What follows belongs to an exercise in optimizing a design on an open flow for small area, a short achievable clock period and few clock cycles; a production flow would make more cautious choices.
Function was checked by simulation only, so behaviour that the tests miss may differ from the original.
Some runs may be left out. An edit can pass the tests and still lose a function that they never use.
With no activity given, the tool overestimates toggling in this design, so its power and IR-drop figures are unreliable.

--- flow/design.v ---
`default_nettype    none
module subterranean_round
(
    input wire [256:0] a,
    input wire [32:0] din,
    output wire [256:0] o,
    output wire [31:0] dout
);
wire [256:0] a_after_chi_iota;
wire [256:0] a_after_theta;
assign a_after_chi_iota[0]     = ~(a[0]   ^   ((~a[1])     & a[2]));
assign a_after_chi_iota[254:1] = a[254:1] ^   ((~a[255:2]) & a[256:3]);
assign a_after_chi_iota[255]   = a[255]   ^   ((~a[256])   & a[0]);
assign a_after_chi_iota[256]   = a[256]   ^   ((~a[0])     & a[1]);
assign a_after_theta[12]  = a_after_chi_iota[12]  ^ a_after_chi_iota[15]  ^ a_after_chi_iota[20]  ^ din[0];
assign a_after_theta[56]  = a_after_chi_iota[56]  ^ a_after_chi_iota[59]  ^ a_after_chi_iota[64]  ^ din[1];
assign a_after_theta[90]  = a_after_chi_iota[90]  ^ a_after_chi_iota[93]  ^ a_after_chi_iota[98]  ^ din[2];
assign a_after_theta[163] = a_after_chi_iota[163] ^ a_after_chi_iota[166] ^ a_after_chi_iota[171] ^ din[3];
assign a_after_theta[161] = a_after_chi_iota[161] ^ a_after_chi_iota[164] ^ a_after_chi_iota[169] ^ din[4];
assign a_after_theta[66]  = a_after_chi_iota[66]  ^ a_after_chi_iota[69]  ^ a_after_chi_iota[74]  ^ din[5];
assign a_after_theta[51]  = a_after_chi_iota[51]  ^ a_after_chi_iota[54]  ^ a_after_chi_iota[59]  ^ din[6];
assign a_after_theta[238] = a_after_chi_iota[238] ^ a_after_chi_iota[241] ^ a_after_chi_iota[246] ^ din[7];
assign a_after_theta[254] = a_after_chi_iota[254] ^ a_after_chi_iota[0]   ^ a_after_chi_iota[5]   ^ din[8];
assign a_after_theta[243] = a_after_chi_iota[243] ^ a_after_chi_iota[246] ^ a_after_chi_iota[251] ^ din[9];
assign a_after_theta[106] = a_after_chi_iota[106] ^ a_after_chi_iota[109] ^ a_after_chi_iota[114] ^ din[10];
assign a_after_theta[152] = a_after_chi_iota[152] ^ a_after_chi_iota[155] ^ a_after_chi_iota[160] ^ din[11];
assign a_after_theta[24]  = a_after_chi_iota[24]  ^ a_after_chi_iota[27]  ^ a_after_chi_iota[32]  ^ din[12];
assign a_after_theta[112] = a_after_chi_iota[112] ^ a_after_chi_iota[115] ^ a_after_chi_iota[120] ^ din[13];
assign a_after_theta[180] = a_after_chi_iota[180] ^ a_after_chi_iota[183] ^ a_after_chi_iota[188] ^ din[14];
assign a_after_theta[69]  = a_after_chi_iota[69]  ^ a_after_chi_iota[72]  ^ a_after_chi_iota[77]  ^ din[15];
assign a_after_theta[65]  = a_after_chi_iota[65]  ^ a_after_chi_iota[68]  ^ a_after_chi_iota[73]  ^ din[16];
assign a_after_theta[132] = a_after_chi_iota[132] ^ a_after_chi_iota[135] ^ a_after_chi_iota[140] ^ din[17];
assign a_after_theta[102] = a_after_chi_iota[102] ^ a_after_chi_iota[105] ^ a_after_chi_iota[110] ^ din[18];
assign a_after_theta[219] = a_after_chi_iota[219] ^ a_after_chi_iota[222] ^ a_after_chi_iota[227] ^ din[19];
assign a_after_theta[251] = a_after_chi_iota[251] ^ a_after_chi_iota[254] ^ a_after_chi_iota[2]   ^ din[20];
assign a_after_theta[229] = a_after_chi_iota[229] ^ a_after_chi_iota[232] ^ a_after_chi_iota[237] ^ din[21];
assign a_after_theta[212] = a_after_chi_iota[212] ^ a_after_chi_iota[215] ^ a_after_chi_iota[220] ^ din[22];
assign a_after_theta[47]  = a_after_chi_iota[47]  ^ a_after_chi_iota[50]  ^ a_after_chi_iota[55]  ^ din[23];
assign a_after_theta[48]  = a_after_chi_iota[48]  ^ a_after_chi_iota[51]  ^ a_after_chi_iota[56]  ^ din[24];
assign a_after_theta[224] = a_after_chi_iota[224] ^ a_after_chi_iota[227] ^ a_after_chi_iota[232] ^ din[25];
assign a_after_theta[103] = a_after_chi_iota[103] ^ a_after_chi_iota[106] ^ a_after_chi_iota[111] ^ din[26];
assign a_after_theta[138] = a_after_chi_iota[138] ^ a_after_chi_iota[141] ^ a_after_chi_iota[146] ^ din[27];
assign a_after_theta[130] = a_after_chi_iota[130] ^ a_after_chi_iota[133] ^ a_after_chi_iota[138] ^ din[28];
assign a_after_theta[7]   = a_after_chi_iota[7]   ^ a_after_chi_iota[10]  ^ a_after_chi_iota[15]  ^ din[29];
assign a_after_theta[204] = a_after_chi_iota[204] ^ a_after_chi_iota[207] ^ a_after_chi_iota[212] ^ din[30];
assign a_after_theta[181] = a_after_chi_iota[181] ^ a_after_chi_iota[184] ^ a_after_chi_iota[189] ^ din[31];
assign a_after_theta[245] = a_after_chi_iota[245] ^ a_after_chi_iota[248] ^ a_after_chi_iota[253] ^ din[32];
assign a_after_theta[0] = a_after_chi_iota[0] ^ a_after_chi_iota[3] ^ a_after_chi_iota[8];
assign a_after_theta[36] = a_after_chi_iota[36] ^ a_after_chi_iota[39] ^ a_after_chi_iota[44];
assign a_after_theta[60] = a_after_chi_iota[60] ^ a_after_chi_iota[63] ^ a_after_chi_iota[68];
assign a_after_theta[72] = a_after_chi_iota[72] ^ a_after_chi_iota[75] ^ a_after_chi_iota[80];
assign a_after_theta[84] = a_after_chi_iota[84] ^ a_after_chi_iota[87] ^ a_after_chi_iota[92];
assign a_after_theta[96] = a_after_chi_iota[96] ^ a_after_chi_iota[99] ^ a_after_chi_iota[104];
assign a_after_theta[108] = a_after_chi_iota[108] ^ a_after_chi_iota[111] ^ a_after_chi_iota[116];
assign a_after_theta[120] = a_after_chi_iota[120] ^ a_after_chi_iota[123] ^ a_after_chi_iota[128];
assign a_after_theta[144] = a_after_chi_iota[144] ^ a_after_chi_iota[147] ^ a_after_chi_iota[152];
assign a_after_theta[156] = a_after_chi_iota[156] ^ a_after_chi_iota[159] ^ a_after_chi_iota[164];
assign a_after_theta[168] = a_after_chi_iota[168] ^ a_after_chi_iota[171] ^ a_after_chi_iota[176];
assign a_after_theta[192] = a_after_chi_iota[192] ^ a_after_chi_iota[195] ^ a_after_chi_iota[200];
assign a_after_theta[216] = a_after_chi_iota[216] ^ a_after_chi_iota[219] ^ a_after_chi_iota[224];
assign a_after_theta[228] = a_after_chi_iota[228] ^ a_after_chi_iota[231] ^ a_after_chi_iota[236];
assign a_after_theta[240] = a_after_chi_iota[240] ^ a_after_chi_iota[243] ^ a_after_chi_iota[248];
assign a_after_theta[252] = a_after_chi_iota[252] ^ a_after_chi_iota[255] ^ a_after_chi_iota[3];
assign a_after_theta[19] = a_after_chi_iota[19] ^ a_after_chi_iota[22] ^ a_after_chi_iota[27];
assign a_after_theta[31] = a_after_chi_iota[31] ^ a_after_chi_iota[34] ^ a_after_chi_iota[39];
assign a_after_theta[43] = a_after_chi_iota[43] ^ a_after_chi_iota[46] ^ a_after_chi_iota[51];
assign a_after_theta[55] = a_after_chi_iota[55] ^ a_after_chi_iota[58] ^ a_after_chi_iota[63];
assign a_after_theta[67] = a_after_chi_iota[67] ^ a_after_chi_iota[70] ^ a_after_chi_iota[75];
assign a_after_theta[79] = a_after_chi_iota[79] ^ a_after_chi_iota[82] ^ a_after_chi_iota[87];
assign a_after_theta[91] = a_after_chi_iota[91] ^ a_after_chi_iota[94] ^ a_after_chi_iota[99];
assign a_after_theta[115] = a_after_chi_iota[115] ^ a_after_chi_iota[118] ^ a_after_chi_iota[123];
assign a_after_theta[127] = a_after_chi_iota[127] ^ a_after_chi_iota[130] ^ a_after_chi_iota[135];
assign a_after_theta[139] = a_after_chi_iota[139] ^ a_after_chi_iota[142] ^ a_after_chi_iota[147];
assign a_after_theta[151] = a_after_chi_iota[151] ^ a_after_chi_iota[154] ^ a_after_chi_iota[159];
assign a_after_theta[175] = a_after_chi_iota[175] ^ a_after_chi_iota[178] ^ a_after_chi_iota[183];
assign a_after_theta[187] = a_after_chi_iota[187] ^ a_after_chi_iota[190] ^ a_after_chi_iota[195];
assign a_after_theta[199] = a_after_chi_iota[199] ^ a_after_chi_iota[202] ^ a_after_chi_iota[207];
assign a_after_theta[211] = a_after_chi_iota[211] ^ a_after_chi_iota[214] ^ a_after_chi_iota[219];
assign a_after_theta[223] = a_after_chi_iota[223] ^ a_after_chi_iota[226] ^ a_after_chi_iota[231];
assign a_after_theta[235] = a_after_chi_iota[235] ^ a_after_chi_iota[238] ^ a_after_chi_iota[243];
assign a_after_theta[247] = a_after_chi_iota[247] ^ a_after_chi_iota[250] ^ a_after_chi_iota[255];
assign a_after_theta[2] = a_after_chi_iota[2] ^ a_after_chi_iota[5] ^ a_after_chi_iota[10];
assign a_after_theta[14] = a_after_chi_iota[14] ^ a_after_chi_iota[17] ^ a_after_chi_iota[22];
assign a_after_theta[26] = a_after_chi_iota[26] ^ a_after_chi_iota[29] ^ a_after_chi_iota[34];
assign a_after_theta[38] = a_after_chi_iota[38] ^ a_after_chi_iota[41] ^ a_after_chi_iota[46];
assign a_after_theta[50] = a_after_chi_iota[50] ^ a_after_chi_iota[53] ^ a_after_chi_iota[58];
assign a_after_theta[62] = a_after_chi_iota[62] ^ a_after_chi_iota[65] ^ a_after_chi_iota[70];
assign a_after_theta[74] = a_after_chi_iota[74] ^ a_after_chi_iota[77] ^ a_after_chi_iota[82];
assign a_after_theta[86] = a_after_chi_iota[86] ^ a_after_chi_iota[89] ^ a_after_chi_iota[94];
assign a_after_theta[98] = a_after_chi_iota[98] ^ a_after_chi_iota[101] ^ a_after_chi_iota[106];
assign a_after_theta[110] = a_after_chi_iota[110] ^ a_after_chi_iota[113] ^ a_after_chi_iota[118];
assign a_after_theta[122] = a_after_chi_iota[122] ^ a_after_chi_iota[125] ^ a_after_chi_iota[130];
assign a_after_theta[134] = a_after_chi_iota[134] ^ a_after_chi_iota[137] ^ a_after_chi_iota[142];
assign a_after_theta[146] = a_after_chi_iota[146] ^ a_after_chi_iota[149] ^ a_after_chi_iota[154];
assign a_after_theta[158] = a_after_chi_iota[158] ^ a_after_chi_iota[161] ^ a_after_chi_iota[166];
assign a_after_theta[170] = a_after_chi_iota[170] ^ a_after_chi_iota[173] ^ a_after_chi_iota[178];
assign a_after_theta[182] = a_after_chi_iota[182] ^ a_after_chi_iota[185] ^ a_after_chi_iota[190];
assign a_after_theta[194] = a_after_chi_iota[194] ^ a_after_chi_iota[197] ^ a_after_chi_iota[202];
assign a_after_theta[206] = a_after_chi_iota[206] ^ a_after_chi_iota[209] ^ a_after_chi_iota[214];
assign a_after_theta[218] = a_after_chi_iota[218] ^ a_after_chi_iota[221] ^ a_after_chi_iota[226];
assign a_after_theta[230] = a_after_chi_iota[230] ^ a_after_chi_iota[233] ^ a_after_chi_iota[238];
assign a_after_theta[242] = a_after_chi_iota[242] ^ a_after_chi_iota[245] ^ a_after_chi_iota[250];
assign a_after_theta[9] = a_after_chi_iota[9] ^ a_after_chi_iota[12] ^ a_after_chi_iota[17];
assign a_after_theta[21] = a_after_chi_iota[21] ^ a_after_chi_iota[24] ^ a_after_chi_iota[29];
assign a_after_theta[33] = a_after_chi_iota[33] ^ a_after_chi_iota[36] ^ a_after_chi_iota[41];
assign a_after_theta[45] = a_after_chi_iota[45] ^ a_after_chi_iota[48] ^ a_after_chi_iota[53];
assign a_after_theta[57] = a_after_chi_iota[57] ^ a_after_chi_iota[60] ^ a_after_chi_iota[65];
assign a_after_theta[81] = a_after_chi_iota[81] ^ a_after_chi_iota[84] ^ a_after_chi_iota[89];
assign a_after_theta[93] = a_after_chi_iota[93] ^ a_after_chi_iota[96] ^ a_after_chi_iota[101];
assign a_after_theta[105] = a_after_chi_iota[105] ^ a_after_chi_iota[108] ^ a_after_chi_iota[113];
assign a_after_theta[117] = a_after_chi_iota[117] ^ a_after_chi_iota[120] ^ a_after_chi_iota[125];
assign a_after_theta[129] = a_after_chi_iota[129] ^ a_after_chi_iota[132] ^ a_after_chi_iota[137];
assign a_after_theta[141] = a_after_chi_iota[141] ^ a_after_chi_iota[144] ^ a_after_chi_iota[149];
assign a_after_theta[153] = a_after_chi_iota[153] ^ a_after_chi_iota[156] ^ a_after_chi_iota[161];
assign a_after_theta[165] = a_after_chi_iota[165] ^ a_after_chi_iota[168] ^ a_after_chi_iota[173];
assign a_after_theta[177] = a_after_chi_iota[177] ^ a_after_chi_iota[180] ^ a_after_chi_iota[185];
assign a_after_theta[189] = a_after_chi_iota[189] ^ a_after_chi_iota[192] ^ a_after_chi_iota[197];
assign a_after_theta[201] = a_after_chi_iota[201] ^ a_after_chi_iota[204] ^ a_after_chi_iota[209];
assign a_after_theta[213] = a_after_chi_iota[213] ^ a_after_chi_iota[216] ^ a_after_chi_iota[221];
assign a_after_theta[225] = a_after_chi_iota[225] ^ a_after_chi_iota[228] ^ a_after_chi_iota[233];
assign a_after_theta[237] = a_after_chi_iota[237] ^ a_after_chi_iota[240] ^ a_after_chi_iota[245];
assign a_after_theta[249] = a_after_chi_iota[249] ^ a_after_chi_iota[252] ^ a_after_chi_iota[0];
assign a_after_theta[4] = a_after_chi_iota[4] ^ a_after_chi_iota[7] ^ a_after_chi_iota[12];
assign a_after_theta[16] = a_after_chi_iota[16] ^ a_after_chi_iota[19] ^ a_after_chi_iota[24];
assign a_after_theta[28] = a_after_chi_iota[28] ^ a_after_chi_iota[31] ^ a_after_chi_iota[36];
assign a_after_theta[40] = a_after_chi_iota[40] ^ a_after_chi_iota[43] ^ a_after_chi_iota[48];
assign a_after_theta[52] = a_after_chi_iota[52] ^ a_after_chi_iota[55] ^ a_after_chi_iota[60];
assign a_after_theta[64] = a_after_chi_iota[64] ^ a_after_chi_iota[67] ^ a_after_chi_iota[72];
assign a_after_theta[76] = a_after_chi_iota[76] ^ a_after_chi_iota[79] ^ a_after_chi_iota[84];
assign a_after_theta[88] = a_after_chi_iota[88] ^ a_after_chi_iota[91] ^ a_after_chi_iota[96];
assign a_after_theta[100] = a_after_chi_iota[100] ^ a_after_chi_iota[103] ^ a_after_chi_iota[108];
assign a_after_theta[124] = a_after_chi_iota[124] ^ a_after_chi_iota[127] ^ a_after_chi_iota[132];
assign a_after_theta[136] = a_after_chi_iota[136] ^ a_after_chi_iota[139] ^ a_after_chi_iota[144];
assign a_after_theta[148] = a_after_chi_iota[148] ^ a_after_chi_iota[151] ^ a_after_chi_iota[156];
assign a_after_theta[160] = a_after_chi_iota[160] ^ a_after_chi_iota[163] ^ a_after_chi_iota[168];
assign a_after_theta[172] = a_after_chi_iota[172] ^ a_after_chi_iota[175] ^ a_after_chi_iota[180];
assign a_after_theta[184] = a_after_chi_iota[184] ^ a_after_chi_iota[187] ^ a_after_chi_iota[192];
assign a_after_theta[196] = a_after_chi_iota[196] ^ a_after_chi_iota[199] ^ a_after_chi_iota[204];
assign a_after_theta[208] = a_after_chi_iota[208] ^ a_after_chi_iota[211] ^ a_after_chi_iota[216];
assign a_after_theta[220] = a_after_chi_iota[220] ^ a_after_chi_iota[223] ^ a_after_chi_iota[228];
assign a_after_theta[232] = a_after_chi_iota[232] ^ a_after_chi_iota[235] ^ a_after_chi_iota[240];
assign a_after_theta[244] = a_after_chi_iota[244] ^ a_after_chi_iota[247] ^ a_after_chi_iota[252];
assign a_after_theta[256] = a_after_chi_iota[256] ^ a_after_chi_iota[2] ^ a_after_chi_iota[7];
assign a_after_theta[11] = a_after_chi_iota[11] ^ a_after_chi_iota[14] ^ a_after_chi_iota[19];
assign a_after_theta[23] = a_after_chi_iota[23] ^ a_after_chi_iota[26] ^ a_after_chi_iota[31];
assign a_after_theta[35] = a_after_chi_iota[35] ^ a_after_chi_iota[38] ^ a_after_chi_iota[43];
assign a_after_theta[59] = a_after_chi_iota[59] ^ a_after_chi_iota[62] ^ a_after_chi_iota[67];
assign a_after_theta[71] = a_after_chi_iota[71] ^ a_after_chi_iota[74] ^ a_after_chi_iota[79];
assign a_after_theta[83] = a_after_chi_iota[83] ^ a_after_chi_iota[86] ^ a_after_chi_iota[91];
assign a_after_theta[95] = a_after_chi_iota[95] ^ a_after_chi_iota[98] ^ a_after_chi_iota[103];
assign a_after_theta[107] = a_after_chi_iota[107] ^ a_after_chi_iota[110] ^ a_after_chi_iota[115];
assign a_after_theta[119] = a_after_chi_iota[119] ^ a_after_chi_iota[122] ^ a_after_chi_iota[127];
assign a_after_theta[131] = a_after_chi_iota[131] ^ a_after_chi_iota[134] ^ a_after_chi_iota[139];
assign a_after_theta[143] = a_after_chi_iota[143] ^ a_after_chi_iota[146] ^ a_after_chi_iota[151];
assign a_after_theta[155] = a_after_chi_iota[155] ^ a_after_chi_iota[158] ^ a_after_chi_iota[163];
assign a_after_theta[167] = a_after_chi_iota[167] ^ a_after_chi_iota[170] ^ a_after_chi_iota[175];
assign a_after_theta[179] = a_after_chi_iota[179] ^ a_after_chi_iota[182] ^ a_after_chi_iota[187];
assign a_after_theta[191] = a_after_chi_iota[191] ^ a_after_chi_iota[194] ^ a_after_chi_iota[199];
assign a_after_theta[203] = a_after_chi_iota[203] ^ a_after_chi_iota[206] ^ a_after_chi_iota[211];
assign a_after_theta[215] = a_after_chi_iota[215] ^ a_after_chi_iota[218] ^ a_after_chi_iota[223];
assign a_after_theta[227] = a_after_chi_iota[227] ^ a_after_chi_iota[230] ^ a_after_chi_iota[235];
assign a_after_theta[239] = a_after_chi_iota[239] ^ a_after_chi_iota[242] ^ a_after_chi_iota[247];
assign a_after_theta[6] = a_after_chi_iota[6] ^ a_after_chi_iota[9] ^ a_after_chi_iota[14];
assign a_after_theta[18] = a_after_chi_iota[18] ^ a_after_chi_iota[21] ^ a_after_chi_iota[26];
assign a_after_theta[30] = a_after_chi_iota[30] ^ a_after_chi_iota[33] ^ a_after_chi_iota[38];
assign a_after_theta[42] = a_after_chi_iota[42] ^ a_after_chi_iota[45] ^ a_after_chi_iota[50];
assign a_after_theta[54] = a_after_chi_iota[54] ^ a_after_chi_iota[57] ^ a_after_chi_iota[62];
assign a_after_theta[78] = a_after_chi_iota[78] ^ a_after_chi_iota[81] ^ a_after_chi_iota[86];
assign a_after_theta[114] = a_after_chi_iota[114] ^ a_after_chi_iota[117] ^ a_after_chi_iota[122];
assign a_after_theta[126] = a_after_chi_iota[126] ^ a_after_chi_iota[129] ^ a_after_chi_iota[134];
assign a_after_theta[150] = a_after_chi_iota[150] ^ a_after_chi_iota[153] ^ a_after_chi_iota[158];
assign a_after_theta[162] = a_after_chi_iota[162] ^ a_after_chi_iota[165] ^ a_after_chi_iota[170];
assign a_after_theta[174] = a_after_chi_iota[174] ^ a_after_chi_iota[177] ^ a_after_chi_iota[182];
assign a_after_theta[186] = a_after_chi_iota[186] ^ a_after_chi_iota[189] ^ a_after_chi_iota[194];
assign a_after_theta[198] = a_after_chi_iota[198] ^ a_after_chi_iota[201] ^ a_after_chi_iota[206];
assign a_after_theta[210] = a_after_chi_iota[210] ^ a_after_chi_iota[213] ^ a_after_chi_iota[218];
assign a_after_theta[222] = a_after_chi_iota[222] ^ a_after_chi_iota[225] ^ a_after_chi_iota[230];
assign a_after_theta[234] = a_after_chi_iota[234] ^ a_after_chi_iota[237] ^ a_after_chi_iota[242];
assign a_after_theta[246] = a_after_chi_iota[246] ^ a_after_chi_iota[249] ^ a_after_chi_iota[254];
assign a_after_theta[1] = a_after_chi_iota[1] ^ a_after_chi_iota[4] ^ a_after_chi_iota[9];
assign a_after_theta[13] = a_after_chi_iota[13] ^ a_after_chi_iota[16] ^ a_after_chi_iota[21];
assign a_after_theta[25] = a_after_chi_iota[25] ^ a_after_chi_iota[28] ^ a_after_chi_iota[33];
assign a_after_theta[37] = a_after_chi_iota[37] ^ a_after_chi_iota[40] ^ a_after_chi_iota[45];
assign a_after_theta[49] = a_after_chi_iota[49] ^ a_after_chi_iota[52] ^ a_after_chi_iota[57];
assign a_after_theta[61] = a_after_chi_iota[61] ^ a_after_chi_iota[64] ^ a_after_chi_iota[69];
assign a_after_theta[73] = a_after_chi_iota[73] ^ a_after_chi_iota[76] ^ a_after_chi_iota[81];
assign a_after_theta[85] = a_after_chi_iota[85] ^ a_after_chi_iota[88] ^ a_after_chi_iota[93];
assign a_after_theta[97] = a_after_chi_iota[97] ^ a_after_chi_iota[100] ^ a_after_chi_iota[105];
assign a_after_theta[109] = a_after_chi_iota[109] ^ a_after_chi_iota[112] ^ a_after_chi_iota[117];
assign a_after_theta[121] = a_after_chi_iota[121] ^ a_after_chi_iota[124] ^ a_after_chi_iota[129];
assign a_after_theta[133] = a_after_chi_iota[133] ^ a_after_chi_iota[136] ^ a_after_chi_iota[141];
assign a_after_theta[145] = a_after_chi_iota[145] ^ a_after_chi_iota[148] ^ a_after_chi_iota[153];
assign a_after_theta[157] = a_after_chi_iota[157] ^ a_after_chi_iota[160] ^ a_after_chi_iota[165];
assign a_after_theta[169] = a_after_chi_iota[169] ^ a_after_chi_iota[172] ^ a_after_chi_iota[177];
assign a_after_theta[193] = a_after_chi_iota[193] ^ a_after_chi_iota[196] ^ a_after_chi_iota[201];
assign a_after_theta[205] = a_after_chi_iota[205] ^ a_after_chi_iota[208] ^ a_after_chi_iota[213];
assign a_after_theta[217] = a_after_chi_iota[217] ^ a_after_chi_iota[220] ^ a_after_chi_iota[225];
assign a_after_theta[241] = a_after_chi_iota[241] ^ a_after_chi_iota[244] ^ a_after_chi_iota[249];
assign a_after_theta[253] = a_after_chi_iota[253] ^ a_after_chi_iota[256] ^ a_after_chi_iota[4];
assign a_after_theta[8] = a_after_chi_iota[8] ^ a_after_chi_iota[11] ^ a_after_chi_iota[16];
assign a_after_theta[20] = a_after_chi_iota[20] ^ a_after_chi_iota[23] ^ a_after_chi_iota[28];
assign a_after_theta[32] = a_after_chi_iota[32] ^ a_after_chi_iota[35] ^ a_after_chi_iota[40];
assign a_after_theta[44] = a_after_chi_iota[44] ^ a_after_chi_iota[47] ^ a_after_chi_iota[52];
assign a_after_theta[68] = a_after_chi_iota[68] ^ a_after_chi_iota[71] ^ a_after_chi_iota[76];
assign a_after_theta[80] = a_after_chi_iota[80] ^ a_after_chi_iota[83] ^ a_after_chi_iota[88];
assign a_after_theta[92] = a_after_chi_iota[92] ^ a_after_chi_iota[95] ^ a_after_chi_iota[100];
assign a_after_theta[104] = a_after_chi_iota[104] ^ a_after_chi_iota[107] ^ a_after_chi_iota[112];
assign a_after_theta[116] = a_after_chi_iota[116] ^ a_after_chi_iota[119] ^ a_after_chi_iota[124];
assign a_after_theta[128] = a_after_chi_iota[128] ^ a_after_chi_iota[131] ^ a_after_chi_iota[136];
assign a_after_theta[140] = a_after_chi_iota[140] ^ a_after_chi_iota[143] ^ a_after_chi_iota[148];
assign a_after_theta[164] = a_after_chi_iota[164] ^ a_after_chi_iota[167] ^ a_after_chi_iota[172];
assign a_after_theta[176] = a_after_chi_iota[176] ^ a_after_chi_iota[179] ^ a_after_chi_iota[184];
assign a_after_theta[188] = a_after_chi_iota[188] ^ a_after_chi_iota[191] ^ a_after_chi_iota[196];
assign a_after_theta[200] = a_after_chi_iota[200] ^ a_after_chi_iota[203] ^ a_after_chi_iota[208];
assign a_after_theta[236] = a_after_chi_iota[236] ^ a_after_chi_iota[239] ^ a_after_chi_iota[244];
assign a_after_theta[248] = a_after_chi_iota[248] ^ a_after_chi_iota[251] ^ a_after_chi_iota[256];
assign a_after_theta[3] = a_after_chi_iota[3] ^ a_after_chi_iota[6] ^ a_after_chi_iota[11];
assign a_after_theta[15] = a_after_chi_iota[15] ^ a_after_chi_iota[18] ^ a_after_chi_iota[23];
assign a_after_theta[27] = a_after_chi_iota[27] ^ a_after_chi_iota[30] ^ a_after_chi_iota[35];
assign a_after_theta[39] = a_after_chi_iota[39] ^ a_after_chi_iota[42] ^ a_after_chi_iota[47];
assign a_after_theta[63] = a_after_chi_iota[63] ^ a_after_chi_iota[66] ^ a_after_chi_iota[71];
assign a_after_theta[75] = a_after_chi_iota[75] ^ a_after_chi_iota[78] ^ a_after_chi_iota[83];
assign a_after_theta[87] = a_after_chi_iota[87] ^ a_after_chi_iota[90] ^ a_after_chi_iota[95];
assign a_after_theta[99] = a_after_chi_iota[99] ^ a_after_chi_iota[102] ^ a_after_chi_iota[107];
assign a_after_theta[111] = a_after_chi_iota[111] ^ a_after_chi_iota[114] ^ a_after_chi_iota[119];
assign a_after_theta[123] = a_after_chi_iota[123] ^ a_after_chi_iota[126] ^ a_after_chi_iota[131];
assign a_after_theta[135] = a_after_chi_iota[135] ^ a_after_chi_iota[138] ^ a_after_chi_iota[143];
assign a_after_theta[147] = a_after_chi_iota[147] ^ a_after_chi_iota[150] ^ a_after_chi_iota[155];
assign a_after_theta[159] = a_after_chi_iota[159] ^ a_after_chi_iota[162] ^ a_after_chi_iota[167];
assign a_after_theta[171] = a_after_chi_iota[171] ^ a_after_chi_iota[174] ^ a_after_chi_iota[179];
assign a_after_theta[183] = a_after_chi_iota[183] ^ a_after_chi_iota[186] ^ a_after_chi_iota[191];
assign a_after_theta[195] = a_after_chi_iota[195] ^ a_after_chi_iota[198] ^ a_after_chi_iota[203];
assign a_after_theta[207] = a_after_chi_iota[207] ^ a_after_chi_iota[210] ^ a_after_chi_iota[215];
assign a_after_theta[231] = a_after_chi_iota[231] ^ a_after_chi_iota[234] ^ a_after_chi_iota[239];
assign a_after_theta[255] = a_after_chi_iota[255] ^ a_after_chi_iota[1] ^ a_after_chi_iota[6];
assign a_after_theta[10] = a_after_chi_iota[10] ^ a_after_chi_iota[13] ^ a_after_chi_iota[18];
assign a_after_theta[22] = a_after_chi_iota[22] ^ a_after_chi_iota[25] ^ a_after_chi_iota[30];
assign a_after_theta[34] = a_after_chi_iota[34] ^ a_after_chi_iota[37] ^ a_after_chi_iota[42];
assign a_after_theta[46] = a_after_chi_iota[46] ^ a_after_chi_iota[49] ^ a_after_chi_iota[54];
assign a_after_theta[58] = a_after_chi_iota[58] ^ a_after_chi_iota[61] ^ a_after_chi_iota[66];
assign a_after_theta[70] = a_after_chi_iota[70] ^ a_after_chi_iota[73] ^ a_after_chi_iota[78];
assign a_after_theta[82] = a_after_chi_iota[82] ^ a_after_chi_iota[85] ^ a_after_chi_iota[90];
assign a_after_theta[94] = a_after_chi_iota[94] ^ a_after_chi_iota[97] ^ a_after_chi_iota[102];
assign a_after_theta[118] = a_after_chi_iota[118] ^ a_after_chi_iota[121] ^ a_after_chi_iota[126];
assign a_after_theta[142] = a_after_chi_iota[142] ^ a_after_chi_iota[145] ^ a_after_chi_iota[150];
assign a_after_theta[154] = a_after_chi_iota[154] ^ a_after_chi_iota[157] ^ a_after_chi_iota[162];
assign a_after_theta[166] = a_after_chi_iota[166] ^ a_after_chi_iota[169] ^ a_after_chi_iota[174];
assign a_after_theta[178] = a_after_chi_iota[178] ^ a_after_chi_iota[181] ^ a_after_chi_iota[186];
assign a_after_theta[190] = a_after_chi_iota[190] ^ a_after_chi_iota[193] ^ a_after_chi_iota[198];
assign a_after_theta[202] = a_after_chi_iota[202] ^ a_after_chi_iota[205] ^ a_after_chi_iota[210];
assign a_after_theta[214] = a_after_chi_iota[214] ^ a_after_chi_iota[217] ^ a_after_chi_iota[222];
assign a_after_theta[226] = a_after_chi_iota[226] ^ a_after_chi_iota[229] ^ a_after_chi_iota[234];
assign a_after_theta[250] = a_after_chi_iota[250] ^ a_after_chi_iota[253] ^ a_after_chi_iota[1];
assign a_after_theta[5] = a_after_chi_iota[5] ^ a_after_chi_iota[8] ^ a_after_chi_iota[13];
assign a_after_theta[17] = a_after_chi_iota[17] ^ a_after_chi_iota[20] ^ a_after_chi_iota[25];
assign a_after_theta[29] = a_after_chi_iota[29] ^ a_after_chi_iota[32] ^ a_after_chi_iota[37];
assign a_after_theta[41] = a_after_chi_iota[41] ^ a_after_chi_iota[44] ^ a_after_chi_iota[49];
assign a_after_theta[53] = a_after_chi_iota[53] ^ a_after_chi_iota[56] ^ a_after_chi_iota[61];
assign a_after_theta[77] = a_after_chi_iota[77] ^ a_after_chi_iota[80] ^ a_after_chi_iota[85];
assign a_after_theta[89] = a_after_chi_iota[89] ^ a_after_chi_iota[92] ^ a_after_chi_iota[97];
assign a_after_theta[101] = a_after_chi_iota[101] ^ a_after_chi_iota[104] ^ a_after_chi_iota[109];
assign a_after_theta[113] = a_after_chi_iota[113] ^ a_after_chi_iota[116] ^ a_after_chi_iota[121];
assign a_after_theta[125] = a_after_chi_iota[125] ^ a_after_chi_iota[128] ^ a_after_chi_iota[133];
assign a_after_theta[137] = a_after_chi_iota[137] ^ a_after_chi_iota[140] ^ a_after_chi_iota[145];
assign a_after_theta[149] = a_after_chi_iota[149] ^ a_after_chi_iota[152] ^ a_after_chi_iota[157];
assign a_after_theta[173] = a_after_chi_iota[173] ^ a_after_chi_iota[176] ^ a_after_chi_iota[181];
assign a_after_theta[185] = a_after_chi_iota[185] ^ a_after_chi_iota[188] ^ a_after_chi_iota[193];
assign a_after_theta[197] = a_after_chi_iota[197] ^ a_after_chi_iota[200] ^ a_after_chi_iota[205];
assign a_after_theta[209] = a_after_chi_iota[209] ^ a_after_chi_iota[212] ^ a_after_chi_iota[217];
assign a_after_theta[221] = a_after_chi_iota[221] ^ a_after_chi_iota[224] ^ a_after_chi_iota[229];
assign a_after_theta[233] = a_after_chi_iota[233] ^ a_after_chi_iota[236] ^ a_after_chi_iota[241];
generate
    genvar gen_j;
    for (gen_j = 0; gen_j < 257; gen_j = gen_j + 1) begin: pi_step
        assign o[gen_j] = a_after_theta[(12*gen_j) % 257];
    end
endgenerate
assign dout[0]  = a[1]   ^ a[256];
assign dout[1]  = a[176] ^ a[81];
assign dout[2]  = a[136] ^ a[121];
assign dout[3]  = a[35]  ^ a[222];
assign dout[4]  = a[249] ^ a[8];
assign dout[5]  = a[134] ^ a[123];
assign dout[6]  = a[197] ^ a[60];
assign dout[7]  = a[234] ^ a[23];
assign dout[8]  = a[64]  ^ a[193];
assign dout[9]  = a[213] ^ a[44];
assign dout[10] = a[223] ^ a[34];
assign dout[11] = a[184] ^ a[73];
assign dout[12] = a[2]   ^ a[255];
assign dout[13] = a[95]  ^ a[162];
assign dout[14] = a[15]  ^ a[242];
assign dout[15] = a[70]  ^ a[187];
assign dout[16] = a[241] ^ a[16];
assign dout[17] = a[11]  ^ a[246];
assign dout[18] = a[137] ^ a[120];
assign dout[19] = a[211] ^ a[46];
assign dout[20] = a[128] ^ a[129];
assign dout[21] = a[169] ^ a[88];
assign dout[22] = a[189] ^ a[68];
assign dout[23] = a[111] ^ a[146];
assign dout[24] = a[4]   ^ a[253];
assign dout[25] = a[190] ^ a[67];
assign dout[26] = a[30]  ^ a[227];
assign dout[27] = a[140] ^ a[117];
assign dout[28] = a[225] ^ a[32];
assign dout[29] = a[22]  ^ a[235];
assign dout[30] = a[17]  ^ a[240];
assign dout[31] = a[165] ^ a[92];
endmodule
`default_nettype    none
module subterranean_lwc
#(parameter ASYNC_RSTN = 0,
parameter G_PWIDTH = 32,
parameter G_SWIDTH = 32,
parameter G_SEGMENT_SIZE_BITS = 16,
parameter G_HASH_SIZE_WORDS = 8,
parameter G_TAG_SIZE_WORDS = 4
)
(
    input wire clk,
    input wire rst,
    input wire [(G_PWIDTH-1):0] pdi_data,
    input wire pdi_valid,
    output wire pdi_ready,
    input wire [(G_SWIDTH-1):0] sdi_data,
    input wire sdi_valid,
    output wire sdi_ready,
    output wire [(G_PWIDTH-1):0] do_data,
    output wire do_valid,
    input wire do_ready,
    output wire do_last
);
localparam P_IDLE = 4'd0,  P_NHDR = 4'd1,  P_NDAT = 4'd2,  P_AHDR = 4'd3,
           P_ADAT = 4'd4,  P_PHDR = 4'd5,  P_PDAT = 4'd6,  P_TAG  = 4'd7,
           P_THDR = 4'd8,  P_TDAT = 4'd9,  P_SQ   = 4'd10, P_STAT = 4'd11,
           P_HHDR = 4'd12, P_HDAT = 4'd13, P_INST = 4'd14;
function [31:0] bswap(input [31:0] x);
    bswap = {x[7:0], x[15:8], x[23:16], x[31:24]};
endfunction
reg [14:0] ph;          
reg [256:0] st;
reg [4:0] nr;           
reg nz;                 
reg [3:0] cnt;          
reg [15:0] len;         
reg lastw;              
reg [2:0] wsize;        
reg eot;
reg dec;
reg fail;
reg [1:0] bidx;         
reg hlast;              
reg [1:0] sph;          
reg [1:0] kcnt;
reg kact;               
reg hfirst;             
reg pv, pc;             
reg [32:0] o0, o1;
reg v0, v1;
reg prdy, srdy;         
reg m_key;              
reg m_word;             
reg m_hash;             
reg m_sq;               
reg m_t;                
reg dfull;              
reg [14:0] ph_n;
reg [4:0] nr_n;
reg [3:0] cnt_n;
reg [15:0] len_n;
reg eot_n, dec_n, fail_n, kact_n, hfirst_n, nz_n, hlast_n;
reg [1:0] bidx_n, sph_n, kcnt_n;
reg push;
reg [32:0] pw;
wire ptake = pdi_valid & prdy;
wire stake = sdi_valid & srdy;
wire qpush = (pdi_valid & pv) | pc;
wire [4:0] nr_dec = nz ? 5'd0 : (nr - 5'd1);
wire wr_ok = ~v1;
wire pop = v0 & do_ready;
wire [31:0] z;
wire [31:0] y;
always @(*) begin
    ph_n = ph;
    nr_n = nr_dec;
    nz_n = (nr[4:1] == 4'd0);
    hlast_n = hlast;
    cnt_n = cnt;
    len_n = len;
    eot_n = eot;
    dec_n = dec;
    fail_n = fail;
    kact_n = kact;
    hfirst_n = hfirst;
    bidx_n = bidx;
    sph_n = sph;
    kcnt_n = kcnt;
    push = 1'b0;
    pw = 33'd0;
    if (stake) begin
        case (sph)
            2'd0 : sph_n = 2'd1;
            2'd1 : begin sph_n = 2'd2; kcnt_n = 2'd0; end
            default : begin
                kcnt_n = kcnt + 2'd1;
                if (kcnt == 2'd3) begin
                    sph_n = 2'd0;
                    kact_n = 1'b0;
                    nr_n = 5'd1;
                    nz_n = 1'b0;
                end
            end
        endcase
    end
        if (ph[P_IDLE] & ptake) begin
            fail_n = 1'b0;
            hfirst_n = 1'b1;
            case (pdi_data[31:28])
                4'h7 : begin
                    kact_n = 1'b1;
                    begin ph_n[P_IDLE] = 1'b0; ph_n[P_INST] = 1'b1; end
                end
                4'h8 : begin ph_n[P_IDLE] = 1'b0; ph_n[P_HHDR] = 1'b1; end
                default : ;
            endcase
        end
        if (ph[P_INST] & ptake) begin
            dec_n = pdi_data[28];
            begin ph_n[P_INST] = 1'b0; ph_n[P_NHDR] = 1'b1; end
        end
        if (ph[P_NHDR] & ptake) begin
            cnt_n = 4'd4;
            begin ph_n[P_NHDR] = 1'b0; ph_n[P_NDAT] = 1'b1; end
        end
        if (ph[P_NDAT] & ptake) begin
            cnt_n = cnt - 4'd1;
            if (cnt == 4'd1) begin
                nr_n = 5'd9;
                nz_n = 1'b0;
                begin ph_n[P_NDAT] = 1'b0; ph_n[P_AHDR] = 1'b1; end
            end
        end
        if (ph[P_AHDR] & ptake) begin
            len_n = pdi_data[15:0];
            eot_n = pdi_data[25];
            if (pdi_data[15:0] == 16'd0) begin
                nr_n = nr_dec + 5'd1;
                nz_n = 1'b0;
                begin ph_n[P_AHDR] = 1'b0; ph_n[P_PHDR] = 1'b1; end
            end else
                begin ph_n[P_AHDR] = 1'b0; ph_n[P_ADAT] = 1'b1; end
        end
        if (ph[P_ADAT] & ptake) begin
            len_n = len - 16'd4;
            if (lastw) begin
                if (eot) begin
                    if (wsize == 3'd4) begin nr_n = 5'd1; nz_n = 1'b0; end
                    begin ph_n[P_ADAT] = 1'b0; ph_n[P_PHDR] = 1'b1; end
                end else
                    begin ph_n[P_ADAT] = 1'b0; ph_n[P_AHDR] = 1'b1; end
            end
        end
        if (ph[P_PHDR] & ptake) begin
            push = 1'b1;
            pw = {1'b0, dec ? 4'h4 : 4'h5, 2'b00, pdi_data[25], dec & pdi_data[25], 8'h00, pdi_data[15:0]};
            len_n = pdi_data[15:0];
            eot_n = pdi_data[25];
            if (pdi_data[15:0] == 16'd0) begin
                nr_n = nr_dec + 5'd9;
                nz_n = 1'b0;
                ph_n[P_PHDR] = 1'b0;
                if (dec) ph_n[P_THDR] = 1'b1; else ph_n[P_TAG] = 1'b1;
            end else
                begin ph_n[P_PHDR] = 1'b0; ph_n[P_PDAT] = 1'b1; end
        end
        if (ph[P_PDAT] & ptake) begin
            push = 1'b1;
            pw = {lastw & eot, bswap(y)};
            len_n = len - 16'd4;
            if (lastw) begin
                if (eot) begin
                    nr_n = (wsize == 3'd4) ? 5'd9 : 5'd8;
                    nz_n = 1'b0;
                    ph_n[P_PDAT] = 1'b0;
                    if (dec) ph_n[P_THDR] = 1'b1; else ph_n[P_TAG] = 1'b1;
                end else
                    begin ph_n[P_PDAT] = 1'b0; ph_n[P_PHDR] = 1'b1; end
            end
        end
        if (ph[P_TAG] & wr_ok) begin
            push = 1'b1;
            pw = {1'b0, 32'h83000010};
            cnt_n = 4'd4;
            begin ph_n[P_TAG] = 1'b0; ph_n[P_SQ] = 1'b1; end
        end
        if (ph[P_THDR] & ptake) begin
            cnt_n = 4'd4;
            begin ph_n[P_THDR] = 1'b0; ph_n[P_TDAT] = 1'b1; end
        end
        if (ph[P_TDAT] & ptake) begin
            if ((y != 32'd0) && (cnt != 4'd1)) fail_n = 1'b1;
            cnt_n = cnt - 4'd1;
            if (cnt == 4'd1) begin ph_n[P_TDAT] = 1'b0; ph_n[P_STAT] = 1'b1; end
        end
        if (ph[P_SQ] & m_sq) begin
            push = 1'b1;
            pw = {cnt == 4'd1, bswap(z)};
            cnt_n = cnt - 4'd1;
            if (cnt == 4'd1) begin ph_n[P_SQ] = 1'b0; ph_n[P_STAT] = 1'b1; end
        end
        if (ph[P_STAT] & wr_ok) begin
            push = 1'b1;
            pw = {1'b1, fail ? 4'hF : 4'hE, 28'd0};
            begin ph_n[P_STAT] = 1'b0; ph_n[P_IDLE] = 1'b1; end
        end
        if (ph[P_HHDR] & ptake) begin
            hfirst_n = 1'b0;
            if (hfirst) begin
                push = 1'b1;
                pw = {1'b0, 4'h9, 4'h3, 8'h00, 16'd32};
            end
            len_n = pdi_data[15:0];
            eot_n = pdi_data[25];
            bidx_n = 2'd0;
            hlast_n = (pdi_data[15:0] == 16'd1);
            if (pdi_data[15:0] == 16'd0) begin
                nr_n = nr_dec + 5'd10;
                nz_n = 1'b0;
                cnt_n = 4'd8;
                begin ph_n[P_HHDR] = 1'b0; ph_n[P_SQ] = 1'b1; end
            end else
                begin ph_n[P_HHDR] = 1'b0; ph_n[P_HDAT] = 1'b1; end
        end
        if (ph[P_HDAT] & pdi_valid & m_hash) begin
            nr_n = 5'd1;
            nz_n = 1'b0;
            bidx_n = bidx + 2'd1;
            hlast_n = ((bidx + 3'd2) == wsize);
            if (ptake) begin
                bidx_n = 2'd0;
                hlast_n = (len == 16'd5);
                len_n = len - 16'd4;
                if (lastw) begin
                    if (eot) begin
                        nr_n = 5'd11;
                        nz_n = 1'b0;
                        cnt_n = 4'd8;
                        begin ph_n[P_HDAT] = 1'b0; ph_n[P_SQ] = 1'b1; end
                    end else
                        begin ph_n[P_HDAT] = 1'b0; ph_n[P_HHDR] = 1'b1; end
                end
            end
        end
end
reg v0_n, v1_n;
always @(*) begin
    v0_n = v0;
    v1_n = v1;
    if (v1) begin
        if (pop) v1_n = 1'b0;
    end else if (qpush) begin
        if (v0 & ~pop) v1_n = 1'b1;
        else v0_n = 1'b1;
    end else if (pop) begin
        v0_n = 1'b0;
    end
end
wire lastw_n = (len_n[15:3] == 13'd0) && ((len_n[2] == 1'b0) || (len_n[1:0] == 2'b00));
wire [2:0] wsize_n = lastw_n ? len_n[2:0] : 3'd4;
wire wr_ok_n = ~v1_n;
reg prdy_n, m_word_n, m_hash_n, m_sq_n;
always @(*) begin
    prdy_n = 1'b0;
    m_word_n = 1'b0;
    m_hash_n = 1'b0;
    m_sq_n = 1'b0;
    prdy_n = ph_n[P_IDLE] | ph_n[P_INST] | ph_n[P_NHDR] | ph_n[P_AHDR] | ph_n[P_THDR]
           | ((ph_n[P_HHDR] | ph_n[P_PHDR]) & wr_ok_n)
           | (ph_n[P_NDAT] & ~kact_n & nz_n)
           | ((ph_n[P_ADAT] | ph_n[P_TDAT]) & nz_n)
           | (ph_n[P_PDAT] & nz_n & wr_ok_n)
           | (ph_n[P_HDAT] & nz_n & hlast_n);
    m_word_n = ((ph_n[P_NDAT] & ~kact_n) | ph_n[P_ADAT] | (ph_n[P_PDAT] & wr_ok_n)) & nz_n;
    m_hash_n = ph_n[P_HDAT] & nz_n;
    m_sq_n = ph_n[P_SQ] & nz_n & wr_ok_n;
end
wire srdy_n = (sph_n != 2'd2) | (kact_n & nz_n);
wire pv_n = prdy_n & (ph_n[P_PHDR] | ph_n[P_PDAT] | (ph_n[P_HHDR] & hfirst_n));
wire pc_n = m_sq_n | ((ph_n[P_TAG] | ph_n[P_STAT]) & wr_ok_n);
wire m_key_n = (sph_n == 2'd2) & kact_n & nz_n;
wire m_t_n = ph_n[P_TDAT] & nz_n;
wire dfull_n = m_key_n | ph_n[P_NDAT] | ph_n[P_TDAT];
always @(posedge clk) begin
    if (rst) begin
        ph <= 15'd1 << P_IDLE;
        nr <= 5'd0;
        nz <= 1'b1;
        sph <= 2'd0;
        kact <= 1'b0;
        v0 <= 1'b0;
        v1 <= 1'b0;
        prdy <= 1'b0;
        srdy <= 1'b0;
        m_key <= 1'b0;
        m_word <= 1'b0;
        m_hash <= 1'b0;
        m_sq <= 1'b0;
        pv <= 1'b0;
        pc <= 1'b0;
        m_t <= 1'b0;
        dfull <= 1'b0;
    end else begin
        ph <= ph_n;
        nr <= nr_n;
        nz <= nz_n;
        sph <= sph_n;
        kact <= kact_n;
        v0 <= v0_n;
        v1 <= v1_n;
        prdy <= prdy_n;
        srdy <= srdy_n;
        m_key <= m_key_n;
        m_word <= m_word_n;
        m_hash <= m_hash_n;
        m_sq <= m_sq_n;
        pv <= pv_n;
        pc <= pc_n;
        m_t <= m_t_n;
        dfull <= dfull_n;
    end
end
always @(posedge clk) begin
    cnt <= cnt_n;
    len <= len_n;
    lastw <= lastw_n;
    wsize <= wsize_n;
    eot <= eot_n;
    dec <= dec_n;
    fail <= fail_n;
    bidx <= bidx_n;
    hlast <= hlast_n;
    kcnt <= kcnt_n;
    hfirst <= hfirst_n;
end
always @(posedge clk) begin
    if (v1) begin
        if (pop) o0 <= o1;
    end else if (qpush) begin
        if (v0 & ~pop) o1 <= pw;
        else o0 <= pw;
    end
end
wire [256:0] st_next;
reg [32:0] din;
wire [31:0] src_c = bswap(m_key ? sdi_data : pdi_data);
wire [2:0] dsize = dfull ? 3'd4 : wsize;
reg [31:0] mask;
always @(*) begin
    case (dsize)
        3'd0 : mask = 32'h00000000;
        3'd1 : mask = 32'h000000FF;
        3'd2 : mask = 32'h0000FFFF;
        3'd3 : mask = 32'h00FFFFFF;
        default : mask = 32'hFFFFFFFF;
    endcase
end
wire [31:0] x = src_c & mask;
assign y = (z ^ x) & mask;
reg [7:0] hbyte;
always @(*) begin
    case (bidx)
        2'd0 : hbyte = pdi_data[31:24];
        2'd1 : hbyte = pdi_data[23:16];
        2'd2 : hbyte = pdi_data[15:8];
        default : hbyte = pdi_data[7:0];
    endcase
end
always @(*) begin
    if (m_key | m_word) begin
        din[31:0] = (dec & ph[P_PDAT]) ? y : x;
        din[32] = 1'b0;
        case (dsize)
            3'd0 : din[0]  = din[0]  ^ 1'b1;
            3'd1 : din[8]  = din[8]  ^ 1'b1;
            3'd2 : din[16] = din[16] ^ 1'b1;
            3'd3 : din[24] = din[24] ^ 1'b1;
            default : din[32] = 1'b1;
        endcase
    end else if (m_hash) begin
        din = {24'd0, 1'b1, hbyte};
    end else begin
        din = 33'd1;
    end
end
subterranean_round round (
    .a(st),
    .din(din),
    .o(st_next),
    .dout(z)
);
wire do_round = ~nz | (sdi_valid & m_key) | (pdi_valid & (m_word | m_hash | m_t)) | m_sq;
wire init = ptake & ph[P_IDLE];
always @(posedge clk) begin
    if (init)
        st <= 257'd0;
    else if (do_round)
        st <= st_next;
end
assign pdi_ready = prdy;
assign sdi_ready = srdy;
assign do_data = o0[31:0];
assign do_last = o0[32];
assign do_valid = v0;
endmodule
--- flow/run.sh ---
#!/bin/bash
# synth_recipe.tcl (not shown) runs the flow's synth.tcl, then flattens the netlist and writes it again
# the make line also repeats each setting of config.mk as NAME=value (left out here)
make -C /OpenROAD-flow-scripts/flow DESIGN_CONFIG=/design/flow/config.mk WORK_HOME=/design/flow/orfs CLKGATE_MAP_FILE= SYNTH_SCRIPT=/design/flow/synth_recipe.tcl finish
--- flow/config.mk ---
export PLATFORM = sky130hd
export DESIGN_NAME = subterranean_lwc
export DESIGN_NICKNAME = subterranean_lwc
export VERILOG_FILES = /design/flow/design.v
export SDC_FILE = /design/flow/constraint.sdc
export NUM_CORES = 4
export LEC_CHECK = 0
export ABC_CLOCK_PERIOD_IN_PS = 2000
export CAP_MARGIN = 20
export CORE_MARGIN = 2
export CORE_UTILIZATION = 40
export SETUP_SLACK_MARGIN = 3.0
export SLEW_MARGIN = 20
export TNS_END_PERCENT = 5
--- flow/constraint.sdc ---
create_clock -name core_clock -period 5.0 [get_ports {clk}]
set_input_delay 1.0000 -clock core_clock [delete_from_list [all_inputs] [get_ports {clk}]]
set_output_delay 1.0000 -clock core_clock [all_outputs]
set_load 0.01 [all_outputs]
==> summary.txt, run 1 <==
Status
  – Status: finished clean

Yosys
  – Compound-Gate Fraction of Synth Area: around 15%
  – Distinct cells, synth: slightly above 80
  – Adder-cell share of the synthesized area: less than 1%
  – Synthesized cell area: ~27,000 um2
  – Seq/Total Area, Yosys: roughly a third
  – Synth Instances: between 3,000 and 4,000
  – Synth Register Bits: between 300 and 400
  – Largest family of logic cells by synthesized area: XOR/XNOR gates

Placed design
  – Inst Count DP: 3,965
  – IO buf count: 104
  – Placement Cell Area: roughly 29,000 um2

Die
  – Area of the core: approximately 67,000 um2
  – Well Taps: 873
  – Chip height: roughly 260 um
  – Initial Util: 40.22%
  – Chip Width: ~260 um
  – Row cnt: between 90 and 100

Layout
  – Number of multi-input logic gates: about 2,500
  – Clock buf/inv share: under 10%
  – Most frequent cells in the layout: xnor2_1 (822), nor2_1 (419), dfxtp_1 (306)
  – Fraction of standard cell area in multi-input logic: a little under three fifths
  – Most common library cell in the layout ignoring fill and taps: xnor2_1
  – Clock buf count: 66
  – Layout cells sized above 1: about 14%
  – End-of-flow core utilization: 49.76%
  – Buffering overhead: 9.851%
  – Final Non-Filler Cells: between 4,000 and 5,000
  – FF/Latch Area: approximately 8600 um2
  – Seq_cells: a little under 400
  – Seq area share: between 20% and 30%
  – Nets: ~3,400
  – Max reg flops: 257

Setup path
  – Critical Path End: do_data[11]
  – CP max stage cell: clkdlybuf4s50_1
  – Worst Setup End Kind: output port
  – CP startpoint kind: flip-flop
  – Max FO, Critical Path: 1
  – WS Path Type: reg2out
  – Delay-heaviest family, CP: buffers and inverters
  – Max incr delay on CP: approximately 0.57 ns
  – Reg-to-Reg Start: len[3]$_DFF_P_
  – Worst R2R Path Depth: 11
  – Critical Path AT: 1.58 ns
  – Critical Path Stages: 1
  – R2r setup slk: approximately 2.4 ns
  – R2R Path End: wsize[0]$_SDFF_PN0_

Min path
  – Cell count of the worst hold path: 2
  – Hold EP: o0[18]$_DFFE_PP_
  – HP Start: o1[18]$_DFFE_PP_
  – Hold Path Class: reg2reg

CTS
  – H-tree levels: 2
  – Setup Buffers After CTS: 64
  – Root buf cell: clkbuf_16
  – # hold bufs at CTS: 0
  – Clk slew on worst S/H paths: around 0.060 ns
  – CTS tree: yes

GRT
  – Vias in the first global route: 21,397
  – Initial antenna violation count: 0
  – GR Util All Layers: a little over a quarter
  – Remaining global-route overflow: 0
  – Largest net degree at the start of global routing: 139

Timing
  – Count of final setup violators: 0
  – Worst slew pin tran: 0.9416 ns
  – Minimum clock period: approximately 2.6 ns
  – Pins Over Slew Limit: 0
  – Fmax: slightly below 400 MHz
  – Slew headroom: 37.08%
  – RSZ-0062 raised after global routing: yes
  – Final worst-path cycle share: 51.64%

Detailed routing
  – Post-DRT Antenna Nets: 0
  – Routed WL: approximately 100,000 um
  – DRT iter0 DRCs: 2,671
  – # DRC: 0
  – Via count: 23,871
  – Met1 Wirelength: 44,920 um

Run
  – Max-cap violations: 0
Testbench counts for the RTL of run 1, summed over its fixed seeds: cycles 13,493.
## run 1: cell usage after synthesis (9+ instances only)
master | number | area (um2)
xnor2_1 | 838 | 7340
nor4_1 | 9 | 56.30
nand3_1 | 19 | 95.09
nor3_1 | 26 | 130.1
buf_2 | 45 | 225.2
edfxtp_1 | 72 | 2162
and3_1 | 13 | 81.33
or3_1 | 14 | 87.58
a31oi_1 | 15 | 93.84
nor2_1 | 434 | 1629
mux2_2 | 14 | 157.7
xor2_1 | 63 | 551.8
clkbuf_1 | 103 | 386.6
buf_1 | 10 | 37.54
ha_1 | 13 | 162.7
a211oi_1 | 268 | 2012
o21ai_0 | 62 | 310.3
inv_1 | 24 | 90.09
nand2_1 | 113 | 424.2
dfxtp_1 | 320 | 6406
nor2b_1 | 269 | 1683
nand4_1 | 14 | 87.58
o31ai_1 | 31 | 232.7
a21oi_1 | 82 | 410.4
mux2i_1 | 43 | 430.4
o22ai_1 | 20 | 125.1
nand2b_1 | 12 | 75.07
Run 1, routed clock nets over the placement:
Bar = 100 um.
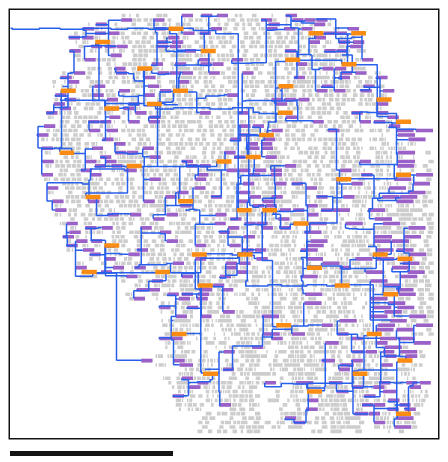
[orange] clock-net drivers | count: 47
[blue] clock wires | length: 6,030 um
[purple] flip-flops | count: 392
routed clock nets	48
flops lie	widely spread
worst skew pair latency: 0.61 ns
Final Skew: 0.03845 ns

Run 1, IR drop map:
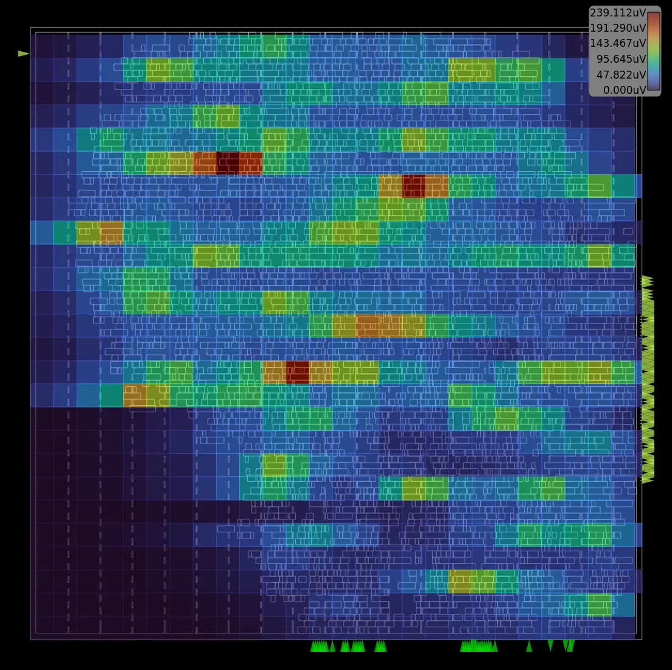

Run 1, cell sizes after repair:
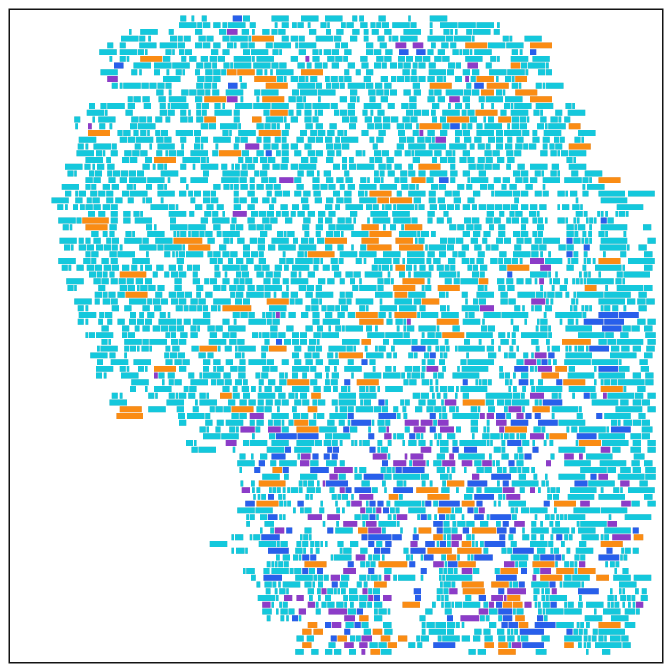
color	size	cells	share
purple	x2	132	4.0%
orange	x6 and larger	150	4.5%
cyan	x1 and smaller	2,853	86%
blue	x3 and x4	175	5.3%
slack of the critical path: 2.418 ns
design area: 33,240 um2
bufs w/o clock: 281
Layout area overhead: 23.73%

Run 1, cell area per tile:
The die is cut into 26 by 26 equal tiles; dark blue is low, red is high, 0 to 100% covered.
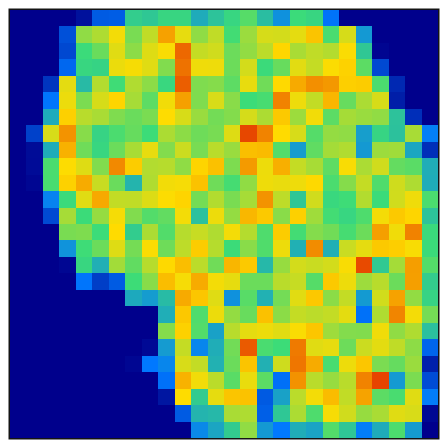

==> run 1 -> run 2 <==
--- a/flow/config.mk
+++ b/flow/config.mk
@@ -7,3 +7,3 @@
 export LEC_CHECK = 0
-export ABC_CLOCK_PERIOD_IN_PS = 2000
+export ABC_CLOCK_PERIOD_IN_PS = 2500
 export CAP_MARGIN = 20
@@ -11,3 +11,3 @@
 export CORE_UTILIZATION = 40
-export SETUP_SLACK_MARGIN = 3.0
+export SETUP_SLACK_MARGIN = 2.4
 export SLEW_MARGIN = 20
Run 2, cell area per tile:
The die is cut into 26 by 26 equal tiles; dark blue is low, red is high, 0 to 100% covered.
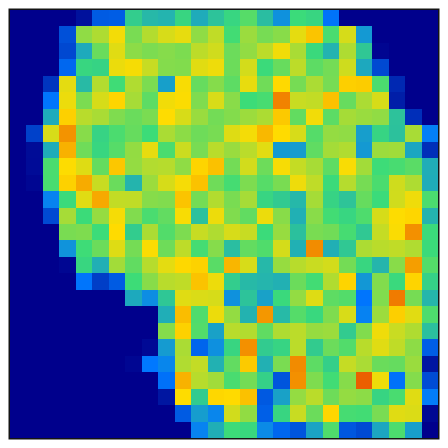
nearly empty tiles	22%
tiles over 75% full	7.0%
emptiest ninth of the die	south-west
fullest tile	89%
end-of-flow core utilization: 46.80%
area of the core: 66,800 um2

Run 2, the metal 1 layer:
Supply wires on this layer in gray. Cells faint in the background.
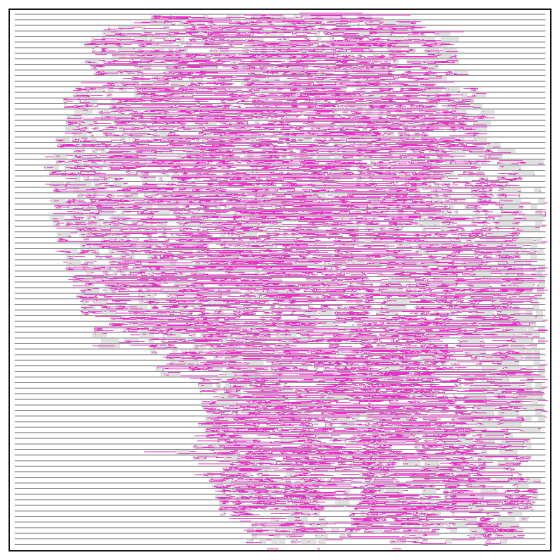
share of all routed wire	46%
nets with wire on the layer	3,074
main direction	horizontal
via count: 22,657
met1 Use GR: 38.53%
Routed WL: 94,800 um

==> run 2 against run 1 <==
Still clean on timing, DRC and antenna. Utilization shrank 3.0 points. Synthesized cell count unchanged. Synthesized area unchanged. First-iteration DRC count fell by 8.5%. Register-to-register slack worse by 0.07 ns. Count of clock-buffer cells in the layout stayed put. Worst setup slack worse by 0.13 ns. Design area decreased by 6.0%. Critical path type is now in2reg. Largest cell class unchanged. Highest routed layer unchanged.
==> summary.txt, run 2 <==
Placed design
  – Placement Cell Area: 28,780 um2 (unchanged)
  – Post-DP HPWL: between 70,000 and 80,000 um
  – IO buf count: 104 (unchanged)

Yosys
  – Yosys top cell by area: xnor2_1
  – Cells taking the most area after synthesis: xnor2_1 (27%), dfxtp_1 (24%), edfxtp_1 (8.0%)
  – Seq/Total Area, Yosys: 31.89% (unchanged)
  – Adder-cell share of the synthesized area: 0.6427% (unchanged)
  – Synthesized cell area: 26,860 um2 (unchanged)
  – Largest family of logic cells by synthesized area: XOR/XNOR gates
  – Compound-Gate Fraction of Synth Area: 15.17% (unchanged)
  – Synth Register Bits: 392 (unchanged)
  – Synth Instances: 3,106 (unchanged)
  – Count leader, synth: xnor2_1
  – Top cell type's share of synthesized area: 27.32% (unchanged)

Layout
  – Bufs w/o clock: 189 (-33%)
  – Seq_cells: 392 (unchanged)
  – Seq area share: 27.53% (+1.6 points)
  – Clock buf count: 66 (unchanged)
  – FF/Latch Area: 8605 um2 (about the same)
  – Fraction of standard cell area in multi-input logic: 57.44% (+1.6 points)
  – Number of multi-input logic gates: 2,526 (unchanged)
  – Clock buf/inv share: 5.199% (+0.31 points)
  – Layout area overhead: 16.36%
  – Nets: 3,262 (-2.7%)
  – Most frequent cells in the layout: xnor2_1 (835), nor2_1 (430), dfxtp_1 (307)
  – Buffering overhead: 6.048% (-3.8 points)
  – Most common library cell in the layout ignoring fill and taps: xnor2_1
  – Layout cells sized above 1: 8.981% (-4.8 points)
  – Max reg flops: 257 (unchanged)
  – Design area: 31,260 um2 (-6.0%)

GRT
  – GR peak layer: met2
  – First-pass GRT wire length: 139,100 um
  – GR Util All Layers: 26.57% (-0.63 points)
  – Vias in the first global route: 20,940 (-2.1%)
  – Largest net degree at the start of global routing: 139 (unchanged)
  – Remaining global-route overflow: 0 (unchanged)
  – Initial antenna violation count: 0 (unchanged)

Setup path
  – WS Path Type: in2reg
  – CP max stage cell: clkdlybuf4s50_1
  – Delay-heaviest family, CP: buffers and inverters
  – Worst setup startpoint: pdi_data[17]
  – Reg-to-Reg Start: cnt[0]$_DFF_P_
  – CP startpoint kind: primary input
  – Max FO, Critical Path: 4 (+3)
  – Max incr delay on CP: 0.60 ns (+0.03 ns)
  – Critical Path AT: 3.20 ns (+1.62 ns)
  – Worst Setup End Kind: flip-flop

Timing
  – Slew headroom: 37.27% (+0.20 points)
  – Final Skew: 0.03652 ns (-0.001929 ns)
  – Slack of the critical path: 2.285 ns (-0.1335 ns)
  – Fmax: 368.3 MHz (-4.9%)
  – Final worst-path cycle share: 54.31% (+2.7 points)
  – Worst slew pin tran: 0.9386 ns (-0.002959 ns)
  – RSZ-0062 raised after global routing: yes
  – Pins Over Slew Limit: 0 (unchanged)
  – Count of final setup violators: 0 (unchanged)

Detailed routing
  – DRT iter0 DRCs: 2,444 (-8.5%)
  – # DRC: 0 (unchanged)
  – Average wire per standard cell: ~23 um
  – Initial DRT Pass Iterations: 10
  – Post-DRT Antenna Nets: 0 (unchanged)

CTS
  – # hold bufs at CTS: 0 (unchanged)
  – Clk slew on worst S/H paths: 0.06 ns (about the same)
  – H-tree levels: 2 (unchanged)
  – CTS tree: yes

Min path
  – HP Start: o1[18]$_DFFE_PP_
  – Hold Path Class: reg2reg

Die
  – Initial Util: 40.22% (unchanged)
  – Row cnt: 95 (unchanged)

Run
  – Max-cap violations: 0 (unchanged)

Status
  – Status: finished clean
Run 2, the whole layout, all layers:
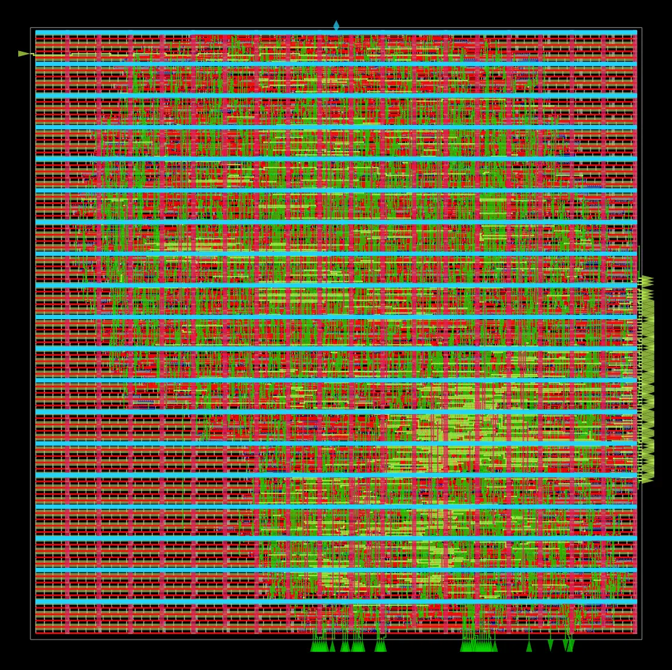
Final Non-Filler Cells: 4,091
Chip Width: 263.2 um

Run 2, IR drop map:
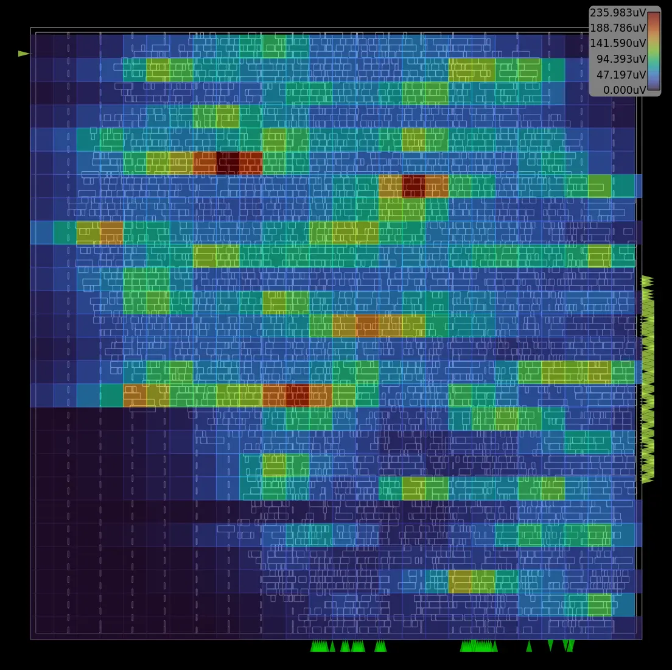

-- run 2: cell count changes in the layout (fill, tap and decap cells not counted), moves of 11 or more --
cell             before  now
buf_4                94   65
clkdlybuf4s50_1      64   93
buf_6                33    7
dlygate4sd2_1        19    4
a211oi_1            251  264
a211oi_2             17    4
clkbuf_16            62   49
xnor2_1             822  835
mux2i_4              17    5
xnor2_2              15    3
nor2_1              419  430
-- run 2: timing repair --
| item | 4_1_cts | 5_1_grt |
|---|---|---|
| hold endpoints to repair | 0 | 0 |
| pin swaps | 15 | 17 |
| cloned | 3 | 0 |
| resized for setup | 84 | 66 |
| endpoints found under the setup margin | 259 | 44 |
| buffers inserted | 27 | 9 |
-- run 2: final timing paths --
path	to	slack, ns	cells past startpoint
max	fail$_DFF_P_	2.28	7
min	o0[18]$_DFFE_PP_	0.50	2
max reg2reg	pc$_SDFF_PP0_	2.36	8
min reg2reg	o0[18]$_DFFE_PP_	0.50	2
-- run 2: routing by layer --
metal  up-vias  wire (um)
met1     10708      43300
li1      10830          -
met4         0       3364
met2       953      40050
met3       166       8088
met5         -          0
-- run 2: worst min-delay path, stage by stage, from the launching register on --
cell and delay [ns]:
edfxtp_1 0.32, nand2_1 0.05, o31ai_1 0.05
Run 2, cell sizes after repair:
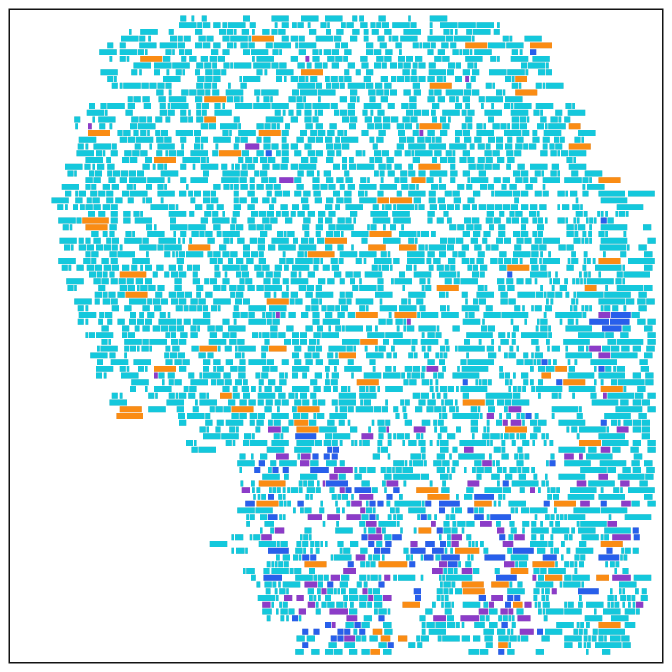

==> run 2 -> run 3 <==
--- a/flow/design.v
+++ b/flow/design.v
@@ -357,2 +357,3 @@
 reg hfirst;             
+reg spend;              
 reg pv, pc;             
@@ -371,3 +372,3 @@
 reg [15:0] len_n;
-reg eot_n, dec_n, fail_n, kact_n, hfirst_n, nz_n, hlast_n;
+reg eot_n, dec_n, fail_n, kact_n, hfirst_n, nz_n, hlast_n, spend_n;
 reg [1:0] bidx_n, sph_n, kcnt_n;
@@ -395,2 +396,3 @@
     hfirst_n = hfirst;
+    spend_n = spend;
     bidx_n = bidx;
@@ -416,3 +418,2 @@
         if (ph[P_IDLE] & ptake) begin
-            fail_n = 1'b0;
             hfirst_n = 1'b1;
@@ -429,2 +430,3 @@
             dec_n = pdi_data[28];
+            fail_n = 1'b0;
             begin ph_n[P_INST] = 1'b0; ph_n[P_NHDR] = 1'b1; end
@@ -503,3 +505,3 @@
             cnt_n = cnt - 4'd1;
-            if (cnt == 4'd1) begin ph_n[P_TDAT] = 1'b0; ph_n[P_STAT] = 1'b1; end
+            if (cnt == 4'd1) begin ph_n[P_TDAT] = 1'b0; ph_n[P_IDLE] = 1'b1; spend_n = 1'b1; end
         end
@@ -509,8 +511,8 @@
             cnt_n = cnt - 4'd1;
-            if (cnt == 4'd1) begin ph_n[P_SQ] = 1'b0; ph_n[P_STAT] = 1'b1; end
+            if (cnt == 4'd1) begin ph_n[P_SQ] = 1'b0; ph_n[P_IDLE] = 1'b1; spend_n = 1'b1; end
         end
-        if (ph[P_STAT] & wr_ok) begin
-            push = 1'b1;
+        if (spend & wr_ok) begin
             pw = {1'b1, fail ? 4'hF : 4'hE, 28'd0};
-            begin ph_n[P_STAT] = 1'b0; ph_n[P_IDLE] = 1'b1; end
+            spend_n = 1'b0;
+            fail_n = 1'b0;
         end
@@ -578,3 +580,3 @@
     prdy_n = ph_n[P_IDLE] | ph_n[P_INST] | ph_n[P_NHDR] | ph_n[P_AHDR] | ph_n[P_THDR]
-           | ((ph_n[P_HHDR] | ph_n[P_PHDR]) & wr_ok_n)
+           | ((ph_n[P_HHDR] | ph_n[P_PHDR]) & wr_ok_n & ~spend_n)
            | (ph_n[P_NDAT] & ~kact_n & nz_n)
@@ -589,3 +591,3 @@
 wire pv_n = prdy_n & (ph_n[P_PHDR] | ph_n[P_PDAT] | (ph_n[P_HHDR] & hfirst_n));
-wire pc_n = m_sq_n | ((ph_n[P_TAG] | ph_n[P_STAT]) & wr_ok_n);
+wire pc_n = m_sq_n | ((ph_n[P_TAG] | spend_n) & wr_ok_n);
 wire m_key_n = (sph_n == 2'd2) & kact_n & nz_n;
@@ -600,2 +602,4 @@
         kact <= 1'b0;
+        spend <= 1'b0;
+        fail <= 1'b0;
         v0 <= 1'b0;
@@ -618,2 +622,4 @@
         kact <= kact_n;
+        spend <= spend_n;
+        fail <= fail_n;
         v0 <= v0_n;
@@ -639,3 +645,2 @@
     dec <= dec_n;
-    fail <= fail_n;
     bidx <= bidx_n;
==> flow/flow/run.sh (new file) <==
#!/bin/bash
# The standard layout, except that the port buffers are plain buffers
# (buffer_ports otherwise picks a delay cell, clkdlybuf4s50_1, for them).
set -euo pipefail
export BUFFER_PORTS_ARGS="-buffer_cell sky130_fd_sc_hd__buf_4"
bash standard.sh finish > make_finish.log 2>&1
==> flow/standard.sh (new file) <==
#!/bin/bash
# synth_recipe.tcl (not shown) runs the flow's synth.tcl, then flattens the netlist and writes it again
# the make line also repeats each setting of config.mk as NAME=value (left out here)
make -C /OpenROAD-flow-scripts/flow DESIGN_CONFIG=/design/flow/config.mk WORK_HOME=/design/flow/orfs CLKGATE_MAP_FILE= SYNTH_SCRIPT=/design/flow/synth_recipe.tcl "${@:-finish}"
removed: flow/run.sh
Run 3, cell sizes after repair:
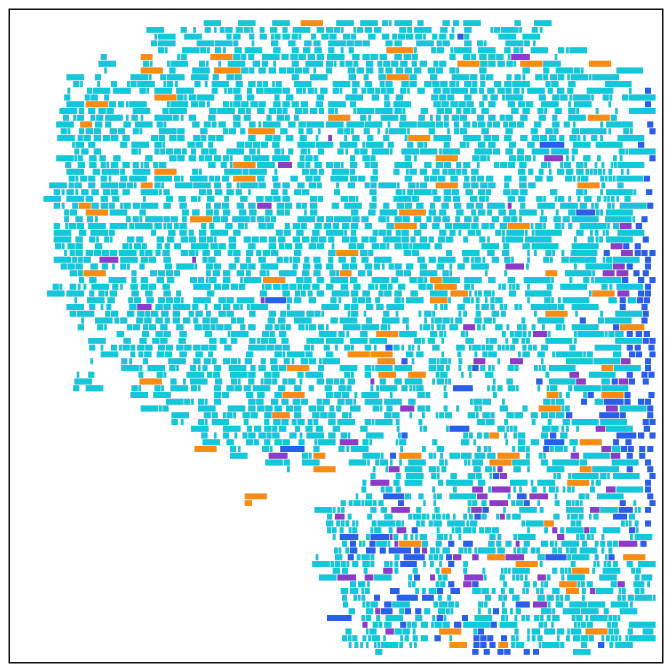
color	size	cells	share
cyan	x1 and smaller	2,871	90%
blue	x3 and x4	178	5.6%
purple	x2	75	2.3%
orange	x6 and larger	81	2.5%
slack of the critical path: 2.106 ns
Layout area overhead: 14.51%

Run 3, routed clock nets over the placement:
Bar = 100 um.
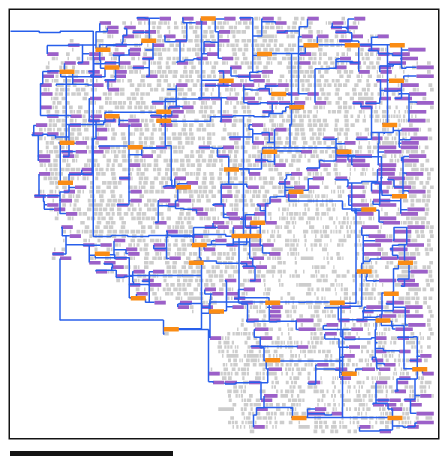
[blue] clock wires | length: 6,090 um
[orange] clock-net drivers | count: 47
[purple] flip-flops | count: 392
flops lie	widely spread
Final Skew: 0.04356 ns

Run 3, IR drop map:
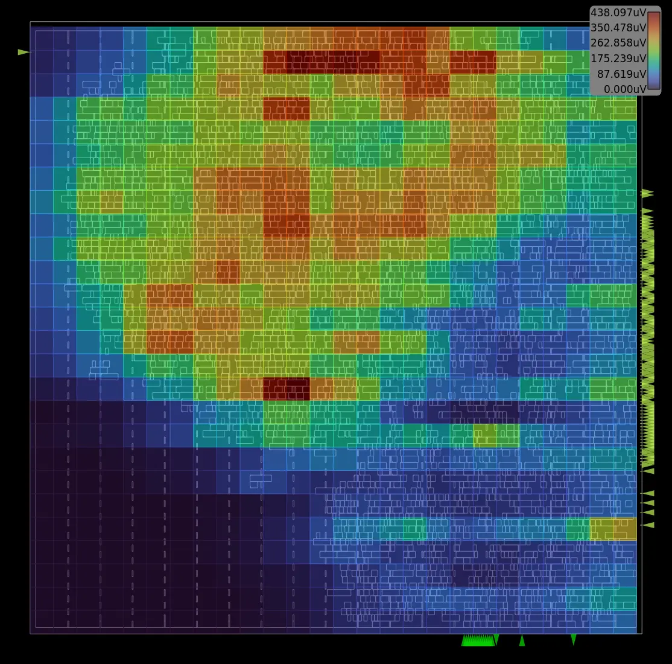

Run 3, the whole layout, all layers:
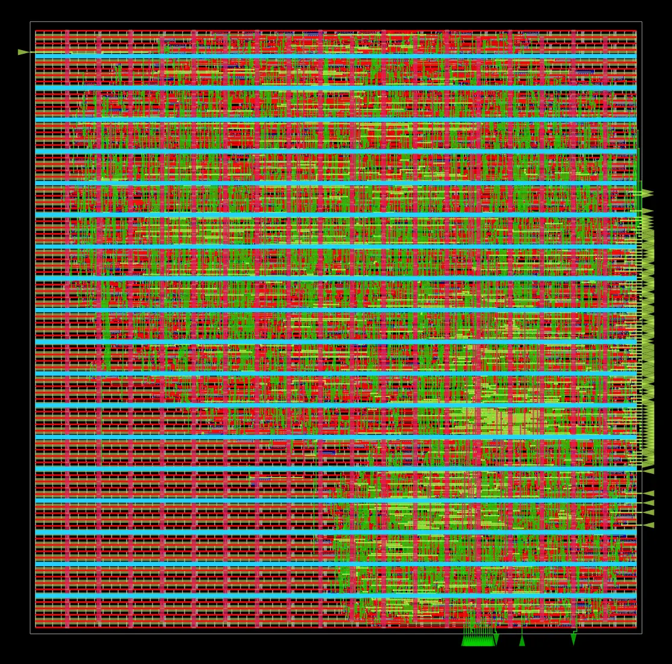
chip height: 262.3 um
IO Count: 105
Routed WL: 94,420 um

==> run 3 against run 2 <==
Still clean on timing, DRC and antenna. Synthesized cell count rose by 0.42%. Critical path depth stayed put. Maximum frequency shrank 6.2%. Worst setup slack got worse by 0.18 ns. Final cell count down 0.54%. Synthesized area is 0.65% lower. First-iteration DRC count is 17% higher. Design area fell by 2.2%. Sequential share of layout area rose by 0.63 points. Largest cell class unchanged.
==> summary.txt, run 3 <==
Status
  – Status: finished clean

Setup path
  – R2R Path End: wsize[2]$_SDFF_PN1_
  – CP max stage cell: or4_4
  – Delay-heaviest family, CP: simple AND/OR/NAND/NOR gates
  – Reg-to-Reg Start: len[3]$_DFF_P_
  – CP startpoint kind: flip-flop
  – R2r setup slk: 2.11 ns (-0.25 ns)
  – Max incr delay on CP: 0.57 ns (-0.03 ns)
  – Worst Setup End Kind: flip-flop
  – Critical Path AT: 3.35 ns (+0.15 ns)
  – Max FO, Critical Path: 4 (unchanged)

Detailed routing
  – WL met3: 7375 um (-8.8%)
  – Top Metal Used: met4
  – Via count: 22,426 (-1.0%)
  – Average wire per standard cell: 23.21 um (+0.14%)
  – # DRC: 0 (unchanged)
  – Metal2 WL: 40,470 um (+1.1%)
  – Met1 Wirelength: 43,510 um (+0.49%)
  – Initial DRT Pass Iterations: 6 (-4)
  – Post-DRT Antenna Nets: 0 (unchanged)

GRT
  – GR Util All Layers: 26.61% (+0.041 points)
  – Vias in the first global route: 20,697 (-1.2%)
  – GR peak layer: met2
  – Initial antenna violation count: 1 (+1)
  – Met1 Use GR: 38.70% (+0.17 points)

Yosys
  – Synth Instances: 3,119 (+0.42%)
  – Syn_nets: approximately 3,200
  – Synth Register Bits: 392 (unchanged)
  – Yosys top cell by area: xnor2_1
  – Adder-cell share of the synthesized area: 0.6094% (-0.033 points)
  – Cells taking the most area after synthesis: xnor2_1 (28%), dfxtp_1 (24%), edfxtp_1 (8.1%)
  – Top cell type's share of synthesized area: 27.79% (+0.47 points)
  – Seq/Total Area, Yosys: 32.10% (+0.21 points)
  – Compound-Gate Fraction of Synth Area: 15.10% (-0.065 points)
  – Simple-gate share of the synthesized area: 17.69%
  – Count leader, synth: xnor2_1
  – Synthesized cell area: 26,690 um2 (-0.65%)
  – Largest family of logic cells by synthesized area: XOR/XNOR gates

Min path
  – Hold Path Class: reg2reg
  – Cell count of the worst hold path: 1 (-1)
  – HP Start: cnt[3]$_DFF_P_
  – Hold EP: cnt[3]$_DFF_P_

CTS
  – Post-CTS sizing: 76 (-9.5%)
  – CTS tree: yes
  – Setup Buffers After CTS: 21 (-22%)
  – H-tree levels: 2 (unchanged)
  – Root buf cell: clkbuf_16
  – Clk slew on worst S/H paths: 0.06 ns (about the same)
  – CTS Buf Count: 47
  – # hold bufs at CTS: 0 (unchanged)

Timing
  – Fmax: 345.5 MHz (-6.2%)
  – Pins Over Slew Limit: 0 (unchanged)
  – Slew headroom: 29.39% (-7.9 points)
  – Count of final setup violators: 0 (unchanged)
  – Worst slew pin tran: 1.058 ns (+0.1194 ns)
  – Final worst-path cycle share: 57.88% (+3.6 points)

Layout
  – Nets: 3,249 (-0.40%)
  – Final Non-Filler Cells: 4,069 (-0.54%)
  – Most frequent cells in the layout: xnor2_1 (843), nor2_1 (442), dfxtp_1 (300)
  – Most common library cell in the layout ignoring fill and taps: xnor2_1
  – Design area: 30,560 um2 (-2.2%)
  – FF/Latch Area: 8606 um2 (about the same)
  – Layout cells sized above 1: 10.42% (+1.4 points)
  – Max reg flops: 257 (unchanged)
  – End-of-flow core utilization: 46.40% (-0.39 points)

Die
  – Initial Util: 40.52% (+0.31 points)
  – Row cnt: 94 (-1.1%)
  – Chip Width: 262.3 um (-0.32%)
  – Area of the core: 65,860 um2 (-1.4%)

Placed design
  – Worst slack, placed: between 1 and 1.5 ns
  – IO buf count: 104 (unchanged)
  – Placement Cell Area: 28,240 um2 (-1.8%)
Testbench counts for the RTL of run 3, summed over its fixed seeds: cycles 13,309.
run 3: cell type report:
cell class / count / area share [%]
multi-input combinational: 2537 / 58.32
sequential: 392 / 28.16
clock buffer: 71 / 4.642
timing repair buffer: 156 / 4.258
tap: 864 / 3.537
clock inverter: 16 / 0.6796
inverter: 33 / 0.4053
run 3: worst max-delay path by stage:
stage,from,to,slack (ns),depth (start not counted)
after CTS,len[3]$_DFF_P_,wsize[2]$_SDFF_PN1_,2.11,7
final,len[3]$_DFF_P_,wsize[2]$_SDFF_PN1_,2.11,7
after global placement,pdi_valid,wsize[2]$_SDFF_PN1_,1.12,8
after floorplan,pdi_valid,wsize[2]$_SDFF_PN1_,1.91,8
after global routing,len[3]$_DFF_P_,wsize[2]$_SDFF_PN1_,2.04,7
after detailed placement,pdi_valid,wsize[2]$_SDFF_PN1_,1.10,8
Run 3, the metal 1 layer:
Supply wires on this layer in gray. Cells faint in the background.
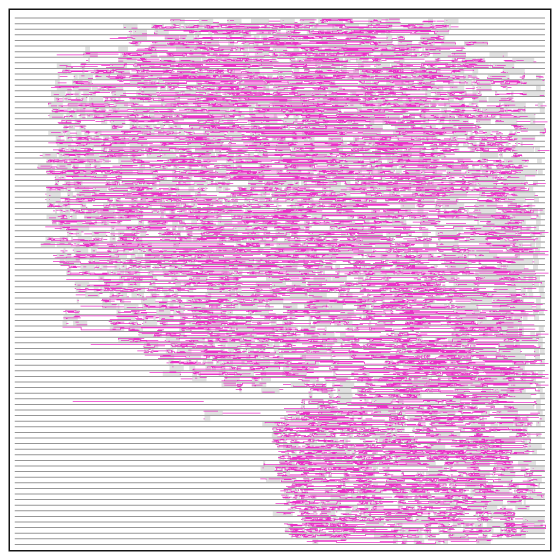

==> run 3 -> run 4 <==
--- a/flow/config.mk
+++ b/flow/config.mk
@@ -7,3 +7,3 @@
 export LEC_CHECK = 0
-export ABC_CLOCK_PERIOD_IN_PS = 2500
+export ABC_CLOCK_PERIOD_IN_PS = 2000
 export CAP_MARGIN = 20
@@ -11,3 +11,3 @@
 export CORE_UTILIZATION = 40
-export SETUP_SLACK_MARGIN = 2.4
+export SETUP_SLACK_MARGIN = 2.9
 export SLEW_MARGIN = 20
Run 4, the metal 1 layer:
Supply wires on this layer in gray. Cells faint in the background.
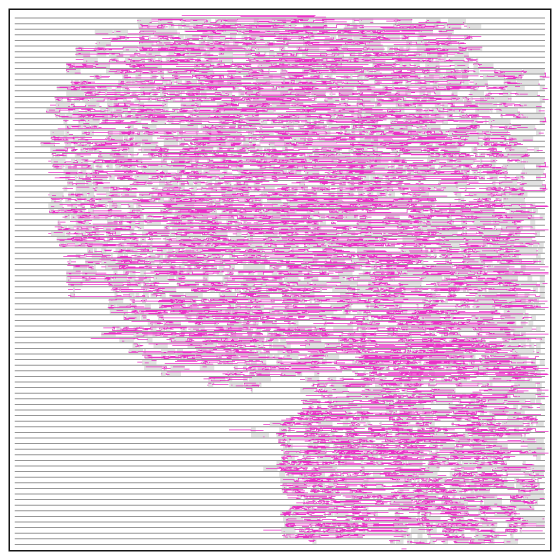
wire length on this layer	42.2 mm
longest straight run	114 um
nets with wire on the layer	3,064
met1 Use GR: 38.05%
Routed WL: 95,760 um
via count: 22,774

Run 4, cell area per tile:
The die is cut into 26 by 26 equal tiles; dark blue is low, red is high, 0 to 100% covered.
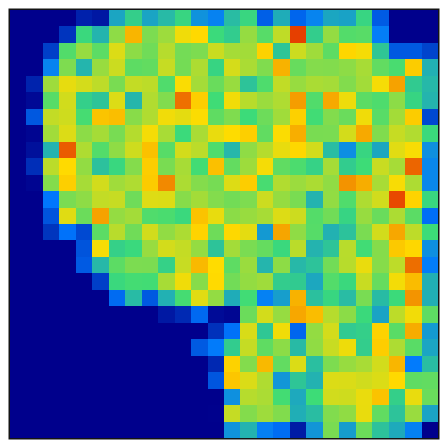
emptiest ninth of the die	south-west
fullest tile	93%
nearly empty tiles	22%
mean over tiles	44%
tiles over 75% full	8.7%
Initial Util: 40.52%
end-of-flow core utilization: 47.19%
area of the core: 65,860 um2

==> run 4 against run 3 <==
Still clean on timing, DRC and antenna. First-iteration DRC count down 16%. Flip-flop and latch count stayed put. Count of clock-buffer cells in the layout decreased by 4. Critical path depth did not move. Utilization rose by 0.78 points. Clock skew grew 0.0034 ns. Worst hold slack worse by 0.0016 ns. Worst setup slack worse by 0.058 ns. Largest cell class unchanged.
==> summary.txt, run 4 <==
Layout
  – Final Non-Filler Cells: 4,086 (+0.42%)
  – FF/Latch Area: 8602 um2 (about the same)
  – Max reg flops: 257 (unchanged)
  – Most frequent cells in the layout: xnor2_1 (841), nor2_1 (444), dfxtp_1 (303)
  – Nets: 3,267 (+0.55%)
  – Filler cells: approximately 6,400
  – Most common library cell in the layout ignoring fill and taps: xnor2_1
  – Layout cells sized above 1: 11.76% (+1.3 points)
  – Largest regs: st (257), o0 (33), o1 (33)
  – Design area: 31,080 um2 (+1.7%)

Detailed routing
  – Initial DRT Pass Iterations: 6 (unchanged)
  – Post-DRT Antenna Nets: 0 (unchanged)
  – WL met3: 8612 um (+17%)
  – Met1 Wirelength: 42,160 um (-3.1%)
  – Top Metal Used: met4
  – Metal2 WL: 41,090 um (+1.5%)
  – # DRC: 0 (unchanged)
  – Average wire per standard cell: 23.44 um (+1.0%)
  – Vias per Instance: between 5 and 6

Yosys
  – Largest family of logic cells by synthesized area: XOR/XNOR gates
  – Count leader, synth: xnor2_1
  – Yosys top cell by area: xnor2_1
  – Seq/Total Area, Yosys: 32.10% (unchanged)
  – Top cell type's share of synthesized area: 27.79% (unchanged)
  – Top_reg_cell synth: dfxtp_1
  – Cells taking the most area after synthesis: xnor2_1 (28%), dfxtp_1 (24%), edfxtp_1 (8.1%)
  – Adder-cell share of the synthesized area: 0.6094% (unchanged)
  – Synth Register Bits: 392 (unchanged)
  – Syn_nets: 3,201 (unchanged)
  – Mapped Avg Cell Area: about 8.6 um2
  – Simple-gate share of the synthesized area: 17.69% (unchanged)
  – Synth Instances: 3,119 (unchanged)
  – Compound-Gate Fraction of Synth Area: 15.10% (unchanged)
  – Synthesized cell area: 26,690 um2 (unchanged)

Setup path
  – Worst Setup End Kind: flip-flop
  – CP max stage cell: or4_4
  – Critical Path AT: 3.44 ns (+0.09 ns)
  – WS Path Type: reg2reg
  – Crit-path cells: or4_4 -> o41ai_4 -> o2111ai_1 -> and2_4 -> or4b_4 -> or4_4 -> or3_1
  – Delay-heaviest family, CP: simple AND/OR/NAND/NOR gates
  – Max incr delay on CP: 0.57 ns (about the same)
  – CP startpoint kind: flip-flop
  – Max FO, Critical Path: 4 (unchanged)

Die
  – Chip Width: 262.3 um (unchanged)
  – Row cnt: 94 (unchanged)
  – Chip height: 262.3 um (unchanged)
  – IO Count: 105 (unchanged)
  – Die area: around 69,000 um2

Timing
  – Count of final setup violators: 0 (unchanged)
  – RSZ-0062 raised after global routing: yes
  – Final Skew: 0.04694 ns (+0.003380 ns)
  – Pins Over Slew Limit: 0 (unchanged)
  – Slew headroom: 28.69% (-0.69 points)
  – Minimum clock period: between 2 and 3 ns
  – WHS: about 0.5 ns
  – Fmax: 338.8 MHz (-2.0%)
  – Final worst-path cycle share: 59.04% (+1.2 points)
  – Final Hold Viols: 0
  – Worst slew pin tran: 1.062 ns (+0.004431 ns)

Placed design
  – Worst slack, placed: 1.083 ns (-0.01760 ns)
  – IO buf count: 104 (unchanged)
  – Placement Cell Area: 28,260 um2 (about the same)

CTS
  – H-tree levels: 2 (unchanged)
  – Setup Buffers After CTS: 26 (+24%)
  – CTS tree: yes
  – Root buf cell: clkbuf_16
  – Clk slew on worst S/H paths: 0.06 ns (about the same)
  – Post-CTS sizing: 105 (+38%)
  – # clock sinks: 392
  – CTS Buf Count: 47 (unchanged)
  – # hold bufs at CTS: 0 (unchanged)

Min path
  – Hold Path Class: reg2reg

Status
  – Status: finished clean

Run
  – Max-cap violations: 0

GRT
  – Initial antenna violation count: 1 (unchanged)
  – GR peak layer: met2
  – GR Util All Layers: 26.70% (+0.085 points)
  – Vias in the first global route: 20,740 (+0.21%)
Run 4, cell sizes after repair:
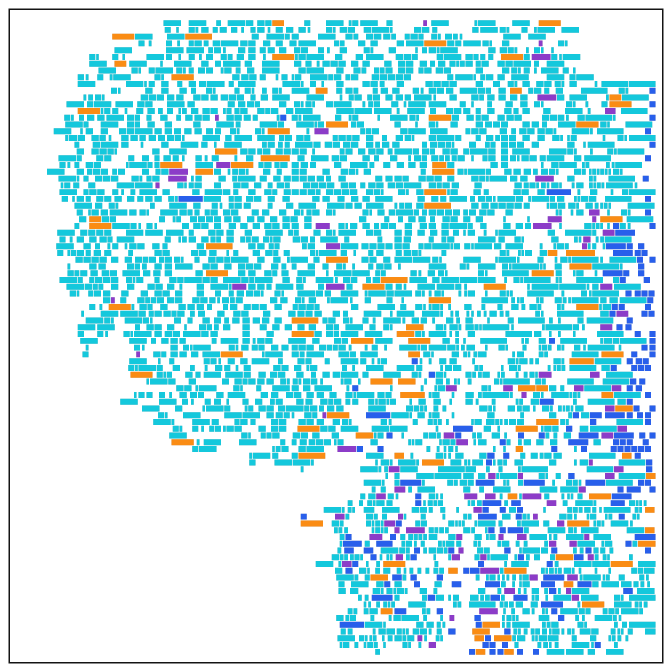
color	size	cells	share
blue	x3 and x4	198	6.1%
orange	x6 and larger	95	2.9%
purple	x2	86	2.7%
cyan	x1 and smaller	2,843	88%
slack of the critical path: 2.048 ns
Layout area overhead: 16.44%
bufs w/o clock: 174

Run 4, IR drop map:
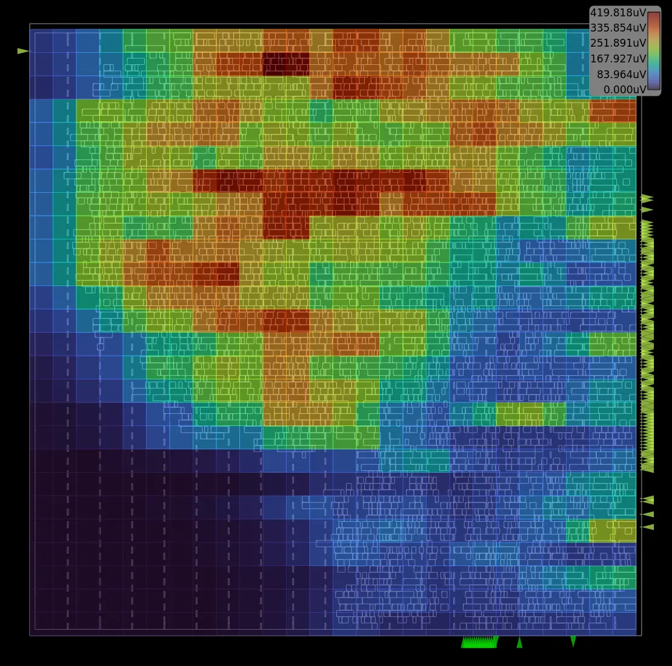

-- run 4: cell counts after synthesis --
No cell type changed its count.
-- run 4: logic make-up after synthesis --
logic type,count (synthesis)
AND/OR/NAND/NOR,978
flip-flops,392
multiplexers,46
XOR/XNOR,913
AO/OA/AOI/OAI,586
adder cells (fa/ha/maj),13
buffers and inverters,191
-- run 4: layout make-up --
type / count / share of cell area (%)
repair buffers: 174 / 5.177
inverters: 33 / 0.4106
multi-input cells: 2537 / 58.06
flip-flops and latches: 392 / 27.68
well taps: 864 / 3.478
clock inverters: 19 / 0.8535
clock buffers: 67 / 4.348
-- run 4: worst paths after layout --
| kind | start | slack [ns] | to | cells after the start |
|---|---|---|---|---|
| setup reg to reg | len[5]$_DFF_P_ | 2.05 | wsize[2]$_SDFF_PN1_ | 7 |
| setup / recovery | len[5]$_DFF_P_ | 2.05 | wsize[2]$_SDFF_PN1_ | 7 |
| hold reg to reg | o1[12]$_DFFE_PP_ | 0.50 | o0[12]$_DFFE_PP_ | 2 |
| hold / removal | o1[12]$_DFFE_PP_ | 0.50 | o0[12]$_DFFE_PP_ | 2 |
Run 4, the whole layout, all layers:
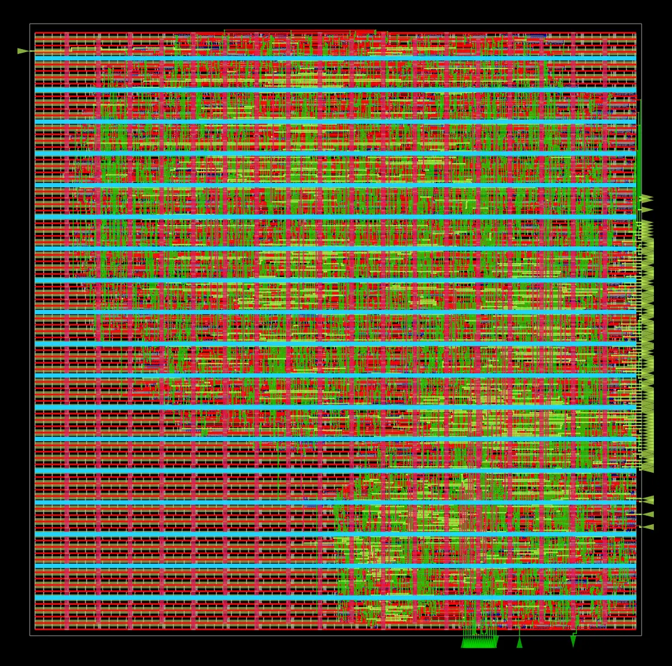

==> run 4 -> run 5 <==
--- a/flow/design.v
+++ b/flow/design.v
@@ -372,2 +372,4 @@
 reg [15:0] len_n;
+reg lastw_n;
+reg [2:0] wsize_n;
 reg eot_n, dec_n, fail_n, kact_n, hfirst_n, nz_n, hlast_n, spend_n;
@@ -384,2 +386,6 @@
 wire [31:0] y;
+wire hdr_le4 = (pdi_data[15:3] == 13'd0) && ((pdi_data[2] == 1'b0) || (pdi_data[1:0] == 2'b00));
+wire [2:0] hdr_ws = hdr_le4 ? pdi_data[2:0] : 3'd4;
+wire len_le8 = (len[15:4] == 12'd0) && ((len[3] == 1'b0) || (len[2:0] == 3'b000));
+wire [2:0] len_ws = len_le8 ? (len[2:0] ^ 3'b100) : 3'd4;
 always @(*) begin
@@ -391,2 +397,4 @@
     len_n = len;
+    lastw_n = lastw;
+    wsize_n = wsize;
     eot_n = eot;
@@ -447,2 +455,4 @@
             len_n = pdi_data[15:0];
+            lastw_n = hdr_le4;
+            wsize_n = hdr_ws;
             eot_n = pdi_data[25];
@@ -457,2 +467,4 @@
             len_n = len - 16'd4;
+                lastw_n = len_le8;
+                wsize_n = len_ws;
             if (lastw) begin
@@ -469,2 +481,4 @@
             len_n = pdi_data[15:0];
+            lastw_n = hdr_le4;
+            wsize_n = hdr_ws;
             eot_n = pdi_data[25];
@@ -482,2 +496,4 @@
             len_n = len - 16'd4;
+                lastw_n = len_le8;
+                wsize_n = len_ws;
             if (lastw) begin
@@ -503,3 +519,3 @@
         if (ph[P_TDAT] & ptake) begin
-            if ((y != 32'd0) && (cnt != 4'd1)) fail_n = 1'b1;
+            if ((bswap(pdi_data) != z) && (cnt != 4'd1)) fail_n = 1'b1;
             cnt_n = cnt - 4'd1;
@@ -525,2 +541,4 @@
             len_n = pdi_data[15:0];
+            lastw_n = hdr_le4;
+            wsize_n = hdr_ws;
             eot_n = pdi_data[25];
@@ -545,2 +563,4 @@
                 len_n = len - 16'd4;
+                lastw_n = len_le8;
+                wsize_n = len_ws;
                 if (lastw) begin
@@ -570,4 +590,2 @@
 end
-wire lastw_n = (len_n[15:3] == 13'd0) && ((len_n[2] == 1'b0) || (len_n[1:0] == 2'b00));
-wire [2:0] wsize_n = lastw_n ? len_n[2:0] : 3'd4;
 wire wr_ok_n = ~v1_n;
--- a/flow/config.mk
+++ b/flow/config.mk
@@ -7,3 +7,3 @@
 export LEC_CHECK = 0
-export ABC_CLOCK_PERIOD_IN_PS = 2000
+export ABC_CLOCK_PERIOD_IN_PS = 2500
 export CAP_MARGIN = 20
@@ -11,3 +11,3 @@
 export CORE_UTILIZATION = 40
-export SETUP_SLACK_MARGIN = 2.9
+export SETUP_SLACK_MARGIN = 2.4
 export SLEW_MARGIN = 20
Run 5, the whole layout, all layers:
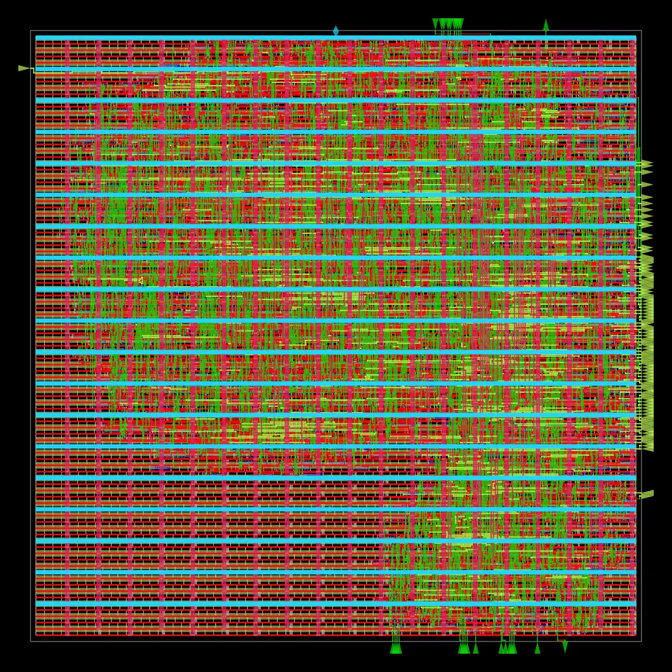
Chip Width: 264.2 um
Routed WL: 95,150 um
die area: 69,780 um2
row cnt: 95

Run 5, cell sizes after repair:
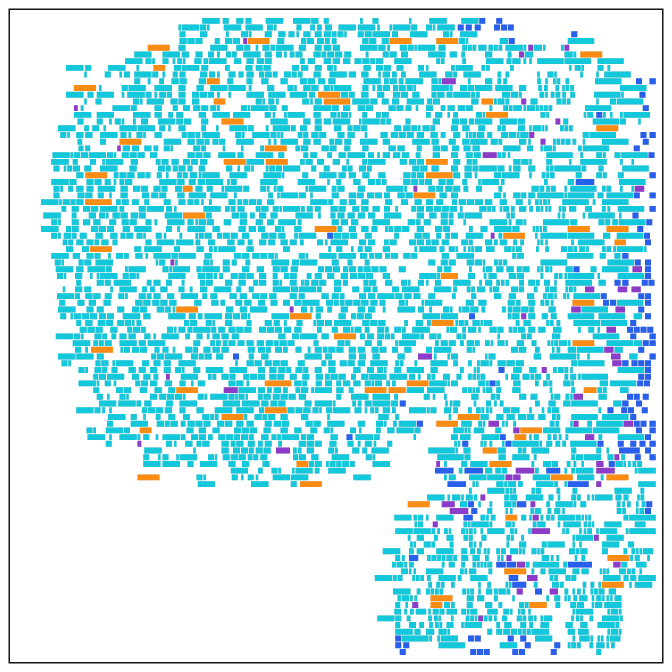
color	size	cells	share
purple	x2	64	2.0%
orange	x6 and larger	68	2.1%
cyan	x1 and smaller	2,939	92%
blue	x3 and x4	139	4.3%
Layout area overhead: 11.52%
slack of the critical path: 2.303 ns

Run 5, the metal 1 layer:
Supply wires on this layer in gray. Cells faint in the background.
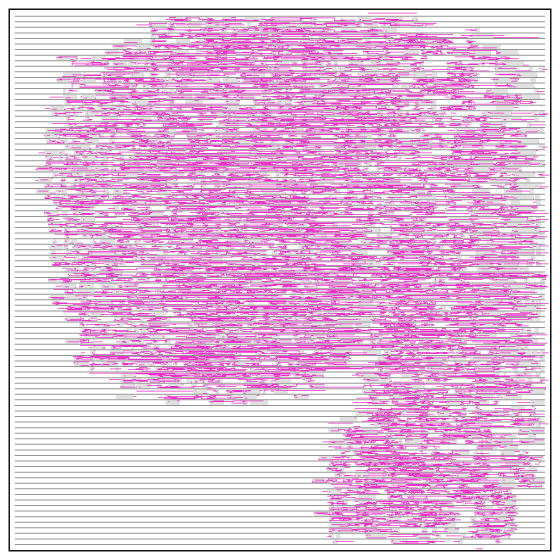
nets with wire on the layer	3,062
longest straight run	96.6 um
main direction	horizontal
wire length on this layer	41.5 mm
via count: 22,928
met1 Use GR: 36.01%

Run 5, cell area per tile:
The die is cut into 26 by 26 equal tiles; dark blue is low, red is high, 0 to 100% covered.
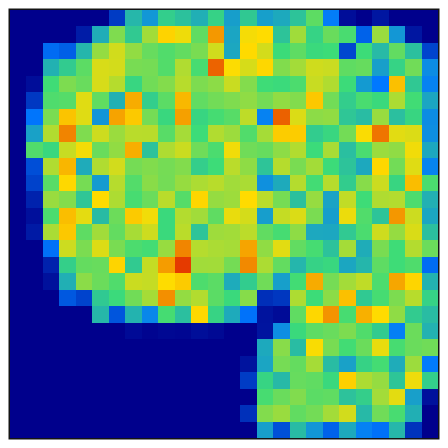
mean over tiles	42%
tiles over 75% full	7.1%
nearly empty tiles	21%
Initial Util: 40.38%
area of the core: 67,040 um2
end-of-flow core utilization: 45.04%

==> run 5 against run 4 <==
Still clean. Critical path depth is the same. Final cell count about the same. Synthesized cell count rose by 1.5%. Non-clock buffer count fell by 46. Maximum frequency is 9.5% higher. Via count up 0.68%. Flip-flop and latch count is the same. Global-route usage shrank 0.34 points. Die area rose by 1.4%. Critical endpoint is now fail$_SDFF_PP0_. Largest cell class unchanged.
==> summary.txt, run 5 <==
CTS
  – H-tree levels: 2 (unchanged)
  – Clk slew on worst S/H paths: 0.06 ns (about the same)
  – # hold bufs at CTS: 0 (unchanged)
  – # clock sinks: 392 (unchanged)
  – Root buf cell: clkbuf_16
  – Worst skew pair latency: roughly 0.64 ns
  – CTS tree: yes
  – CTS Buf Count: 47 (unchanged)

GRT
  – Vias in the first global route: 21,266 (+2.5%)
  – Largest net degree at the start of global routing: between 150 and 200
  – GR Util All Layers: 26.36% (-0.34 points)
  – Initial antenna violation count: 0 (-1)

Yosys
  – Synth Register Bits: 392 (unchanged)
  – Syn_nets: 3,249 (+1.5%)
  – Top cell type's share of synthesized area: 27.21% (-0.59 points)
  – Adder-cell share of the synthesized area: 0.6008% (-0.0086 points)
  – Synthesized cell area: 27,070 um2 (+1.4%)
  – Cells taking the most area after synthesis: xnor2_1 (27%), dfxtp_1 (24%), edfxtp_1 (8.2%)
  – Largest family of logic cells by synthesized area: XOR/XNOR gates
  – Mux share of post-synthesis cell area: under 10%
  – Top_reg_cell synth: dfxtp_1
  – Simple-gate share of the synthesized area: 18.11% (+0.42 points)
  – Synth Instances: 3,167 (+1.5%)
  – Distinct cells, synth: 83
  – Count leader, synth: xnor2_1
  – Yosys top cell by area: xnor2_1
  – EDFF count, synth: 74
  – Seq/Total Area, Yosys: 31.72% (-0.38 points)
  – Compound-Gate Fraction of Synth Area: 15.11% (about the same)
  – Mapped Avg Cell Area: 8.549 um2 (-0.10%)

Setup path
  – CP startpoint kind: flip-flop
  – R2r setup slk: 2.30 ns (+0.25 ns)
  – Worst R2R Path Depth: 7 (unchanged)
  – Critical Path Stages: 7 (unchanged)
  – Max incr delay on CP: 0.66 ns (+0.09 ns)
  – Worst setup startpoint: st[81]$_SDFFE_PP0P_
  – Max FO, Critical Path: 5 (+1)
  – Worst Setup End Kind: flip-flop
  – Crit-path cells: xor2_2 -> xnor2_1 -> nand4_1 -> nor4_1 -> a211oi_1 -> a21oi_1 -> nor3_1
  – WS Path Type: reg2reg
  – Critical Path AT: 3.18 ns (-0.26 ns)
  – Delay-heaviest family, CP: simple AND/OR/NAND/NOR gates
  – R2R Path End: fail$_SDFF_PP0_
  – CP max stage cell: nor4_1
  – Critical Path End: fail$_SDFF_PP0_
  – Reg-to-Reg Start: st[81]$_SDFFE_PP0P_

Detailed routing
  – Metal2 WL: 41,490 um (+0.97%)
  – Post-DRT Antenna Nets: 0 (unchanged)
  – Top Metal Used: met4
  – Vias per Instance: 5.615 (+0.75%)
  – # DRC: 0 (unchanged)
  – Met1 Wirelength: 41,540 um (-1.5%)
  – WL met3: 7049 um (-18%)
  – Initial DRT Pass Iterations: 9 (+3)
  – Average wire per standard cell: 23.30 um (-0.57%)

Timing
  – Fmax: 370.8 MHz (+9.5%)
  – Final Hold Viols: 0 (unchanged)
  – Final Skew: 0.05954 ns (+0.01261 ns)
  – Count of final setup violators: 0 (unchanged)
  – Setup TNS Final: 0 ns
  – Slew headroom: 31.43% (+2.7 points)
  – Final worst-path cycle share: 53.94% (-5.1 points)
  – Worst slew pin tran: 1.025 ns (-0.03746 ns)
  – Pins Over Slew Limit: 0 (unchanged)
  – WHS: 0.4691 ns (-0.03002 ns)
  – Minimum clock period: 2.697 ns (-0.2549 ns)
  – RSZ-0062 raised after global routing: yes

Placed design
  – IO buf count: 104 (unchanged)
  – Inst Count DP: between 3,000 and 4,000
  – Worst slack, placed: 1.122 ns (+0.03884 ns)
  – Placement Cell Area: 28,490 um2 (+0.81%)
  – Post-DP HPWL: between 70,000 and 80,000 um

Layout
  – Filler cells: 6,702 (+5.3%)
  – FF/Latch Area: 8597 um2 (about the same)
  – Nets: 3,255 (-0.37%)
  – Most common library cell in the layout ignoring fill and taps: xnor2_1
  – Largest regs: st (257), o0 (33), o1 (33)
  – Layout cells sized above 1: 8.442% (-3.3 points)
  – Max reg flops: 257 (unchanged)
  – Final Non-Filler Cells: 4,083 (-0.073%)
  – Most frequent cells in the layout: xnor2_1 (841), nor2_1 (387), dfxtp_1 (313)
  – Design area: 30,190 um2 (-2.9%)
  – # diodes: 0

Min path
  – Hold Path Class: reg2reg
  – HP Start: hlast$_DFF_P_
  – Hold EP: hlast$_DFF_P_
  – Cell count of the worst hold path: 2 (unchanged)

Run
  – Max-cap violations: 0 (unchanged)

Die
  – IO Count: 105 (unchanged)

Status
  – Status: finished clean
Testbench counts for the RTL of run 5, summed over its fixed seeds: cycles 13,309.
==> run 5: cell count changes in the layout (fill, tap and decap cells not counted), moves of 21 or more <==
cell	change
buf_4	-24
a21oi_1	+24
nand2_1	+29
o21ai_0	+40
nand3_1	+21
a211oi_1	-30
nor2_1	-57
==> run 5: area by class of cell <==
type                       instances  area share [%]
clock buffer                      68           4.434
sequential                       392           28.47
clock inverter                    18          0.6672
inverter                          22          0.2735
timing repair buffer             128           3.406
tap                              873           3.618
multi-input combinational       2582           59.13
==> run 5: what timing repair did <==
action,4_1_cts,5_1_grt
endpoints found under the setup margin,112,183
pin swaps,0,3
gates cloned,0,2
setup buffers,0,1
gates resized for setup,13,20
==> run 5: worst min-delay path, cell delays in order, from the launching register on <==
cell,delay (ns)
dfxtp_1,0.32
a221oi_2,0.06
nand2_1,0.06
==> run 5: per-layer routing <==
layer  vias up  track usage [%]
met1     10914            36.01
li1      10836                -
met3       205            3.710
met4         0            12.81
met2       973            40.81
met5         -                0
Run 5, IR drop map:
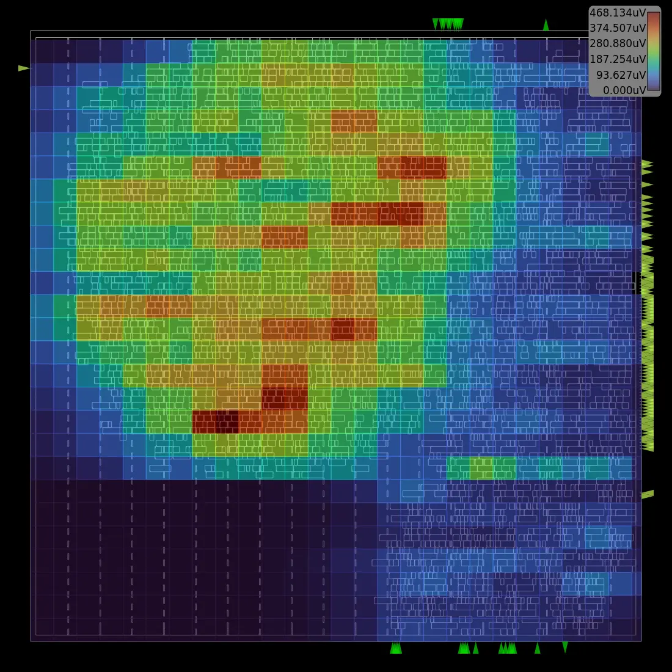

==> run 5 -> run 6 <==
--- a/flow/config.mk
+++ b/flow/config.mk
@@ -11,2 +11,4 @@
 export CORE_UTILIZATION = 40
+export CTS_CLUSTER_DIAMETER = 100
+export CTS_CLUSTER_SIZE = 30
 export SETUP_SLACK_MARGIN = 2.4
Run 6, IR drop map:
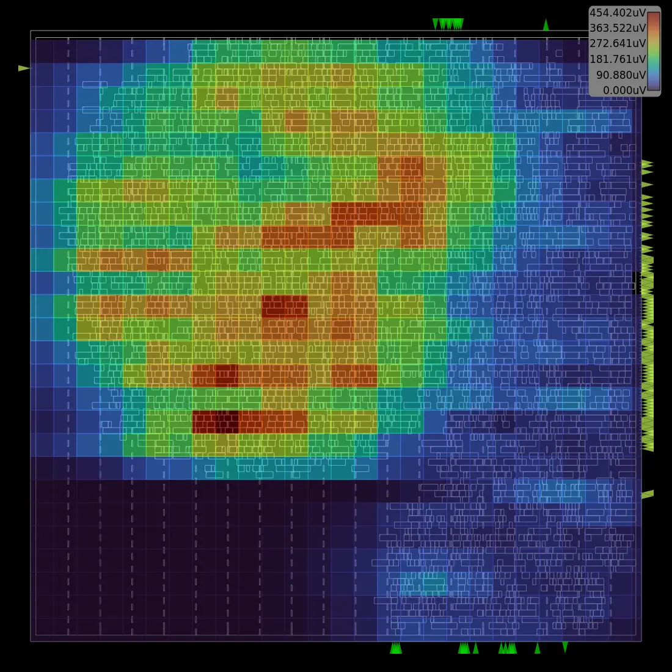

Run 6, routed clock nets over the placement:
Bar = 100 um.
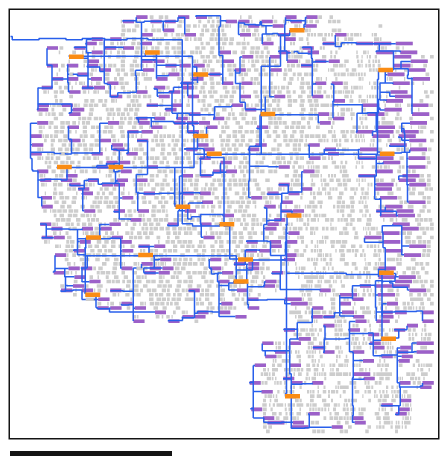
[purple] flip-flops | count: 392
[blue] clock wires | length: 5,200 um
[orange] clock-net drivers | count: 22
routed clock nets	23
Final Skew: 0.04306 ns

==> run 6 against run 5 <==
Worst setup slack gained 0.047 ns. Register-to-register slack gained 0.13 ns. Largest cell class unchanged.
==> summary.txt, run 6 <==
GRT
  – Vias in the first global route: 20,939 (-1.5%)
  – GRT met2 Usage: 40.49% (-0.32 points)
  – GR Util All Layers: 25.92% (-0.44 points)
  – GR Layer Usage met3: 2.647% (-1.1 points)
  – Largest net degree at the start of global routing: 169 (unchanged)

Timing
  – Fmax: 377.4 MHz (+1.8%)
  – Minimum clock period: 2.650 ns (-0.04732 ns)
  – Setup TNS Final: 0 ns (unchanged)
  – Final worst-path cycle share: 52.99% (-0.95 points)
  – Count of final setup violators: 0 (unchanged)
  – RSZ-0062 raised after global routing: yes

Yosys
  – Cells taking the most area after synthesis: xnor2_1 (27%), dfxtp_1 (24%), edfxtp_1 (8.2%)
  – Adder-cell share of the synthesized area: 0.6008% (unchanged)
  – Distinct cells, synth: 83 (unchanged)
  – Compound-Gate Fraction of Synth Area: 15.11% (unchanged)
  – Synth Instances: 3,167 (unchanged)
  – Largest family of logic cells by synthesized area: XOR/XNOR gates
  – Top_reg_cell synth: dfxtp_1
  – Synth Register Bits: 392 (unchanged)
  – Mux share of post-synthesis cell area: 1.802% (unchanged)
  – Synthesized cell area: 27,070 um2 (unchanged)
  – Yosys top cell by area: xnor2_1
  – Mapped Avg Cell Area: 8.549 um2 (unchanged)
  – EDFF count, synth: 74 (unchanged)
  – Simple-gate share of the synthesized area: 18.11% (unchanged)

Detailed routing
  – Routed WL: 93,370 um (-1.9%)
  – Met1 Wirelength: 41,160 um (-0.91%)
  – # DRC: 0 (unchanged)
  – Vias per Instance: 5.586 (-0.53%)
  – Top Metal Used: met5
  – Metal2 WL: 40,750 um (-1.8%)
  – Initial DRT Pass Iterations: 6 (-3)

Layout
  – FF/Latch Area: 8598 um2 (about the same)
  – Buffering overhead: 3.488% (+0.082 points)
  – Filler cells: 6,789 (+1.3%)
  – Largest class: multi-input combinational cells
  – Clock buf count: 24 (-65%)
  – Number of multi-input logic gates: 2,581 (-0.039%)
  – Inverters: 22 (unchanged)
  – Seq area share: 29.23% (+0.76 points)
  – Most common library cell in the layout ignoring fill and taps: xnor2_1
  – # diodes: 1 (+1)
  – Layout cells sized above 1: 7.493% (-0.95 points)
  – Bufs w/o clock: 128 (unchanged)
  – Seq_cells: 392 (unchanged)
  – Clock buf/inv share: 2.620% (-2.5 points)
  – Max reg flops: 257 (unchanged)
  – Largest regs: st (257), o0 (33), o1 (33)
  – Nets: 3,229 (-0.80%)

CTS
  – Clk slew on worst S/H paths: 0.12 ns (+0.06 ns)
  – H-tree levels: 1 (-1)
  – CTS Buf Count: 22 (-53%)
  – Post-CTS sizing: 8 (-5)
  – Worst skew pair latency: 0.60 ns (-0.04 ns)
  – CTS tree: yes

Placed design
  – Placement Cell Area: 28,490 um2 (unchanged)
  – Post-DP HPWL: 72,530 um (unchanged)

Die
  – Chip Width: 264.2 um (unchanged)
  – IO Count: 105 (unchanged)
  – Row cnt: 95 (unchanged)
  – Die area: 69,780 um2 (unchanged)
  – Initial Util: 40.38% (unchanged)

Setup path
  – Max incr delay on CP: 0.46 ns (-0.20 ns)
  – R2R Path End: o0[5]$_DFFE_PP_
  – R2r setup slk: 2.43 ns (+0.13 ns)
  – Worst R2R Path Depth: 7 (unchanged)
  – Worst Setup End Kind: flip-flop

Min path
  – Cell count of the worst hold path: 2 (unchanged)
  – Hold Path Class: reg2reg
  – Hold EP: hlast$_DFF_P_

Status
  – Status: finished clean

Run
  – Max-cap violations: 0 (unchanged)
Run 6, cell area per tile:
The die is cut into 26 by 26 equal tiles; dark blue is low, red is high, 0 to 100% covered.
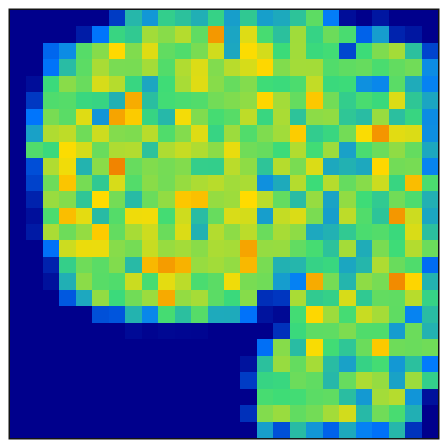
emptiest ninth of the die	south-west
tiles over 75% full	4.7%
fullest tile	85%
nearly empty tiles	22%
mean over tiles	41%
end-of-flow core utilization: 43.87%

Run 6, cell sizes after repair:
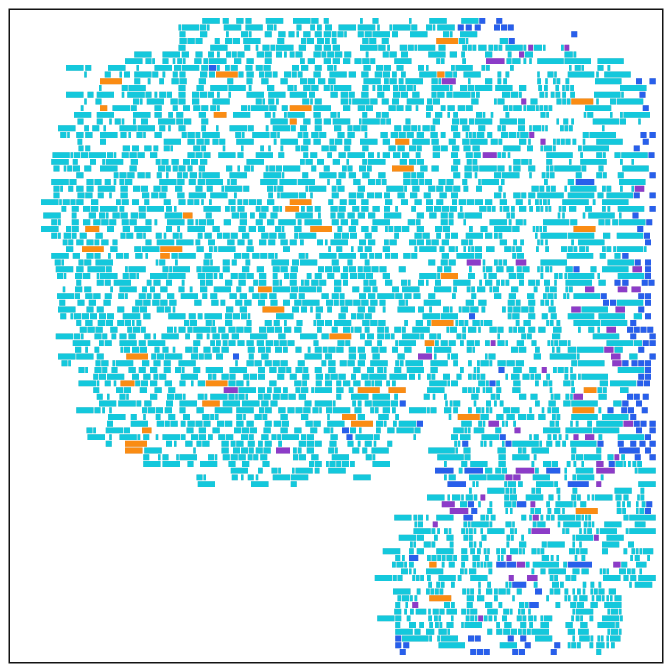
color	size	cells	share
purple	x2	55	1.7%
orange	x6 and larger	43	1.4%
blue	x3 and x4	139	4.4%
cyan	x1 and smaller	2,926	93%
design area: 29,410 um2
slack of the critical path: 2.350 ns
Layout area overhead: 8.638%

==> run 6: per-stage QoR <==
stage          instances  setup slack [ns]  utilization [%]  hold slack, ns
2_1_floorplan       3167             2.237                -          0.4391
3_3_place_gp        3994             1.239            42.49          0.4536
3_5_place_dp        3994             1.122            42.50          0.4601
4_1_cts             4034             2.148            43.69          0.4877
5_1_grt             4036             2.278            43.87          0.5028
6_report            4037             2.350            43.87          0.4856
==> run 6: worst max-delay path by stage <==
stage | depth (start not counted) | from | end | slack (ns)
floorplan | 8 | pdi_data[3] | pv$_SDFF_PP0_ | 2.24
global placement | 6 | pdi_valid | o0[17]$_DFFE_PP_ | 1.24
detailed placement | 6 | pdi_valid | o0[22]$_DFFE_PP_ | 1.12
CTS | 7 | st[176]$_SDFFE_PP0P_ | fail$_SDFF_PP0_ | 2.15
global route | 8 | pdi_data[4] | nr[0]$_SDFF_PP0_ | 2.28
finish | 9 | pdi_valid | pv$_SDFF_PP0_ | 2.35
Run 6, the whole layout, all layers:
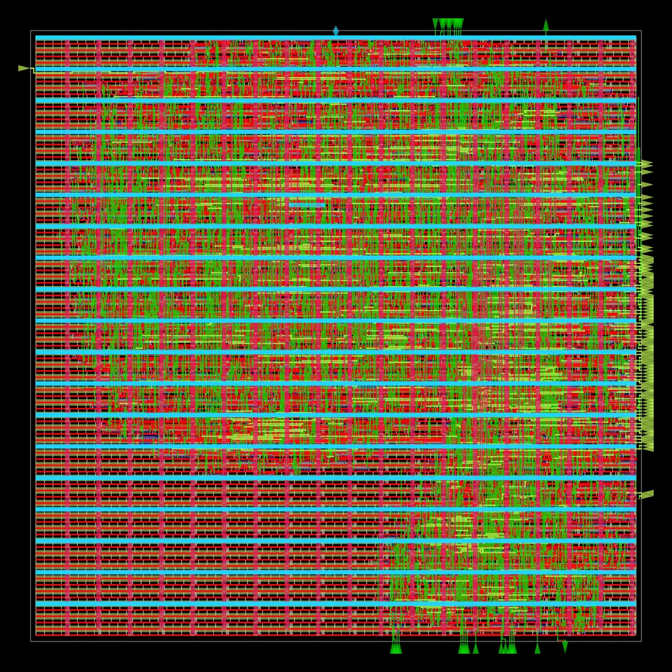

==> run 6 -> run 7 <==
--- a/flow/design.v
+++ b/flow/design.v
@@ -353,2 +353,10 @@
 reg hlast;              
+reg [3:0] bsel;         
+reg [3:0] bsel_n;
+reg [3:0] mb;           
+reg [3:0] mp;           
+reg ms;                 
+reg dsel;               
+reg kw;                 
+reg [4:0] padv;         
 reg [1:0] sph;          
@@ -406,2 +414,3 @@
     bidx_n = bidx;
+    bsel_n = bsel;
     sph_n = sph;
@@ -438,3 +447,2 @@
             dec_n = pdi_data[28];
-            fail_n = 1'b0;
             begin ph_n[P_INST] = 1'b0; ph_n[P_NHDR] = 1'b1; end
@@ -459,3 +467,3 @@
             if (pdi_data[15:0] == 16'd0) begin
-                nr_n = nr_dec + 5'd1;
+                nr_n = nz ? 5'd1 : nr;
                 nz_n = 1'b0;
@@ -485,3 +493,3 @@
             if (pdi_data[15:0] == 16'd0) begin
-                nr_n = nr_dec + 5'd9;
+                nr_n = nz ? 5'd9 : (nr + 5'd8);
                 nz_n = 1'b0;
@@ -545,5 +553,6 @@
             bidx_n = 2'd0;
+            bsel_n = 4'b0001;
             hlast_n = (pdi_data[15:0] == 16'd1);
             if (pdi_data[15:0] == 16'd0) begin
-                nr_n = nr_dec + 5'd10;
+                nr_n = nz ? 5'd10 : (nr + 5'd9);
                 nz_n = 1'b0;
@@ -558,2 +567,3 @@
             bidx_n = bidx + 2'd1;
+            bsel_n = {bsel[2:0], bsel[3]};
             hlast_n = ((bidx + 3'd2) == wsize);
@@ -561,2 +571,3 @@
                 bidx_n = 2'd0;
+                bsel_n = 4'b0001;
                 hlast_n = (len == 16'd5);
@@ -613,2 +624,20 @@
 wire dfull_n = m_key_n | ph_n[P_NDAT] | ph_n[P_TDAT];
+wire [2:0] dsize_n = dfull_n ? 3'd4 : wsize_n;
+wire [3:0] mb_n = {dsize_n == 3'd4, dsize_n >= 3'd3, dsize_n >= 3'd2, dsize_n >= 3'd1};
+wire [3:0] mp_n = m_key_n ? 4'b0000 : mb_n;
+reg [4:0] padv_n;
+always @(*) begin
+    if (m_key_n | m_word_n) begin
+        case (dsize_n)
+            3'd0 : padv_n = 5'b00001;
+            3'd1 : padv_n = 5'b00010;
+            3'd2 : padv_n = 5'b00100;
+            3'd3 : padv_n = 5'b01000;
+            default : padv_n = 5'b10000;
+        endcase
+    end else if (m_hash_n)
+        padv_n = 5'b00010;
+    else
+        padv_n = 5'b00001;
+end
 always @(posedge clk) begin
@@ -664,2 +693,9 @@
     bidx <= bidx_n;
+    bsel <= bsel_n;
+    mb <= mb_n;
+    mp <= mp_n;
+    ms <= m_key_n;
+    dsel <= dec_n & ph_n[P_PDAT];
+    kw <= m_key_n | m_word_n;
+    padv <= padv_n;
     hlast <= hlast_n;
@@ -678,41 +714,15 @@
 reg [32:0] din;
-wire [31:0] src_c = bswap(m_key ? sdi_data : pdi_data);
-wire [2:0] dsize = dfull ? 3'd4 : wsize;
-reg [31:0] mask;
-always @(*) begin
-    case (dsize)
-        3'd0 : mask = 32'h00000000;
-        3'd1 : mask = 32'h000000FF;
-        3'd2 : mask = 32'h0000FFFF;
-        3'd3 : mask = 32'h00FFFFFF;
-        default : mask = 32'hFFFFFFFF;
-    endcase
-end
-wire [31:0] x = src_c & mask;
+wire [31:0] mask = {{8{mb[3]}}, {8{mb[2]}}, {8{mb[1]}}, {8{mb[0]}}};
+wire [31:0] x = (bswap(pdi_data) & {{8{mp[3]}}, {8{mp[2]}}, {8{mp[1]}}, {8{mp[0]}}})
+              | (bswap(sdi_data) & {32{ms}});
 assign y = (z ^ x) & mask;
-reg [7:0] hbyte;
+wire [7:0] hbyte = (pdi_data[31:24] & {8{bsel[0]}}) | (pdi_data[23:16] & {8{bsel[1]}})
+                 | (pdi_data[15:8] & {8{bsel[2]}}) | (pdi_data[7:0] & {8{bsel[3]}});
 always @(*) begin
-    case (bidx)
-        2'd0 : hbyte = pdi_data[31:24];
-        2'd1 : hbyte = pdi_data[23:16];
-        2'd2 : hbyte = pdi_data[15:8];
-        default : hbyte = pdi_data[7:0];
-    endcase
-end
-always @(*) begin
-    if (m_key | m_word) begin
-        din[31:0] = (dec & ph[P_PDAT]) ? y : x;
-        din[32] = 1'b0;
-        case (dsize)
-            3'd0 : din[0]  = din[0]  ^ 1'b1;
-            3'd1 : din[8]  = din[8]  ^ 1'b1;
-            3'd2 : din[16] = din[16] ^ 1'b1;
-            3'd3 : din[24] = din[24] ^ 1'b1;
-            default : din[32] = 1'b1;
-        endcase
-    end else if (m_hash) begin
-        din = {24'd0, 1'b1, hbyte};
-    end else begin
-        din = 33'd1;
-    end
+    din[31:0] = ((dsel ? y : x) & {32{kw}}) | {24'd0, hbyte & {8{m_hash}}};
+    din[32] = padv[4];
+    din[0] = din[0] | padv[0];
+    din[8] = din[8] | padv[1];
+    din[16] = din[16] | padv[2];
+    din[24] = din[24] | padv[3];
 end
--- a/flow/config.mk
+++ b/flow/config.mk
@@ -12,3 +12,3 @@
 export CTS_CLUSTER_DIAMETER = 100
-export CTS_CLUSTER_SIZE = 30
+export CTS_CLUSTER_SIZE = 24
 export SETUP_SLACK_MARGIN = 2.4
Run 7, the whole layout, all layers:
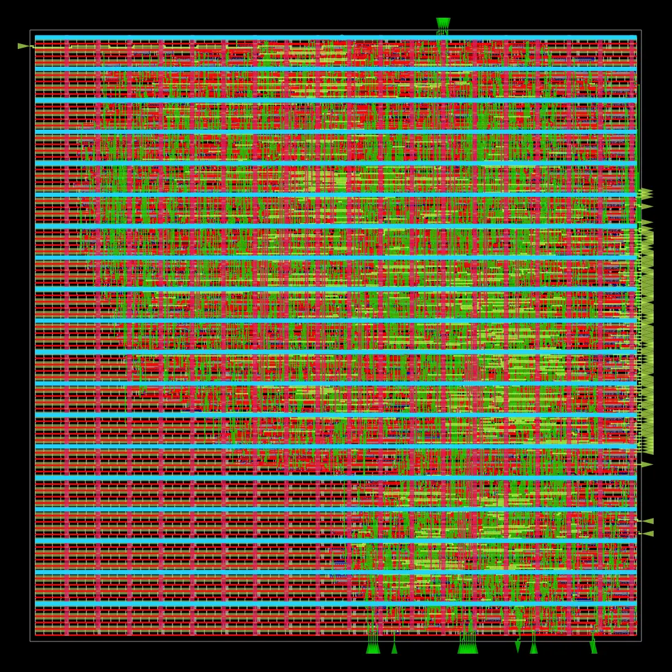
end-of-flow core utilization: 44.04%
Routed WL: 92,570 um

Run 7, cell sizes after repair:
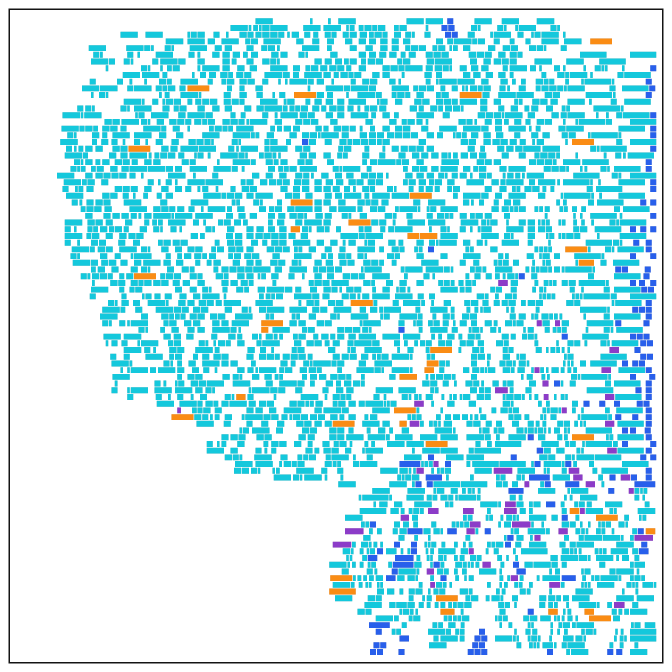
color	size	cells	share
orange	x6 and larger	39	1.2%
cyan	x1 and smaller	2,913	92%
blue	x3 and x4	153	4.9%
purple	x2	46	1.5%
Layout area overhead: 9.106%
slack of the critical path: 2.229 ns
design area: 29,580 um2
bufs w/o clock: 142

==> run 7 against run 6 <==
Synthesized area is 0.13% higher. Clock skew is 0.0072 ns lower. Register-to-register slack worse by 0.20 ns. Die area is 0.13% higher. Synthesized cell count is 0.88% lower. First-iteration DRC count is 31% higher. Worst hold slack better by 0.016 ns. Flip-flop and latch count is 19 higher. Global-route usage is 0.083 points lower. Highest routed layer is now met4.
==> summary.txt, run 7 <==
CTS
  – CTS Buf Count: 23 (+4.5%)
  – CTS tree: yes
  – Root buf cell: clkbuf_16
  – Clk slew on worst S/H paths: 0.10 ns (-0.02 ns)
  – H-tree levels: 1 (unchanged)
  – # clock sinks: 411
  – Worst skew pair latency: 0.60 ns (about the same)
  – Clk buf depth: 3
  – # hold bufs at CTS: 0
  – Setup Buffers After CTS: 3
  – Post-CTS sizing: 6 (-2)

GRT
  – GR peak layer: met2
  – Initial antenna violation count: 0
  – GR Layer Usage met3: 3.428% (+0.78 points)
  – GRT met2 Usage: 39.72% (-0.77 points)
  – First-pass GRT wire length: 137,200 um
  – Largest net degree at the start of global routing: 177 (+4.7%)
  – Vias in the first global route: 20,775 (-0.78%)
  – GR Util All Layers: 25.84% (-0.083 points)
  – Remaining global-route overflow: 0

Timing
  – Setup TNS Final: 0 ns (unchanged)
  – RSZ-0062 raised after global routing: yes
  – Final Skew: 0.03586 ns (-0.007206 ns)
  – Fmax: 360.9 MHz (-4.4%)
  – Minimum clock period: 2.771 ns (+0.1217 ns)
  – Slew headroom: around 25%
  – Final worst-path cycle share: 55.42% (+2.4 points)
  – WHS: 0.5018 ns (+0.01618 ns)
  – Pins Over Slew Limit: 0
  – Count of final setup violators: 0 (unchanged)
  – Final Hold Viols: 0
  – Worst slew pin tran: ~1.1 ns

Placed design
  – Placement Cell Area: 28,610 um2 (+0.41%)
  – IO buf count: about 100
  – Worst slack, placed: 1.525 ns (+0.4033 ns)
  – Inst Count DP: 3,973 (-0.53%)
  – GP Congestion: between 0.9 and 1
  – Post-DP HPWL: 72,270 um (-0.36%)

Run
  – Max-cap violations: 0 (unchanged)

Yosys
  – Top_reg_cell synth: dfxtp_1
  – Synth Instances: 3,139 (-0.88%)
  – Synth Register Bits: 411 (+4.8%)
  – Synthesized cell area: 27,110 um2 (+0.13%)
  – Mux share of post-synthesis cell area: 0.5677% (-1.2 points)
  – Largest family of logic cells by synthesized area: XOR/XNOR gates
  – Compound-Gate Fraction of Synth Area: 16.58% (+1.5 points)
  – Simple-gate share of the synthesized area: 17.64% (-0.48 points)
  – Adder-cell share of the synthesized area: 0.4154% (-0.19 points)
  – Xor/xnor cell area share of the yosys netlist: between 20% and 30%
  – Seq/Total Area, Yosys: between 30% and 40%
  – Cells taking the most area after synthesis: xnor2_1 (27%), dfxtp_1 (25%), edfxtp_1 (8.5%)
  – Asr flop ratio synth: 0%
  – Yosys top cell by area: xnor2_1
  – Mapped Avg Cell Area: 8.636 um2 (+1.0%)
  – Distinct cells, synth: 73 (-12%)
  – EDFF count, synth: 77 (+4.1%)
  – Count leader, synth: xnor2_1
  – Warnings from Yosys: 1
  – Post-synth top cells: xnor2_1 (829), nor2_1 (362), dfxtp_1 (334)
  – Top cell type's share of synthesized area: 26.78%
  – Syn_nets: around 3,200

Layout
  – Final Non-Filler Cells: 4,024 (-0.32%)
  – Clock buf count: 31 (+29%)
  – Fraction of standard cell area in multi-input logic: just under 60%
  – Reg with most FFs: st
  – # diodes: 0 (-1)
  – Most common library cell in the layout ignoring fill and taps: xnor2_1
  – Seq area share: 30.47% (+1.2 points)
  – Max reg flops: 257 (unchanged)
  – Inverters: 16 (-27%)
  – Area of the multi-input gates: 17,570 um2
  – Layout cells sized above 1: 7.553% (+0.060 points)
  – Seq_cells: 411 (+4.8%)
  – Largest regs: st (257), o0 (33), o1 (33)
  – Most frequent cells in the layout: xnor2_1 (829), nor2_1 (359), dfxtp_1 (327)
  – Nets: 3,215 (-0.43%)
  – Buffering overhead: 3.752% (+0.26 points)
  – FF/Latch Area: 9012 um2 (+4.8%)
  – Clock buf/inv share: 2.483% (-0.14 points)
  – Number of multi-input logic gates: 2,543 (-1.5%)
  – Filler cells: 6,694 (-1.4%)
  – Largest class: multi-input combinational cells

Die
  – IO Count: 105 (unchanged)
  – Chip Width: 264.3 um (about the same)
  – Die area: 69,870 um2 (+0.13%)
  – Row cnt: 95 (unchanged)
  – Initial Util: 40.37% (about the same)
  – Chip height: 264.3 um
  – Area of the core: 67,160 um2
  – Well Taps: 873

Setup path
  – Critical Path RT: approximately 5.5 ns
  – Worst R2R Path Depth: 6 (-1)
  – WS Path Type: reg2reg
  – Worst Setup End Kind: flip-flop
  – R2r setup slk: 2.23 ns (-0.20 ns)
  – Critical Path AT: 3.29 ns
  – CP startpoint kind: flip-flop
  – Max FO, Critical Path: 16

Detailed routing
  – Average wire per standard cell: around 23 um
  – Met1 Wirelength: 41,810 um (+1.6%)
  – # DRC: 0 (unchanged)
  – WL met3: roughly 7000 um
  – Vias per Instance: 5.624 (+0.68%)
  – Initial DRT Pass Iterations: 6 (unchanged)
  – Post-DRT Antenna Nets: 0
  – Top Metal Used: met4
  – DRT iter0 DRCs: between 2,000 and 3,000
  – Metal2 WL: 39,720 um (-2.5%)

Min path
  – Cell count of the worst hold path: 2 (unchanged)
  – Hold Path Class: reg2reg

Status
  – Status: finished clean
Testbench counts for the RTL of run 7, summed over its fixed seeds: cycles 13,309.
Run 7, IR drop map:
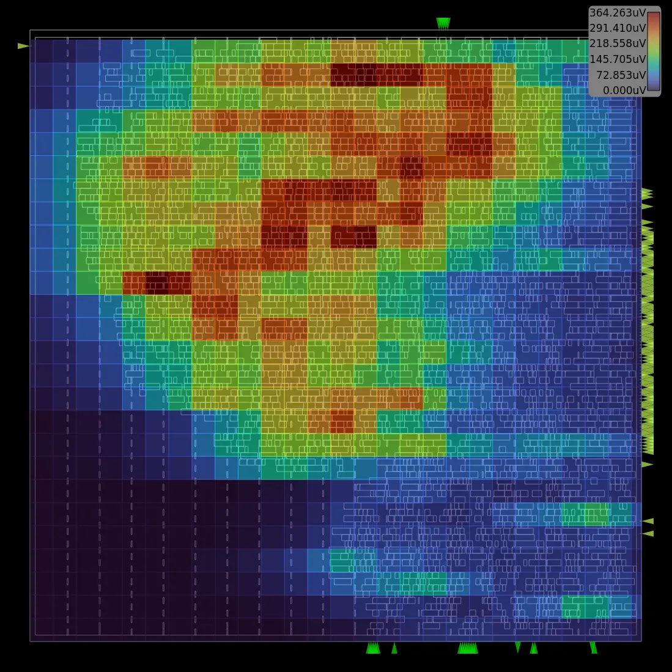

Run 7, the metal 1 layer:
Supply wires on this layer in gray. Cells faint in the background.
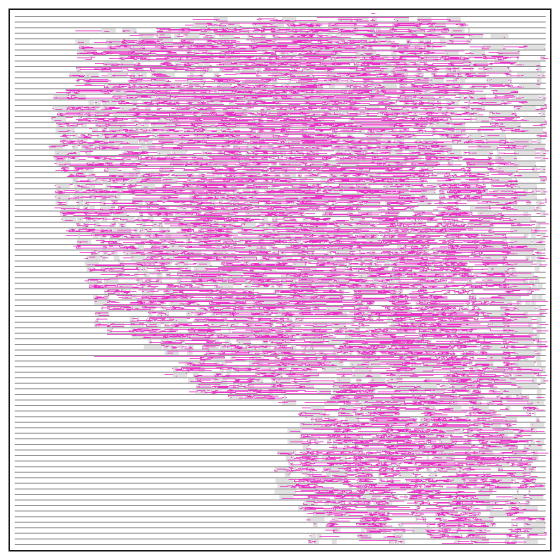
wire length on this layer	41.8 mm
longest straight run	105 um
main direction	horizontal
nets with wire on the layer	2,996
share of all routed wire	45%
via count: 22,630
met1 Use GR: 37.05%

## run 7: cell count changes in the layout (fill, tap and decap cells not counted), moves of 11 or more
| cell | previous run | this run |
|---|---|---|
| a22oi_1 | 12 | 69 |
| mux2i_1 | 33 | 3 |
| nor2_1 | 387 | 359 |
| o21ai_0 | 109 | 90 |
| dfxtp_1 | 312 | 327 |
| buf_4 | 121 | 135 |
| nand3_1 | 44 | 58 |
| nor4_1 | 17 | 5 |
| xnor2_1 | 841 | 829 |
| o21a_1 | 9 | 20 |
| o31ai_1 | 20 | 31 |
## run 7: final timing paths
path	start	endpoint
hold reg to reg	st[0]$_SDFFE_PP0P_	st[0]$_SDFFE_PP0P_
hold / removal	st[0]$_SDFFE_PP0P_	st[0]$_SDFFE_PP0P_
setup / recovery	ms$_DFF_P_	st[1]$_SDFFE_PP0P_
setup reg to reg	ms$_DFF_P_	st[1]$_SDFFE_PP0P_
## run 7: critical path, cell delays in order (launching register included)
cell and delay, ns:
dfxtp_1 0.81, a22oi_1 0.32, nand3_1 0.15, o21ai_0 0.08
a2111oi_0 0.99, xnor2_1 0.18, a21oi_1 0.17
Run 7, routed clock nets over the placement:
Bar = 100 um.
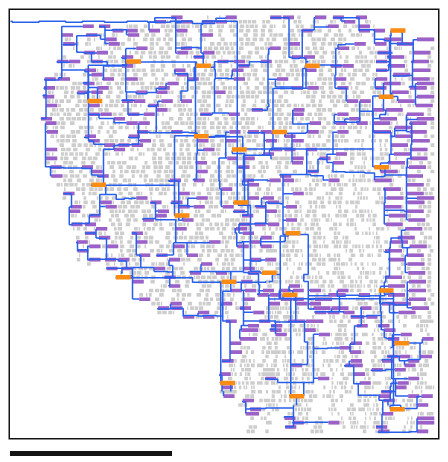

==> run 7 -> run 8 <==
--- a/flow/config.mk
+++ b/flow/config.mk
@@ -7,3 +7,3 @@
 export LEC_CHECK = 0
-export ABC_CLOCK_PERIOD_IN_PS = 2500
+export ABC_CLOCK_PERIOD_IN_PS = 2000
 export CAP_MARGIN = 20
@@ -13,3 +13,3 @@
 export CTS_CLUSTER_SIZE = 24
-export SETUP_SLACK_MARGIN = 2.4
+export SETUP_SLACK_MARGIN = 2.8
 export SLEW_MARGIN = 20
Run 8, routed clock nets over the placement:
Bar = 100 um.
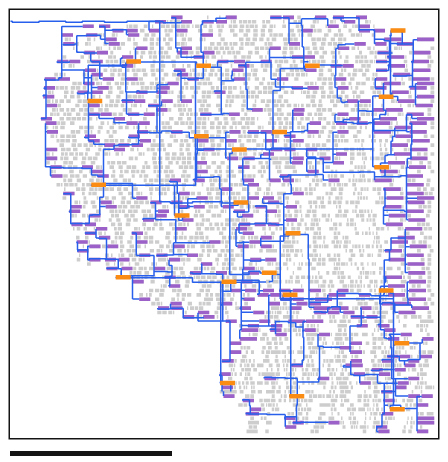
[purple] flip-flops | count: 411
[orange] clock-net drivers | count: 23
[blue] clock wires | length: 5,530 um
flops lie	widely spread
Final Skew: 0.03905 ns

Run 8, the whole layout, all layers:
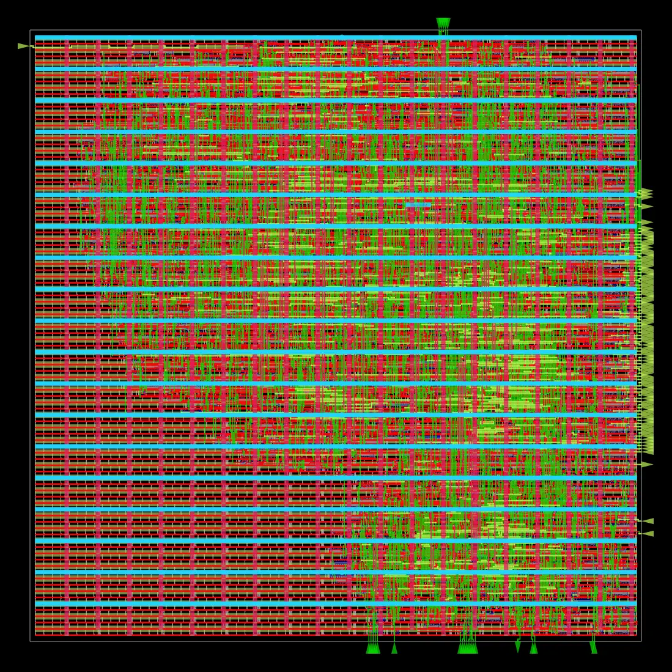
chip height: 264.3 um
end-of-flow core utilization: 44.60%
die area: 69,870 um2

Run 8, the metal 1 layer:
Supply wires on this layer in gray. Cells faint in the background.
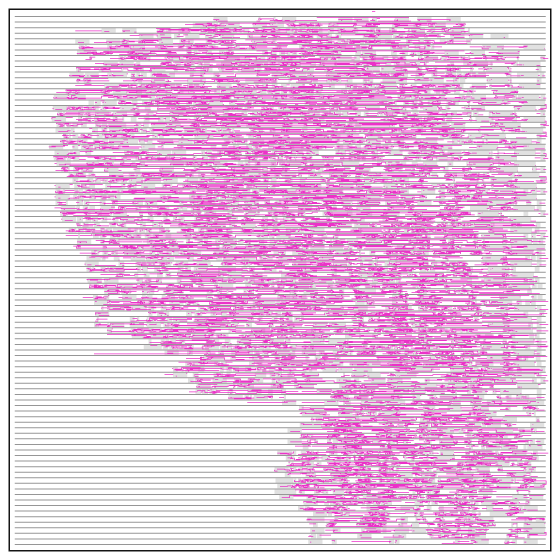
wire length on this layer	41.8 mm
main direction	horizontal
share of all routed wire	45%
nets with wire on the layer	3,022
longest straight run	88.3 um
Routed WL: 93,040 um
met1 Use GR: 36.96%

Run 8, cell area per tile:
The die is cut into 26 by 26 equal tiles; dark blue is low, red is high, 0 to 100% covered.
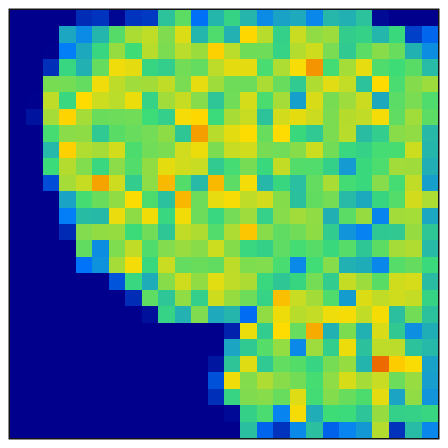
tiles over 75% full	2.7%
nearly empty tiles	23%
mean over tiles	41%
fullest tile	88%
emptiest ninth of the die	south-west
Initial Util: 40.37%
area of the core: 67,160 um2

==> run 8 against run 7 <==
Worst setup slack better by 0.22 ns. First-iteration DRC count down 4.3%. Utilization up 0.56 points. Flip-flop and latch count unchanged. Synthesized cell count unchanged. Sequential share of layout area down 0.36 points. Register-to-register slack better by 0.22 ns. Non-clock buffer count up 14. Clock skew up 0.0032 ns. Critical path type unchanged.
==> summary.txt, run 8 <==
Status
  – Status: finished clean

Layout
  – Largest regs: st (257), o0 (33), o1 (33)
  – Reg with most FFs: st
  – Design area: 29,950 um2 (+1.3%)
  – Layout cells sized above 1: 8.752% (+1.2 points)
  – Most frequent cells in the layout: xnor2_1 (829), nor2_1 (356), dfxtp_1 (323)
  – Max reg flops: 257 (unchanged)
  – # diodes: 0 (unchanged)
  – Most common library cell in the layout ignoring fill and taps: xnor2_1
  – Nets: 3,229 (+0.44%)
  – Layout area overhead: 10.49%
  – Final Non-Filler Cells: 4,038 (+0.35%)

Timing
  – Minimum clock period: 2.547 ns (-0.2238 ns)
  – Slack of the critical path: 2.453 ns (+0.2238 ns)
  – Final Hold Viols: 0 (unchanged)
  – Count of final setup violators: 0 (unchanged)
  – Final worst-path cycle share: 50.95% (-4.5 points)
  – Pins Over Slew Limit: 0 (unchanged)
  – Slew headroom: 34.93% (+9.6 points)
  – Fmax: 392.6 MHz (+8.8%)
  – RSZ-0062 raised after global routing: yes
  – WHS: 0.5038 ns (+0.001960 ns)
  – Worst slew pin tran: 0.9692 ns (-0.1232 ns)
  – Setup TNS Final: 0 ns (unchanged)

Placed design
  – IO buf count: 104 (unchanged)
  – Placement Cell Area: 28,610 um2 (unchanged)
  – Inst Count DP: 3,973 (unchanged)
  – Worst slack, placed: 1.525 ns (unchanged)
  – GP Congestion: 0.9427 (unchanged)
  – Post-DP HPWL: 72,270 um (unchanged)

GRT
  – Remaining global-route overflow: 0 (unchanged)
  – GR Layer Usage met3: 3.614% (+0.19 points)
  – Vias in the first global route: 20,953 (+0.86%)
  – GRT met2 Usage: 39.91% (+0.18 points)
  – GR Util All Layers: 25.91% (+0.077 points)
  – First-pass GRT wire length: 137,700 um (+0.40%)
  – Initial antenna violation count: 2 (+2)
  – Largest net degree at the start of global routing: 177 (unchanged)
  – GR peak layer: met2

Detailed routing
  – Top Metal Used: met5
  – Initial DRT Pass Iterations: 6 (unchanged)
  – Metal2 WL: 40,090 um (+0.93%)
  – Met1 Wirelength: 41,840 um (about the same)
  – Vias per Instance: 5.617 (-0.12%)
  – Post-DRT Antenna Nets: 0 (unchanged)
  – WL met3: 7374 um (+3.0%)
  – Via count: 22,682 (+0.23%)
  – Average wire per standard cell: 23.04 um (+0.16%)
  – DRT iter0 DRCs: 2,756 (-4.3%)
  – # DRC: 0 (unchanged)

Yosys
  – Cells taking the most area after synthesis: xnor2_1 (27%), dfxtp_1 (25%), edfxtp_1 (8.5%)
  – Synthesized cell area: 27,110 um2 (unchanged)
  – Seq/Total Area, Yosys: 33.19% (unchanged)
  – Synth Register Bits: 411 (unchanged)
  – Syn_nets: 3,217 (unchanged)
  – Yosys top cell by area: xnor2_1
  – Top cell type's share of synthesized area: 26.78% (unchanged)
  – Mapped Avg Cell Area: 8.636 um2 (unchanged)
  – Post-synth top cells: xnor2_1 (829), nor2_1 (362), dfxtp_1 (334)
  – Count leader, synth: xnor2_1
  – Distinct cells, synth: 73 (unchanged)
  – EDFF count, synth: 77 (unchanged)
  – Top_reg_cell synth: dfxtp_1
  – Warnings from Yosys: 1 (unchanged)
  – Synth Instances: 3,139 (unchanged)
  – Asr flop ratio synth: 0% (unchanged)

Setup path
  – R2R Path End: fail$_SDFFE_PP0P_
  – Critical Path Stages: 7 (+1)
  – Worst R2R Path Depth: 7 (+1)
  – Critical Path RT: 5.46 ns (-0.06 ns)
  – CP max stage cell: xor2_1
  – Delay-heaviest family, CP: simple AND/OR/NAND/NOR gates
  – Crit-path cells: xor2_1 -> xnor2_1 -> nand4_1 -> nor4_1 -> a211oi_1 -> nor2_1 -> nor3_1
  – Reg-to-Reg Start: st[240]$_SDFFE_PP0P_
  – Max incr delay on CP: 0.66 ns (-0.33 ns)
  – Worst Setup End Kind: flip-flop
  – Max FO, Critical Path: 5 (-11)
  – R2r setup slk: 2.45 ns (+0.22 ns)
  – CP startpoint kind: flip-flop
  – Worst setup startpoint: st[240]$_SDFFE_PP0P_
  – Critical Path End: fail$_SDFFE_PP0P_
  – Buffers plus inverters on the worst setup path: 0 (unchanged)
  – WS Path Type: reg2reg
  – Critical Path AT: 3.01 ns (-0.28 ns)

CTS
  – CTS tree: yes
  – H-tree levels: 1 (unchanged)
  – # hold bufs at CTS: 0 (unchanged)
  – # clock sinks: 411 (unchanged)
  – CTS Buf Count: 23 (unchanged)
  – Clk buf depth: 3 (unchanged)
  – Root buf cell: clkbuf_16
  – Post-CTS sizing: 49 (+43)
  – Clk slew on worst S/H paths: 0.10 ns (about the same)
  – Worst skew pair latency: 0.61 ns (about the same)
  – Setup Buffers After CTS: 12 (+9)

Run
  – Max-cap violations: 0 (unchanged)

Min path
  – Hold EP: st[0]$_SDFFE_PP0P_
  – Cell count of the worst hold path: 2 (unchanged)
  – HP Start: st[0]$_SDFFE_PP0P_
  – Hold Path Class: reg2reg

Die
  – Chip Width: 264.3 um (unchanged)
  – IO Count: 105 (unchanged)
  – Row cnt: 95 (unchanged)
[run 8: logic make-up after synthesis]
family / Yosys count / synth area share, %
adder cells (fa/ha/maj): 9 / 0.4154
buffers and inverters: 185 / 2.622
XOR/XNOR: 897 / 28.98
flip-flops: 411 / 33.19
AO/OA/AOI/OAI: 661 / 16.58
AND/OR/NAND/NOR: 962 / 17.64
multiplexers: 14 / 0.5677
[run 8: cell type report]
class                      instances  area (um2)
clock buffer                      31       625.6
sequential                       411        9017
multi-input combinational       2543       17720
fill                            6668       37210
clock inverter                     8       108.9
tap                              873        1092
inverter                          16       63.81
timing repair buffer             156        1325
[run 8: worst reg2reg max path: stages (launching register included)]
cell	delay, ns
dfxtp_1	0.47
xor2_1	0.66
xnor2_1	0.19
nand4_1	0.15
nor4_1	0.63
a211oi_1	0.15
nor2_1	0.12
nor3_1	0.05
Run 8, IR drop map:
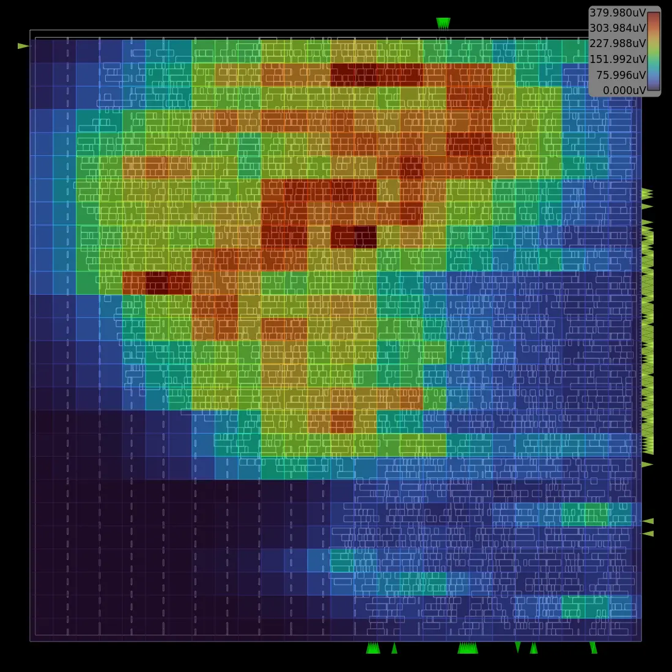

==> run 8 -> run 9 <==
--- a/flow/config.mk
+++ b/flow/config.mk
@@ -10,5 +10,6 @@
 export CORE_MARGIN = 2
-export CORE_UTILIZATION = 40
+export CORE_UTILIZATION = 60
 export CTS_CLUSTER_DIAMETER = 100
 export CTS_CLUSTER_SIZE = 24
+export PLACE_DENSITY = 0.72
 export SETUP_SLACK_MARGIN = 2.8
Run 9, IR drop map:
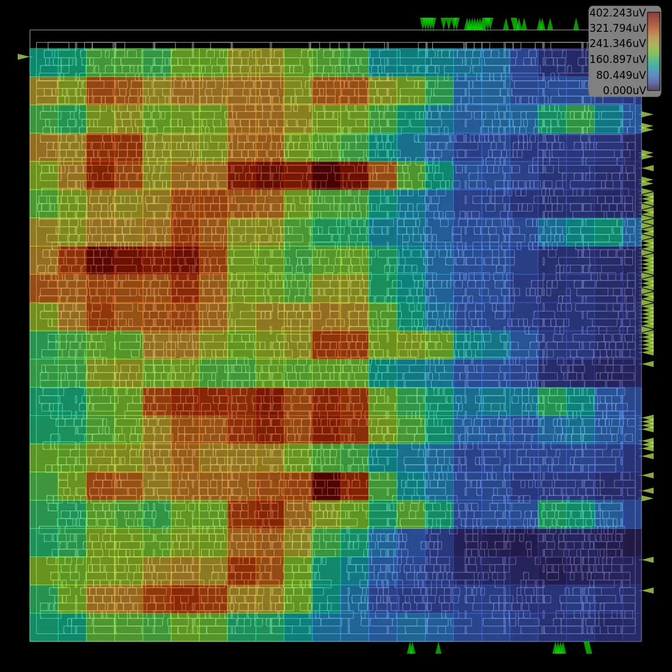

Run 9, the metal 1 layer:
Supply wires on this layer in gray. Cells faint in the background.
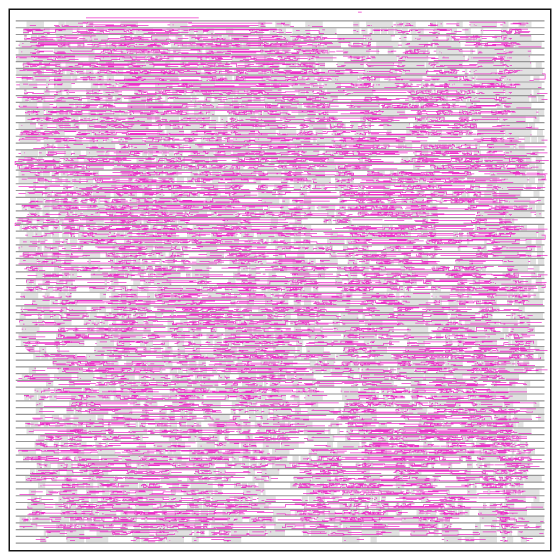
nets with wire on the layer	3,018
share of all routed wire	39%
wire length on this layer	37.0 mm
main direction	horizontal
via count: 23,330
met1 Use GR: 49.00%

==> run 9 against run 8 <==
Design area is 1.5% lower.
==> summary.txt, run 9 <==
Status
  – Status: finished clean

Layout
  – Seq area share: 30.60% (+0.50 points)
  – Most common library cell in the layout ignoring fill and taps: xnor2_1
  – Bufs w/o clock: 156 (unchanged)
  – Filler cells: 3,727 (-44%)
  – Seq_cells: 411 (unchanged)
  – Reg with most FFs: st
  – Buffering overhead: 4.449% (+0.025 points)
  – Nets: 3,230 (+0.031%)
  – Most frequent cells in the layout: xnor2_1 (828), nor2_1 (357), dfxtp_1 (318)
  – Layout cells sized above 1: 8.760% (about the same)
  – Max reg flops: 257 (unchanged)
  – FF/Latch Area: 9029 um2 (+0.12%)
  – Clock buf count: 30 (-3.2%)
  – Layout area overhead: 8.834%
  – Largest regs: st (257), o0 (33), o1 (33)
  – Area of the multi-input gates: 17,760 um2 (+0.22%)
  – Largest class: multi-input combinational cells
  – Inverters: 16 (unchanged)
  – # diodes: 1 (+1)
  – Fraction of standard cell area in multi-input logic: 60.19% (+1.0 points)
  – Number of multi-input logic gates: 2,546 (+0.12%)
  – Clock buf/inv share: 2.040% (-0.41 points)

Yosys
  – Mux share of post-synthesis cell area: 0.5677% (unchanged)
  – Compound-Gate Fraction of Synth Area: 16.58% (unchanged)
  – Count leader, synth: xnor2_1
  – Adder-cell share of the synthesized area: 0.4154% (unchanged)
  – Syn_nets: 3,217 (unchanged)
  – Top_reg_cell synth: dfxtp_1
  – Simple-gate share of the synthesized area: 17.64% (unchanged)
  – Distinct cells, synth: 73 (unchanged)
  – Post-synth top cells: xnor2_1 (829), nor2_1 (362), dfxtp_1 (334)
  – EDFF count, synth: 77 (unchanged)
  – Synth Register Bits: 411 (unchanged)
  – Xor/xnor cell area share of the yosys netlist: 28.98% (unchanged)
  – Synthesized cell area: 27,110 um2 (unchanged)
  – Top cell type's share of synthesized area: 26.78% (unchanged)
  – Mapped Avg Cell Area: 8.636 um2 (unchanged)
  – Cells taking the most area after synthesis: xnor2_1 (27%), dfxtp_1 (25%), edfxtp_1 (8.5%)
  – Warnings from Yosys: 1 (unchanged)
  – Yosys top cell by area: xnor2_1
  – Synth Instances: 3,139 (unchanged)
  – Seq/Total Area, Yosys: 33.19% (unchanged)
  – Asr flop ratio synth: 0% (unchanged)
  – Largest family of logic cells by synthesized area: XOR/XNOR gates

GRT
  – Largest net degree at the start of global routing: 229 (+29%)
  – GR Layer Usage met3: 4.393% (+0.78 points)
  – Initial antenna violation count: 1 (-1)
  – GR Util All Layers: 38.97% (+13 points)
  – GR peak layer: met2
  – Vias in the first global route: 21,916 (+4.6%)
  – First-pass GRT wire length: 138,100 um (+0.26%)
  – GRT met2 Usage: 63.38% (+23 points)
  – Remaining global-route overflow: 0 (unchanged)

Timing
  – Worst slew pin tran: 1.412 ns (+0.4430 ns)
  – Pins Over Slew Limit: 0 (unchanged)
  – RSZ-0062 raised after global routing: yes
  – Final Hold Viols: 0 (unchanged)
  – Fmax: 383.0 MHz (-2.4%)
  – Minimum clock period: 2.611 ns (+0.06379 ns)
  – Count of final setup violators: 0 (unchanged)
  – Setup TNS Final: 0 ns (unchanged)
  – Slew headroom: 5.859% (-29 points)
  – Final worst-path cycle share: 52.22% (+1.3 points)
  – WHS: 0.5093 ns (+0.005577 ns)

Detailed routing
  – DRT iter0 DRCs: 2,697 (-2.1%)
  – Metal2 WL: 42,710 um (+6.5%)
  – Initial DRT Pass Iterations: 6 (unchanged)
  – Post-DRT Antenna Nets: 0 (unchanged)
  – Top Metal Used: met4
  – # DRC: 0 (unchanged)
  – Average wire per standard cell: 25.21 um (+9.4%)
  – Met1 Wirelength: 37,050 um (-11%)
  – Vias per Instance: 6.213 (+11%)
  – Routed WL: 94,660 um (+1.7%)
  – WL met3: 7371 um (about the same)

Setup path
  – Reg-to-Reg Start: st[81]$_SDFFE_PP0P_
  – Max incr delay on CP: 0.76 ns (+0.10 ns)
  – Critical Path RT: 5.43 ns (-0.03 ns)
  – Worst R2R Path Depth: 7 (unchanged)
  – Critical Path Stages: 7 (unchanged)
  – Critical Path End: fail$_SDFFE_PP0P_
  – Max FO, Critical Path: 5 (unchanged)
  – Delay-heaviest family, CP: XOR/XNOR gates
  – Worst Setup End Kind: flip-flop
  – Crit-path cells: xor2_1 -> xnor2_1 -> nand4_1 -> nor4_1 -> a211oi_1 -> nor2_1 -> nor3_1
  – R2R Path End: fail$_SDFFE_PP0P_
  – Buffers plus inverters on the worst setup path: 0 (unchanged)
  – Critical Path AT: 3.05 ns (+0.04 ns)
  – R2r setup slk: 2.39 ns (-0.06 ns)
  – WS Path Type: reg2reg
  – CP startpoint kind: flip-flop
  – Worst setup startpoint: st[81]$_SDFFE_PP0P_
  – CP max stage cell: xor2_1

CTS
  – CTS Buf Count: 21 (-8.7%)
  – Root buf cell: clkbuf_16
  – # clock sinks: 411 (unchanged)
  – Post-CTS sizing: 50 (+2.0%)
  – # hold bufs at CTS: 0 (unchanged)
  – CTS tree: yes
  – Clk slew on worst S/H paths: 0.10 ns (about the same)
  – Setup Buffers After CTS: 7 (-5)
  – Clk buf depth: 3 (unchanged)
  – H-tree levels: 1 (unchanged)

Placed design
  – GP Congestion: 0.9986 (+5.9%)
  – Post-DP HPWL: 72,180 um (-0.13%)
  – IO buf count: 104 (unchanged)

Die
  – Initial Util: 61.04% (+21 points)
  – Well Taps: 592 (-32%)
  – Chip Width: 216.6 um (-18%)
  – IO Count: 105 (unchanged)
  – Row cnt: 77 (-19%)
  – Area of the core: 44,410 um2 (-34%)

Run
  – Max-cap violations: 0 (unchanged)

Min path
  – Hold EP: ph[7]$_SDFF_PP0_
  – HP Start: ph[7]$_SDFF_PP0_
  – Hold Path Class: reg2reg
  – Cell count of the worst hold path: 1 (-1)
Run 9, the whole layout, all layers:
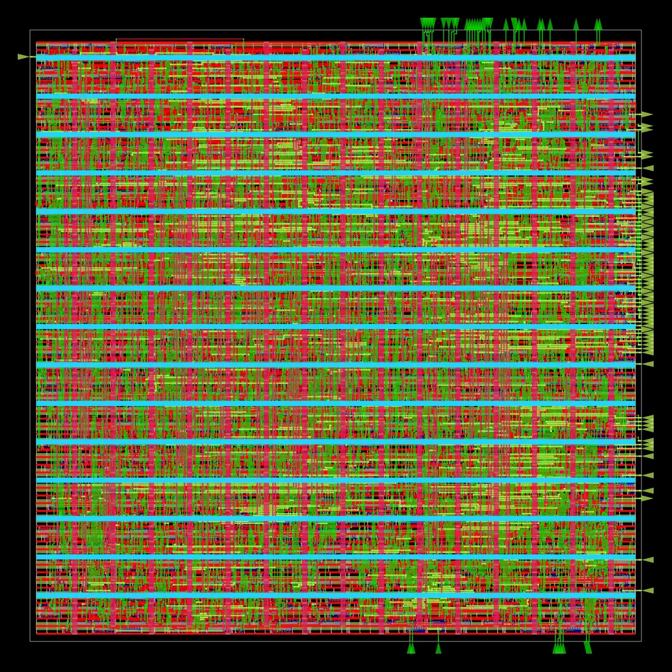
chip height: 216.6 um
die area: 46,900 um2
Final Non-Filler Cells: 3,755

Run 9, routed clock nets over the placement:
Bar = 50 um.
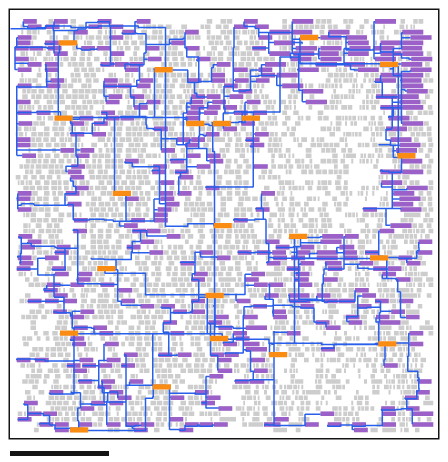
[orange] clock-net drivers | count: 21
[purple] flip-flops | count: 411
[blue] clock wires | length: 4,860 um
routed clock nets	22
worst skew pair latency: 0.58 ns
Final Skew: 0.02741 ns

run 9: cell count changes in the layout (fill, tap and decap cells not counted), moves of 3 or more:
cell / previous run / this run
nand3_2: 0 / 3
xor2_1: 62 / 65
a211oi_2: 3 / 0
a211oi_1: 229 / 232
nand2_1: 132 / 127
dfxtp_2: 9 / 12
nand3_1: 58 / 55
dfxtp_1: 323 / 318
buf_12: 9 / 5
nand2_2: 0 / 3
xor2_2: 6 / 3
run 9: cell families after synthesis:
| family | count (synthesis) |
|---|---|
| simple gates | 962 |
| xor+xnor | 897 |
| compound gates | 661 |
| flops | 411 |
| buf+inv | 185 |
| mux | 14 |
| fa+ha+maj | 9 |
run 9: stage by stage:
step | utilization [%] | cell area (um2) | cells | setup WS [ns]
floorplan | - | 27180 | 3139 | 2.099
global placement | 63.52 | 28210 | 3686 | 1.418
detailed placement | 63.52 | 28210 | 3686 | 1.336
CTS | 65.38 | 29040 | 3727 | 2.404
global route | 66.42 | 29500 | 3754 | 2.340
finish | 66.43 | 29500 | 3755 | 2.389
Run 9, cell area per tile:
The die is cut into 22 by 22 equal tiles; dark blue is low, red is high, 0 to 100% covered.
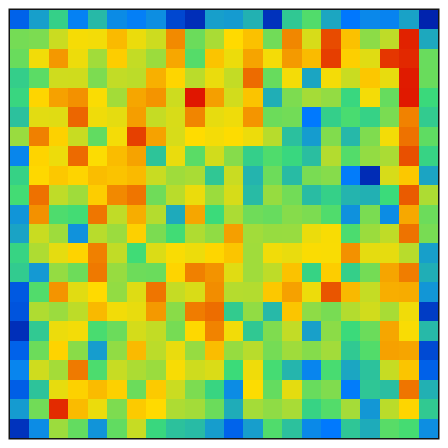

==> run 9 -> run 10 <==
--- a/flow/design.v
+++ b/flow/design.v
@@ -366,2 +366,4 @@
 reg spend;              
+reg hpend;              
+reg pinst_v, pinst_h;   
 reg pv, pc;             
@@ -382,6 +384,4 @@
 reg [2:0] wsize_n;
-reg eot_n, dec_n, fail_n, kact_n, hfirst_n, nz_n, hlast_n, spend_n;
+reg eot_n, dec_n, fail_n, kact_n, hfirst_n, nz_n, hlast_n, spend_n, hpend_n, pinst_v_n, pinst_h_n, nxt, nxh;
 reg [1:0] bidx_n, sph_n, kcnt_n;
-reg push;
-reg [32:0] pw;
 wire ptake = pdi_valid & prdy;
@@ -413,2 +413,5 @@
     spend_n = spend;
+    hpend_n = hpend;
+    pinst_v_n = pinst_v;
+    pinst_h_n = pinst_h;
     bidx_n = bidx;
@@ -417,4 +420,2 @@
     kcnt_n = kcnt;
-    push = 1'b0;
-    pw = 33'd0;
     if (stake) begin
@@ -486,4 +487,2 @@
         if (ph[P_PHDR] & ptake) begin
-            push = 1'b1;
-            pw = {1'b0, dec ? 4'h4 : 4'h5, 2'b00, pdi_data[25], dec & pdi_data[25], 8'h00, pdi_data[15:0]};
             len_n = pdi_data[15:0];
@@ -501,4 +500,2 @@
         if (ph[P_PDAT] & ptake) begin
-            push = 1'b1;
-            pw = {lastw & eot, bswap(y)};
             len_n = len - 16'd4;
@@ -517,4 +514,2 @@
         if (ph[P_TAG] & wr_ok) begin
-            push = 1'b1;
-            pw = {1'b0, 32'h83000010};
             cnt_n = 4'd4;
@@ -531,19 +526,30 @@
         end
+        nxt = pinst_v | (ptake & ((pdi_data[31:28] == 4'h7) | (pdi_data[31:28] == 4'h8)));
+        nxh = pinst_v ? pinst_h : (pdi_data[31:28] == 4'h8);
+        if (ph[P_SQ] & ptake) begin
+            pinst_v_n = nxt;
+            pinst_h_n = nxh;
+        end
         if (ph[P_SQ] & m_sq) begin
-            push = 1'b1;
-            pw = {cnt == 4'd1, bswap(z)};
             cnt_n = cnt - 4'd1;
-            if (cnt == 4'd1) begin ph_n[P_SQ] = 1'b0; ph_n[P_IDLE] = 1'b1; spend_n = 1'b1; end
+            if (cnt == 4'd1) begin
+                ph_n[P_SQ] = 1'b0;
+                spend_n = 1'b1;
+                pinst_v_n = 1'b0;
+                if (nxt) begin
+                    hfirst_n = 1'b1;
+                    if (nxh) ph_n[P_HHDR] = 1'b1;
+                    else begin ph_n[P_INST] = 1'b1; kact_n = 1'b1; end
+                end else
+                    ph_n[P_IDLE] = 1'b1;
+            end
         end
         if (spend & wr_ok) begin
-            pw = {1'b1, fail ? 4'hF : 4'hE, 28'd0};
             spend_n = 1'b0;
             fail_n = 1'b0;
-        end
+        end else if (hpend & wr_ok)
+            hpend_n = 1'b0;
         if (ph[P_HHDR] & ptake) begin
             hfirst_n = 1'b0;
-            if (hfirst) begin
-                push = 1'b1;
-                pw = {1'b0, 4'h9, 4'h3, 8'h00, 16'd32};
-            end
+            if (hfirst) hpend_n = 1'b1;
             len_n = pdi_data[15:0];
@@ -588,2 +594,18 @@
 end
+reg [32:0] pw;
+always @(*) begin
+    pw = 33'd0;
+    if (spend)
+        pw = {1'b1, fail ? 4'hF : 4'hE, 28'd0};
+    else if (hpend)
+        pw = {1'b0, 4'h9, 4'h3, 8'h00, 16'd32};
+    else if (ph[P_PHDR])
+        pw = {1'b0, dec ? 4'h4 : 4'h5, 2'b00, pdi_data[25], dec & pdi_data[25], 8'h00, pdi_data[15:0]};
+    else if (ph[P_PDAT])
+        pw = {lastw & eot, bswap(y)};
+    else if (ph[P_TAG])
+        pw = {1'b0, 32'h83000010};
+    else if (ph[P_SQ])
+        pw = {cnt == 4'd1, bswap(z)};
+end
 reg v0_n, v1_n;
@@ -608,4 +630,4 @@
     m_sq_n = 1'b0;
-    prdy_n = ph_n[P_IDLE] | ph_n[P_INST] | ph_n[P_NHDR] | ph_n[P_AHDR] | ph_n[P_THDR]
-           | ((ph_n[P_HHDR] | ph_n[P_PHDR]) & wr_ok_n & ~spend_n)
+    prdy_n = (ph_n[P_SQ] & ~pinst_v_n) | ph_n[P_IDLE] | ph_n[P_INST] | ph_n[P_NHDR] | ph_n[P_AHDR] | ph_n[P_THDR]
+           | ph_n[P_HHDR] | (ph_n[P_PHDR] & wr_ok_n & ~spend_n & ~hpend_n)
            | (ph_n[P_NDAT] & ~kact_n & nz_n)
@@ -616,27 +638,23 @@
     m_hash_n = ph_n[P_HDAT] & nz_n;
-    m_sq_n = ph_n[P_SQ] & nz_n & wr_ok_n;
+    m_sq_n = ph_n[P_SQ] & nz_n & wr_ok_n & ~spend_n & ~hpend_n;
 end
 wire srdy_n = (sph_n != 2'd2) | (kact_n & nz_n);
-wire pv_n = prdy_n & (ph_n[P_PHDR] | ph_n[P_PDAT] | (ph_n[P_HHDR] & hfirst_n));
-wire pc_n = m_sq_n | ((ph_n[P_TAG] | spend_n) & wr_ok_n);
+wire pv_n = prdy_n & (ph_n[P_PHDR] | ph_n[P_PDAT]);
+wire pc_n = m_sq_n | ((ph_n[P_TAG] | spend_n | hpend_n) & wr_ok_n);
 wire m_key_n = (sph_n == 2'd2) & kact_n & nz_n;
 wire m_t_n = ph_n[P_TDAT] & nz_n;
-wire dfull_n = m_key_n | ph_n[P_NDAT] | ph_n[P_TDAT];
+wire kabs_n = (sph_n == 2'd2) & kact_n;
+wire dfull_n = kabs_n | ph_n[P_NDAT];
 wire [2:0] dsize_n = dfull_n ? 3'd4 : wsize_n;
 wire [3:0] mb_n = {dsize_n == 3'd4, dsize_n >= 3'd3, dsize_n >= 3'd2, dsize_n >= 3'd1};
-wire [3:0] mp_n = m_key_n ? 4'b0000 : mb_n;
+wire [3:0] mp_n = kabs_n ? 4'b0000 : mb_n;
 reg [4:0] padv_n;
 always @(*) begin
-    if (m_key_n | m_word_n) begin
-        case (dsize_n)
-            3'd0 : padv_n = 5'b00001;
-            3'd1 : padv_n = 5'b00010;
-            3'd2 : padv_n = 5'b00100;
-            3'd3 : padv_n = 5'b01000;
-            default : padv_n = 5'b10000;
-        endcase
-    end else if (m_hash_n)
-        padv_n = 5'b00010;
-    else
-        padv_n = 5'b00001;
+    case (dsize_n)
+        3'd0 : padv_n = 5'b00001;
+        3'd1 : padv_n = 5'b00010;
+        3'd2 : padv_n = 5'b00100;
+        3'd3 : padv_n = 5'b01000;
+        default : padv_n = 5'b10000;
+    endcase
 end
@@ -650,2 +668,4 @@
         spend <= 1'b0;
+        hpend <= 1'b0;
+        pinst_v <= 1'b0;
         fail <= 1'b0;
@@ -670,2 +690,4 @@
         spend <= spend_n;
+        hpend <= hpend_n;
+        pinst_v <= pinst_v_n;
         fail <= fail_n;
@@ -696,3 +718,3 @@
     mp <= mp_n;
-    ms <= m_key_n;
+    ms <= kabs_n;
     dsel <= dec_n & ph_n[P_PDAT];
@@ -703,2 +725,3 @@
     hfirst <= hfirst_n;
+    pinst_h <= pinst_h_n;
 end
@@ -722,7 +745,7 @@
     din[31:0] = ((dsel ? y : x) & {32{kw}}) | {24'd0, hbyte & {8{m_hash}}};
-    din[32] = padv[4];
-    din[0] = din[0] | padv[0];
-    din[8] = din[8] | padv[1];
-    din[16] = din[16] | padv[2];
-    din[24] = din[24] | padv[3];
+    din[32] = kw & padv[4];
+    din[0] = din[0] | (kw ? padv[0] : ~m_hash);
+    din[8] = din[8] | (kw ? padv[1] : m_hash);
+    din[16] = din[16] | (kw & padv[2]);
+    din[24] = din[24] | (kw & padv[3]);
 end
@@ -735,3 +758,5 @@
 wire do_round = ~nz | (sdi_valid & m_key) | (pdi_valid & (m_word | m_hash | m_t)) | m_sq;
-wire init = ptake & ph[P_IDLE];
+wire init = (ptake & ph[P_IDLE])
+          | (ph[P_SQ] & m_sq & (cnt == 4'd1)
+             & (pinst_v | (ptake & ((pdi_data[31:28] == 4'h7) | (pdi_data[31:28] == 4'h8)))));
 always @(posedge clk) begin
--- a/flow/config.mk
+++ b/flow/config.mk
@@ -10,6 +10,5 @@
 export CORE_MARGIN = 2
-export CORE_UTILIZATION = 60
+export CORE_UTILIZATION = 40
 export CTS_CLUSTER_DIAMETER = 100
 export CTS_CLUSTER_SIZE = 24
-export PLACE_DENSITY = 0.72
 export SETUP_SLACK_MARGIN = 2.8
Run 10, cell area per tile:
The die is cut into 27 by 27 equal tiles; dark blue is low, red is high, 0 to 100% covered.
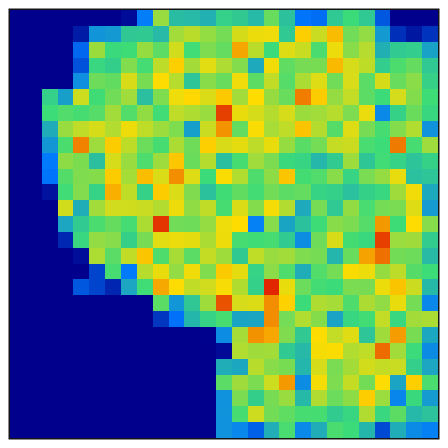
fullest tile	96%
nearly empty tiles	24%
emptiest ninth of the die	south-west
tiles over 75% full	6.2%
mean over tiles	43%
end-of-flow core utilization: 46.11%
area of the core: 68,230 um2
Initial Util: 40.20%

Run 10, routed clock nets over the placement:
Bar = 100 um.
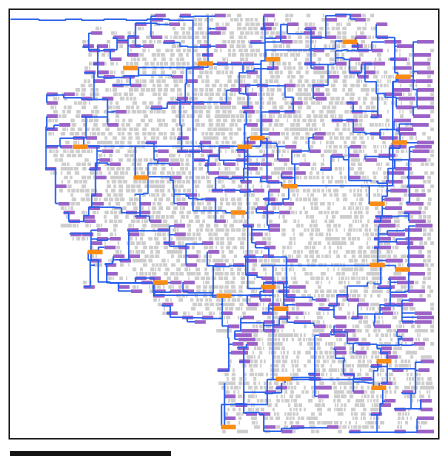
[blue] clock wires | length: 5,620 um
[purple] flip-flops | count: 414
[orange] clock-net drivers | count: 24
flops lie	widely spread
Final Skew: 0.05025 ns

==> run 10 against run 9 <==
Still clean. Critical path depth grew 1. Utilization shrank 20 points. Worst setup slack lost 0.096 ns. Non-clock buffer count grew 42. Clock skew grew 0.023 ns. Count of clock-buffer cells in the layout grew 3. Highest routed layer is now met5.
==> summary.txt, run 10 <==
Status
  – Status: finished clean

Die
  – IO Count: 105 (unchanged)
  – Chip Width: 265.9 um (+23%)
  – Chip height: 265.9 um (+23%)
  – Die area: 70,680 um2 (+51%)
  – Row cnt: 96 (+25%)

Yosys
  – Asr flop ratio synth: 0% (unchanged)
  – Synth Register Bits: 414 (+0.73%)
  – Mux share of post-synthesis cell area: 1.218% (+0.65 points)
  – Adder-cell share of the synthesized area: 0.4106% (-0.0048 points)
  – Cells taking the most area after synthesis: dfxtp_1 (25%), xnor2_1 (23%), edfxtp_1 (8.5%)
  – Syn_nets: 3,236 (+0.59%)
  – Synth Instances: 3,158 (+0.61%)
  – Mapped Avg Cell Area: 8.685 um2 (+0.57%)
  – Compound-Gate Fraction of Synth Area: 16.63% (+0.049 points)
  – Yosys top cell by area: dfxtp_1
  – Synthesized cell area: 27,430 um2 (+1.2%)
  – EDFF count, synth: 78 (+1.3%)
  – Count leader, synth: xnor2_1
  – Seq/Total Area, Yosys: 33.06% (-0.13 points)
  – Warnings from Yosys: 1 (unchanged)
  – Distinct cells, synth: 79 (+8.2%)
  – Xor/xnor cell area share of the yosys netlist: 28.68% (-0.30 points)
  – Largest family of logic cells by synthesized area: XOR/XNOR gates
  – Top cell type's share of synthesized area: 24.52% (-2.3 points)
  – Top_reg_cell synth: dfxtp_1
  – Post-synth top cells: xnor2_1 (732), nor2_1 (358), dfxtp_1 (336)
  – Simple-gate share of the synthesized area: 17.24% (-0.39 points)

Setup path
  – Critical Path End: pv$_SDFF_PP0_
  – Crit-path cells: buf_6 -> or4_4 -> or4_4 -> buf_6 -> o311ai_4 -> or3_1 -> a211o_1 -> o22ai_1
  – Worst setup startpoint: pdi_data[10]
  – Delay-heaviest family, CP: simple AND/OR/NAND/NOR gates
  – CP startpoint kind: primary input
  – Max FO, Critical Path: 7 (+2)
  – Critical Path AT: 3.17 ns (+0.12 ns)
  – Worst R2R Path Depth: 8 (+1)
  – R2R Path End: mb[3]$_DFF_P_
  – Critical Path Stages: 8 (+1)
  – Reg-to-Reg Start: ph[5]$_SDFF_PP0_
  – Critical Path RT: 5.47 ns (+0.04 ns)
  – CP max stage cell: or4_4
  – Buffers plus inverters on the worst setup path: 2 (+2)
  – Max incr delay on CP: 0.63 ns (-0.13 ns)
  – R2r setup slk: 2.45 ns (+0.06 ns)
  – WS Path Type: in2reg
  – Worst Setup End Kind: flip-flop

GRT
  – Largest net degree at the start of global routing: 134 (-41%)
  – Vias in the first global route: 21,818 (-0.45%)
  – GR Util All Layers: 27.60% (-11 points)
  – Remaining global-route overflow: 0 (unchanged)
  – First-pass GRT wire length: 146,700 um (+6.2%)
  – Initial antenna violation count: 1 (unchanged)

Detailed routing
  – Post-DRT Antenna Nets: 0 (unchanged)
  – Via count: 23,526 (+0.84%)
  – Initial DRT Pass Iterations: 6 (unchanged)
  – Average wire per standard cell: 24.41 um (-3.2%)
  – Routed WL: 100,300 um (+6.0%)
  – # DRC: 0 (unchanged)
  – Vias per Instance: 5.725 (-7.8%)
  – DRT iter0 DRCs: 2,580 (-4.3%)

Timing
  – Setup TNS Final: 0 ns (unchanged)
  – Final worst-path cycle share: 54.14% (+1.9 points)
  – Minimum clock period: 2.707 ns (+0.09594 ns)
  – Pins Over Slew Limit: 0 (unchanged)
  – Fmax: 369.4 MHz (-3.5%)
  – Worst slew pin tran: 1.028 ns (-0.3837 ns)
  – Slew headroom: 31.27% (+25 points)
  – Count of final setup violators: 0 (unchanged)
  – RSZ-0062 raised after global routing: yes
  – WHS: 0.4811 ns (-0.02827 ns)
  – Final Hold Viols: 0 (unchanged)

Placed design
  – Placement Cell Area: 29,010 um2 (+2.8%)
  – Inst Count DP: 4,001 (+8.5%)
  – IO buf count: 104 (unchanged)
  – GP Congestion: 0.9885 (-1.0%)
  – Post-DP HPWL: 74,510 um (+3.2%)

Min path
  – Hold Path Class: reg2reg
  – Cell count of the worst hold path: 2 (+1)
  – HP Start: hfirst$_SDFF_PP0_
  – Hold EP: hfirst$_SDFF_PP0_

CTS
  – Root buf cell: clkbuf_16
  – Clk slew on worst S/H paths: 0.09 ns (about the same)
  – # hold bufs at CTS: 0 (unchanged)
  – # clock sinks: 414 (+0.73%)
  – Worst skew pair latency: 0.61 ns (+0.03 ns)
  – Clk buf depth: 3 (unchanged)
  – H-tree levels: 1 (unchanged)
  – CTS tree: yes
  – CTS Buf Count: 24 (+14%)

Layout
  – Filler cells: 6,656 (+79%)
  – FF/Latch Area: 9097 um2 (+0.76%)
  – # diodes: 0 (-1)
  – Final Non-Filler Cells: 4,109 (+9.4%)
  – Largest regs: st (257), o0 (33), o1 (33)
  – Reg with most FFs: st
  – Layout area overhead: 14.69%
  – Layout cells sized above 1: 11.37% (+2.6 points)
  – Nets: 3,291 (+1.9%)
  – Most frequent cells in the layout: xnor2_1 (725), nor2_1 (351), dfxtp_1 (317)
  – Area of the multi-input gates: 18,220 um2 (+2.6%)
  – Max reg flops: 257 (unchanged)
  – Most common library cell in the layout ignoring fill and taps: xnor2_1

Run
  – Max-cap violations: 0 (unchanged)
Testbench counts for the RTL of run 10, summed over its fixed seeds: cycles 13,182.
Run 10, IR drop map:
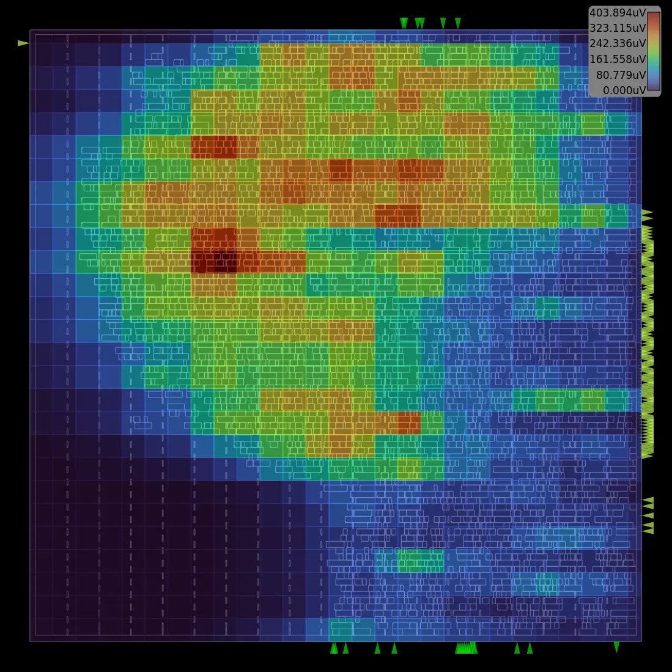

Run 10, cell sizes after repair:
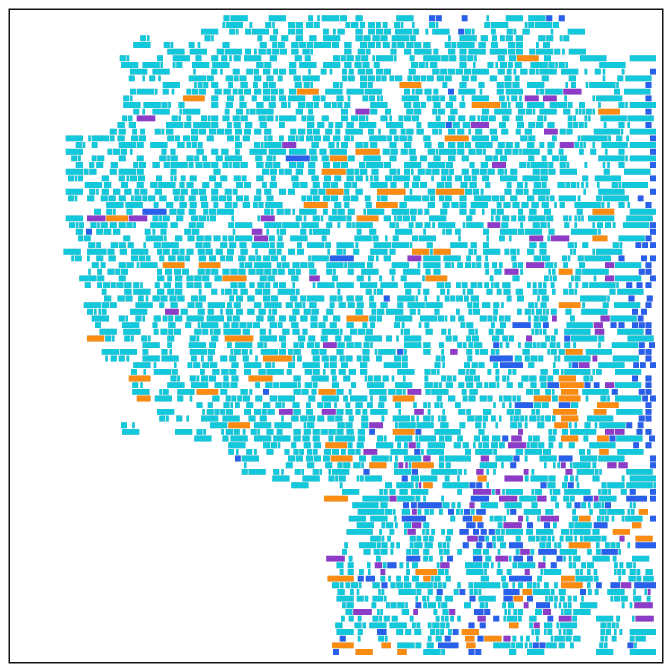
color	size	cells	share
blue	x3 and x4	189	5.9%
orange	x6 and larger	83	2.6%
purple	x2	95	2.9%
cyan	x1 and smaller	2,860	89%
slack of the critical path: 2.293 ns
design area: 31,460 um2
bufs w/o clock: 198

run 10: stage by stage:
| stage | setup WS (ns) | utilization, % |
|---|---|---|
| floorplan | 1.916 | - |
| global placement | 1.551 | 42.52 |
| detailed placement | 1.547 | 42.52 |
| CTS | 2.381 | 45.53 |
| global route | 2.257 | 46.11 |
| finish | 2.293 | 46.11 |
run 10: routing by layer:
layer	global-route usage (%)	routed length, um	part of all wire, %	up-vias
li1	-	-	-	10993
met1	38.70	43390	43	11292
met2	42.16	42970	43	1058
met3	4.750	9578	9.5	181
met4	10.63	4362	4.3	2
met5	0	8	0.0080	-
run 10: cell type report:
class | count | area share (%)
Clock inverter | 7 | 0.3858
Inverter | 28 | 0.3460
Sequential cell | 414 | 28.92
Tap cell | 882 | 3.508
Multi-Input combinational cell | 2547 | 57.92
Clock buffer | 33 | 2.216
Timing Repair Buffer | 198 | 6.702
run 10: timing repair:
action	CTS	global route
gates resized for setup	110	57
pin swaps	24	19
gates cloned	12	2
endpoints found under the setup margin	402	399
setup buffers	47	7
Run 10, the metal 1 layer:
Supply wires on this layer in gray. Cells faint in the background.
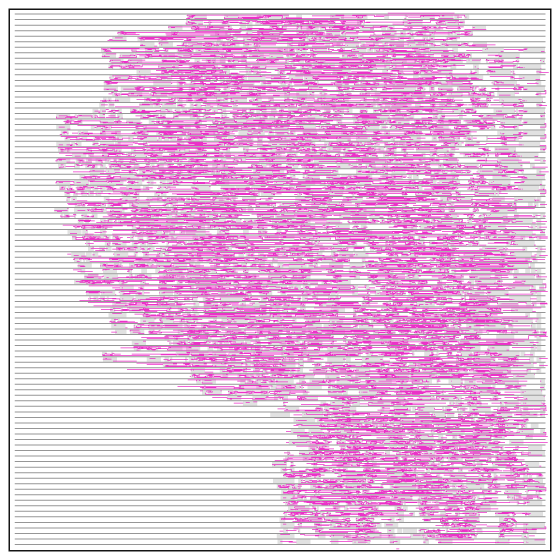

==> run 10 -> run 11 <==
--- a/flow/config.mk
+++ b/flow/config.mk
@@ -7,3 +7,3 @@
 export LEC_CHECK = 0
-export ABC_CLOCK_PERIOD_IN_PS = 2000
+export ABC_CLOCK_PERIOD_IN_PS = 1800
 export CAP_MARGIN = 20
@@ -13,3 +13,3 @@
 export CTS_CLUSTER_SIZE = 24
-export SETUP_SLACK_MARGIN = 2.8
+export SETUP_SLACK_MARGIN = 3.2
 export SLEW_MARGIN = 20
Run 11, the metal 1 layer:
Supply wires on this layer in gray. Cells faint in the background.
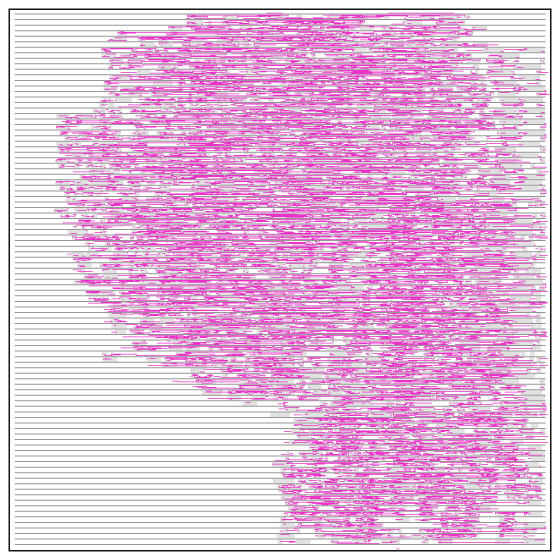
longest straight run	98.4 um
nets with wire on the layer	3,127
wire length on this layer	43.5 mm
via count: 23,823
Routed WL: 101,900 um

Run 11, routed clock nets over the placement:
Bar = 100 um.
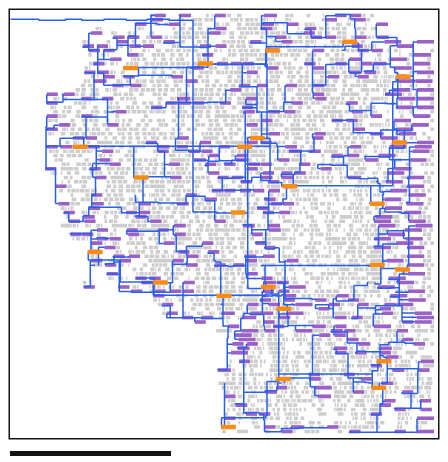
[purple] flip-flops | count: 414
[blue] clock wires | length: 5,620 um
[orange] clock-net drivers | count: 24
flops lie	widely spread
worst skew pair latency: 0.61 ns
Final Skew: 0.05156 ns

Run 11, cell area per tile:
The die is cut into 27 by 27 equal tiles; dark blue is low, red is high, 0 to 100% covered.
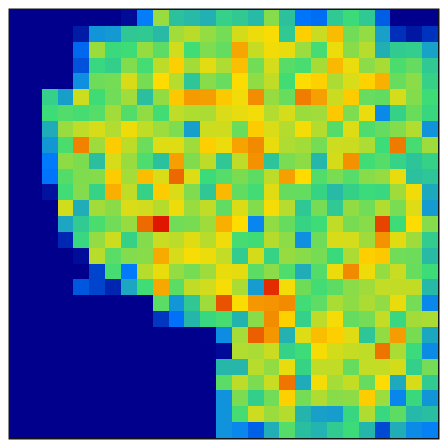
fullest tile	97%
tiles over 75% full	8.5%
nearly empty tiles	24%
mean over tiles	44%
emptiest ninth of the die	south-west
end-of-flow core utilization: 47.33%

Run 11, cell sizes after repair:
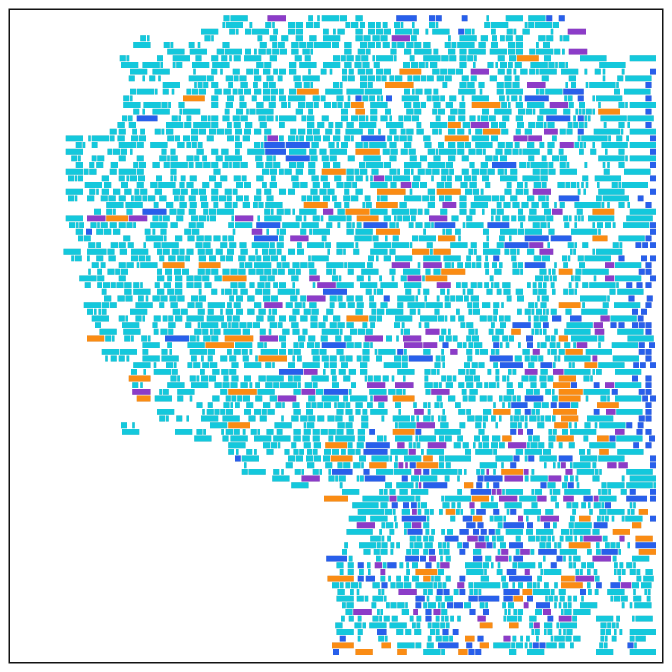
color	size	cells	share
orange	x6 and larger	96	3.0%
blue	x3 and x4	243	7.5%
cyan	x1 and smaller	2,793	86%
purple	x2	122	3.7%
bufs w/o clock: 225
slack of the critical path: 2.334 ns
design area: 32,290 um2

==> run 11 against run 10 <==
Still clean on timing, DRC and antenna. Wire length grew 1.6%. Register-to-register slack better by 0.02 ns. Critical path depth up 1. Largest cell class unchanged.
==> summary.txt, run 11 <==
Status
  – Status: finished clean

Layout
  – Most common library cell in the layout ignoring fill and taps: xnor2_1
  – FF/Latch Area: 9184 um2 (+0.95%)
  – # diodes: 0 (unchanged)
  – Inverters: 28 (unchanged)
  – Number of multi-input logic gates: 2,547 (unchanged)
  – Clock buf/inv share: 2.534% (-0.067 points)
  – Area of the multi-input gates: 18,620 um2 (+2.2%)
  – Reg with most FFs: st
  – Fraction of standard cell area in multi-input logic: 57.68% (-0.24 points)
  – Most frequent cells in the layout: xnor2_1 (716), nor2_1 (350), dfxtp_1 (278)
  – Max reg flops: 257 (unchanged)
  – Filler cells: 6,536 (-1.8%)
  – Layout area overhead: 17.72%
  – Nets: 3,318 (+0.82%)
  – Seq_cells: 414 (unchanged)
  – Largest class: multi-input combinational cells
  – Layout cells sized above 1: 14.17% (+2.8 points)
  – Seq area share: 28.44% (-0.48 points)
  – Largest regs: st (257), o0 (33), o1 (33)
  – Buffering overhead: 7.591% (+0.89 points)
  – Clock buf count: 33 (unchanged)

Setup path
  – CP max stage cell: or4_4
  – Delay-heaviest family, CP: simple AND/OR/NAND/NOR gates
  – Critical Path AT: 3.16 ns (about the same)
  – Critical Path Stages: 9 (+1)
  – Max incr delay on CP: 0.63 ns (about the same)
  – Reg-to-Reg Start: kcnt[0]$_SDFFCE_PP0P_
  – R2r setup slk: 2.47 ns (+0.02 ns)
  – Worst setup startpoint: pdi_data[2]
  – Crit-path cells: buf_12 -> or4_4 -> or4_4 -> buf_6 -> o311ai_4 -> buf_4 -> buf_6 -> a21o_1 -> a21oi_2
  – R2R Path End: pv$_SDFF_PP0_
  – Worst R2R Path Depth: 7 (-1)
  – Critical Path RT: 5.49 ns (+0.02 ns)
  – Max FO, Critical Path: 6 (-1)
  – Worst Setup End Kind: flip-flop
  – Critical Path End: nr[4]$_SDFF_PP0_
  – CP startpoint kind: primary input
  – Buffers plus inverters on the worst setup path: 4 (+2)
  – WS Path Type: in2reg

Yosys
  – Syn_nets: 3,236 (unchanged)
  – Post-synth top cells: xnor2_1 (732), nor2_1 (358), dfxtp_1 (336)
  – EDFF count, synth: 78 (unchanged)
  – Asr flop ratio synth: 0% (unchanged)
  – Distinct cells, synth: 79 (unchanged)
  – Yosys top cell by area: dfxtp_1
  – Mapped Avg Cell Area: 8.685 um2 (unchanged)
  – Top_reg_cell synth: dfxtp_1
  – Top cell type's share of synthesized area: 24.52% (unchanged)
  – Count leader, synth: xnor2_1
  – Synth Register Bits: 414 (unchanged)
  – Synthesized cell area: 27,430 um2 (unchanged)
  – Warnings from Yosys: 1 (unchanged)
  – Cells taking the most area after synthesis: dfxtp_1 (25%), xnor2_1 (23%), edfxtp_1 (8.5%)
  – Synth Instances: 3,158 (unchanged)
  – Seq/Total Area, Yosys: 33.06% (unchanged)

CTS
  – Clk buf depth: 3 (unchanged)
  – Root buf cell: clkbuf_16
  – # clock sinks: 414 (unchanged)
  – Clk slew on worst S/H paths: 0.10 ns (about the same)
  – # hold bufs at CTS: 0 (unchanged)
  – H-tree levels: 1 (unchanged)
  – Setup Buffers After CTS: 45 (-4.3%)
  – CTS Buf Count: 24 (unchanged)
  – Post-CTS sizing: 116 (+5.5%)
  – CTS tree: yes

GRT
  – GR Util All Layers: 27.82% (+0.22 points)
  – Met1 Use GR: 39.28% (+0.57 points)
  – Vias in the first global route: 21,829 (+0.050%)
  – Remaining global-route overflow: 0 (unchanged)
  – GR Layer Usage met3: 4.621% (-0.13 points)
  – Initial antenna violation count: 1 (unchanged)
  – GR peak layer: met2
  – Largest net degree at the start of global routing: 134 (unchanged)
  – GRT met2 Usage: 42.59% (+0.43 points)
  – First-pass GRT wire length: 147,700 um (+0.72%)

Timing
  – Fmax: 375.1 MHz (+1.5%)
  – RSZ-0062 raised after global routing: yes
  – Final worst-path cycle share: 53.32% (-0.82 points)
  – Count of final setup violators: 0 (unchanged)
  – Setup TNS Final: 0 ns (unchanged)
  – Worst slew pin tran: 1.037 ns (+0.008772 ns)
  – WHS: 0.4895 ns (+0.008465 ns)
  – Pins Over Slew Limit: 0 (unchanged)
  – Slew headroom: 30.68% (-0.59 points)
  – Final Hold Viols: 0 (unchanged)
  – Minimum clock period: 2.666 ns (-0.04105 ns)

Detailed routing
  – Average wire per standard cell: 24.63 um (+0.89%)
  – Vias per Instance: 5.760 (+0.60%)
  – WL met3: 9801 um (+2.3%)
  – Met1 Wirelength: 43,500 um (+0.27%)
  – DRT iter0 DRCs: 2,877 (+12%)
  – Initial DRT Pass Iterations: 6 (unchanged)
  – Metal2 WL: 44,060 um (+2.5%)
  – Post-DRT Antenna Nets: 0 (unchanged)
  – Top Metal Used: met5
  – # DRC: 0 (unchanged)

Run
  – Max-cap violations: 0 (unchanged)

Die
  – Die area: 70,680 um2 (unchanged)
  – Chip Width: 265.9 um (unchanged)
  – Initial Util: 40.20% (unchanged)
  – Area of the core: 68,230 um2 (unchanged)
  – Well Taps: 882 (unchanged)
  – IO Count: 105 (unchanged)
  – Chip height: 265.9 um (unchanged)
  – Row cnt: 96 (unchanged)

Min path
  – HP Start: hfirst$_SDFF_PP0_
  – Cell count of the worst hold path: 2 (unchanged)
  – Hold EP: hfirst$_SDFF_PP0_
  – Hold Path Class: reg2reg

Placed design
  – Post-DP HPWL: 74,510 um (unchanged)
  – IO buf count: 104 (unchanged)
  – GP Congestion: 0.9885 (unchanged)
  – Worst slack, placed: 1.547 ns (unchanged)
## run 11: cell count changes in the layout (fill, tap and decap cells not counted), moves of 9 or more
cell,change
xnor2_1,-9
buf_4,+13
xor2_4,+10
dfxtp_2,+24
dfxtp_1,-39
dfxtp_4,+15
## run 11: logic make-up (layout without fill, tap and decap cells)
group	after synthesis	after routing	share of synthesized area, %
xor+xnor	895	895	28.68
simple gates	953	954	17.24
flops	414	414	33.06
mux	32	32	1.218
fa+ha+maj	9	9	0.4106
compound gates	657	657	16.63
buf+inv	198	293	2.751
## run 11: stage by stage
stage               std cells  util, %  cell area, um2
floorplan                3158        -           27520
global placement         4001    42.52           29010
detailed placement       4001    42.52           29010
CTS                      4103    45.74           31210
global route             4136    47.33           32290
finish                   4136    47.33           32290
Run 11, IR drop map:
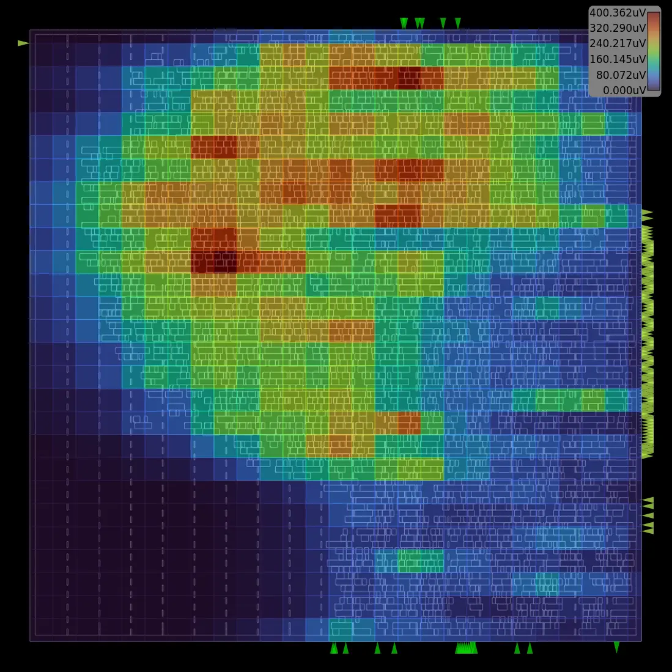

==> run 11 -> run 12 <==
--- a/flow/design.v
+++ b/flow/design.v
@@ -526,3 +526,3 @@
         end
-        nxt = pinst_v | (ptake & ((pdi_data[31:28] == 4'h7) | (pdi_data[31:28] == 4'h8)));
+        nxt = pinst_v | ptake;
         nxh = pinst_v ? pinst_h : (pdi_data[31:28] == 4'h8);
@@ -758,5 +758,3 @@
 wire do_round = ~nz | (sdi_valid & m_key) | (pdi_valid & (m_word | m_hash | m_t)) | m_sq;
-wire init = (ptake & ph[P_IDLE])
-          | (ph[P_SQ] & m_sq & (cnt == 4'd1)
-             & (pinst_v | (ptake & ((pdi_data[31:28] == 4'h7) | (pdi_data[31:28] == 4'h8)))));
+wire init = (ptake & ph[P_IDLE]) | (ph[P_SQ] & m_sq & (cnt == 4'd1) & (pinst_v | ptake));
 always @(posedge clk) begin
--- a/flow/config.mk
+++ b/flow/config.mk
@@ -7,3 +7,3 @@
 export LEC_CHECK = 0
-export ABC_CLOCK_PERIOD_IN_PS = 1800
+export ABC_CLOCK_PERIOD_IN_PS = 2000
 export CAP_MARGIN = 20
@@ -13,3 +13,3 @@
 export CTS_CLUSTER_SIZE = 24
-export SETUP_SLACK_MARGIN = 3.2
+export SETUP_SLACK_MARGIN = 2.8
 export SLEW_MARGIN = 20
Run 12, IR drop map:
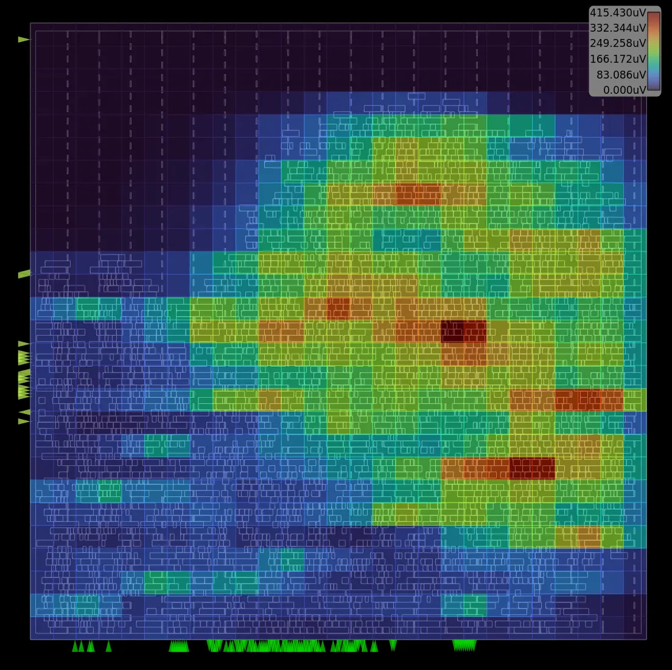

Run 12, cell sizes after repair:
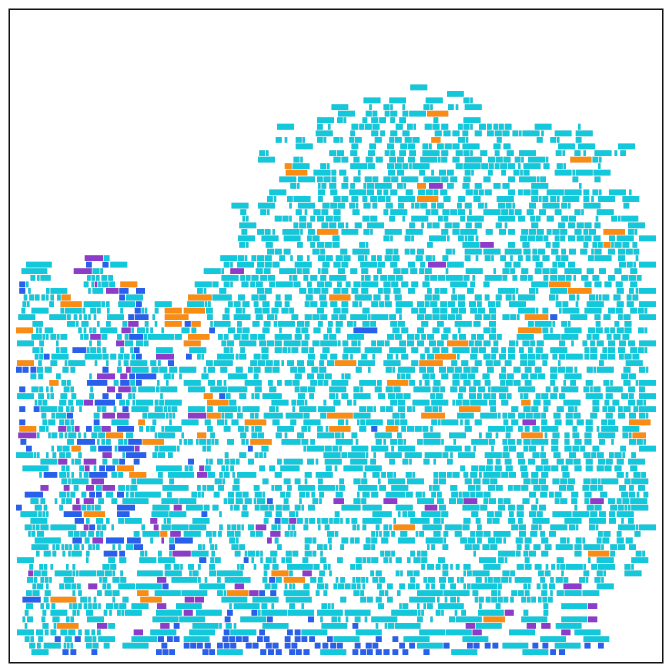
color	size	cells	share
purple	x2	81	2.5%
cyan	x1 and smaller	2,890	90%
orange	x6 and larger	68	2.1%
blue	x3 and x4	173	5.4%
Layout area overhead: 10.93%
design area: 31,410 um2
bufs w/o clock: 162
slack of the critical path: 2.695 ns

Run 12, routed clock nets over the placement:
Bar = 100 um.
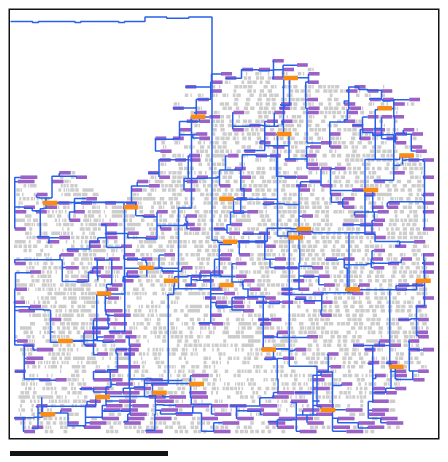
[orange] clock-net drivers | count: 26
[blue] clock wires | length: 5,820 um
[purple] flip-flops | count: 414
flops lie	widely spread
worst skew pair latency: 0.63 ns

Run 12, the metal 1 layer:
Supply wires on this layer in gray. Cells faint in the background.
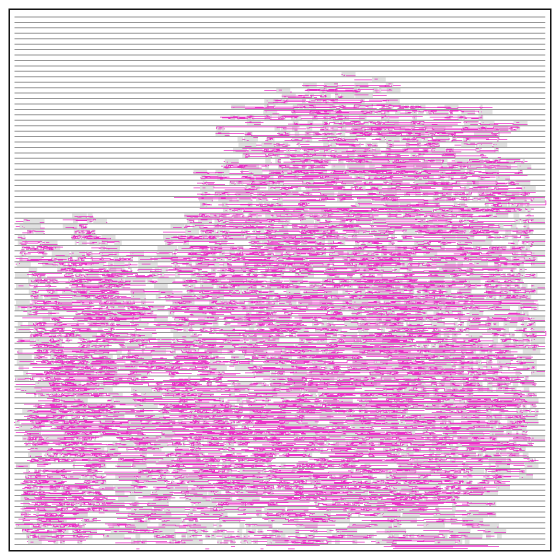
nets with wire on the layer	3,092
wire length on this layer	43.2 mm
main direction	horizontal
share of all routed wire	43%
met1 Use GR: 36.38%
Routed WL: 100,300 um
via count: 23,467

==> run 12 against run 11 <==
Synthesized area up 3.2%. Register-to-register slack better by 0.25 ns. Via count down 1.5%. Utilization down 2.5 points. Clock skew down 0.018 ns. Design area down 2.7%. Maximum frequency up 16%. Critical path depth down 2. Count of clock-buffer cells in the layout down 1. Non-clock buffer count down 63. Largest cell class unchanged.
==> summary.txt, run 12 <==
Yosys
  – Mux share of post-synthesis cell area: 0.9679% (-0.25 points)
  – Simple-gate share of the synthesized area: 17.41% (+0.17 points)
  – Mapped Avg Cell Area: 8.844 um2 (+1.8%)
  – Distinct cells, synth: 98 (+24%)
  – Top cell type's share of synthesized area: 23.76% (-0.76 points)
  – Top_reg_cell synth: dfxtp_1
  – Cells taking the most area after synthesis: dfxtp_1 (24%), xnor2_1 (23%), edfxtp_1 (8.3%)
  – Yosys top cell by area: dfxtp_1
  – Asr flop ratio synth: 0% (unchanged)
  – Synth Register Bits: 414 (unchanged)
  – Post-synth top cells: xnor2_1 (736), nor2_1 (365), dfxtp_1 (336)
  – Synth Instances: 3,201 (+1.4%)
  – Syn_nets: 3,279 (+1.3%)
  – Seq/Total Area, Yosys: 32.03% (-1.0 points)
  – Adder-cell share of the synthesized area: 0.3978% (-0.013 points)
  – Warnings from Yosys: 1 (unchanged)
  – EDFF count, synth: 78 (unchanged)
  – Xor/xnor cell area share of the yosys netlist: 28.67% (about the same)

Min path
  – Hold Path Class: reg2reg
  – Hold EP: hfirst$_SDFF_PP0_
  – Cell count of the worst hold path: 2 (unchanged)

Setup path
  – Worst Setup End Kind: flip-flop
  – Worst setup startpoint: pdi_data[11]
  – Crit-path cells: buf_4 -> nor3_1 -> and4_4 -> a31oi_1 -> o221a_2 -> nand2b_1 -> o22ai_1
  – CP max stage cell: and4_4
  – R2R Path End: st[197]$_SDFFE_PP0P_
  – WS Path Type: in2reg
  – Critical Path RT: 5.49 ns (about the same)
  – Worst R2R Path Depth: 5 (-2)
  – Max FO, Critical Path: 8 (+2)
  – Reg-to-Reg Start: st[197]$_SDFFE_PP0P_

Layout
  – Max reg flops: 257 (unchanged)
  – Largest regs: st (257), o0 (33), o1 (33)
  – Most common library cell in the layout ignoring fill and taps: xnor2_1
  – Reg with most FFs: st
  – Layout cells sized above 1: 10.02% (-4.1 points)
  – Nets: 3,272 (-1.4%)

GRT
  – Largest net degree at the start of global routing: 182 (+36%)
  – GRT met2 Usage: 41.39% (-1.2 points)
  – GR peak layer: met2
  – GR Util All Layers: 26.32% (-1.5 points)
  – GR Layer Usage met3: 3.129% (-1.5 points)
  – First-pass GRT wire length: 145,100 um (-1.8%)
  – Initial antenna violation count: 1 (unchanged)
  – Vias in the first global route: 21,831 (+0.0092%)

CTS
  – Post-CTS sizing: 74 (-36%)
  – # hold bufs at CTS: 0 (unchanged)
  – Setup Buffers After CTS: 16 (-64%)
  – # clock sinks: 414 (unchanged)
  – H-tree levels: 1 (unchanged)
  – Clk slew on worst S/H paths: 0.09 ns (about the same)
  – Root buf cell: clkbuf_16
  – CTS Buf Count: 26 (+8.3%)
  – CTS tree: yes

Detailed routing
  – Met1 Wirelength: 43,170 um (-0.77%)
  – Post-DRT Antenna Nets: 0 (unchanged)
  – Average wire per standard cell: 24.15 um (-1.9%)
  – Metal2 WL: 44,900 um (+1.9%)
  – Initial DRT Pass Iterations: 6 (unchanged)
  – Top Metal Used: met4
  – DRT iter0 DRCs: 2,729 (-5.1%)
  – Vias per Instance: 5.652 (-1.9%)

Timing
  – Fmax: 433.8 MHz (+16%)
  – Slew headroom: 31.70% (+1.0 points)
  – Count of final setup violators: 0 (unchanged)
  – Final worst-path cycle share: 46.11% (-7.2 points)
  – Worst slew pin tran: 1.023 ns (-0.01389 ns)
  – Pins Over Slew Limit: 0 (unchanged)
  – WHS: 0.4880 ns (-0.001555 ns)
  – Setup TNS Final: 0 ns (unchanged)
  – Final Skew: 0.03370 ns (-0.01786 ns)

Die
  – Chip height: 270.0 um (+1.6%)
  – Area of the core: 70,030 um2 (+2.6%)
  – IO Count: 105 (unchanged)
  – Row cnt: 97 (+1.0%)
  – Die area: 72,920 um2 (+3.2%)

Status
  – Status: finished clean

Placed design
  – GP Congestion: 0.9463 (-4.3%)
  – Post-DP HPWL: 74,300 um (-0.29%)
  – IO buf count: 104 (unchanged)
  – Placement Cell Area: 29,610 um2 (+2.1%)
Testbench counts for the RTL of run 12, summed over its fixed seeds: cycles 13,182.
[run 12: how the worst max path moves through the flow]
stage | to
global route | o0[27]$_DFFE_PP_
detailed placement | padv[1]$_DFF_P_
finish | prdy$_SDFF_PP0_
CTS | pdi_ready
floorplan | o1[0]$_DFFE_PP_
global placement | padv[1]$_DFF_P_
[run 12: per-stage QoR]
step           setup WS (ns)  util (%)  std cells
2_1_floorplan          1.984         -       3201
6_report               2.695     44.85       4152
5_1_grt                2.651     44.85       4152
3_3_place_gp           1.544     42.28       4066
3_5_place_dp           1.496     42.28       4066
4_1_cts                2.704     44.30       4133
[run 12: worst max-delay path: cells and delay by family]
| kind | cells | cell delay, ns |
|---|---|---|
| AND/OR/NAND/NOR | 3 | 0.99 |
| buffers and inverters | 1 | 0.18 |
| AO/OA/AOI/OAI | 3 | 0.61 |
[run 12: layout make-up]
type	count	area, um2
fill	6894	38620
multi-input combinational	2562	18560
sequential	414	9087
timing repair buffer	162	1562
tap	940	1176
clock buffer	32	704.4
clock inverter	14	197.7
inverter	28	122.6
Run 12, cell area per tile:
The die is cut into 27 by 27 equal tiles; dark blue is low, red is high, 0 to 100% covered.
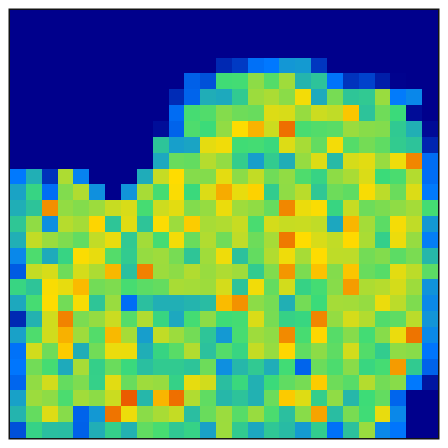

==> run 12 -> run 13 <==
--- a/flow/flow/run.sh
+++ b/flow/flow/run.sh
@@ -4,3 +4,3 @@
 set -euo pipefail
-export BUFFER_PORTS_ARGS="-buffer_cell sky130_fd_sc_hd__buf_4"
+export BUFFER_PORTS_ARGS="-buffer_cell sky130_fd_sc_hd__buf_2"
 bash standard.sh finish > make_finish.log 2>&1
--- a/flow/config.mk
+++ b/flow/config.mk
@@ -13,3 +13,3 @@
 export CTS_CLUSTER_SIZE = 24
-export SETUP_SLACK_MARGIN = 2.8
+export SETUP_SLACK_MARGIN = 2.6
 export SLEW_MARGIN = 20
Run 13, cell area per tile:
The die is cut into 27 by 27 equal tiles; dark blue is low, red is high, 0 to 100% covered.
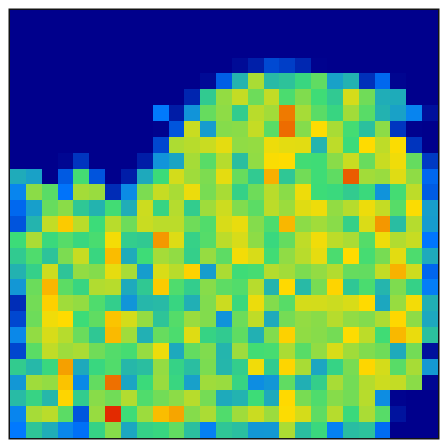
fullest tile	95%
emptiest ninth of the die	north-west
tiles over 75% full	4.8%
mean over tiles	40%
nearly empty tiles	25%
area of the core: 70,030 um2
Initial Util: 40.43%
end-of-flow core utilization: 43.64%

Run 13, routed clock nets over the placement:
Bar = 100 um.
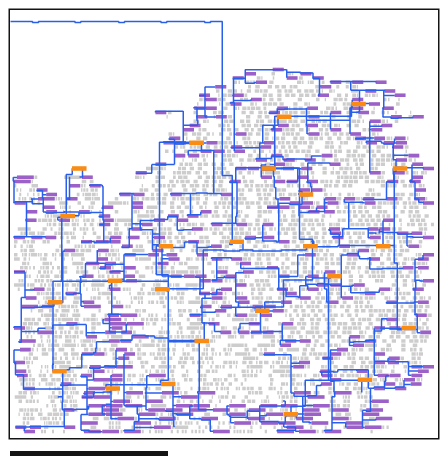
[blue] clock wires | length: 5,820 um
[orange] clock-net drivers | count: 24
[purple] flip-flops | count: 414
routed clock nets	25
flops lie	widely spread
worst skew pair latency: 0.62 ns
Final Skew: 0.05340 ns

==> run 13 against run 12 <==
Maximum frequency shrank 4.7%. Count of clock-buffer cells in the layout grew 1. Synthesized cell count is the same. Worst hold slack lost 0.0032 ns. Non-clock buffer count shrank 23. Critical path type unchanged. First-iteration DRC count shrank 10%. Highest routed layer is now met5. Die area is the same. Still clean. Synthesized area is the same.
==> summary.txt, run 13 <==
GRT
  – First-pass GRT wire length: 142,000 um (-2.2%)
  – Vias in the first global route: 21,604 (-1.0%)
  – Initial antenna violation count: 2 (+1)
  – Largest net degree at the start of global routing: 161 (-12%)

Layout
  – Reg with most FFs: st
  – Area of the multi-input gates: 18,430 um2 (-0.67%)
  – Layout area overhead: 7.951%
  – FF/Latch Area: 9077 um2 (-0.11%)
  – Most common library cell in the layout ignoring fill and taps: xnor2_1
  – Seq area share: 29.70% (+0.77 points)
  – Seq_cells: 414 (unchanged)
  – Buffering overhead: 3.128% (-1.8 points)
  – Fraction of standard cell area in multi-input logic: 60.31% (+1.2 points)
  – Clock buf count: 33 (+3.1%)
  – Final Non-Filler Cells: 4,125 (-0.65%)
  – Filler cells: 6,961 (+0.97%)
  – Largest regs: st (257), o0 (33), o1 (33)
  – Largest class: multi-input combinational cells
  – Inverters: 28 (unchanged)
  – Layout cells sized above 1: 8.354% (-1.7 points)
  – Nets: 3,247 (-0.76%)

Timing
  – Fmax: 413.2 MHz (-4.7%)
  – Setup TNS Final: 0 ns (unchanged)
  – Pins Over Slew Limit: 0 (unchanged)
  – Count of final setup violators: 0 (unchanged)
  – Final worst-path cycle share: 48.40% (+2.3 points)
  – Worst slew pin tran: 0.9554 ns (-0.06792 ns)
  – Slew headroom: 36.24% (+4.5 points)

Setup path
  – Critical Path Stages: 8 (+1)
  – Delay-heaviest family, CP: compound AO/OA/AOI/OAI gates
  – Crit-path cells: clkbuf_4 -> nor4b_4 -> mux2i_2 -> a221o_2 -> a211oi_4 -> o21a_4 -> buf_4 -> a21oi_1
  – Worst R2R Path Depth: 6 (+1)
  – Max FO, Critical Path: 6 (-2)
  – CP max stage cell: a221o_2
  – WS Path Type: in2reg

Die
  – IO Count: 105 (unchanged)
  – Well Taps: 940 (unchanged)
  – Row cnt: 97 (unchanged)

CTS
  – Post-CTS sizing: 23 (-69%)
  – Clk slew on worst S/H paths: 0.10 ns (about the same)
  – # clock sinks: 414 (unchanged)
  – H-tree levels: 1 (unchanged)
  – CTS tree: yes
  – Root buf cell: clkbuf_16
  – Setup Buffers After CTS: 1 (-15)
  – CTS Buf Count: 24 (-7.7%)

Yosys
  – Warnings from Yosys: 1 (unchanged)
  – Syn_nets: 3,279 (unchanged)
  – Xor/xnor cell area share of the yosys netlist: 28.67% (unchanged)
  – Distinct cells, synth: 98 (unchanged)
  – Asr flop ratio synth: 0% (unchanged)
  – Seq/Total Area, Yosys: 32.03% (unchanged)
  – Adder-cell share of the synthesized area: 0.3978% (unchanged)
  – EDFF count, synth: 78 (unchanged)
  – Post-synth top cells: xnor2_1 (736), nor2_1 (365), dfxtp_1 (336)
  – Mapped Avg Cell Area: 8.844 um2 (unchanged)
  – Top_reg_cell synth: dfxtp_1
  – Synth Instances: 3,201 (unchanged)
  – Mux share of post-synthesis cell area: 0.9679% (unchanged)
  – Synth Register Bits: 414 (unchanged)
  – Top cell type's share of synthesized area: 23.76% (unchanged)

Detailed routing
  – Via count: 23,202 (-1.1%)
  – Post-DRT Antenna Nets: 0 (unchanged)
  – Average wire per standard cell: 23.47 um (-2.8%)
  – # DRC: 0
  – Initial DRT Pass Iterations: 8 (+2)
  – Vias per Instance: 5.625 (-0.48%)

Min path
  – Cell count of the worst hold path: 2 (unchanged)
  – Hold Path Class: reg2reg

Placed design
  – Post-DP HPWL: 74,420 um (+0.16%)
  – Inst Count DP: 4,071 (+0.12%)
  – GP Congestion: 0.9684 (+2.3%)
  – IO buf count: 104 (unchanged)

Status
  – Status: finished clean
Run 13, IR drop map:
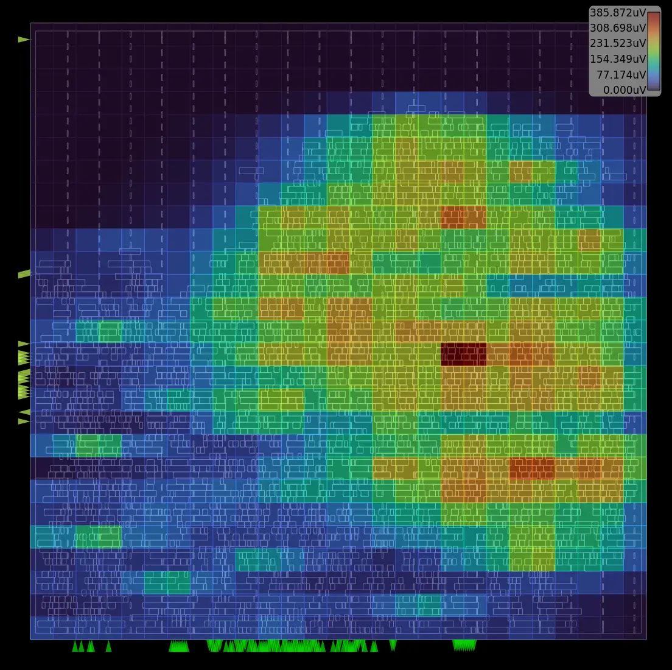

Run 13, the whole layout, all layers:
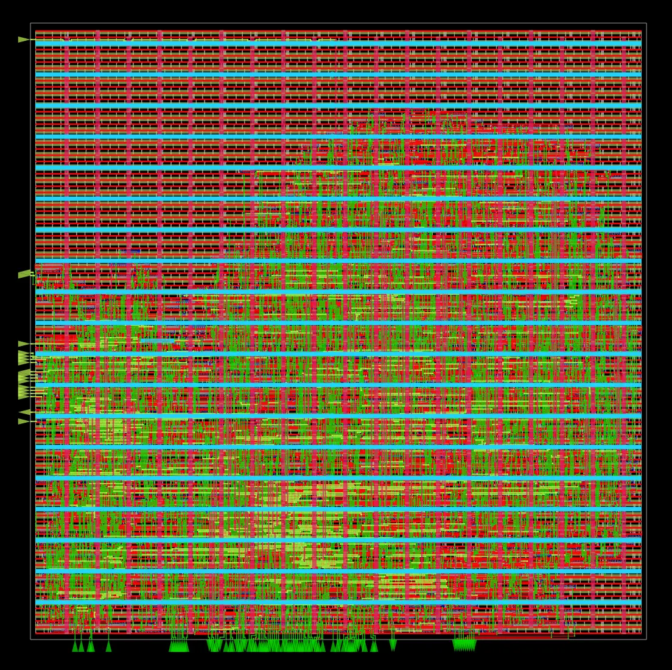
Chip Width: 270.0 um
Routed WL: 96,820 um
design area: 30,560 um2

run 13: path summary, 6_finish.rpt:
check                    start  slack, ns           endpoint
max               pdi_data[29]       2.58   mp[1]$_SDFF_PP0_
min          hfirst$_SDFF_PP0_       0.48  hfirst$_SDFF_PP0_
max reg2reg     cnt[0]$_DFF_P_       2.61      pv$_SDFF_PP0_
min reg2reg  hfirst$_SDFF_PP0_       0.48  hfirst$_SDFF_PP0_
run 13: per-layer routing:
metal | GRT usage (%) | share of wire [%]
met4 | 11.68 | 5.1
met3 | 2.898 | 7.2
met5 | 0 | 0.012
met2 | 39.51 | 44
met1 | 35.51 | 44
run 13: metrics by stage:
stage	utilization (%)	setup WS, ns	hold slack, ns	instance area (um2)
after floorplan	-	1.984	0.4407	28350
after global placement	41.97	1.428	0.4702	29390
after detailed placement	42.01	1.341	0.4646	29420
after CTS	43.25	2.479	0.4870	30290
after global routing	43.64	2.521	0.5183	30560
final	43.64	2.580	0.4848	30560
Run 13, cell sizes after repair:
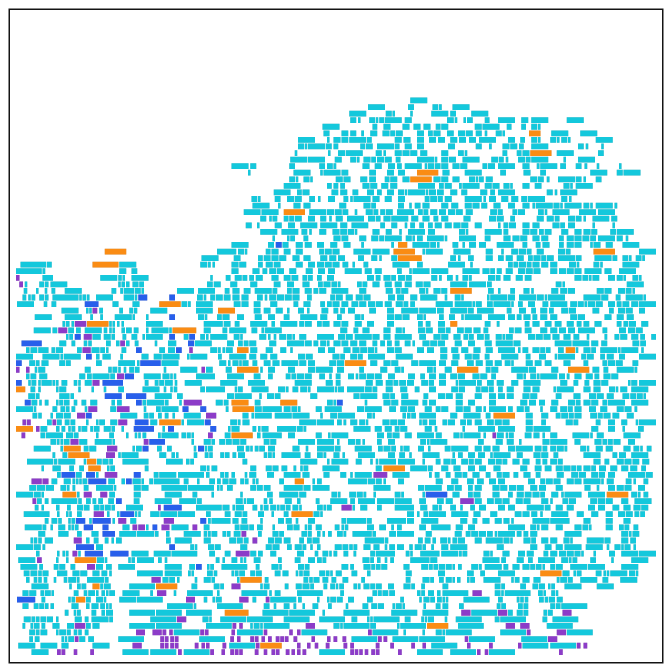

==> run 13 -> run 14 <==
--- a/flow/design.v
+++ b/flow/design.v
@@ -384,3 +384,3 @@
 reg [2:0] wsize_n;
-reg eot_n, dec_n, fail_n, kact_n, hfirst_n, nz_n, hlast_n, spend_n, hpend_n, pinst_v_n, pinst_h_n, nxt, nxh;
+reg eot_n, dec_n, fail_n, kact_n, hfirst_n, hlast_n, spend_n, hpend_n, pinst_v_n, pinst_h_n, nxt, nxh;
 reg [1:0] bidx_n, sph_n, kcnt_n;
@@ -401,3 +401,2 @@
     nr_n = nr_dec;
-    nz_n = (nr[4:1] == 4'd0);
     hlast_n = hlast;
@@ -430,3 +429,2 @@
                     nr_n = 5'd1;
-                    nz_n = 1'b0;
                 end
@@ -458,3 +456,2 @@
                 nr_n = 5'd9;
-                nz_n = 1'b0;
                 begin ph_n[P_NDAT] = 1'b0; ph_n[P_AHDR] = 1'b1; end
@@ -469,3 +466,2 @@
                 nr_n = nz ? 5'd1 : nr;
-                nz_n = 1'b0;
                 begin ph_n[P_AHDR] = 1'b0; ph_n[P_PHDR] = 1'b1; end
@@ -480,3 +476,3 @@
                 if (eot) begin
-                    if (wsize == 3'd4) begin nr_n = 5'd1; nz_n = 1'b0; end
+                    if (wsize == 3'd4) nr_n = 5'd1;
                     begin ph_n[P_ADAT] = 1'b0; ph_n[P_PHDR] = 1'b1; end
@@ -493,3 +489,2 @@
                 nr_n = nz ? 5'd9 : (nr + 5'd8);
-                nz_n = 1'b0;
                 ph_n[P_PHDR] = 1'b0;
@@ -506,3 +501,2 @@
                     nr_n = (wsize == 3'd4) ? 5'd9 : 5'd8;
-                    nz_n = 1'b0;
                     ph_n[P_PDAT] = 1'b0;
@@ -563,3 +557,2 @@
                 nr_n = nz ? 5'd10 : (nr + 5'd9);
-                nz_n = 1'b0;
                 cnt_n = 4'd8;
@@ -571,3 +564,2 @@
             nr_n = 5'd1;
-            nz_n = 1'b0;
             bidx_n = bidx + 2'd1;
@@ -585,3 +577,2 @@
                         nr_n = 5'd11;
-                        nz_n = 1'b0;
                         cnt_n = 4'd8;
@@ -594,2 +585,10 @@
 end
+wire hdr0 = (pdi_data[15:0] == 16'd0);
+wire nz_n = (nr[4:1] == 4'd0)
+          & ~(stake & (sph == 2'd2) & (kcnt == 2'd3))
+          & ~(ptake & ((ph[P_NDAT] & (cnt == 4'd1))
+                     | ((ph[P_AHDR] | ph[P_PHDR] | ph[P_HHDR]) & hdr0)
+                     | (ph[P_ADAT] & lastw & eot & (wsize == 3'd4))
+                     | (ph[P_PDAT] & lastw & eot)))
+          & ~(ph[P_HDAT] & pdi_valid & m_hash);
 reg [32:0] pw;
@@ -641,3 +640,3 @@
 wire srdy_n = (sph_n != 2'd2) | (kact_n & nz_n);
-wire pv_n = prdy_n & (ph_n[P_PHDR] | ph_n[P_PDAT]);
+wire pv_n = (ph_n[P_PHDR] & wr_ok_n & ~spend_n & ~hpend_n) | (ph_n[P_PDAT] & nz_n & wr_ok_n);
 wire pc_n = m_sq_n | ((ph_n[P_TAG] | spend_n | hpend_n) & wr_ok_n);
--- a/flow/flow/run.sh
+++ b/flow/flow/run.sh
@@ -4,3 +4,3 @@
 set -euo pipefail
-export BUFFER_PORTS_ARGS="-buffer_cell sky130_fd_sc_hd__buf_2"
+export BUFFER_PORTS_ARGS="-buffer_cell sky130_fd_sc_hd__buf_4"
 bash standard.sh finish > make_finish.log 2>&1
--- a/flow/config.mk
+++ b/flow/config.mk
@@ -13,3 +13,3 @@
 export CTS_CLUSTER_SIZE = 24
-export SETUP_SLACK_MARGIN = 2.6
+export SETUP_SLACK_MARGIN = 2.8
 export SLEW_MARGIN = 20
Run 14, cell sizes after repair:
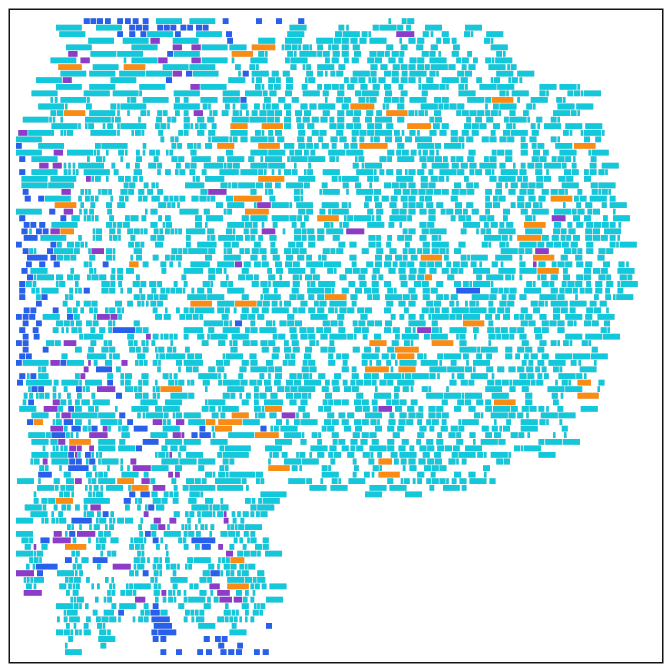
color	size	cells	share
cyan	x1 and smaller	2,930	90%
purple	x2	88	2.7%
orange	x6 and larger	60	1.9%
blue	x3 and x4	165	5.1%
Layout area overhead: 11.22%
bufs w/o clock: 167
design area: 31,420 um2

Run 14, IR drop map:
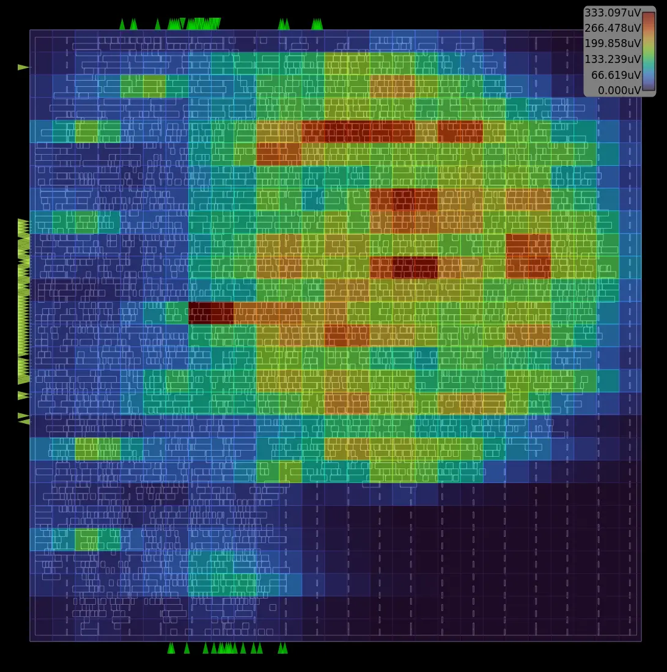

==> run 14 against run 13 <==
Synthesized cell count rose by 1.1%. Critical endpoint is now o0[16]$_DFFE_PP_. Largest cell class unchanged. Still clean. Clock skew fell by 0.0076 ns. Critical path type is now reg2reg. Highest routed layer is now met4.
==> summary.txt, run 14 <==
Status
  – Status: finished clean

Yosys
  – Post-synth top cells: xnor2_1 (734), nor2_1 (370), dfxtp_1 (336)
  – Distinct cells, synth: 82 (-16%)
  – Mapped Avg Cell Area: 8.733 um2 (-1.3%)
  – Xor/xnor cell area share of the yosys netlist: 28.57% (-0.097 points)
  – Mux share of post-synthesis cell area: 1.470% (+0.50 points)
  – EDFF count, synth: 78 (unchanged)
  – Compound-Gate Fraction of Synth Area: between 10% and 20%
  – Syn_nets: 3,313 (+1.0%)
  – Seq/Total Area, Yosys: 32.10% (+0.065 points)
  – Count leader, synth: xnor2_1
  – Warnings from Yosys: 1 (unchanged)
  – Largest family of logic cells by synthesized area: XOR/XNOR gates
  – Adder-cell share of the synthesized area: 0.4340% (+0.036 points)
  – Cells taking the most area after synthesis: dfxtp_1 (24%), xnor2_1 (23%), edfxtp_1 (8.3%)
  – Synth Register Bits: 414 (unchanged)
  – Asr flop ratio synth: 0% (unchanged)
  – Synth Instances: 3,235 (+1.1%)
  – Simple-gate share of the synthesized area: between 10% and 20%
  – Yosys top cell by area: dfxtp_1
  – Synthesized cell area: about 28,000 um2
  – Top cell type's share of synthesized area: 23.81% (+0.048 points)
  – Top_reg_cell synth: dfxtp_1

GRT
  – Vias in the first global route: 22,015 (+1.9%)
  – Initial antenna violation count: 0 (-2)
  – Remaining global-route overflow: 0
  – Largest net degree at the start of global routing: 205 (+27%)
  – GR Util All Layers: 26.82%
  – First-pass GRT wire length: 148,200 um (+4.4%)

Run
  – Max-cap violations: 0

Layout
  – Layout cells sized above 1: 9.652% (+1.3 points)
  – Clock buf count: 29 (-12%)
  – Area of the multi-input gates: 18,600 um2 (+0.92%)
  – Nets: 3,308 (+1.9%)
  – Filler cells: 6,983 (+0.32%)
  – # diodes: 0
  – Seq area share: 28.93% (-0.78 points)
  – FF/Latch Area: 9090 um2 (+0.14%)
  – Reg with most FFs: st
  – Inverters: 28 (unchanged)
  – Clock buf/inv share: 2.305%
  – Seq_cells: 414 (unchanged)
  – Most frequent cells in the layout: xnor2_1 (730), nor2_1 (365), dfxtp_1 (323)
  – Largest class: multi-input combinational cells
  – Most common library cell in the layout ignoring fill and taps: xnor2_1
  – Fraction of standard cell area in multi-input logic: 59.19% (-1.1 points)
  – Largest regs: st (257), o0 (33), o1 (33)
  – Buffering overhead: 5.499% (+2.4 points)
  – Number of multi-input logic gates: ~2,600
  – End-of-flow core utilization: 44.87% (+1.2 points)
  – Max reg flops: between 200 and 300
  – Final Non-Filler Cells: 4,183 (+1.4%)

Placed design
  – GP Congestion: 0.9568 (-1.2%)
  – Placement Cell Area: 29,630 um2 (+0.73%)
  – Worst slack, placed: 1.754 ns (+0.4132 ns)
  – Post-DP HPWL: 75,730 um (+1.8%)
  – Inst Count DP: 4,100 (+0.71%)
  – IO buf count: 104 (unchanged)

Setup path
  – WS Path Type: reg2reg
  – Worst Setup End Kind: flip-flop
  – Buffers plus inverters on the worst setup path: 1
  – Max incr delay on CP: ~0.42 ns
  – Worst R2R Path Depth: 6 (unchanged)
  – CP startpoint kind: flip-flop
  – Crit-path cells: buf_4 -> a22oi_1 -> and2_1 -> o21ai_0 -> a21oi_1 -> mux2_2
  – Critical Path RT: between 5 and 6 ns
  – R2r setup slk: 2.65 ns (+0.04 ns)
  – Reg-to-Reg Start: ms$_DFF_P_
  – Critical Path AT: approximately 2.7 ns
  – Delay-heaviest family, CP: compound AO/OA/AOI/OAI gates
  – Max FO, Critical Path: 31 (+25)
  – CP max stage cell: dfxtp_1
  – R2R Path End: o0[16]$_DFFE_PP_

Min path
  – HP Start: fail$_SDFFE_PP0P_
  – Cell count of the worst hold path: 2 (unchanged)
  – Hold Path Class: reg2reg
  – Hold EP: fail$_SDFFE_PP0P_

CTS
  – # hold bufs at CTS: 0
  – Root buf cell: clkbuf_16
  – # clock sinks: 414 (unchanged)
  – CTS Buf Count: 23 (-4.2%)
  – H-tree levels: 1 (unchanged)
  – Clk slew on worst S/H paths: 0.10 ns (about the same)
  – Post-CTS sizing: 55 (+140%)
  – CTS tree: yes
  – Clk buf depth: 3
  – Setup Buffers After CTS: 14 (+13)

Die
  – Chip Width: 269.8 um (about the same)
  – IO Count: 105 (unchanged)
  – Initial Util: 40.34% (-0.082 points)
  – Well Taps: 940 (unchanged)
  – Area of the core: 70,030 um2 (unchanged)

Detailed routing
  – DRT iter0 DRCs: ~2,400
  – Routed WL: 102,200 um (+5.6%)
  – Post-DRT Antenna Nets: 0 (unchanged)
  – # DRC: 0 (unchanged)
  – Initial DRT Pass Iterations: 5 (-3)
  – Via count: 23,766 (+2.4%)
  – Average wire per standard cell: 24.44 um (+4.1%)
  – Vias per Instance: 5.682 (+1.0%)

Timing
  – Slew headroom: 43.77% (+7.5 points)
  – WHS: 0.4823 ns (-0.002495 ns)
  – Fmax: 424.7 MHz (+2.8%)
  – Setup TNS Final: 0 ns (unchanged)
  – Minimum clock period: roughly 2.4 ns
  – Final worst-path cycle share: 47.09% (-1.3 points)
  – Slack of the critical path: 2.646 ns (+0.06547 ns)
  – Pins Over Slew Limit: 0 (unchanged)
  – Count of final setup violators: 0 (unchanged)
  – Final Hold Viols: 0
  – Worst slew pin tran: 0.8374 ns (-0.1180 ns)
  – RSZ-0062 raised after global routing: yes
Testbench counts for the RTL of run 14, summed over its fixed seeds: cycles 13,182.
Run 14, routed clock nets over the placement:
Bar = 100 um.
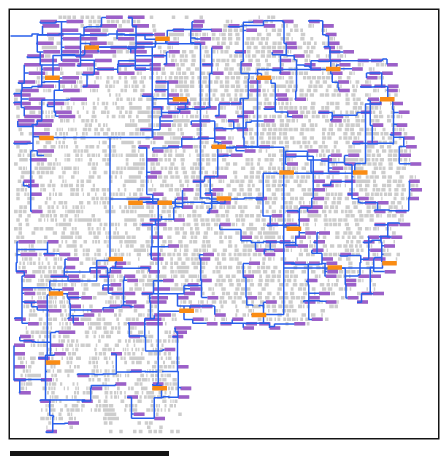
[blue] clock wires | length: 5,460 um
[orange] clock-net drivers | count: 23
[purple] flip-flops | count: 414
flops lie	widely spread
routed clock nets	24
worst skew pair latency: 0.61 ns
Final Skew: 0.04577 ns

Run 14, the whole layout, all layers:
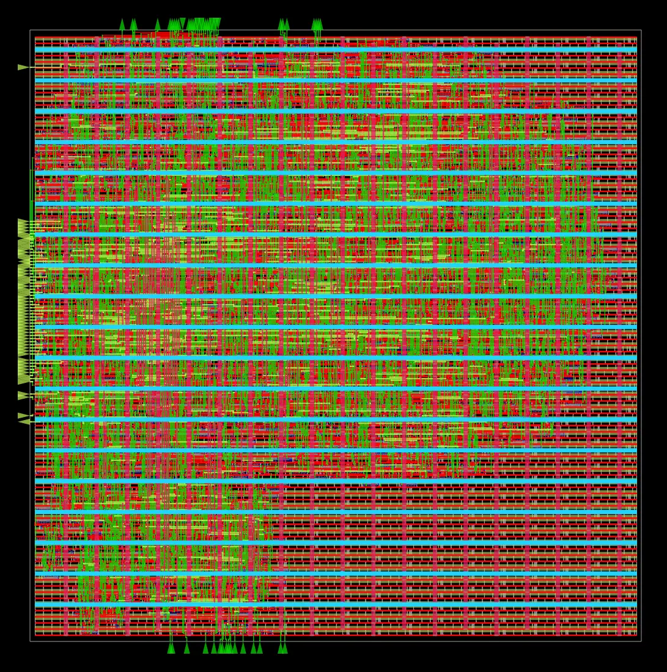
chip height: 269.8 um
die area: 72,770 um2
row cnt: 97

[run 14: cell count changes after synthesis, moves of 8 or more]
cell      previous run  this run
a21oi_1             93       108
buf_2               81        47
clkbuf_1           103       143
mux2i_1              6        19
o21ai_0             72        83
o21ai_1              3        11
o221ai_1            23         2
o22ai_1             49        66
[run 14: how the worst max path moves through the flow]
stage / from / endpoint / slack, ns / depth (start not counted)
global route: cnt[1]$_DFF_P_ / prdy$_SDFF_PP0_ / 2.61 / 8
detailed placement: pdi_valid / mp[3]$_SDFF_PP0_ / 1.75 / 8
global placement: pdi_valid / st[169]$_SDFFE_PP0P_ / 1.81 / 6
CTS: cnt[1]$_DFF_P_ / prdy$_SDFF_PP0_ / 2.72 / 8
finish: ms$_DFF_P_ / o0[16]$_DFFE_PP_ / 2.65 / 6
floorplan: pdi_valid / o1[0]$_DFFE_PP_ / 2.11 / 4
[run 14: routing by layer]
metal / global-route usage [%] / up-vias / part of all wire (%)
met1: 37.01 / 11487 / 43
met5: 0 / - / 0
met3: 3.616 / 193 / 7.4
met4: 10.69 / 0 / 5.1
li1: - / 11104 / -
met2: 42.28 / 982 / 44
Run 14, cell area per tile:
The die is cut into 27 by 27 equal tiles; dark blue is low, red is high, 0 to 100% covered.
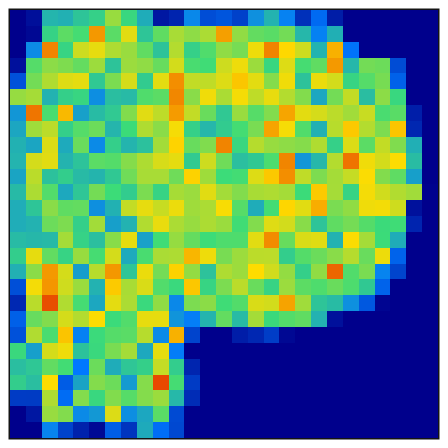

==> run 14 -> run 15 <==
--- a/flow/config.mk
+++ b/flow/config.mk
@@ -13,4 +13,4 @@
 export CTS_CLUSTER_SIZE = 24
-export SETUP_SLACK_MARGIN = 2.8
+export SETUP_SLACK_MARGIN = 2.6
 export SLEW_MARGIN = 20
-export TNS_END_PERCENT = 5
+export TNS_END_PERCENT = 2
Run 15, cell area per tile:
The die is cut into 27 by 27 equal tiles; dark blue is low, red is high, 0 to 100% covered.
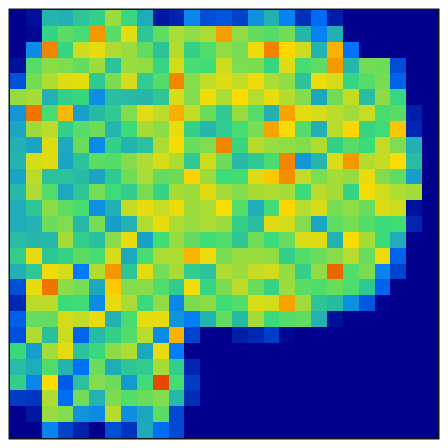
emptiest ninth of the die	south-east
mean over tiles	41%
fullest tile	92%
end-of-flow core utilization: 43.89%
Initial Util: 40.34%

Run 15, routed clock nets over the placement:
Bar = 100 um.
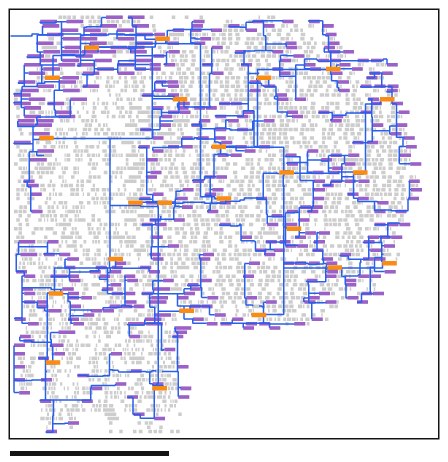
[blue] clock wires | length: 5,440 um
[purple] flip-flops | count: 414
[orange] clock-net drivers | count: 23
routed clock nets	24
Final Skew: 0.04895 ns

Run 15, IR drop map:
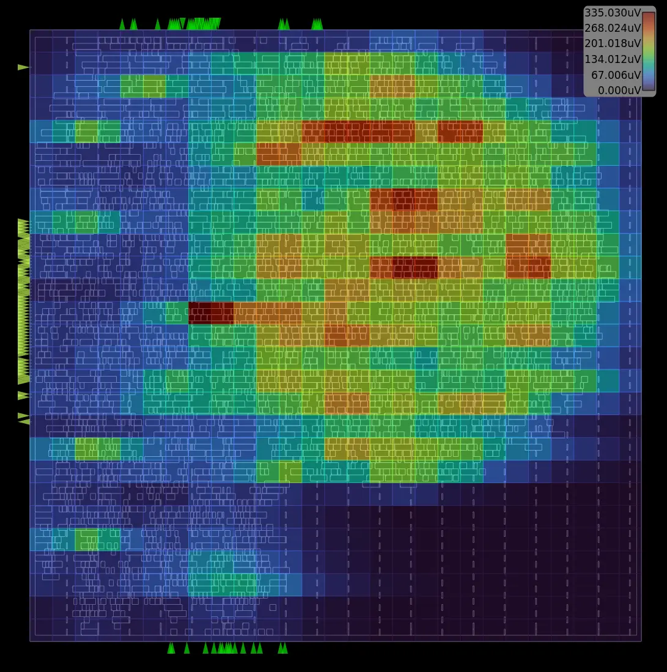

Run 15, cell sizes after repair:
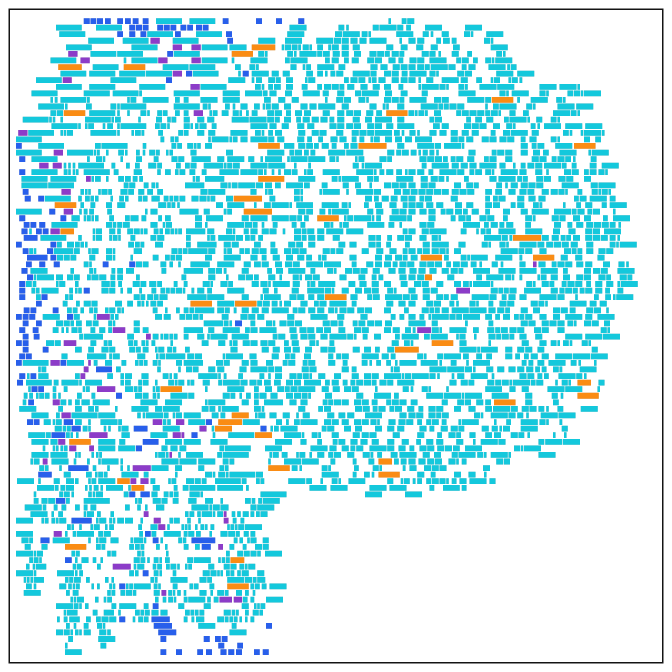
color	size	cells	share
purple	x2	58	1.8%
cyan	x1 and smaller	2,967	92%
orange	x6 and larger	42	1.3%
blue	x3 and x4	143	4.5%
design area: 30,730 um2
bufs w/o clock: 135

==> run 15 against run 14 <==
Critical path depth stayed put. Highest routed layer unchanged. Design area is 2.2% lower. Clock skew rose by 0.0032 ns. Largest cell class unchanged. Synthesized cell count unchanged. Still clean on timing, DRC and antenna. Global-route usage fell by 0.44 points.
==> summary.txt, run 15 <==
Setup path
  – Buffers plus inverters on the worst setup path: 0 (-1)
  – Worst setup startpoint: st[32]$_SDFFE_PP0P_
  – Delay-heaviest family, CP: XOR/XNOR gates
  – Max FO, Critical Path: 5 (-84%)
  – R2r setup slk: 2.45 ns (-0.20 ns)
  – R2R Path End: o0[4]$_DFFE_PP_
  – CP max stage cell: xor2_1
  – Critical Path End: o0[4]$_DFFE_PP_
  – Max incr delay on CP: 0.73 ns (+0.31 ns)
  – Reg-to-Reg Start: st[32]$_SDFFE_PP0P_
  – WS Path Type: reg2reg
  – Worst R2R Path Depth: 6 (unchanged)
  – Critical Path RT: 5.35 ns (-0.02 ns)

Layout
  – Area of the multi-input gates: 18,400 um2 (-1.1%)
  – Fraction of standard cell area in multi-input logic: 59.87% (+0.68 points)
  – Clock buf count: 29 (unchanged)
  – Layout cells sized above 1: 7.570% (-2.1 points)
  – Most common library cell in the layout ignoring fill and taps: xnor2_1
  – # diodes: 0 (unchanged)
  – Seq area share: 29.55% (+0.62 points)
  – Reg with most FFs: st
  – Buffering overhead: 4.055% (-1.4 points)
  – Final Non-Filler Cells: 4,150 (-0.79%)
  – Largest regs: st (257), o0 (33), o1 (33)
  – Clock buf/inv share: 2.357% (+0.052 points)
  – Largest class: multi-input combinational cells
  – Seq_cells: 414 (unchanged)
  – FF/Latch Area: 9081 um2 (about the same)

GRT
  – Largest net degree at the start of global routing: 205 (unchanged)
  – Initial antenna violation count: 0 (unchanged)
  – Met1 Use GR: 36.79% (-0.22 points)
  – GR peak layer: met2
  – GR Util All Layers: 26.38% (-0.44 points)
  – Remaining global-route overflow: 0 (unchanged)
  – Vias in the first global route: 21,746 (-1.2%)

Die
  – Chip height: 269.8 um (unchanged)
  – IO Count: 105 (unchanged)
  – Area of the core: 70,030 um2 (unchanged)
  – Die area: 72,770 um2 (unchanged)
  – Chip Width: 269.8 um (unchanged)

Placed design
  – Placement Cell Area: 29,630 um2 (unchanged)
  – GP Congestion: 0.9568 (unchanged)
  – IO buf count: 104 (unchanged)
  – Post-DP HPWL: 75,730 um (unchanged)
  – Inst Count DP: 4,100 (unchanged)
  – Worst slack, placed: 1.754 ns (unchanged)

Yosys
  – Distinct cells, synth: 82 (unchanged)
  – Post-synth top cells: xnor2_1 (734), nor2_1 (370), dfxtp_1 (336)
  – Synth Register Bits: 414 (unchanged)
  – Yosys top cell by area: dfxtp_1
  – Mapped Avg Cell Area: 8.733 um2 (unchanged)
  – Warnings from Yosys: 1 (unchanged)
  – Synthesized cell area: 28,250 um2 (unchanged)
  – EDFF count, synth: 78 (unchanged)
  – Seq/Total Area, Yosys: 32.10% (unchanged)
  – Synth Instances: 3,235 (unchanged)
  – Top_reg_cell synth: dfxtp_1
  – Top cell type's share of synthesized area: 23.81% (unchanged)
  – Asr flop ratio synth: 0% (unchanged)
  – Syn_nets: 3,313 (unchanged)

CTS
  – # clock sinks: 414 (unchanged)
  – Clk slew on worst S/H paths: 0.09 ns (about the same)
  – Setup Buffers After CTS: 1 (-13)
  – # hold bufs at CTS: 0 (unchanged)
  – Clk buf depth: 3 (unchanged)
  – Root buf cell: clkbuf_16
  – CTS tree: yes
  – CTS Buf Count: 23 (unchanged)
  – Post-CTS sizing: 23 (-58%)
  – H-tree levels: 1 (unchanged)

Timing
  – RSZ-0062 raised after global routing: yes
  – Count of final setup violators: 0 (unchanged)
  – Fmax: 391.5 MHz (-7.8%)
  – Slack of the critical path: 2.446 ns (-0.2000 ns)
  – Final worst-path cycle share: 51.09% (+4.0 points)
  – Pins Over Slew Limit: 0 (unchanged)

Run
  – Max-cap violations: 0 (unchanged)

Min path
  – HP Start: fail$_SDFFE_PP0P_
  – Hold EP: fail$_SDFFE_PP0P_
  – Cell count of the worst hold path: 2 (unchanged)

Detailed routing
  – Routed WL: 98,330 um (-3.8%)
  – Average wire per standard cell: 23.69 um (-3.0%)
  – Via count: 23,291 (-2.0%)
  – DRT iter0 DRCs: 2,439 (+0.25%)
  – Initial DRT Pass Iterations: 6 (+1)

Status
  – Status: finished clean
-- run 15: changes by cell type in the layout (fill, tap and decap cells not counted), sizes merged --
| cell | previous run | this run |
|---|---|---|
| nand2b | 145 | 144 |
| bufbuf | 2 | 4 |
| clkbuf | 34 | 29 |
| buf | 160 | 131 |
-- run 15: kinds of logic after synthesis --
group,share of synthesized area [%]
AO/OA/AOI/OAI,16.61
XOR/XNOR,28.57
adder cells (fa/ha/maj),0.4340
buffers and inverters,3.251
flip-flops,32.10
multiplexers,1.470
AND/OR/NAND/NOR,17.56
-- run 15: metrics by stage --
stage,hold slack (ns),util [%]
6_report,0.4830,43.89
5_1_grt,0.5204,43.89
4_1_cts,0.4873,43.71
3_5_place_dp,0.4728,42.31
3_3_place_gp,0.4615,42.31
2_1_floorplan,0.4402,-
-- run 15: layer usage --
metal,vias to the layer above,share of wire (%),wire (um)
met5,-,0,0
met4,0,4.6,4475
met3,178,7.6,7465
met2,957,44,43600
met1,11104,44,42790
li1,11052,-,-
Run 15, the whole layout, all layers:
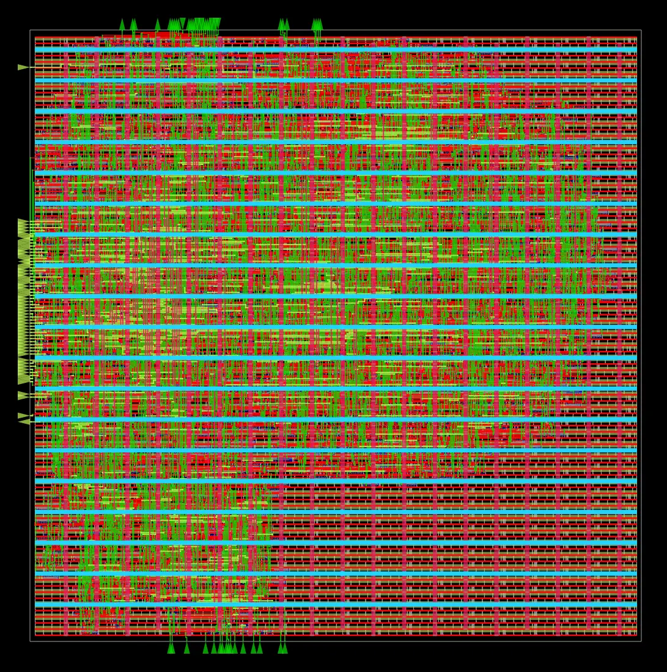

==> run 15 -> run 16 <==
--- a/flow/design.v
+++ b/flow/design.v
@@ -351,3 +351,2 @@
 reg fail;
-reg [1:0] bidx;         
 reg hlast;              
@@ -385,3 +384,3 @@
 reg eot_n, dec_n, fail_n, kact_n, hfirst_n, hlast_n, spend_n, hpend_n, pinst_v_n, pinst_h_n, nxt, nxh;
-reg [1:0] bidx_n, sph_n, kcnt_n;
+reg [1:0] sph_n, kcnt_n;
 wire ptake = pdi_valid & prdy;
@@ -415,3 +414,2 @@
     pinst_h_n = pinst_h;
-    bidx_n = bidx;
     bsel_n = bsel;
@@ -552,3 +550,2 @@
             eot_n = pdi_data[25];
-            bidx_n = 2'd0;
             bsel_n = 4'b0001;
@@ -564,7 +561,5 @@
             nr_n = 5'd1;
-            bidx_n = bidx + 2'd1;
             bsel_n = {bsel[2:0], bsel[3]};
-            hlast_n = ((bidx + 3'd2) == wsize);
+            hlast_n = (bsel[0] & (wsize == 3'd2)) | (bsel[1] & (wsize == 3'd3)) | (bsel[2] & (wsize == 3'd4));
             if (ptake) begin
-                bidx_n = 2'd0;
                 bsel_n = 4'b0001;
@@ -713,3 +708,2 @@
     dec <= dec_n;
-    bidx <= bidx_n;
     bsel <= bsel_n;
--- a/flow/config.mk
+++ b/flow/config.mk
@@ -13,4 +13,4 @@
 export CTS_CLUSTER_SIZE = 24
-export SETUP_SLACK_MARGIN = 2.6
+export SETUP_SLACK_MARGIN = 2.8
 export SLEW_MARGIN = 20
-export TNS_END_PERCENT = 2
+export TNS_END_PERCENT = 5
Run 16, the whole layout, all layers:
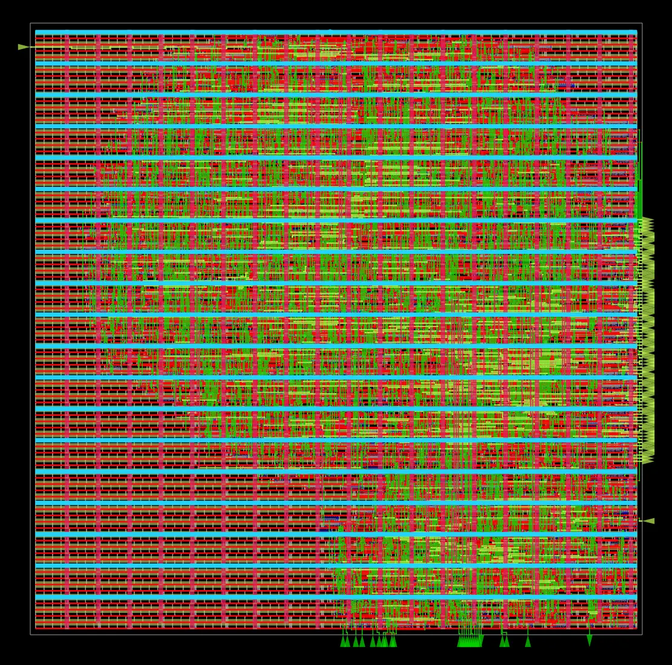
Routed WL: 93,750 um
design area: 30,080 um2
Chip Width: 265.0 um
chip height: 265.0 um

Run 16, cell area per tile:
The die is cut into 27 by 27 equal tiles; dark blue is low, red is high, 0 to 100% covered.
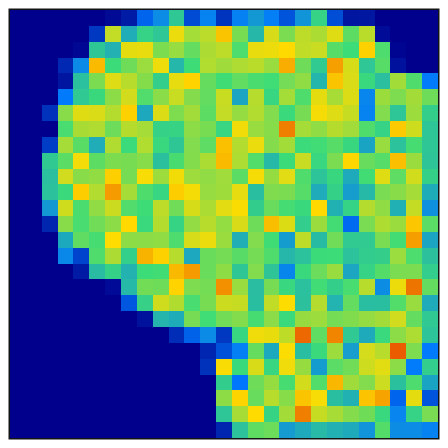
nearly empty tiles	24%
mean over tiles	41%
fullest tile	90%
Initial Util: 40.51%
area of the core: 67,280 um2
end-of-flow core utilization: 44.71%

==> run 16 against run 15 <==
Maximum frequency is 0.43% lower. Critical endpoint is now mp[3]$_SDFF_PP0_. Via count is 3.6% lower. Register-to-register slack better by 0.04 ns. Sequential share of layout area is 0.45 points higher. Clock skew is 0.0080 ns lower.
==> summary.txt, run 16 <==
Die
  – Die area: 70,240 um2 (-3.5%)
  – Well Taps: between 800 and 900
  – Row cnt: 95
  – IO Count: 105 (unchanged)

Placed design
  – GP Congestion: 0.9536 (-0.33%)
  – Worst slack, placed: 1.373 ns (-0.3816 ns)
  – Placement Cell Area: 28,620 um2 (-3.4%)
  – IO buf count: 104 (unchanged)
  – Post-DP HPWL: 71,940 um (-5.0%)
  – Inst Count DP: 3,968 (-3.2%)

Layout
  – Nets: between 3,000 and 4,000
  – Fraction of standard cell area in multi-input logic: 58.92% (-0.95 points)
  – Final Non-Filler Cells: 4,039 (-2.7%)
  – Most common library cell in the layout ignoring fill and taps: xnor2_1
  – Largest class: multi-input combinational cells
  – Layout area overhead: 10.37%
  – Bufs w/o clock: 146 (+8.1%)
  – Seq_cells: 412 (-0.48%)
  – Filler cells: about 6,700
  – Clock buf/inv share: 2.712% (+0.35 points)
  – Largest regs: st (257), o0 (33), o1 (33)
  – Clock buf count: 30 (+3.4%)
  – FF/Latch Area: 9024 um2 (-0.63%)
  – Inverters: 36
  – Seq area share: 30.00% (+0.45 points)
  – Number of multi-input logic gates: 2,527
  – Area of the multi-input gates: 17,720 um2 (-3.7%)
  – Layout cells sized above 1: 9.255% (+1.7 points)
  – Most frequent cells in the layout: xnor2_1 (834), nor2_1 (377), dfxtp_1 (328)
  – Reg with most FFs: st
  – # diodes: 0 (unchanged)
  – Max reg flops: about 260
  – Buffering overhead: 4.264% (+0.21 points)

Timing
  – Slew headroom: between 30 and 40%
  – Pins Over Slew Limit: 0 (unchanged)
  – Final Hold Viols: 0
  – Count of final setup violators: 0 (unchanged)
  – WHS: 0.4943 ns (+0.01132 ns)
  – Worst slew pin tran: between 0.9 and 1 ns
  – Final worst-path cycle share: 51.31% (+0.22 points)
  – Minimum clock period: ~2.6 ns
  – RSZ-0062 raised after global routing: yes
  – Setup TNS Final: 0 ns
  – Slack of the critical path: 2.434 ns (-0.01104 ns)
  – Fmax: 389.8 MHz (-0.43%)

Detailed routing
  – Initial DRT Pass Iterations: 5 (-1)
  – Vias per Instance: 5.559
  – # DRC: 0
  – DRT iter0 DRCs: 2,468 (+1.2%)
  – Average wire per standard cell: 23.21 um (-2.0%)
  – Via count: 22,454 (-3.6%)
  – Post-DRT Antenna Nets: 0

Setup path
  – Critical Path AT: approximately 3 ns
  – Max FO, Critical Path: 4 (-1)
  – WS Path Type: in2reg
  – CP startpoint kind: primary input
  – CP max stage cell: or4_4
  – Worst Setup End Kind: flip-flop
  – Crit-path cells: buf_12 -> or4_4 -> nor4_4 -> buf_4 -> a21oi_2 -> o311a_1 -> or2_4 -> clkinv_4 -> nand3_4 -> and4_1
  – Critical Path RT: 5.50 ns (+0.15 ns)
  – Max incr delay on CP: 0.54 ns (-0.19 ns)

CTS
  – Setup Buffers After CTS: 19 (+18)
  – Root buf cell: clkbuf_16
  – Post-CTS sizing: 60 (+160%)
  – Worst skew pair latency: between 0.6 and 0.7 ns
  – CTS Buf Count: 25 (+8.7%)
  – Clk slew on worst S/H paths: 0.10 ns (about the same)
  – # clock sinks: 412 (-0.48%)
  – Clk buf depth: 3 (unchanged)
  – H-tree levels: 1 (unchanged)
  – # hold bufs at CTS: 0 (unchanged)
  – CTS tree: yes

Yosys
  – Distinct cells, synth: 86 (+4.9%)
  – Top_reg_cell synth: dfxtp_1
  – EDFF count, synth: 76 (-2.6%)
  – Compound-Gate Fraction of Synth Area: 15.83% (-0.78 points)
  – Largest family of logic cells by synthesized area: XOR/XNOR gates
  – Xor/xnor cell area share of the yosys netlist: 28.41% (-0.16 points)
  – Simple-gate share of the synthesized area: 17.65% (+0.083 points)
  – Synth Register Bits: 412 (-0.48%)
  – Syn_nets: 3,219 (-2.8%)
  – Mapped Avg Cell Area: 8.677 um2 (-0.65%)
  – Mux share of post-synthesis cell area: 1.446% (-0.024 points)
  – Yosys top cell by area: xnor2_1
  – Count leader, synth: xnor2_1
  – Cells taking the most area after synthesis: xnor2_1 (27%), dfxtp_1 (25%), edfxtp_1 (8.4%)
  – Synthesized cell area: 27,250 um2 (-3.5%)
  – Synth Instances: 3,141 (-2.9%)
  – Warnings from Yosys: 1 (unchanged)
  – Top cell type's share of synthesized area: 26.83% (+3.0 points)
  – Adder-cell share of the synthesized area: 0.4132% (-0.021 points)
  – Asr flop ratio synth: 0% (unchanged)
  – Seq/Total Area, Yosys: 33.05% (+0.96 points)
  – Post-synth top cells: xnor2_1 (835), nor2_1 (378), dfxtp_1 (336)

GRT
  – Remaining global-route overflow: 0 (unchanged)
  – GR Util All Layers: 25.65% (-0.73 points)
  – First-pass GRT wire length: 136,100 um
  – Initial antenna violation count: 1 (+1)
  – Largest net degree at the start of global routing: 191 (-6.8%)
  – Vias in the first global route: 20,740 (-4.6%)

Min path
  – Hold Path Class: reg2reg

Status
  – Status: finished clean

Run
  – Max-cap violations: 0 (unchanged)
Testbench counts for the RTL of run 16, summed over its fixed seeds: cycles 13,182.
Run 16, routed clock nets over the placement:
Bar = 100 um.
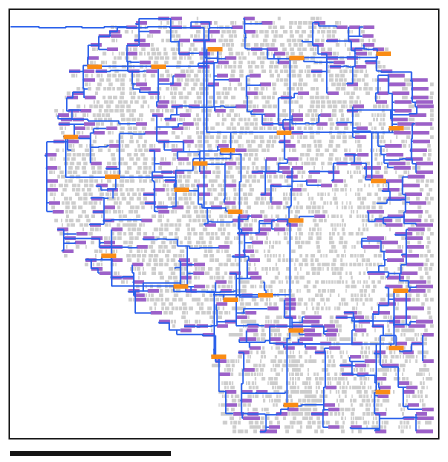
[blue] clock wires | length: 5,590 um
[purple] flip-flops | count: 412
[orange] clock-net drivers | count: 25
flops lie	widely spread
Final Skew: 0.04095 ns

Run 16, IR drop map:
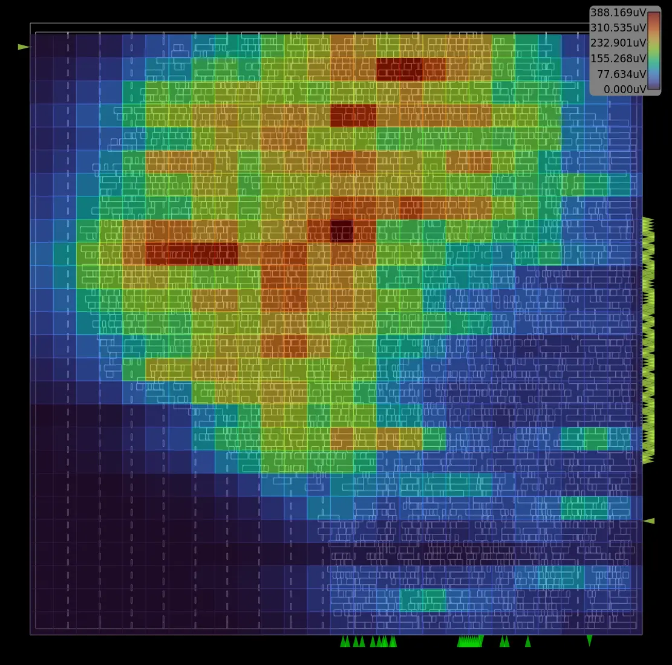

==> run 16: changes by cell type after synthesis, sizes merged, moves of 7 or more <==
cell / delta
nand3: +18
nand3b: -19
xnor2: +101
or2: +7
buf: -35
inv: +8
o22ai: -13
nand2b: -129
xnor3: -22
nor2b: +117
o21ai: -23
a21oi: -11
xor2: -82
nor2: +7
==> run 16: critical path, delay by kind of cell <==
family / cells / cell delay (ns)
buffers and inverters: 3 / 0.35
AOI/OAI and AO/OA: 2 / 0.36
and+or+nand+nor: 5 / 1.35
==> run 16: final timing paths <==
kind                        from           endpoint  slack, ns  cells after the start
max reg2reg  st[95]$_SDFFE_PP0P_  fail$_SDFFE_PP0P_       2.49                      7
max                  pdi_data[6]   mp[3]$_SDFF_PP0_       2.43                     10
min reg2reg    fail$_SDFFE_PP0P_  fail$_SDFFE_PP0P_       0.49                      2
min            fail$_SDFFE_PP0P_  fail$_SDFFE_PP0P_       0.49                      2
==> run 16: metal layers <==
layer	GRT usage, %	share of wire, %
met2	39.61	43
met4	7.589	3.2
met1	36.52	45
met5	0	0
met3	4.471	9.0

-- static timing again, ports no longer ideal --
The results above use ideal ports. As a check the final layouts listed here were re-extracted and re-timed, cells and wires unchanged. Step 1: set_driving_cell puts a clkbuf_16 on clk and a buf_2 on each other input, an assumption about the parent block. Step 2 times the ports against the registers' clock, not the clock port: input delays grow and output delays shrink by t, the midpoint of the rising clock arrivals with the driver on. Slacks: ideal ports / drivers / drivers and shift; pairs: ideal ports / drivers.
run | t, ns | setup WS [ns] | worst data-port slew with drivers (ns)
run 1 | 0.659 | 2.418 / 2.348 / 1.834 | 0.06
run 2 | 0.653 | 2.285 / 2.322 / 1.670 | 0.05
run 3 | 0.659 | 2.106 / 2.106 / 1.515 | 0.05
run 4 | 0.664 | 2.048 / 2.048 / 1.514 | 0.07
run 5 | 0.679 | 2.303 / 2.303 / 1.740 | 0.05
run 6 | 0.643 | 2.350 / 2.389 / 1.746 | 0.05
run 7 | 0.639 | 2.229 / 2.229 / 1.729 | 0.07
run 8 | 0.645 | 2.453 / 2.453 / 1.882 | 0.08
run 9 | 0.629 | 2.389 / 2.389 / 1.842 | 0.07
run 10 | 0.649 | 2.293 / 2.309 / 1.660 | 0.07
run 11 | 0.652 | 2.334 / 2.351 / 1.699 | 0.08
run 12 | 0.672 | 2.695 / 2.643 / 2.058 | 0.07
run 13 | 0.656 | 2.580 / 2.551 / 1.967 | 0.09
run 14 | 0.651 | 2.646 / 2.646 / 2.084 | 0.04
run 15 | 0.649 | 2.446 / 2.446 / 1.894 | 0.05
run 16 | 0.657 | 2.434 / 2.442 / 1.785 | 0.07
After both steps setup and hold are still met in every run listed. For run 16, which loses most, drivers alone change the setup slack by +0.008 ns; drivers and shift together by -0.649 ns.
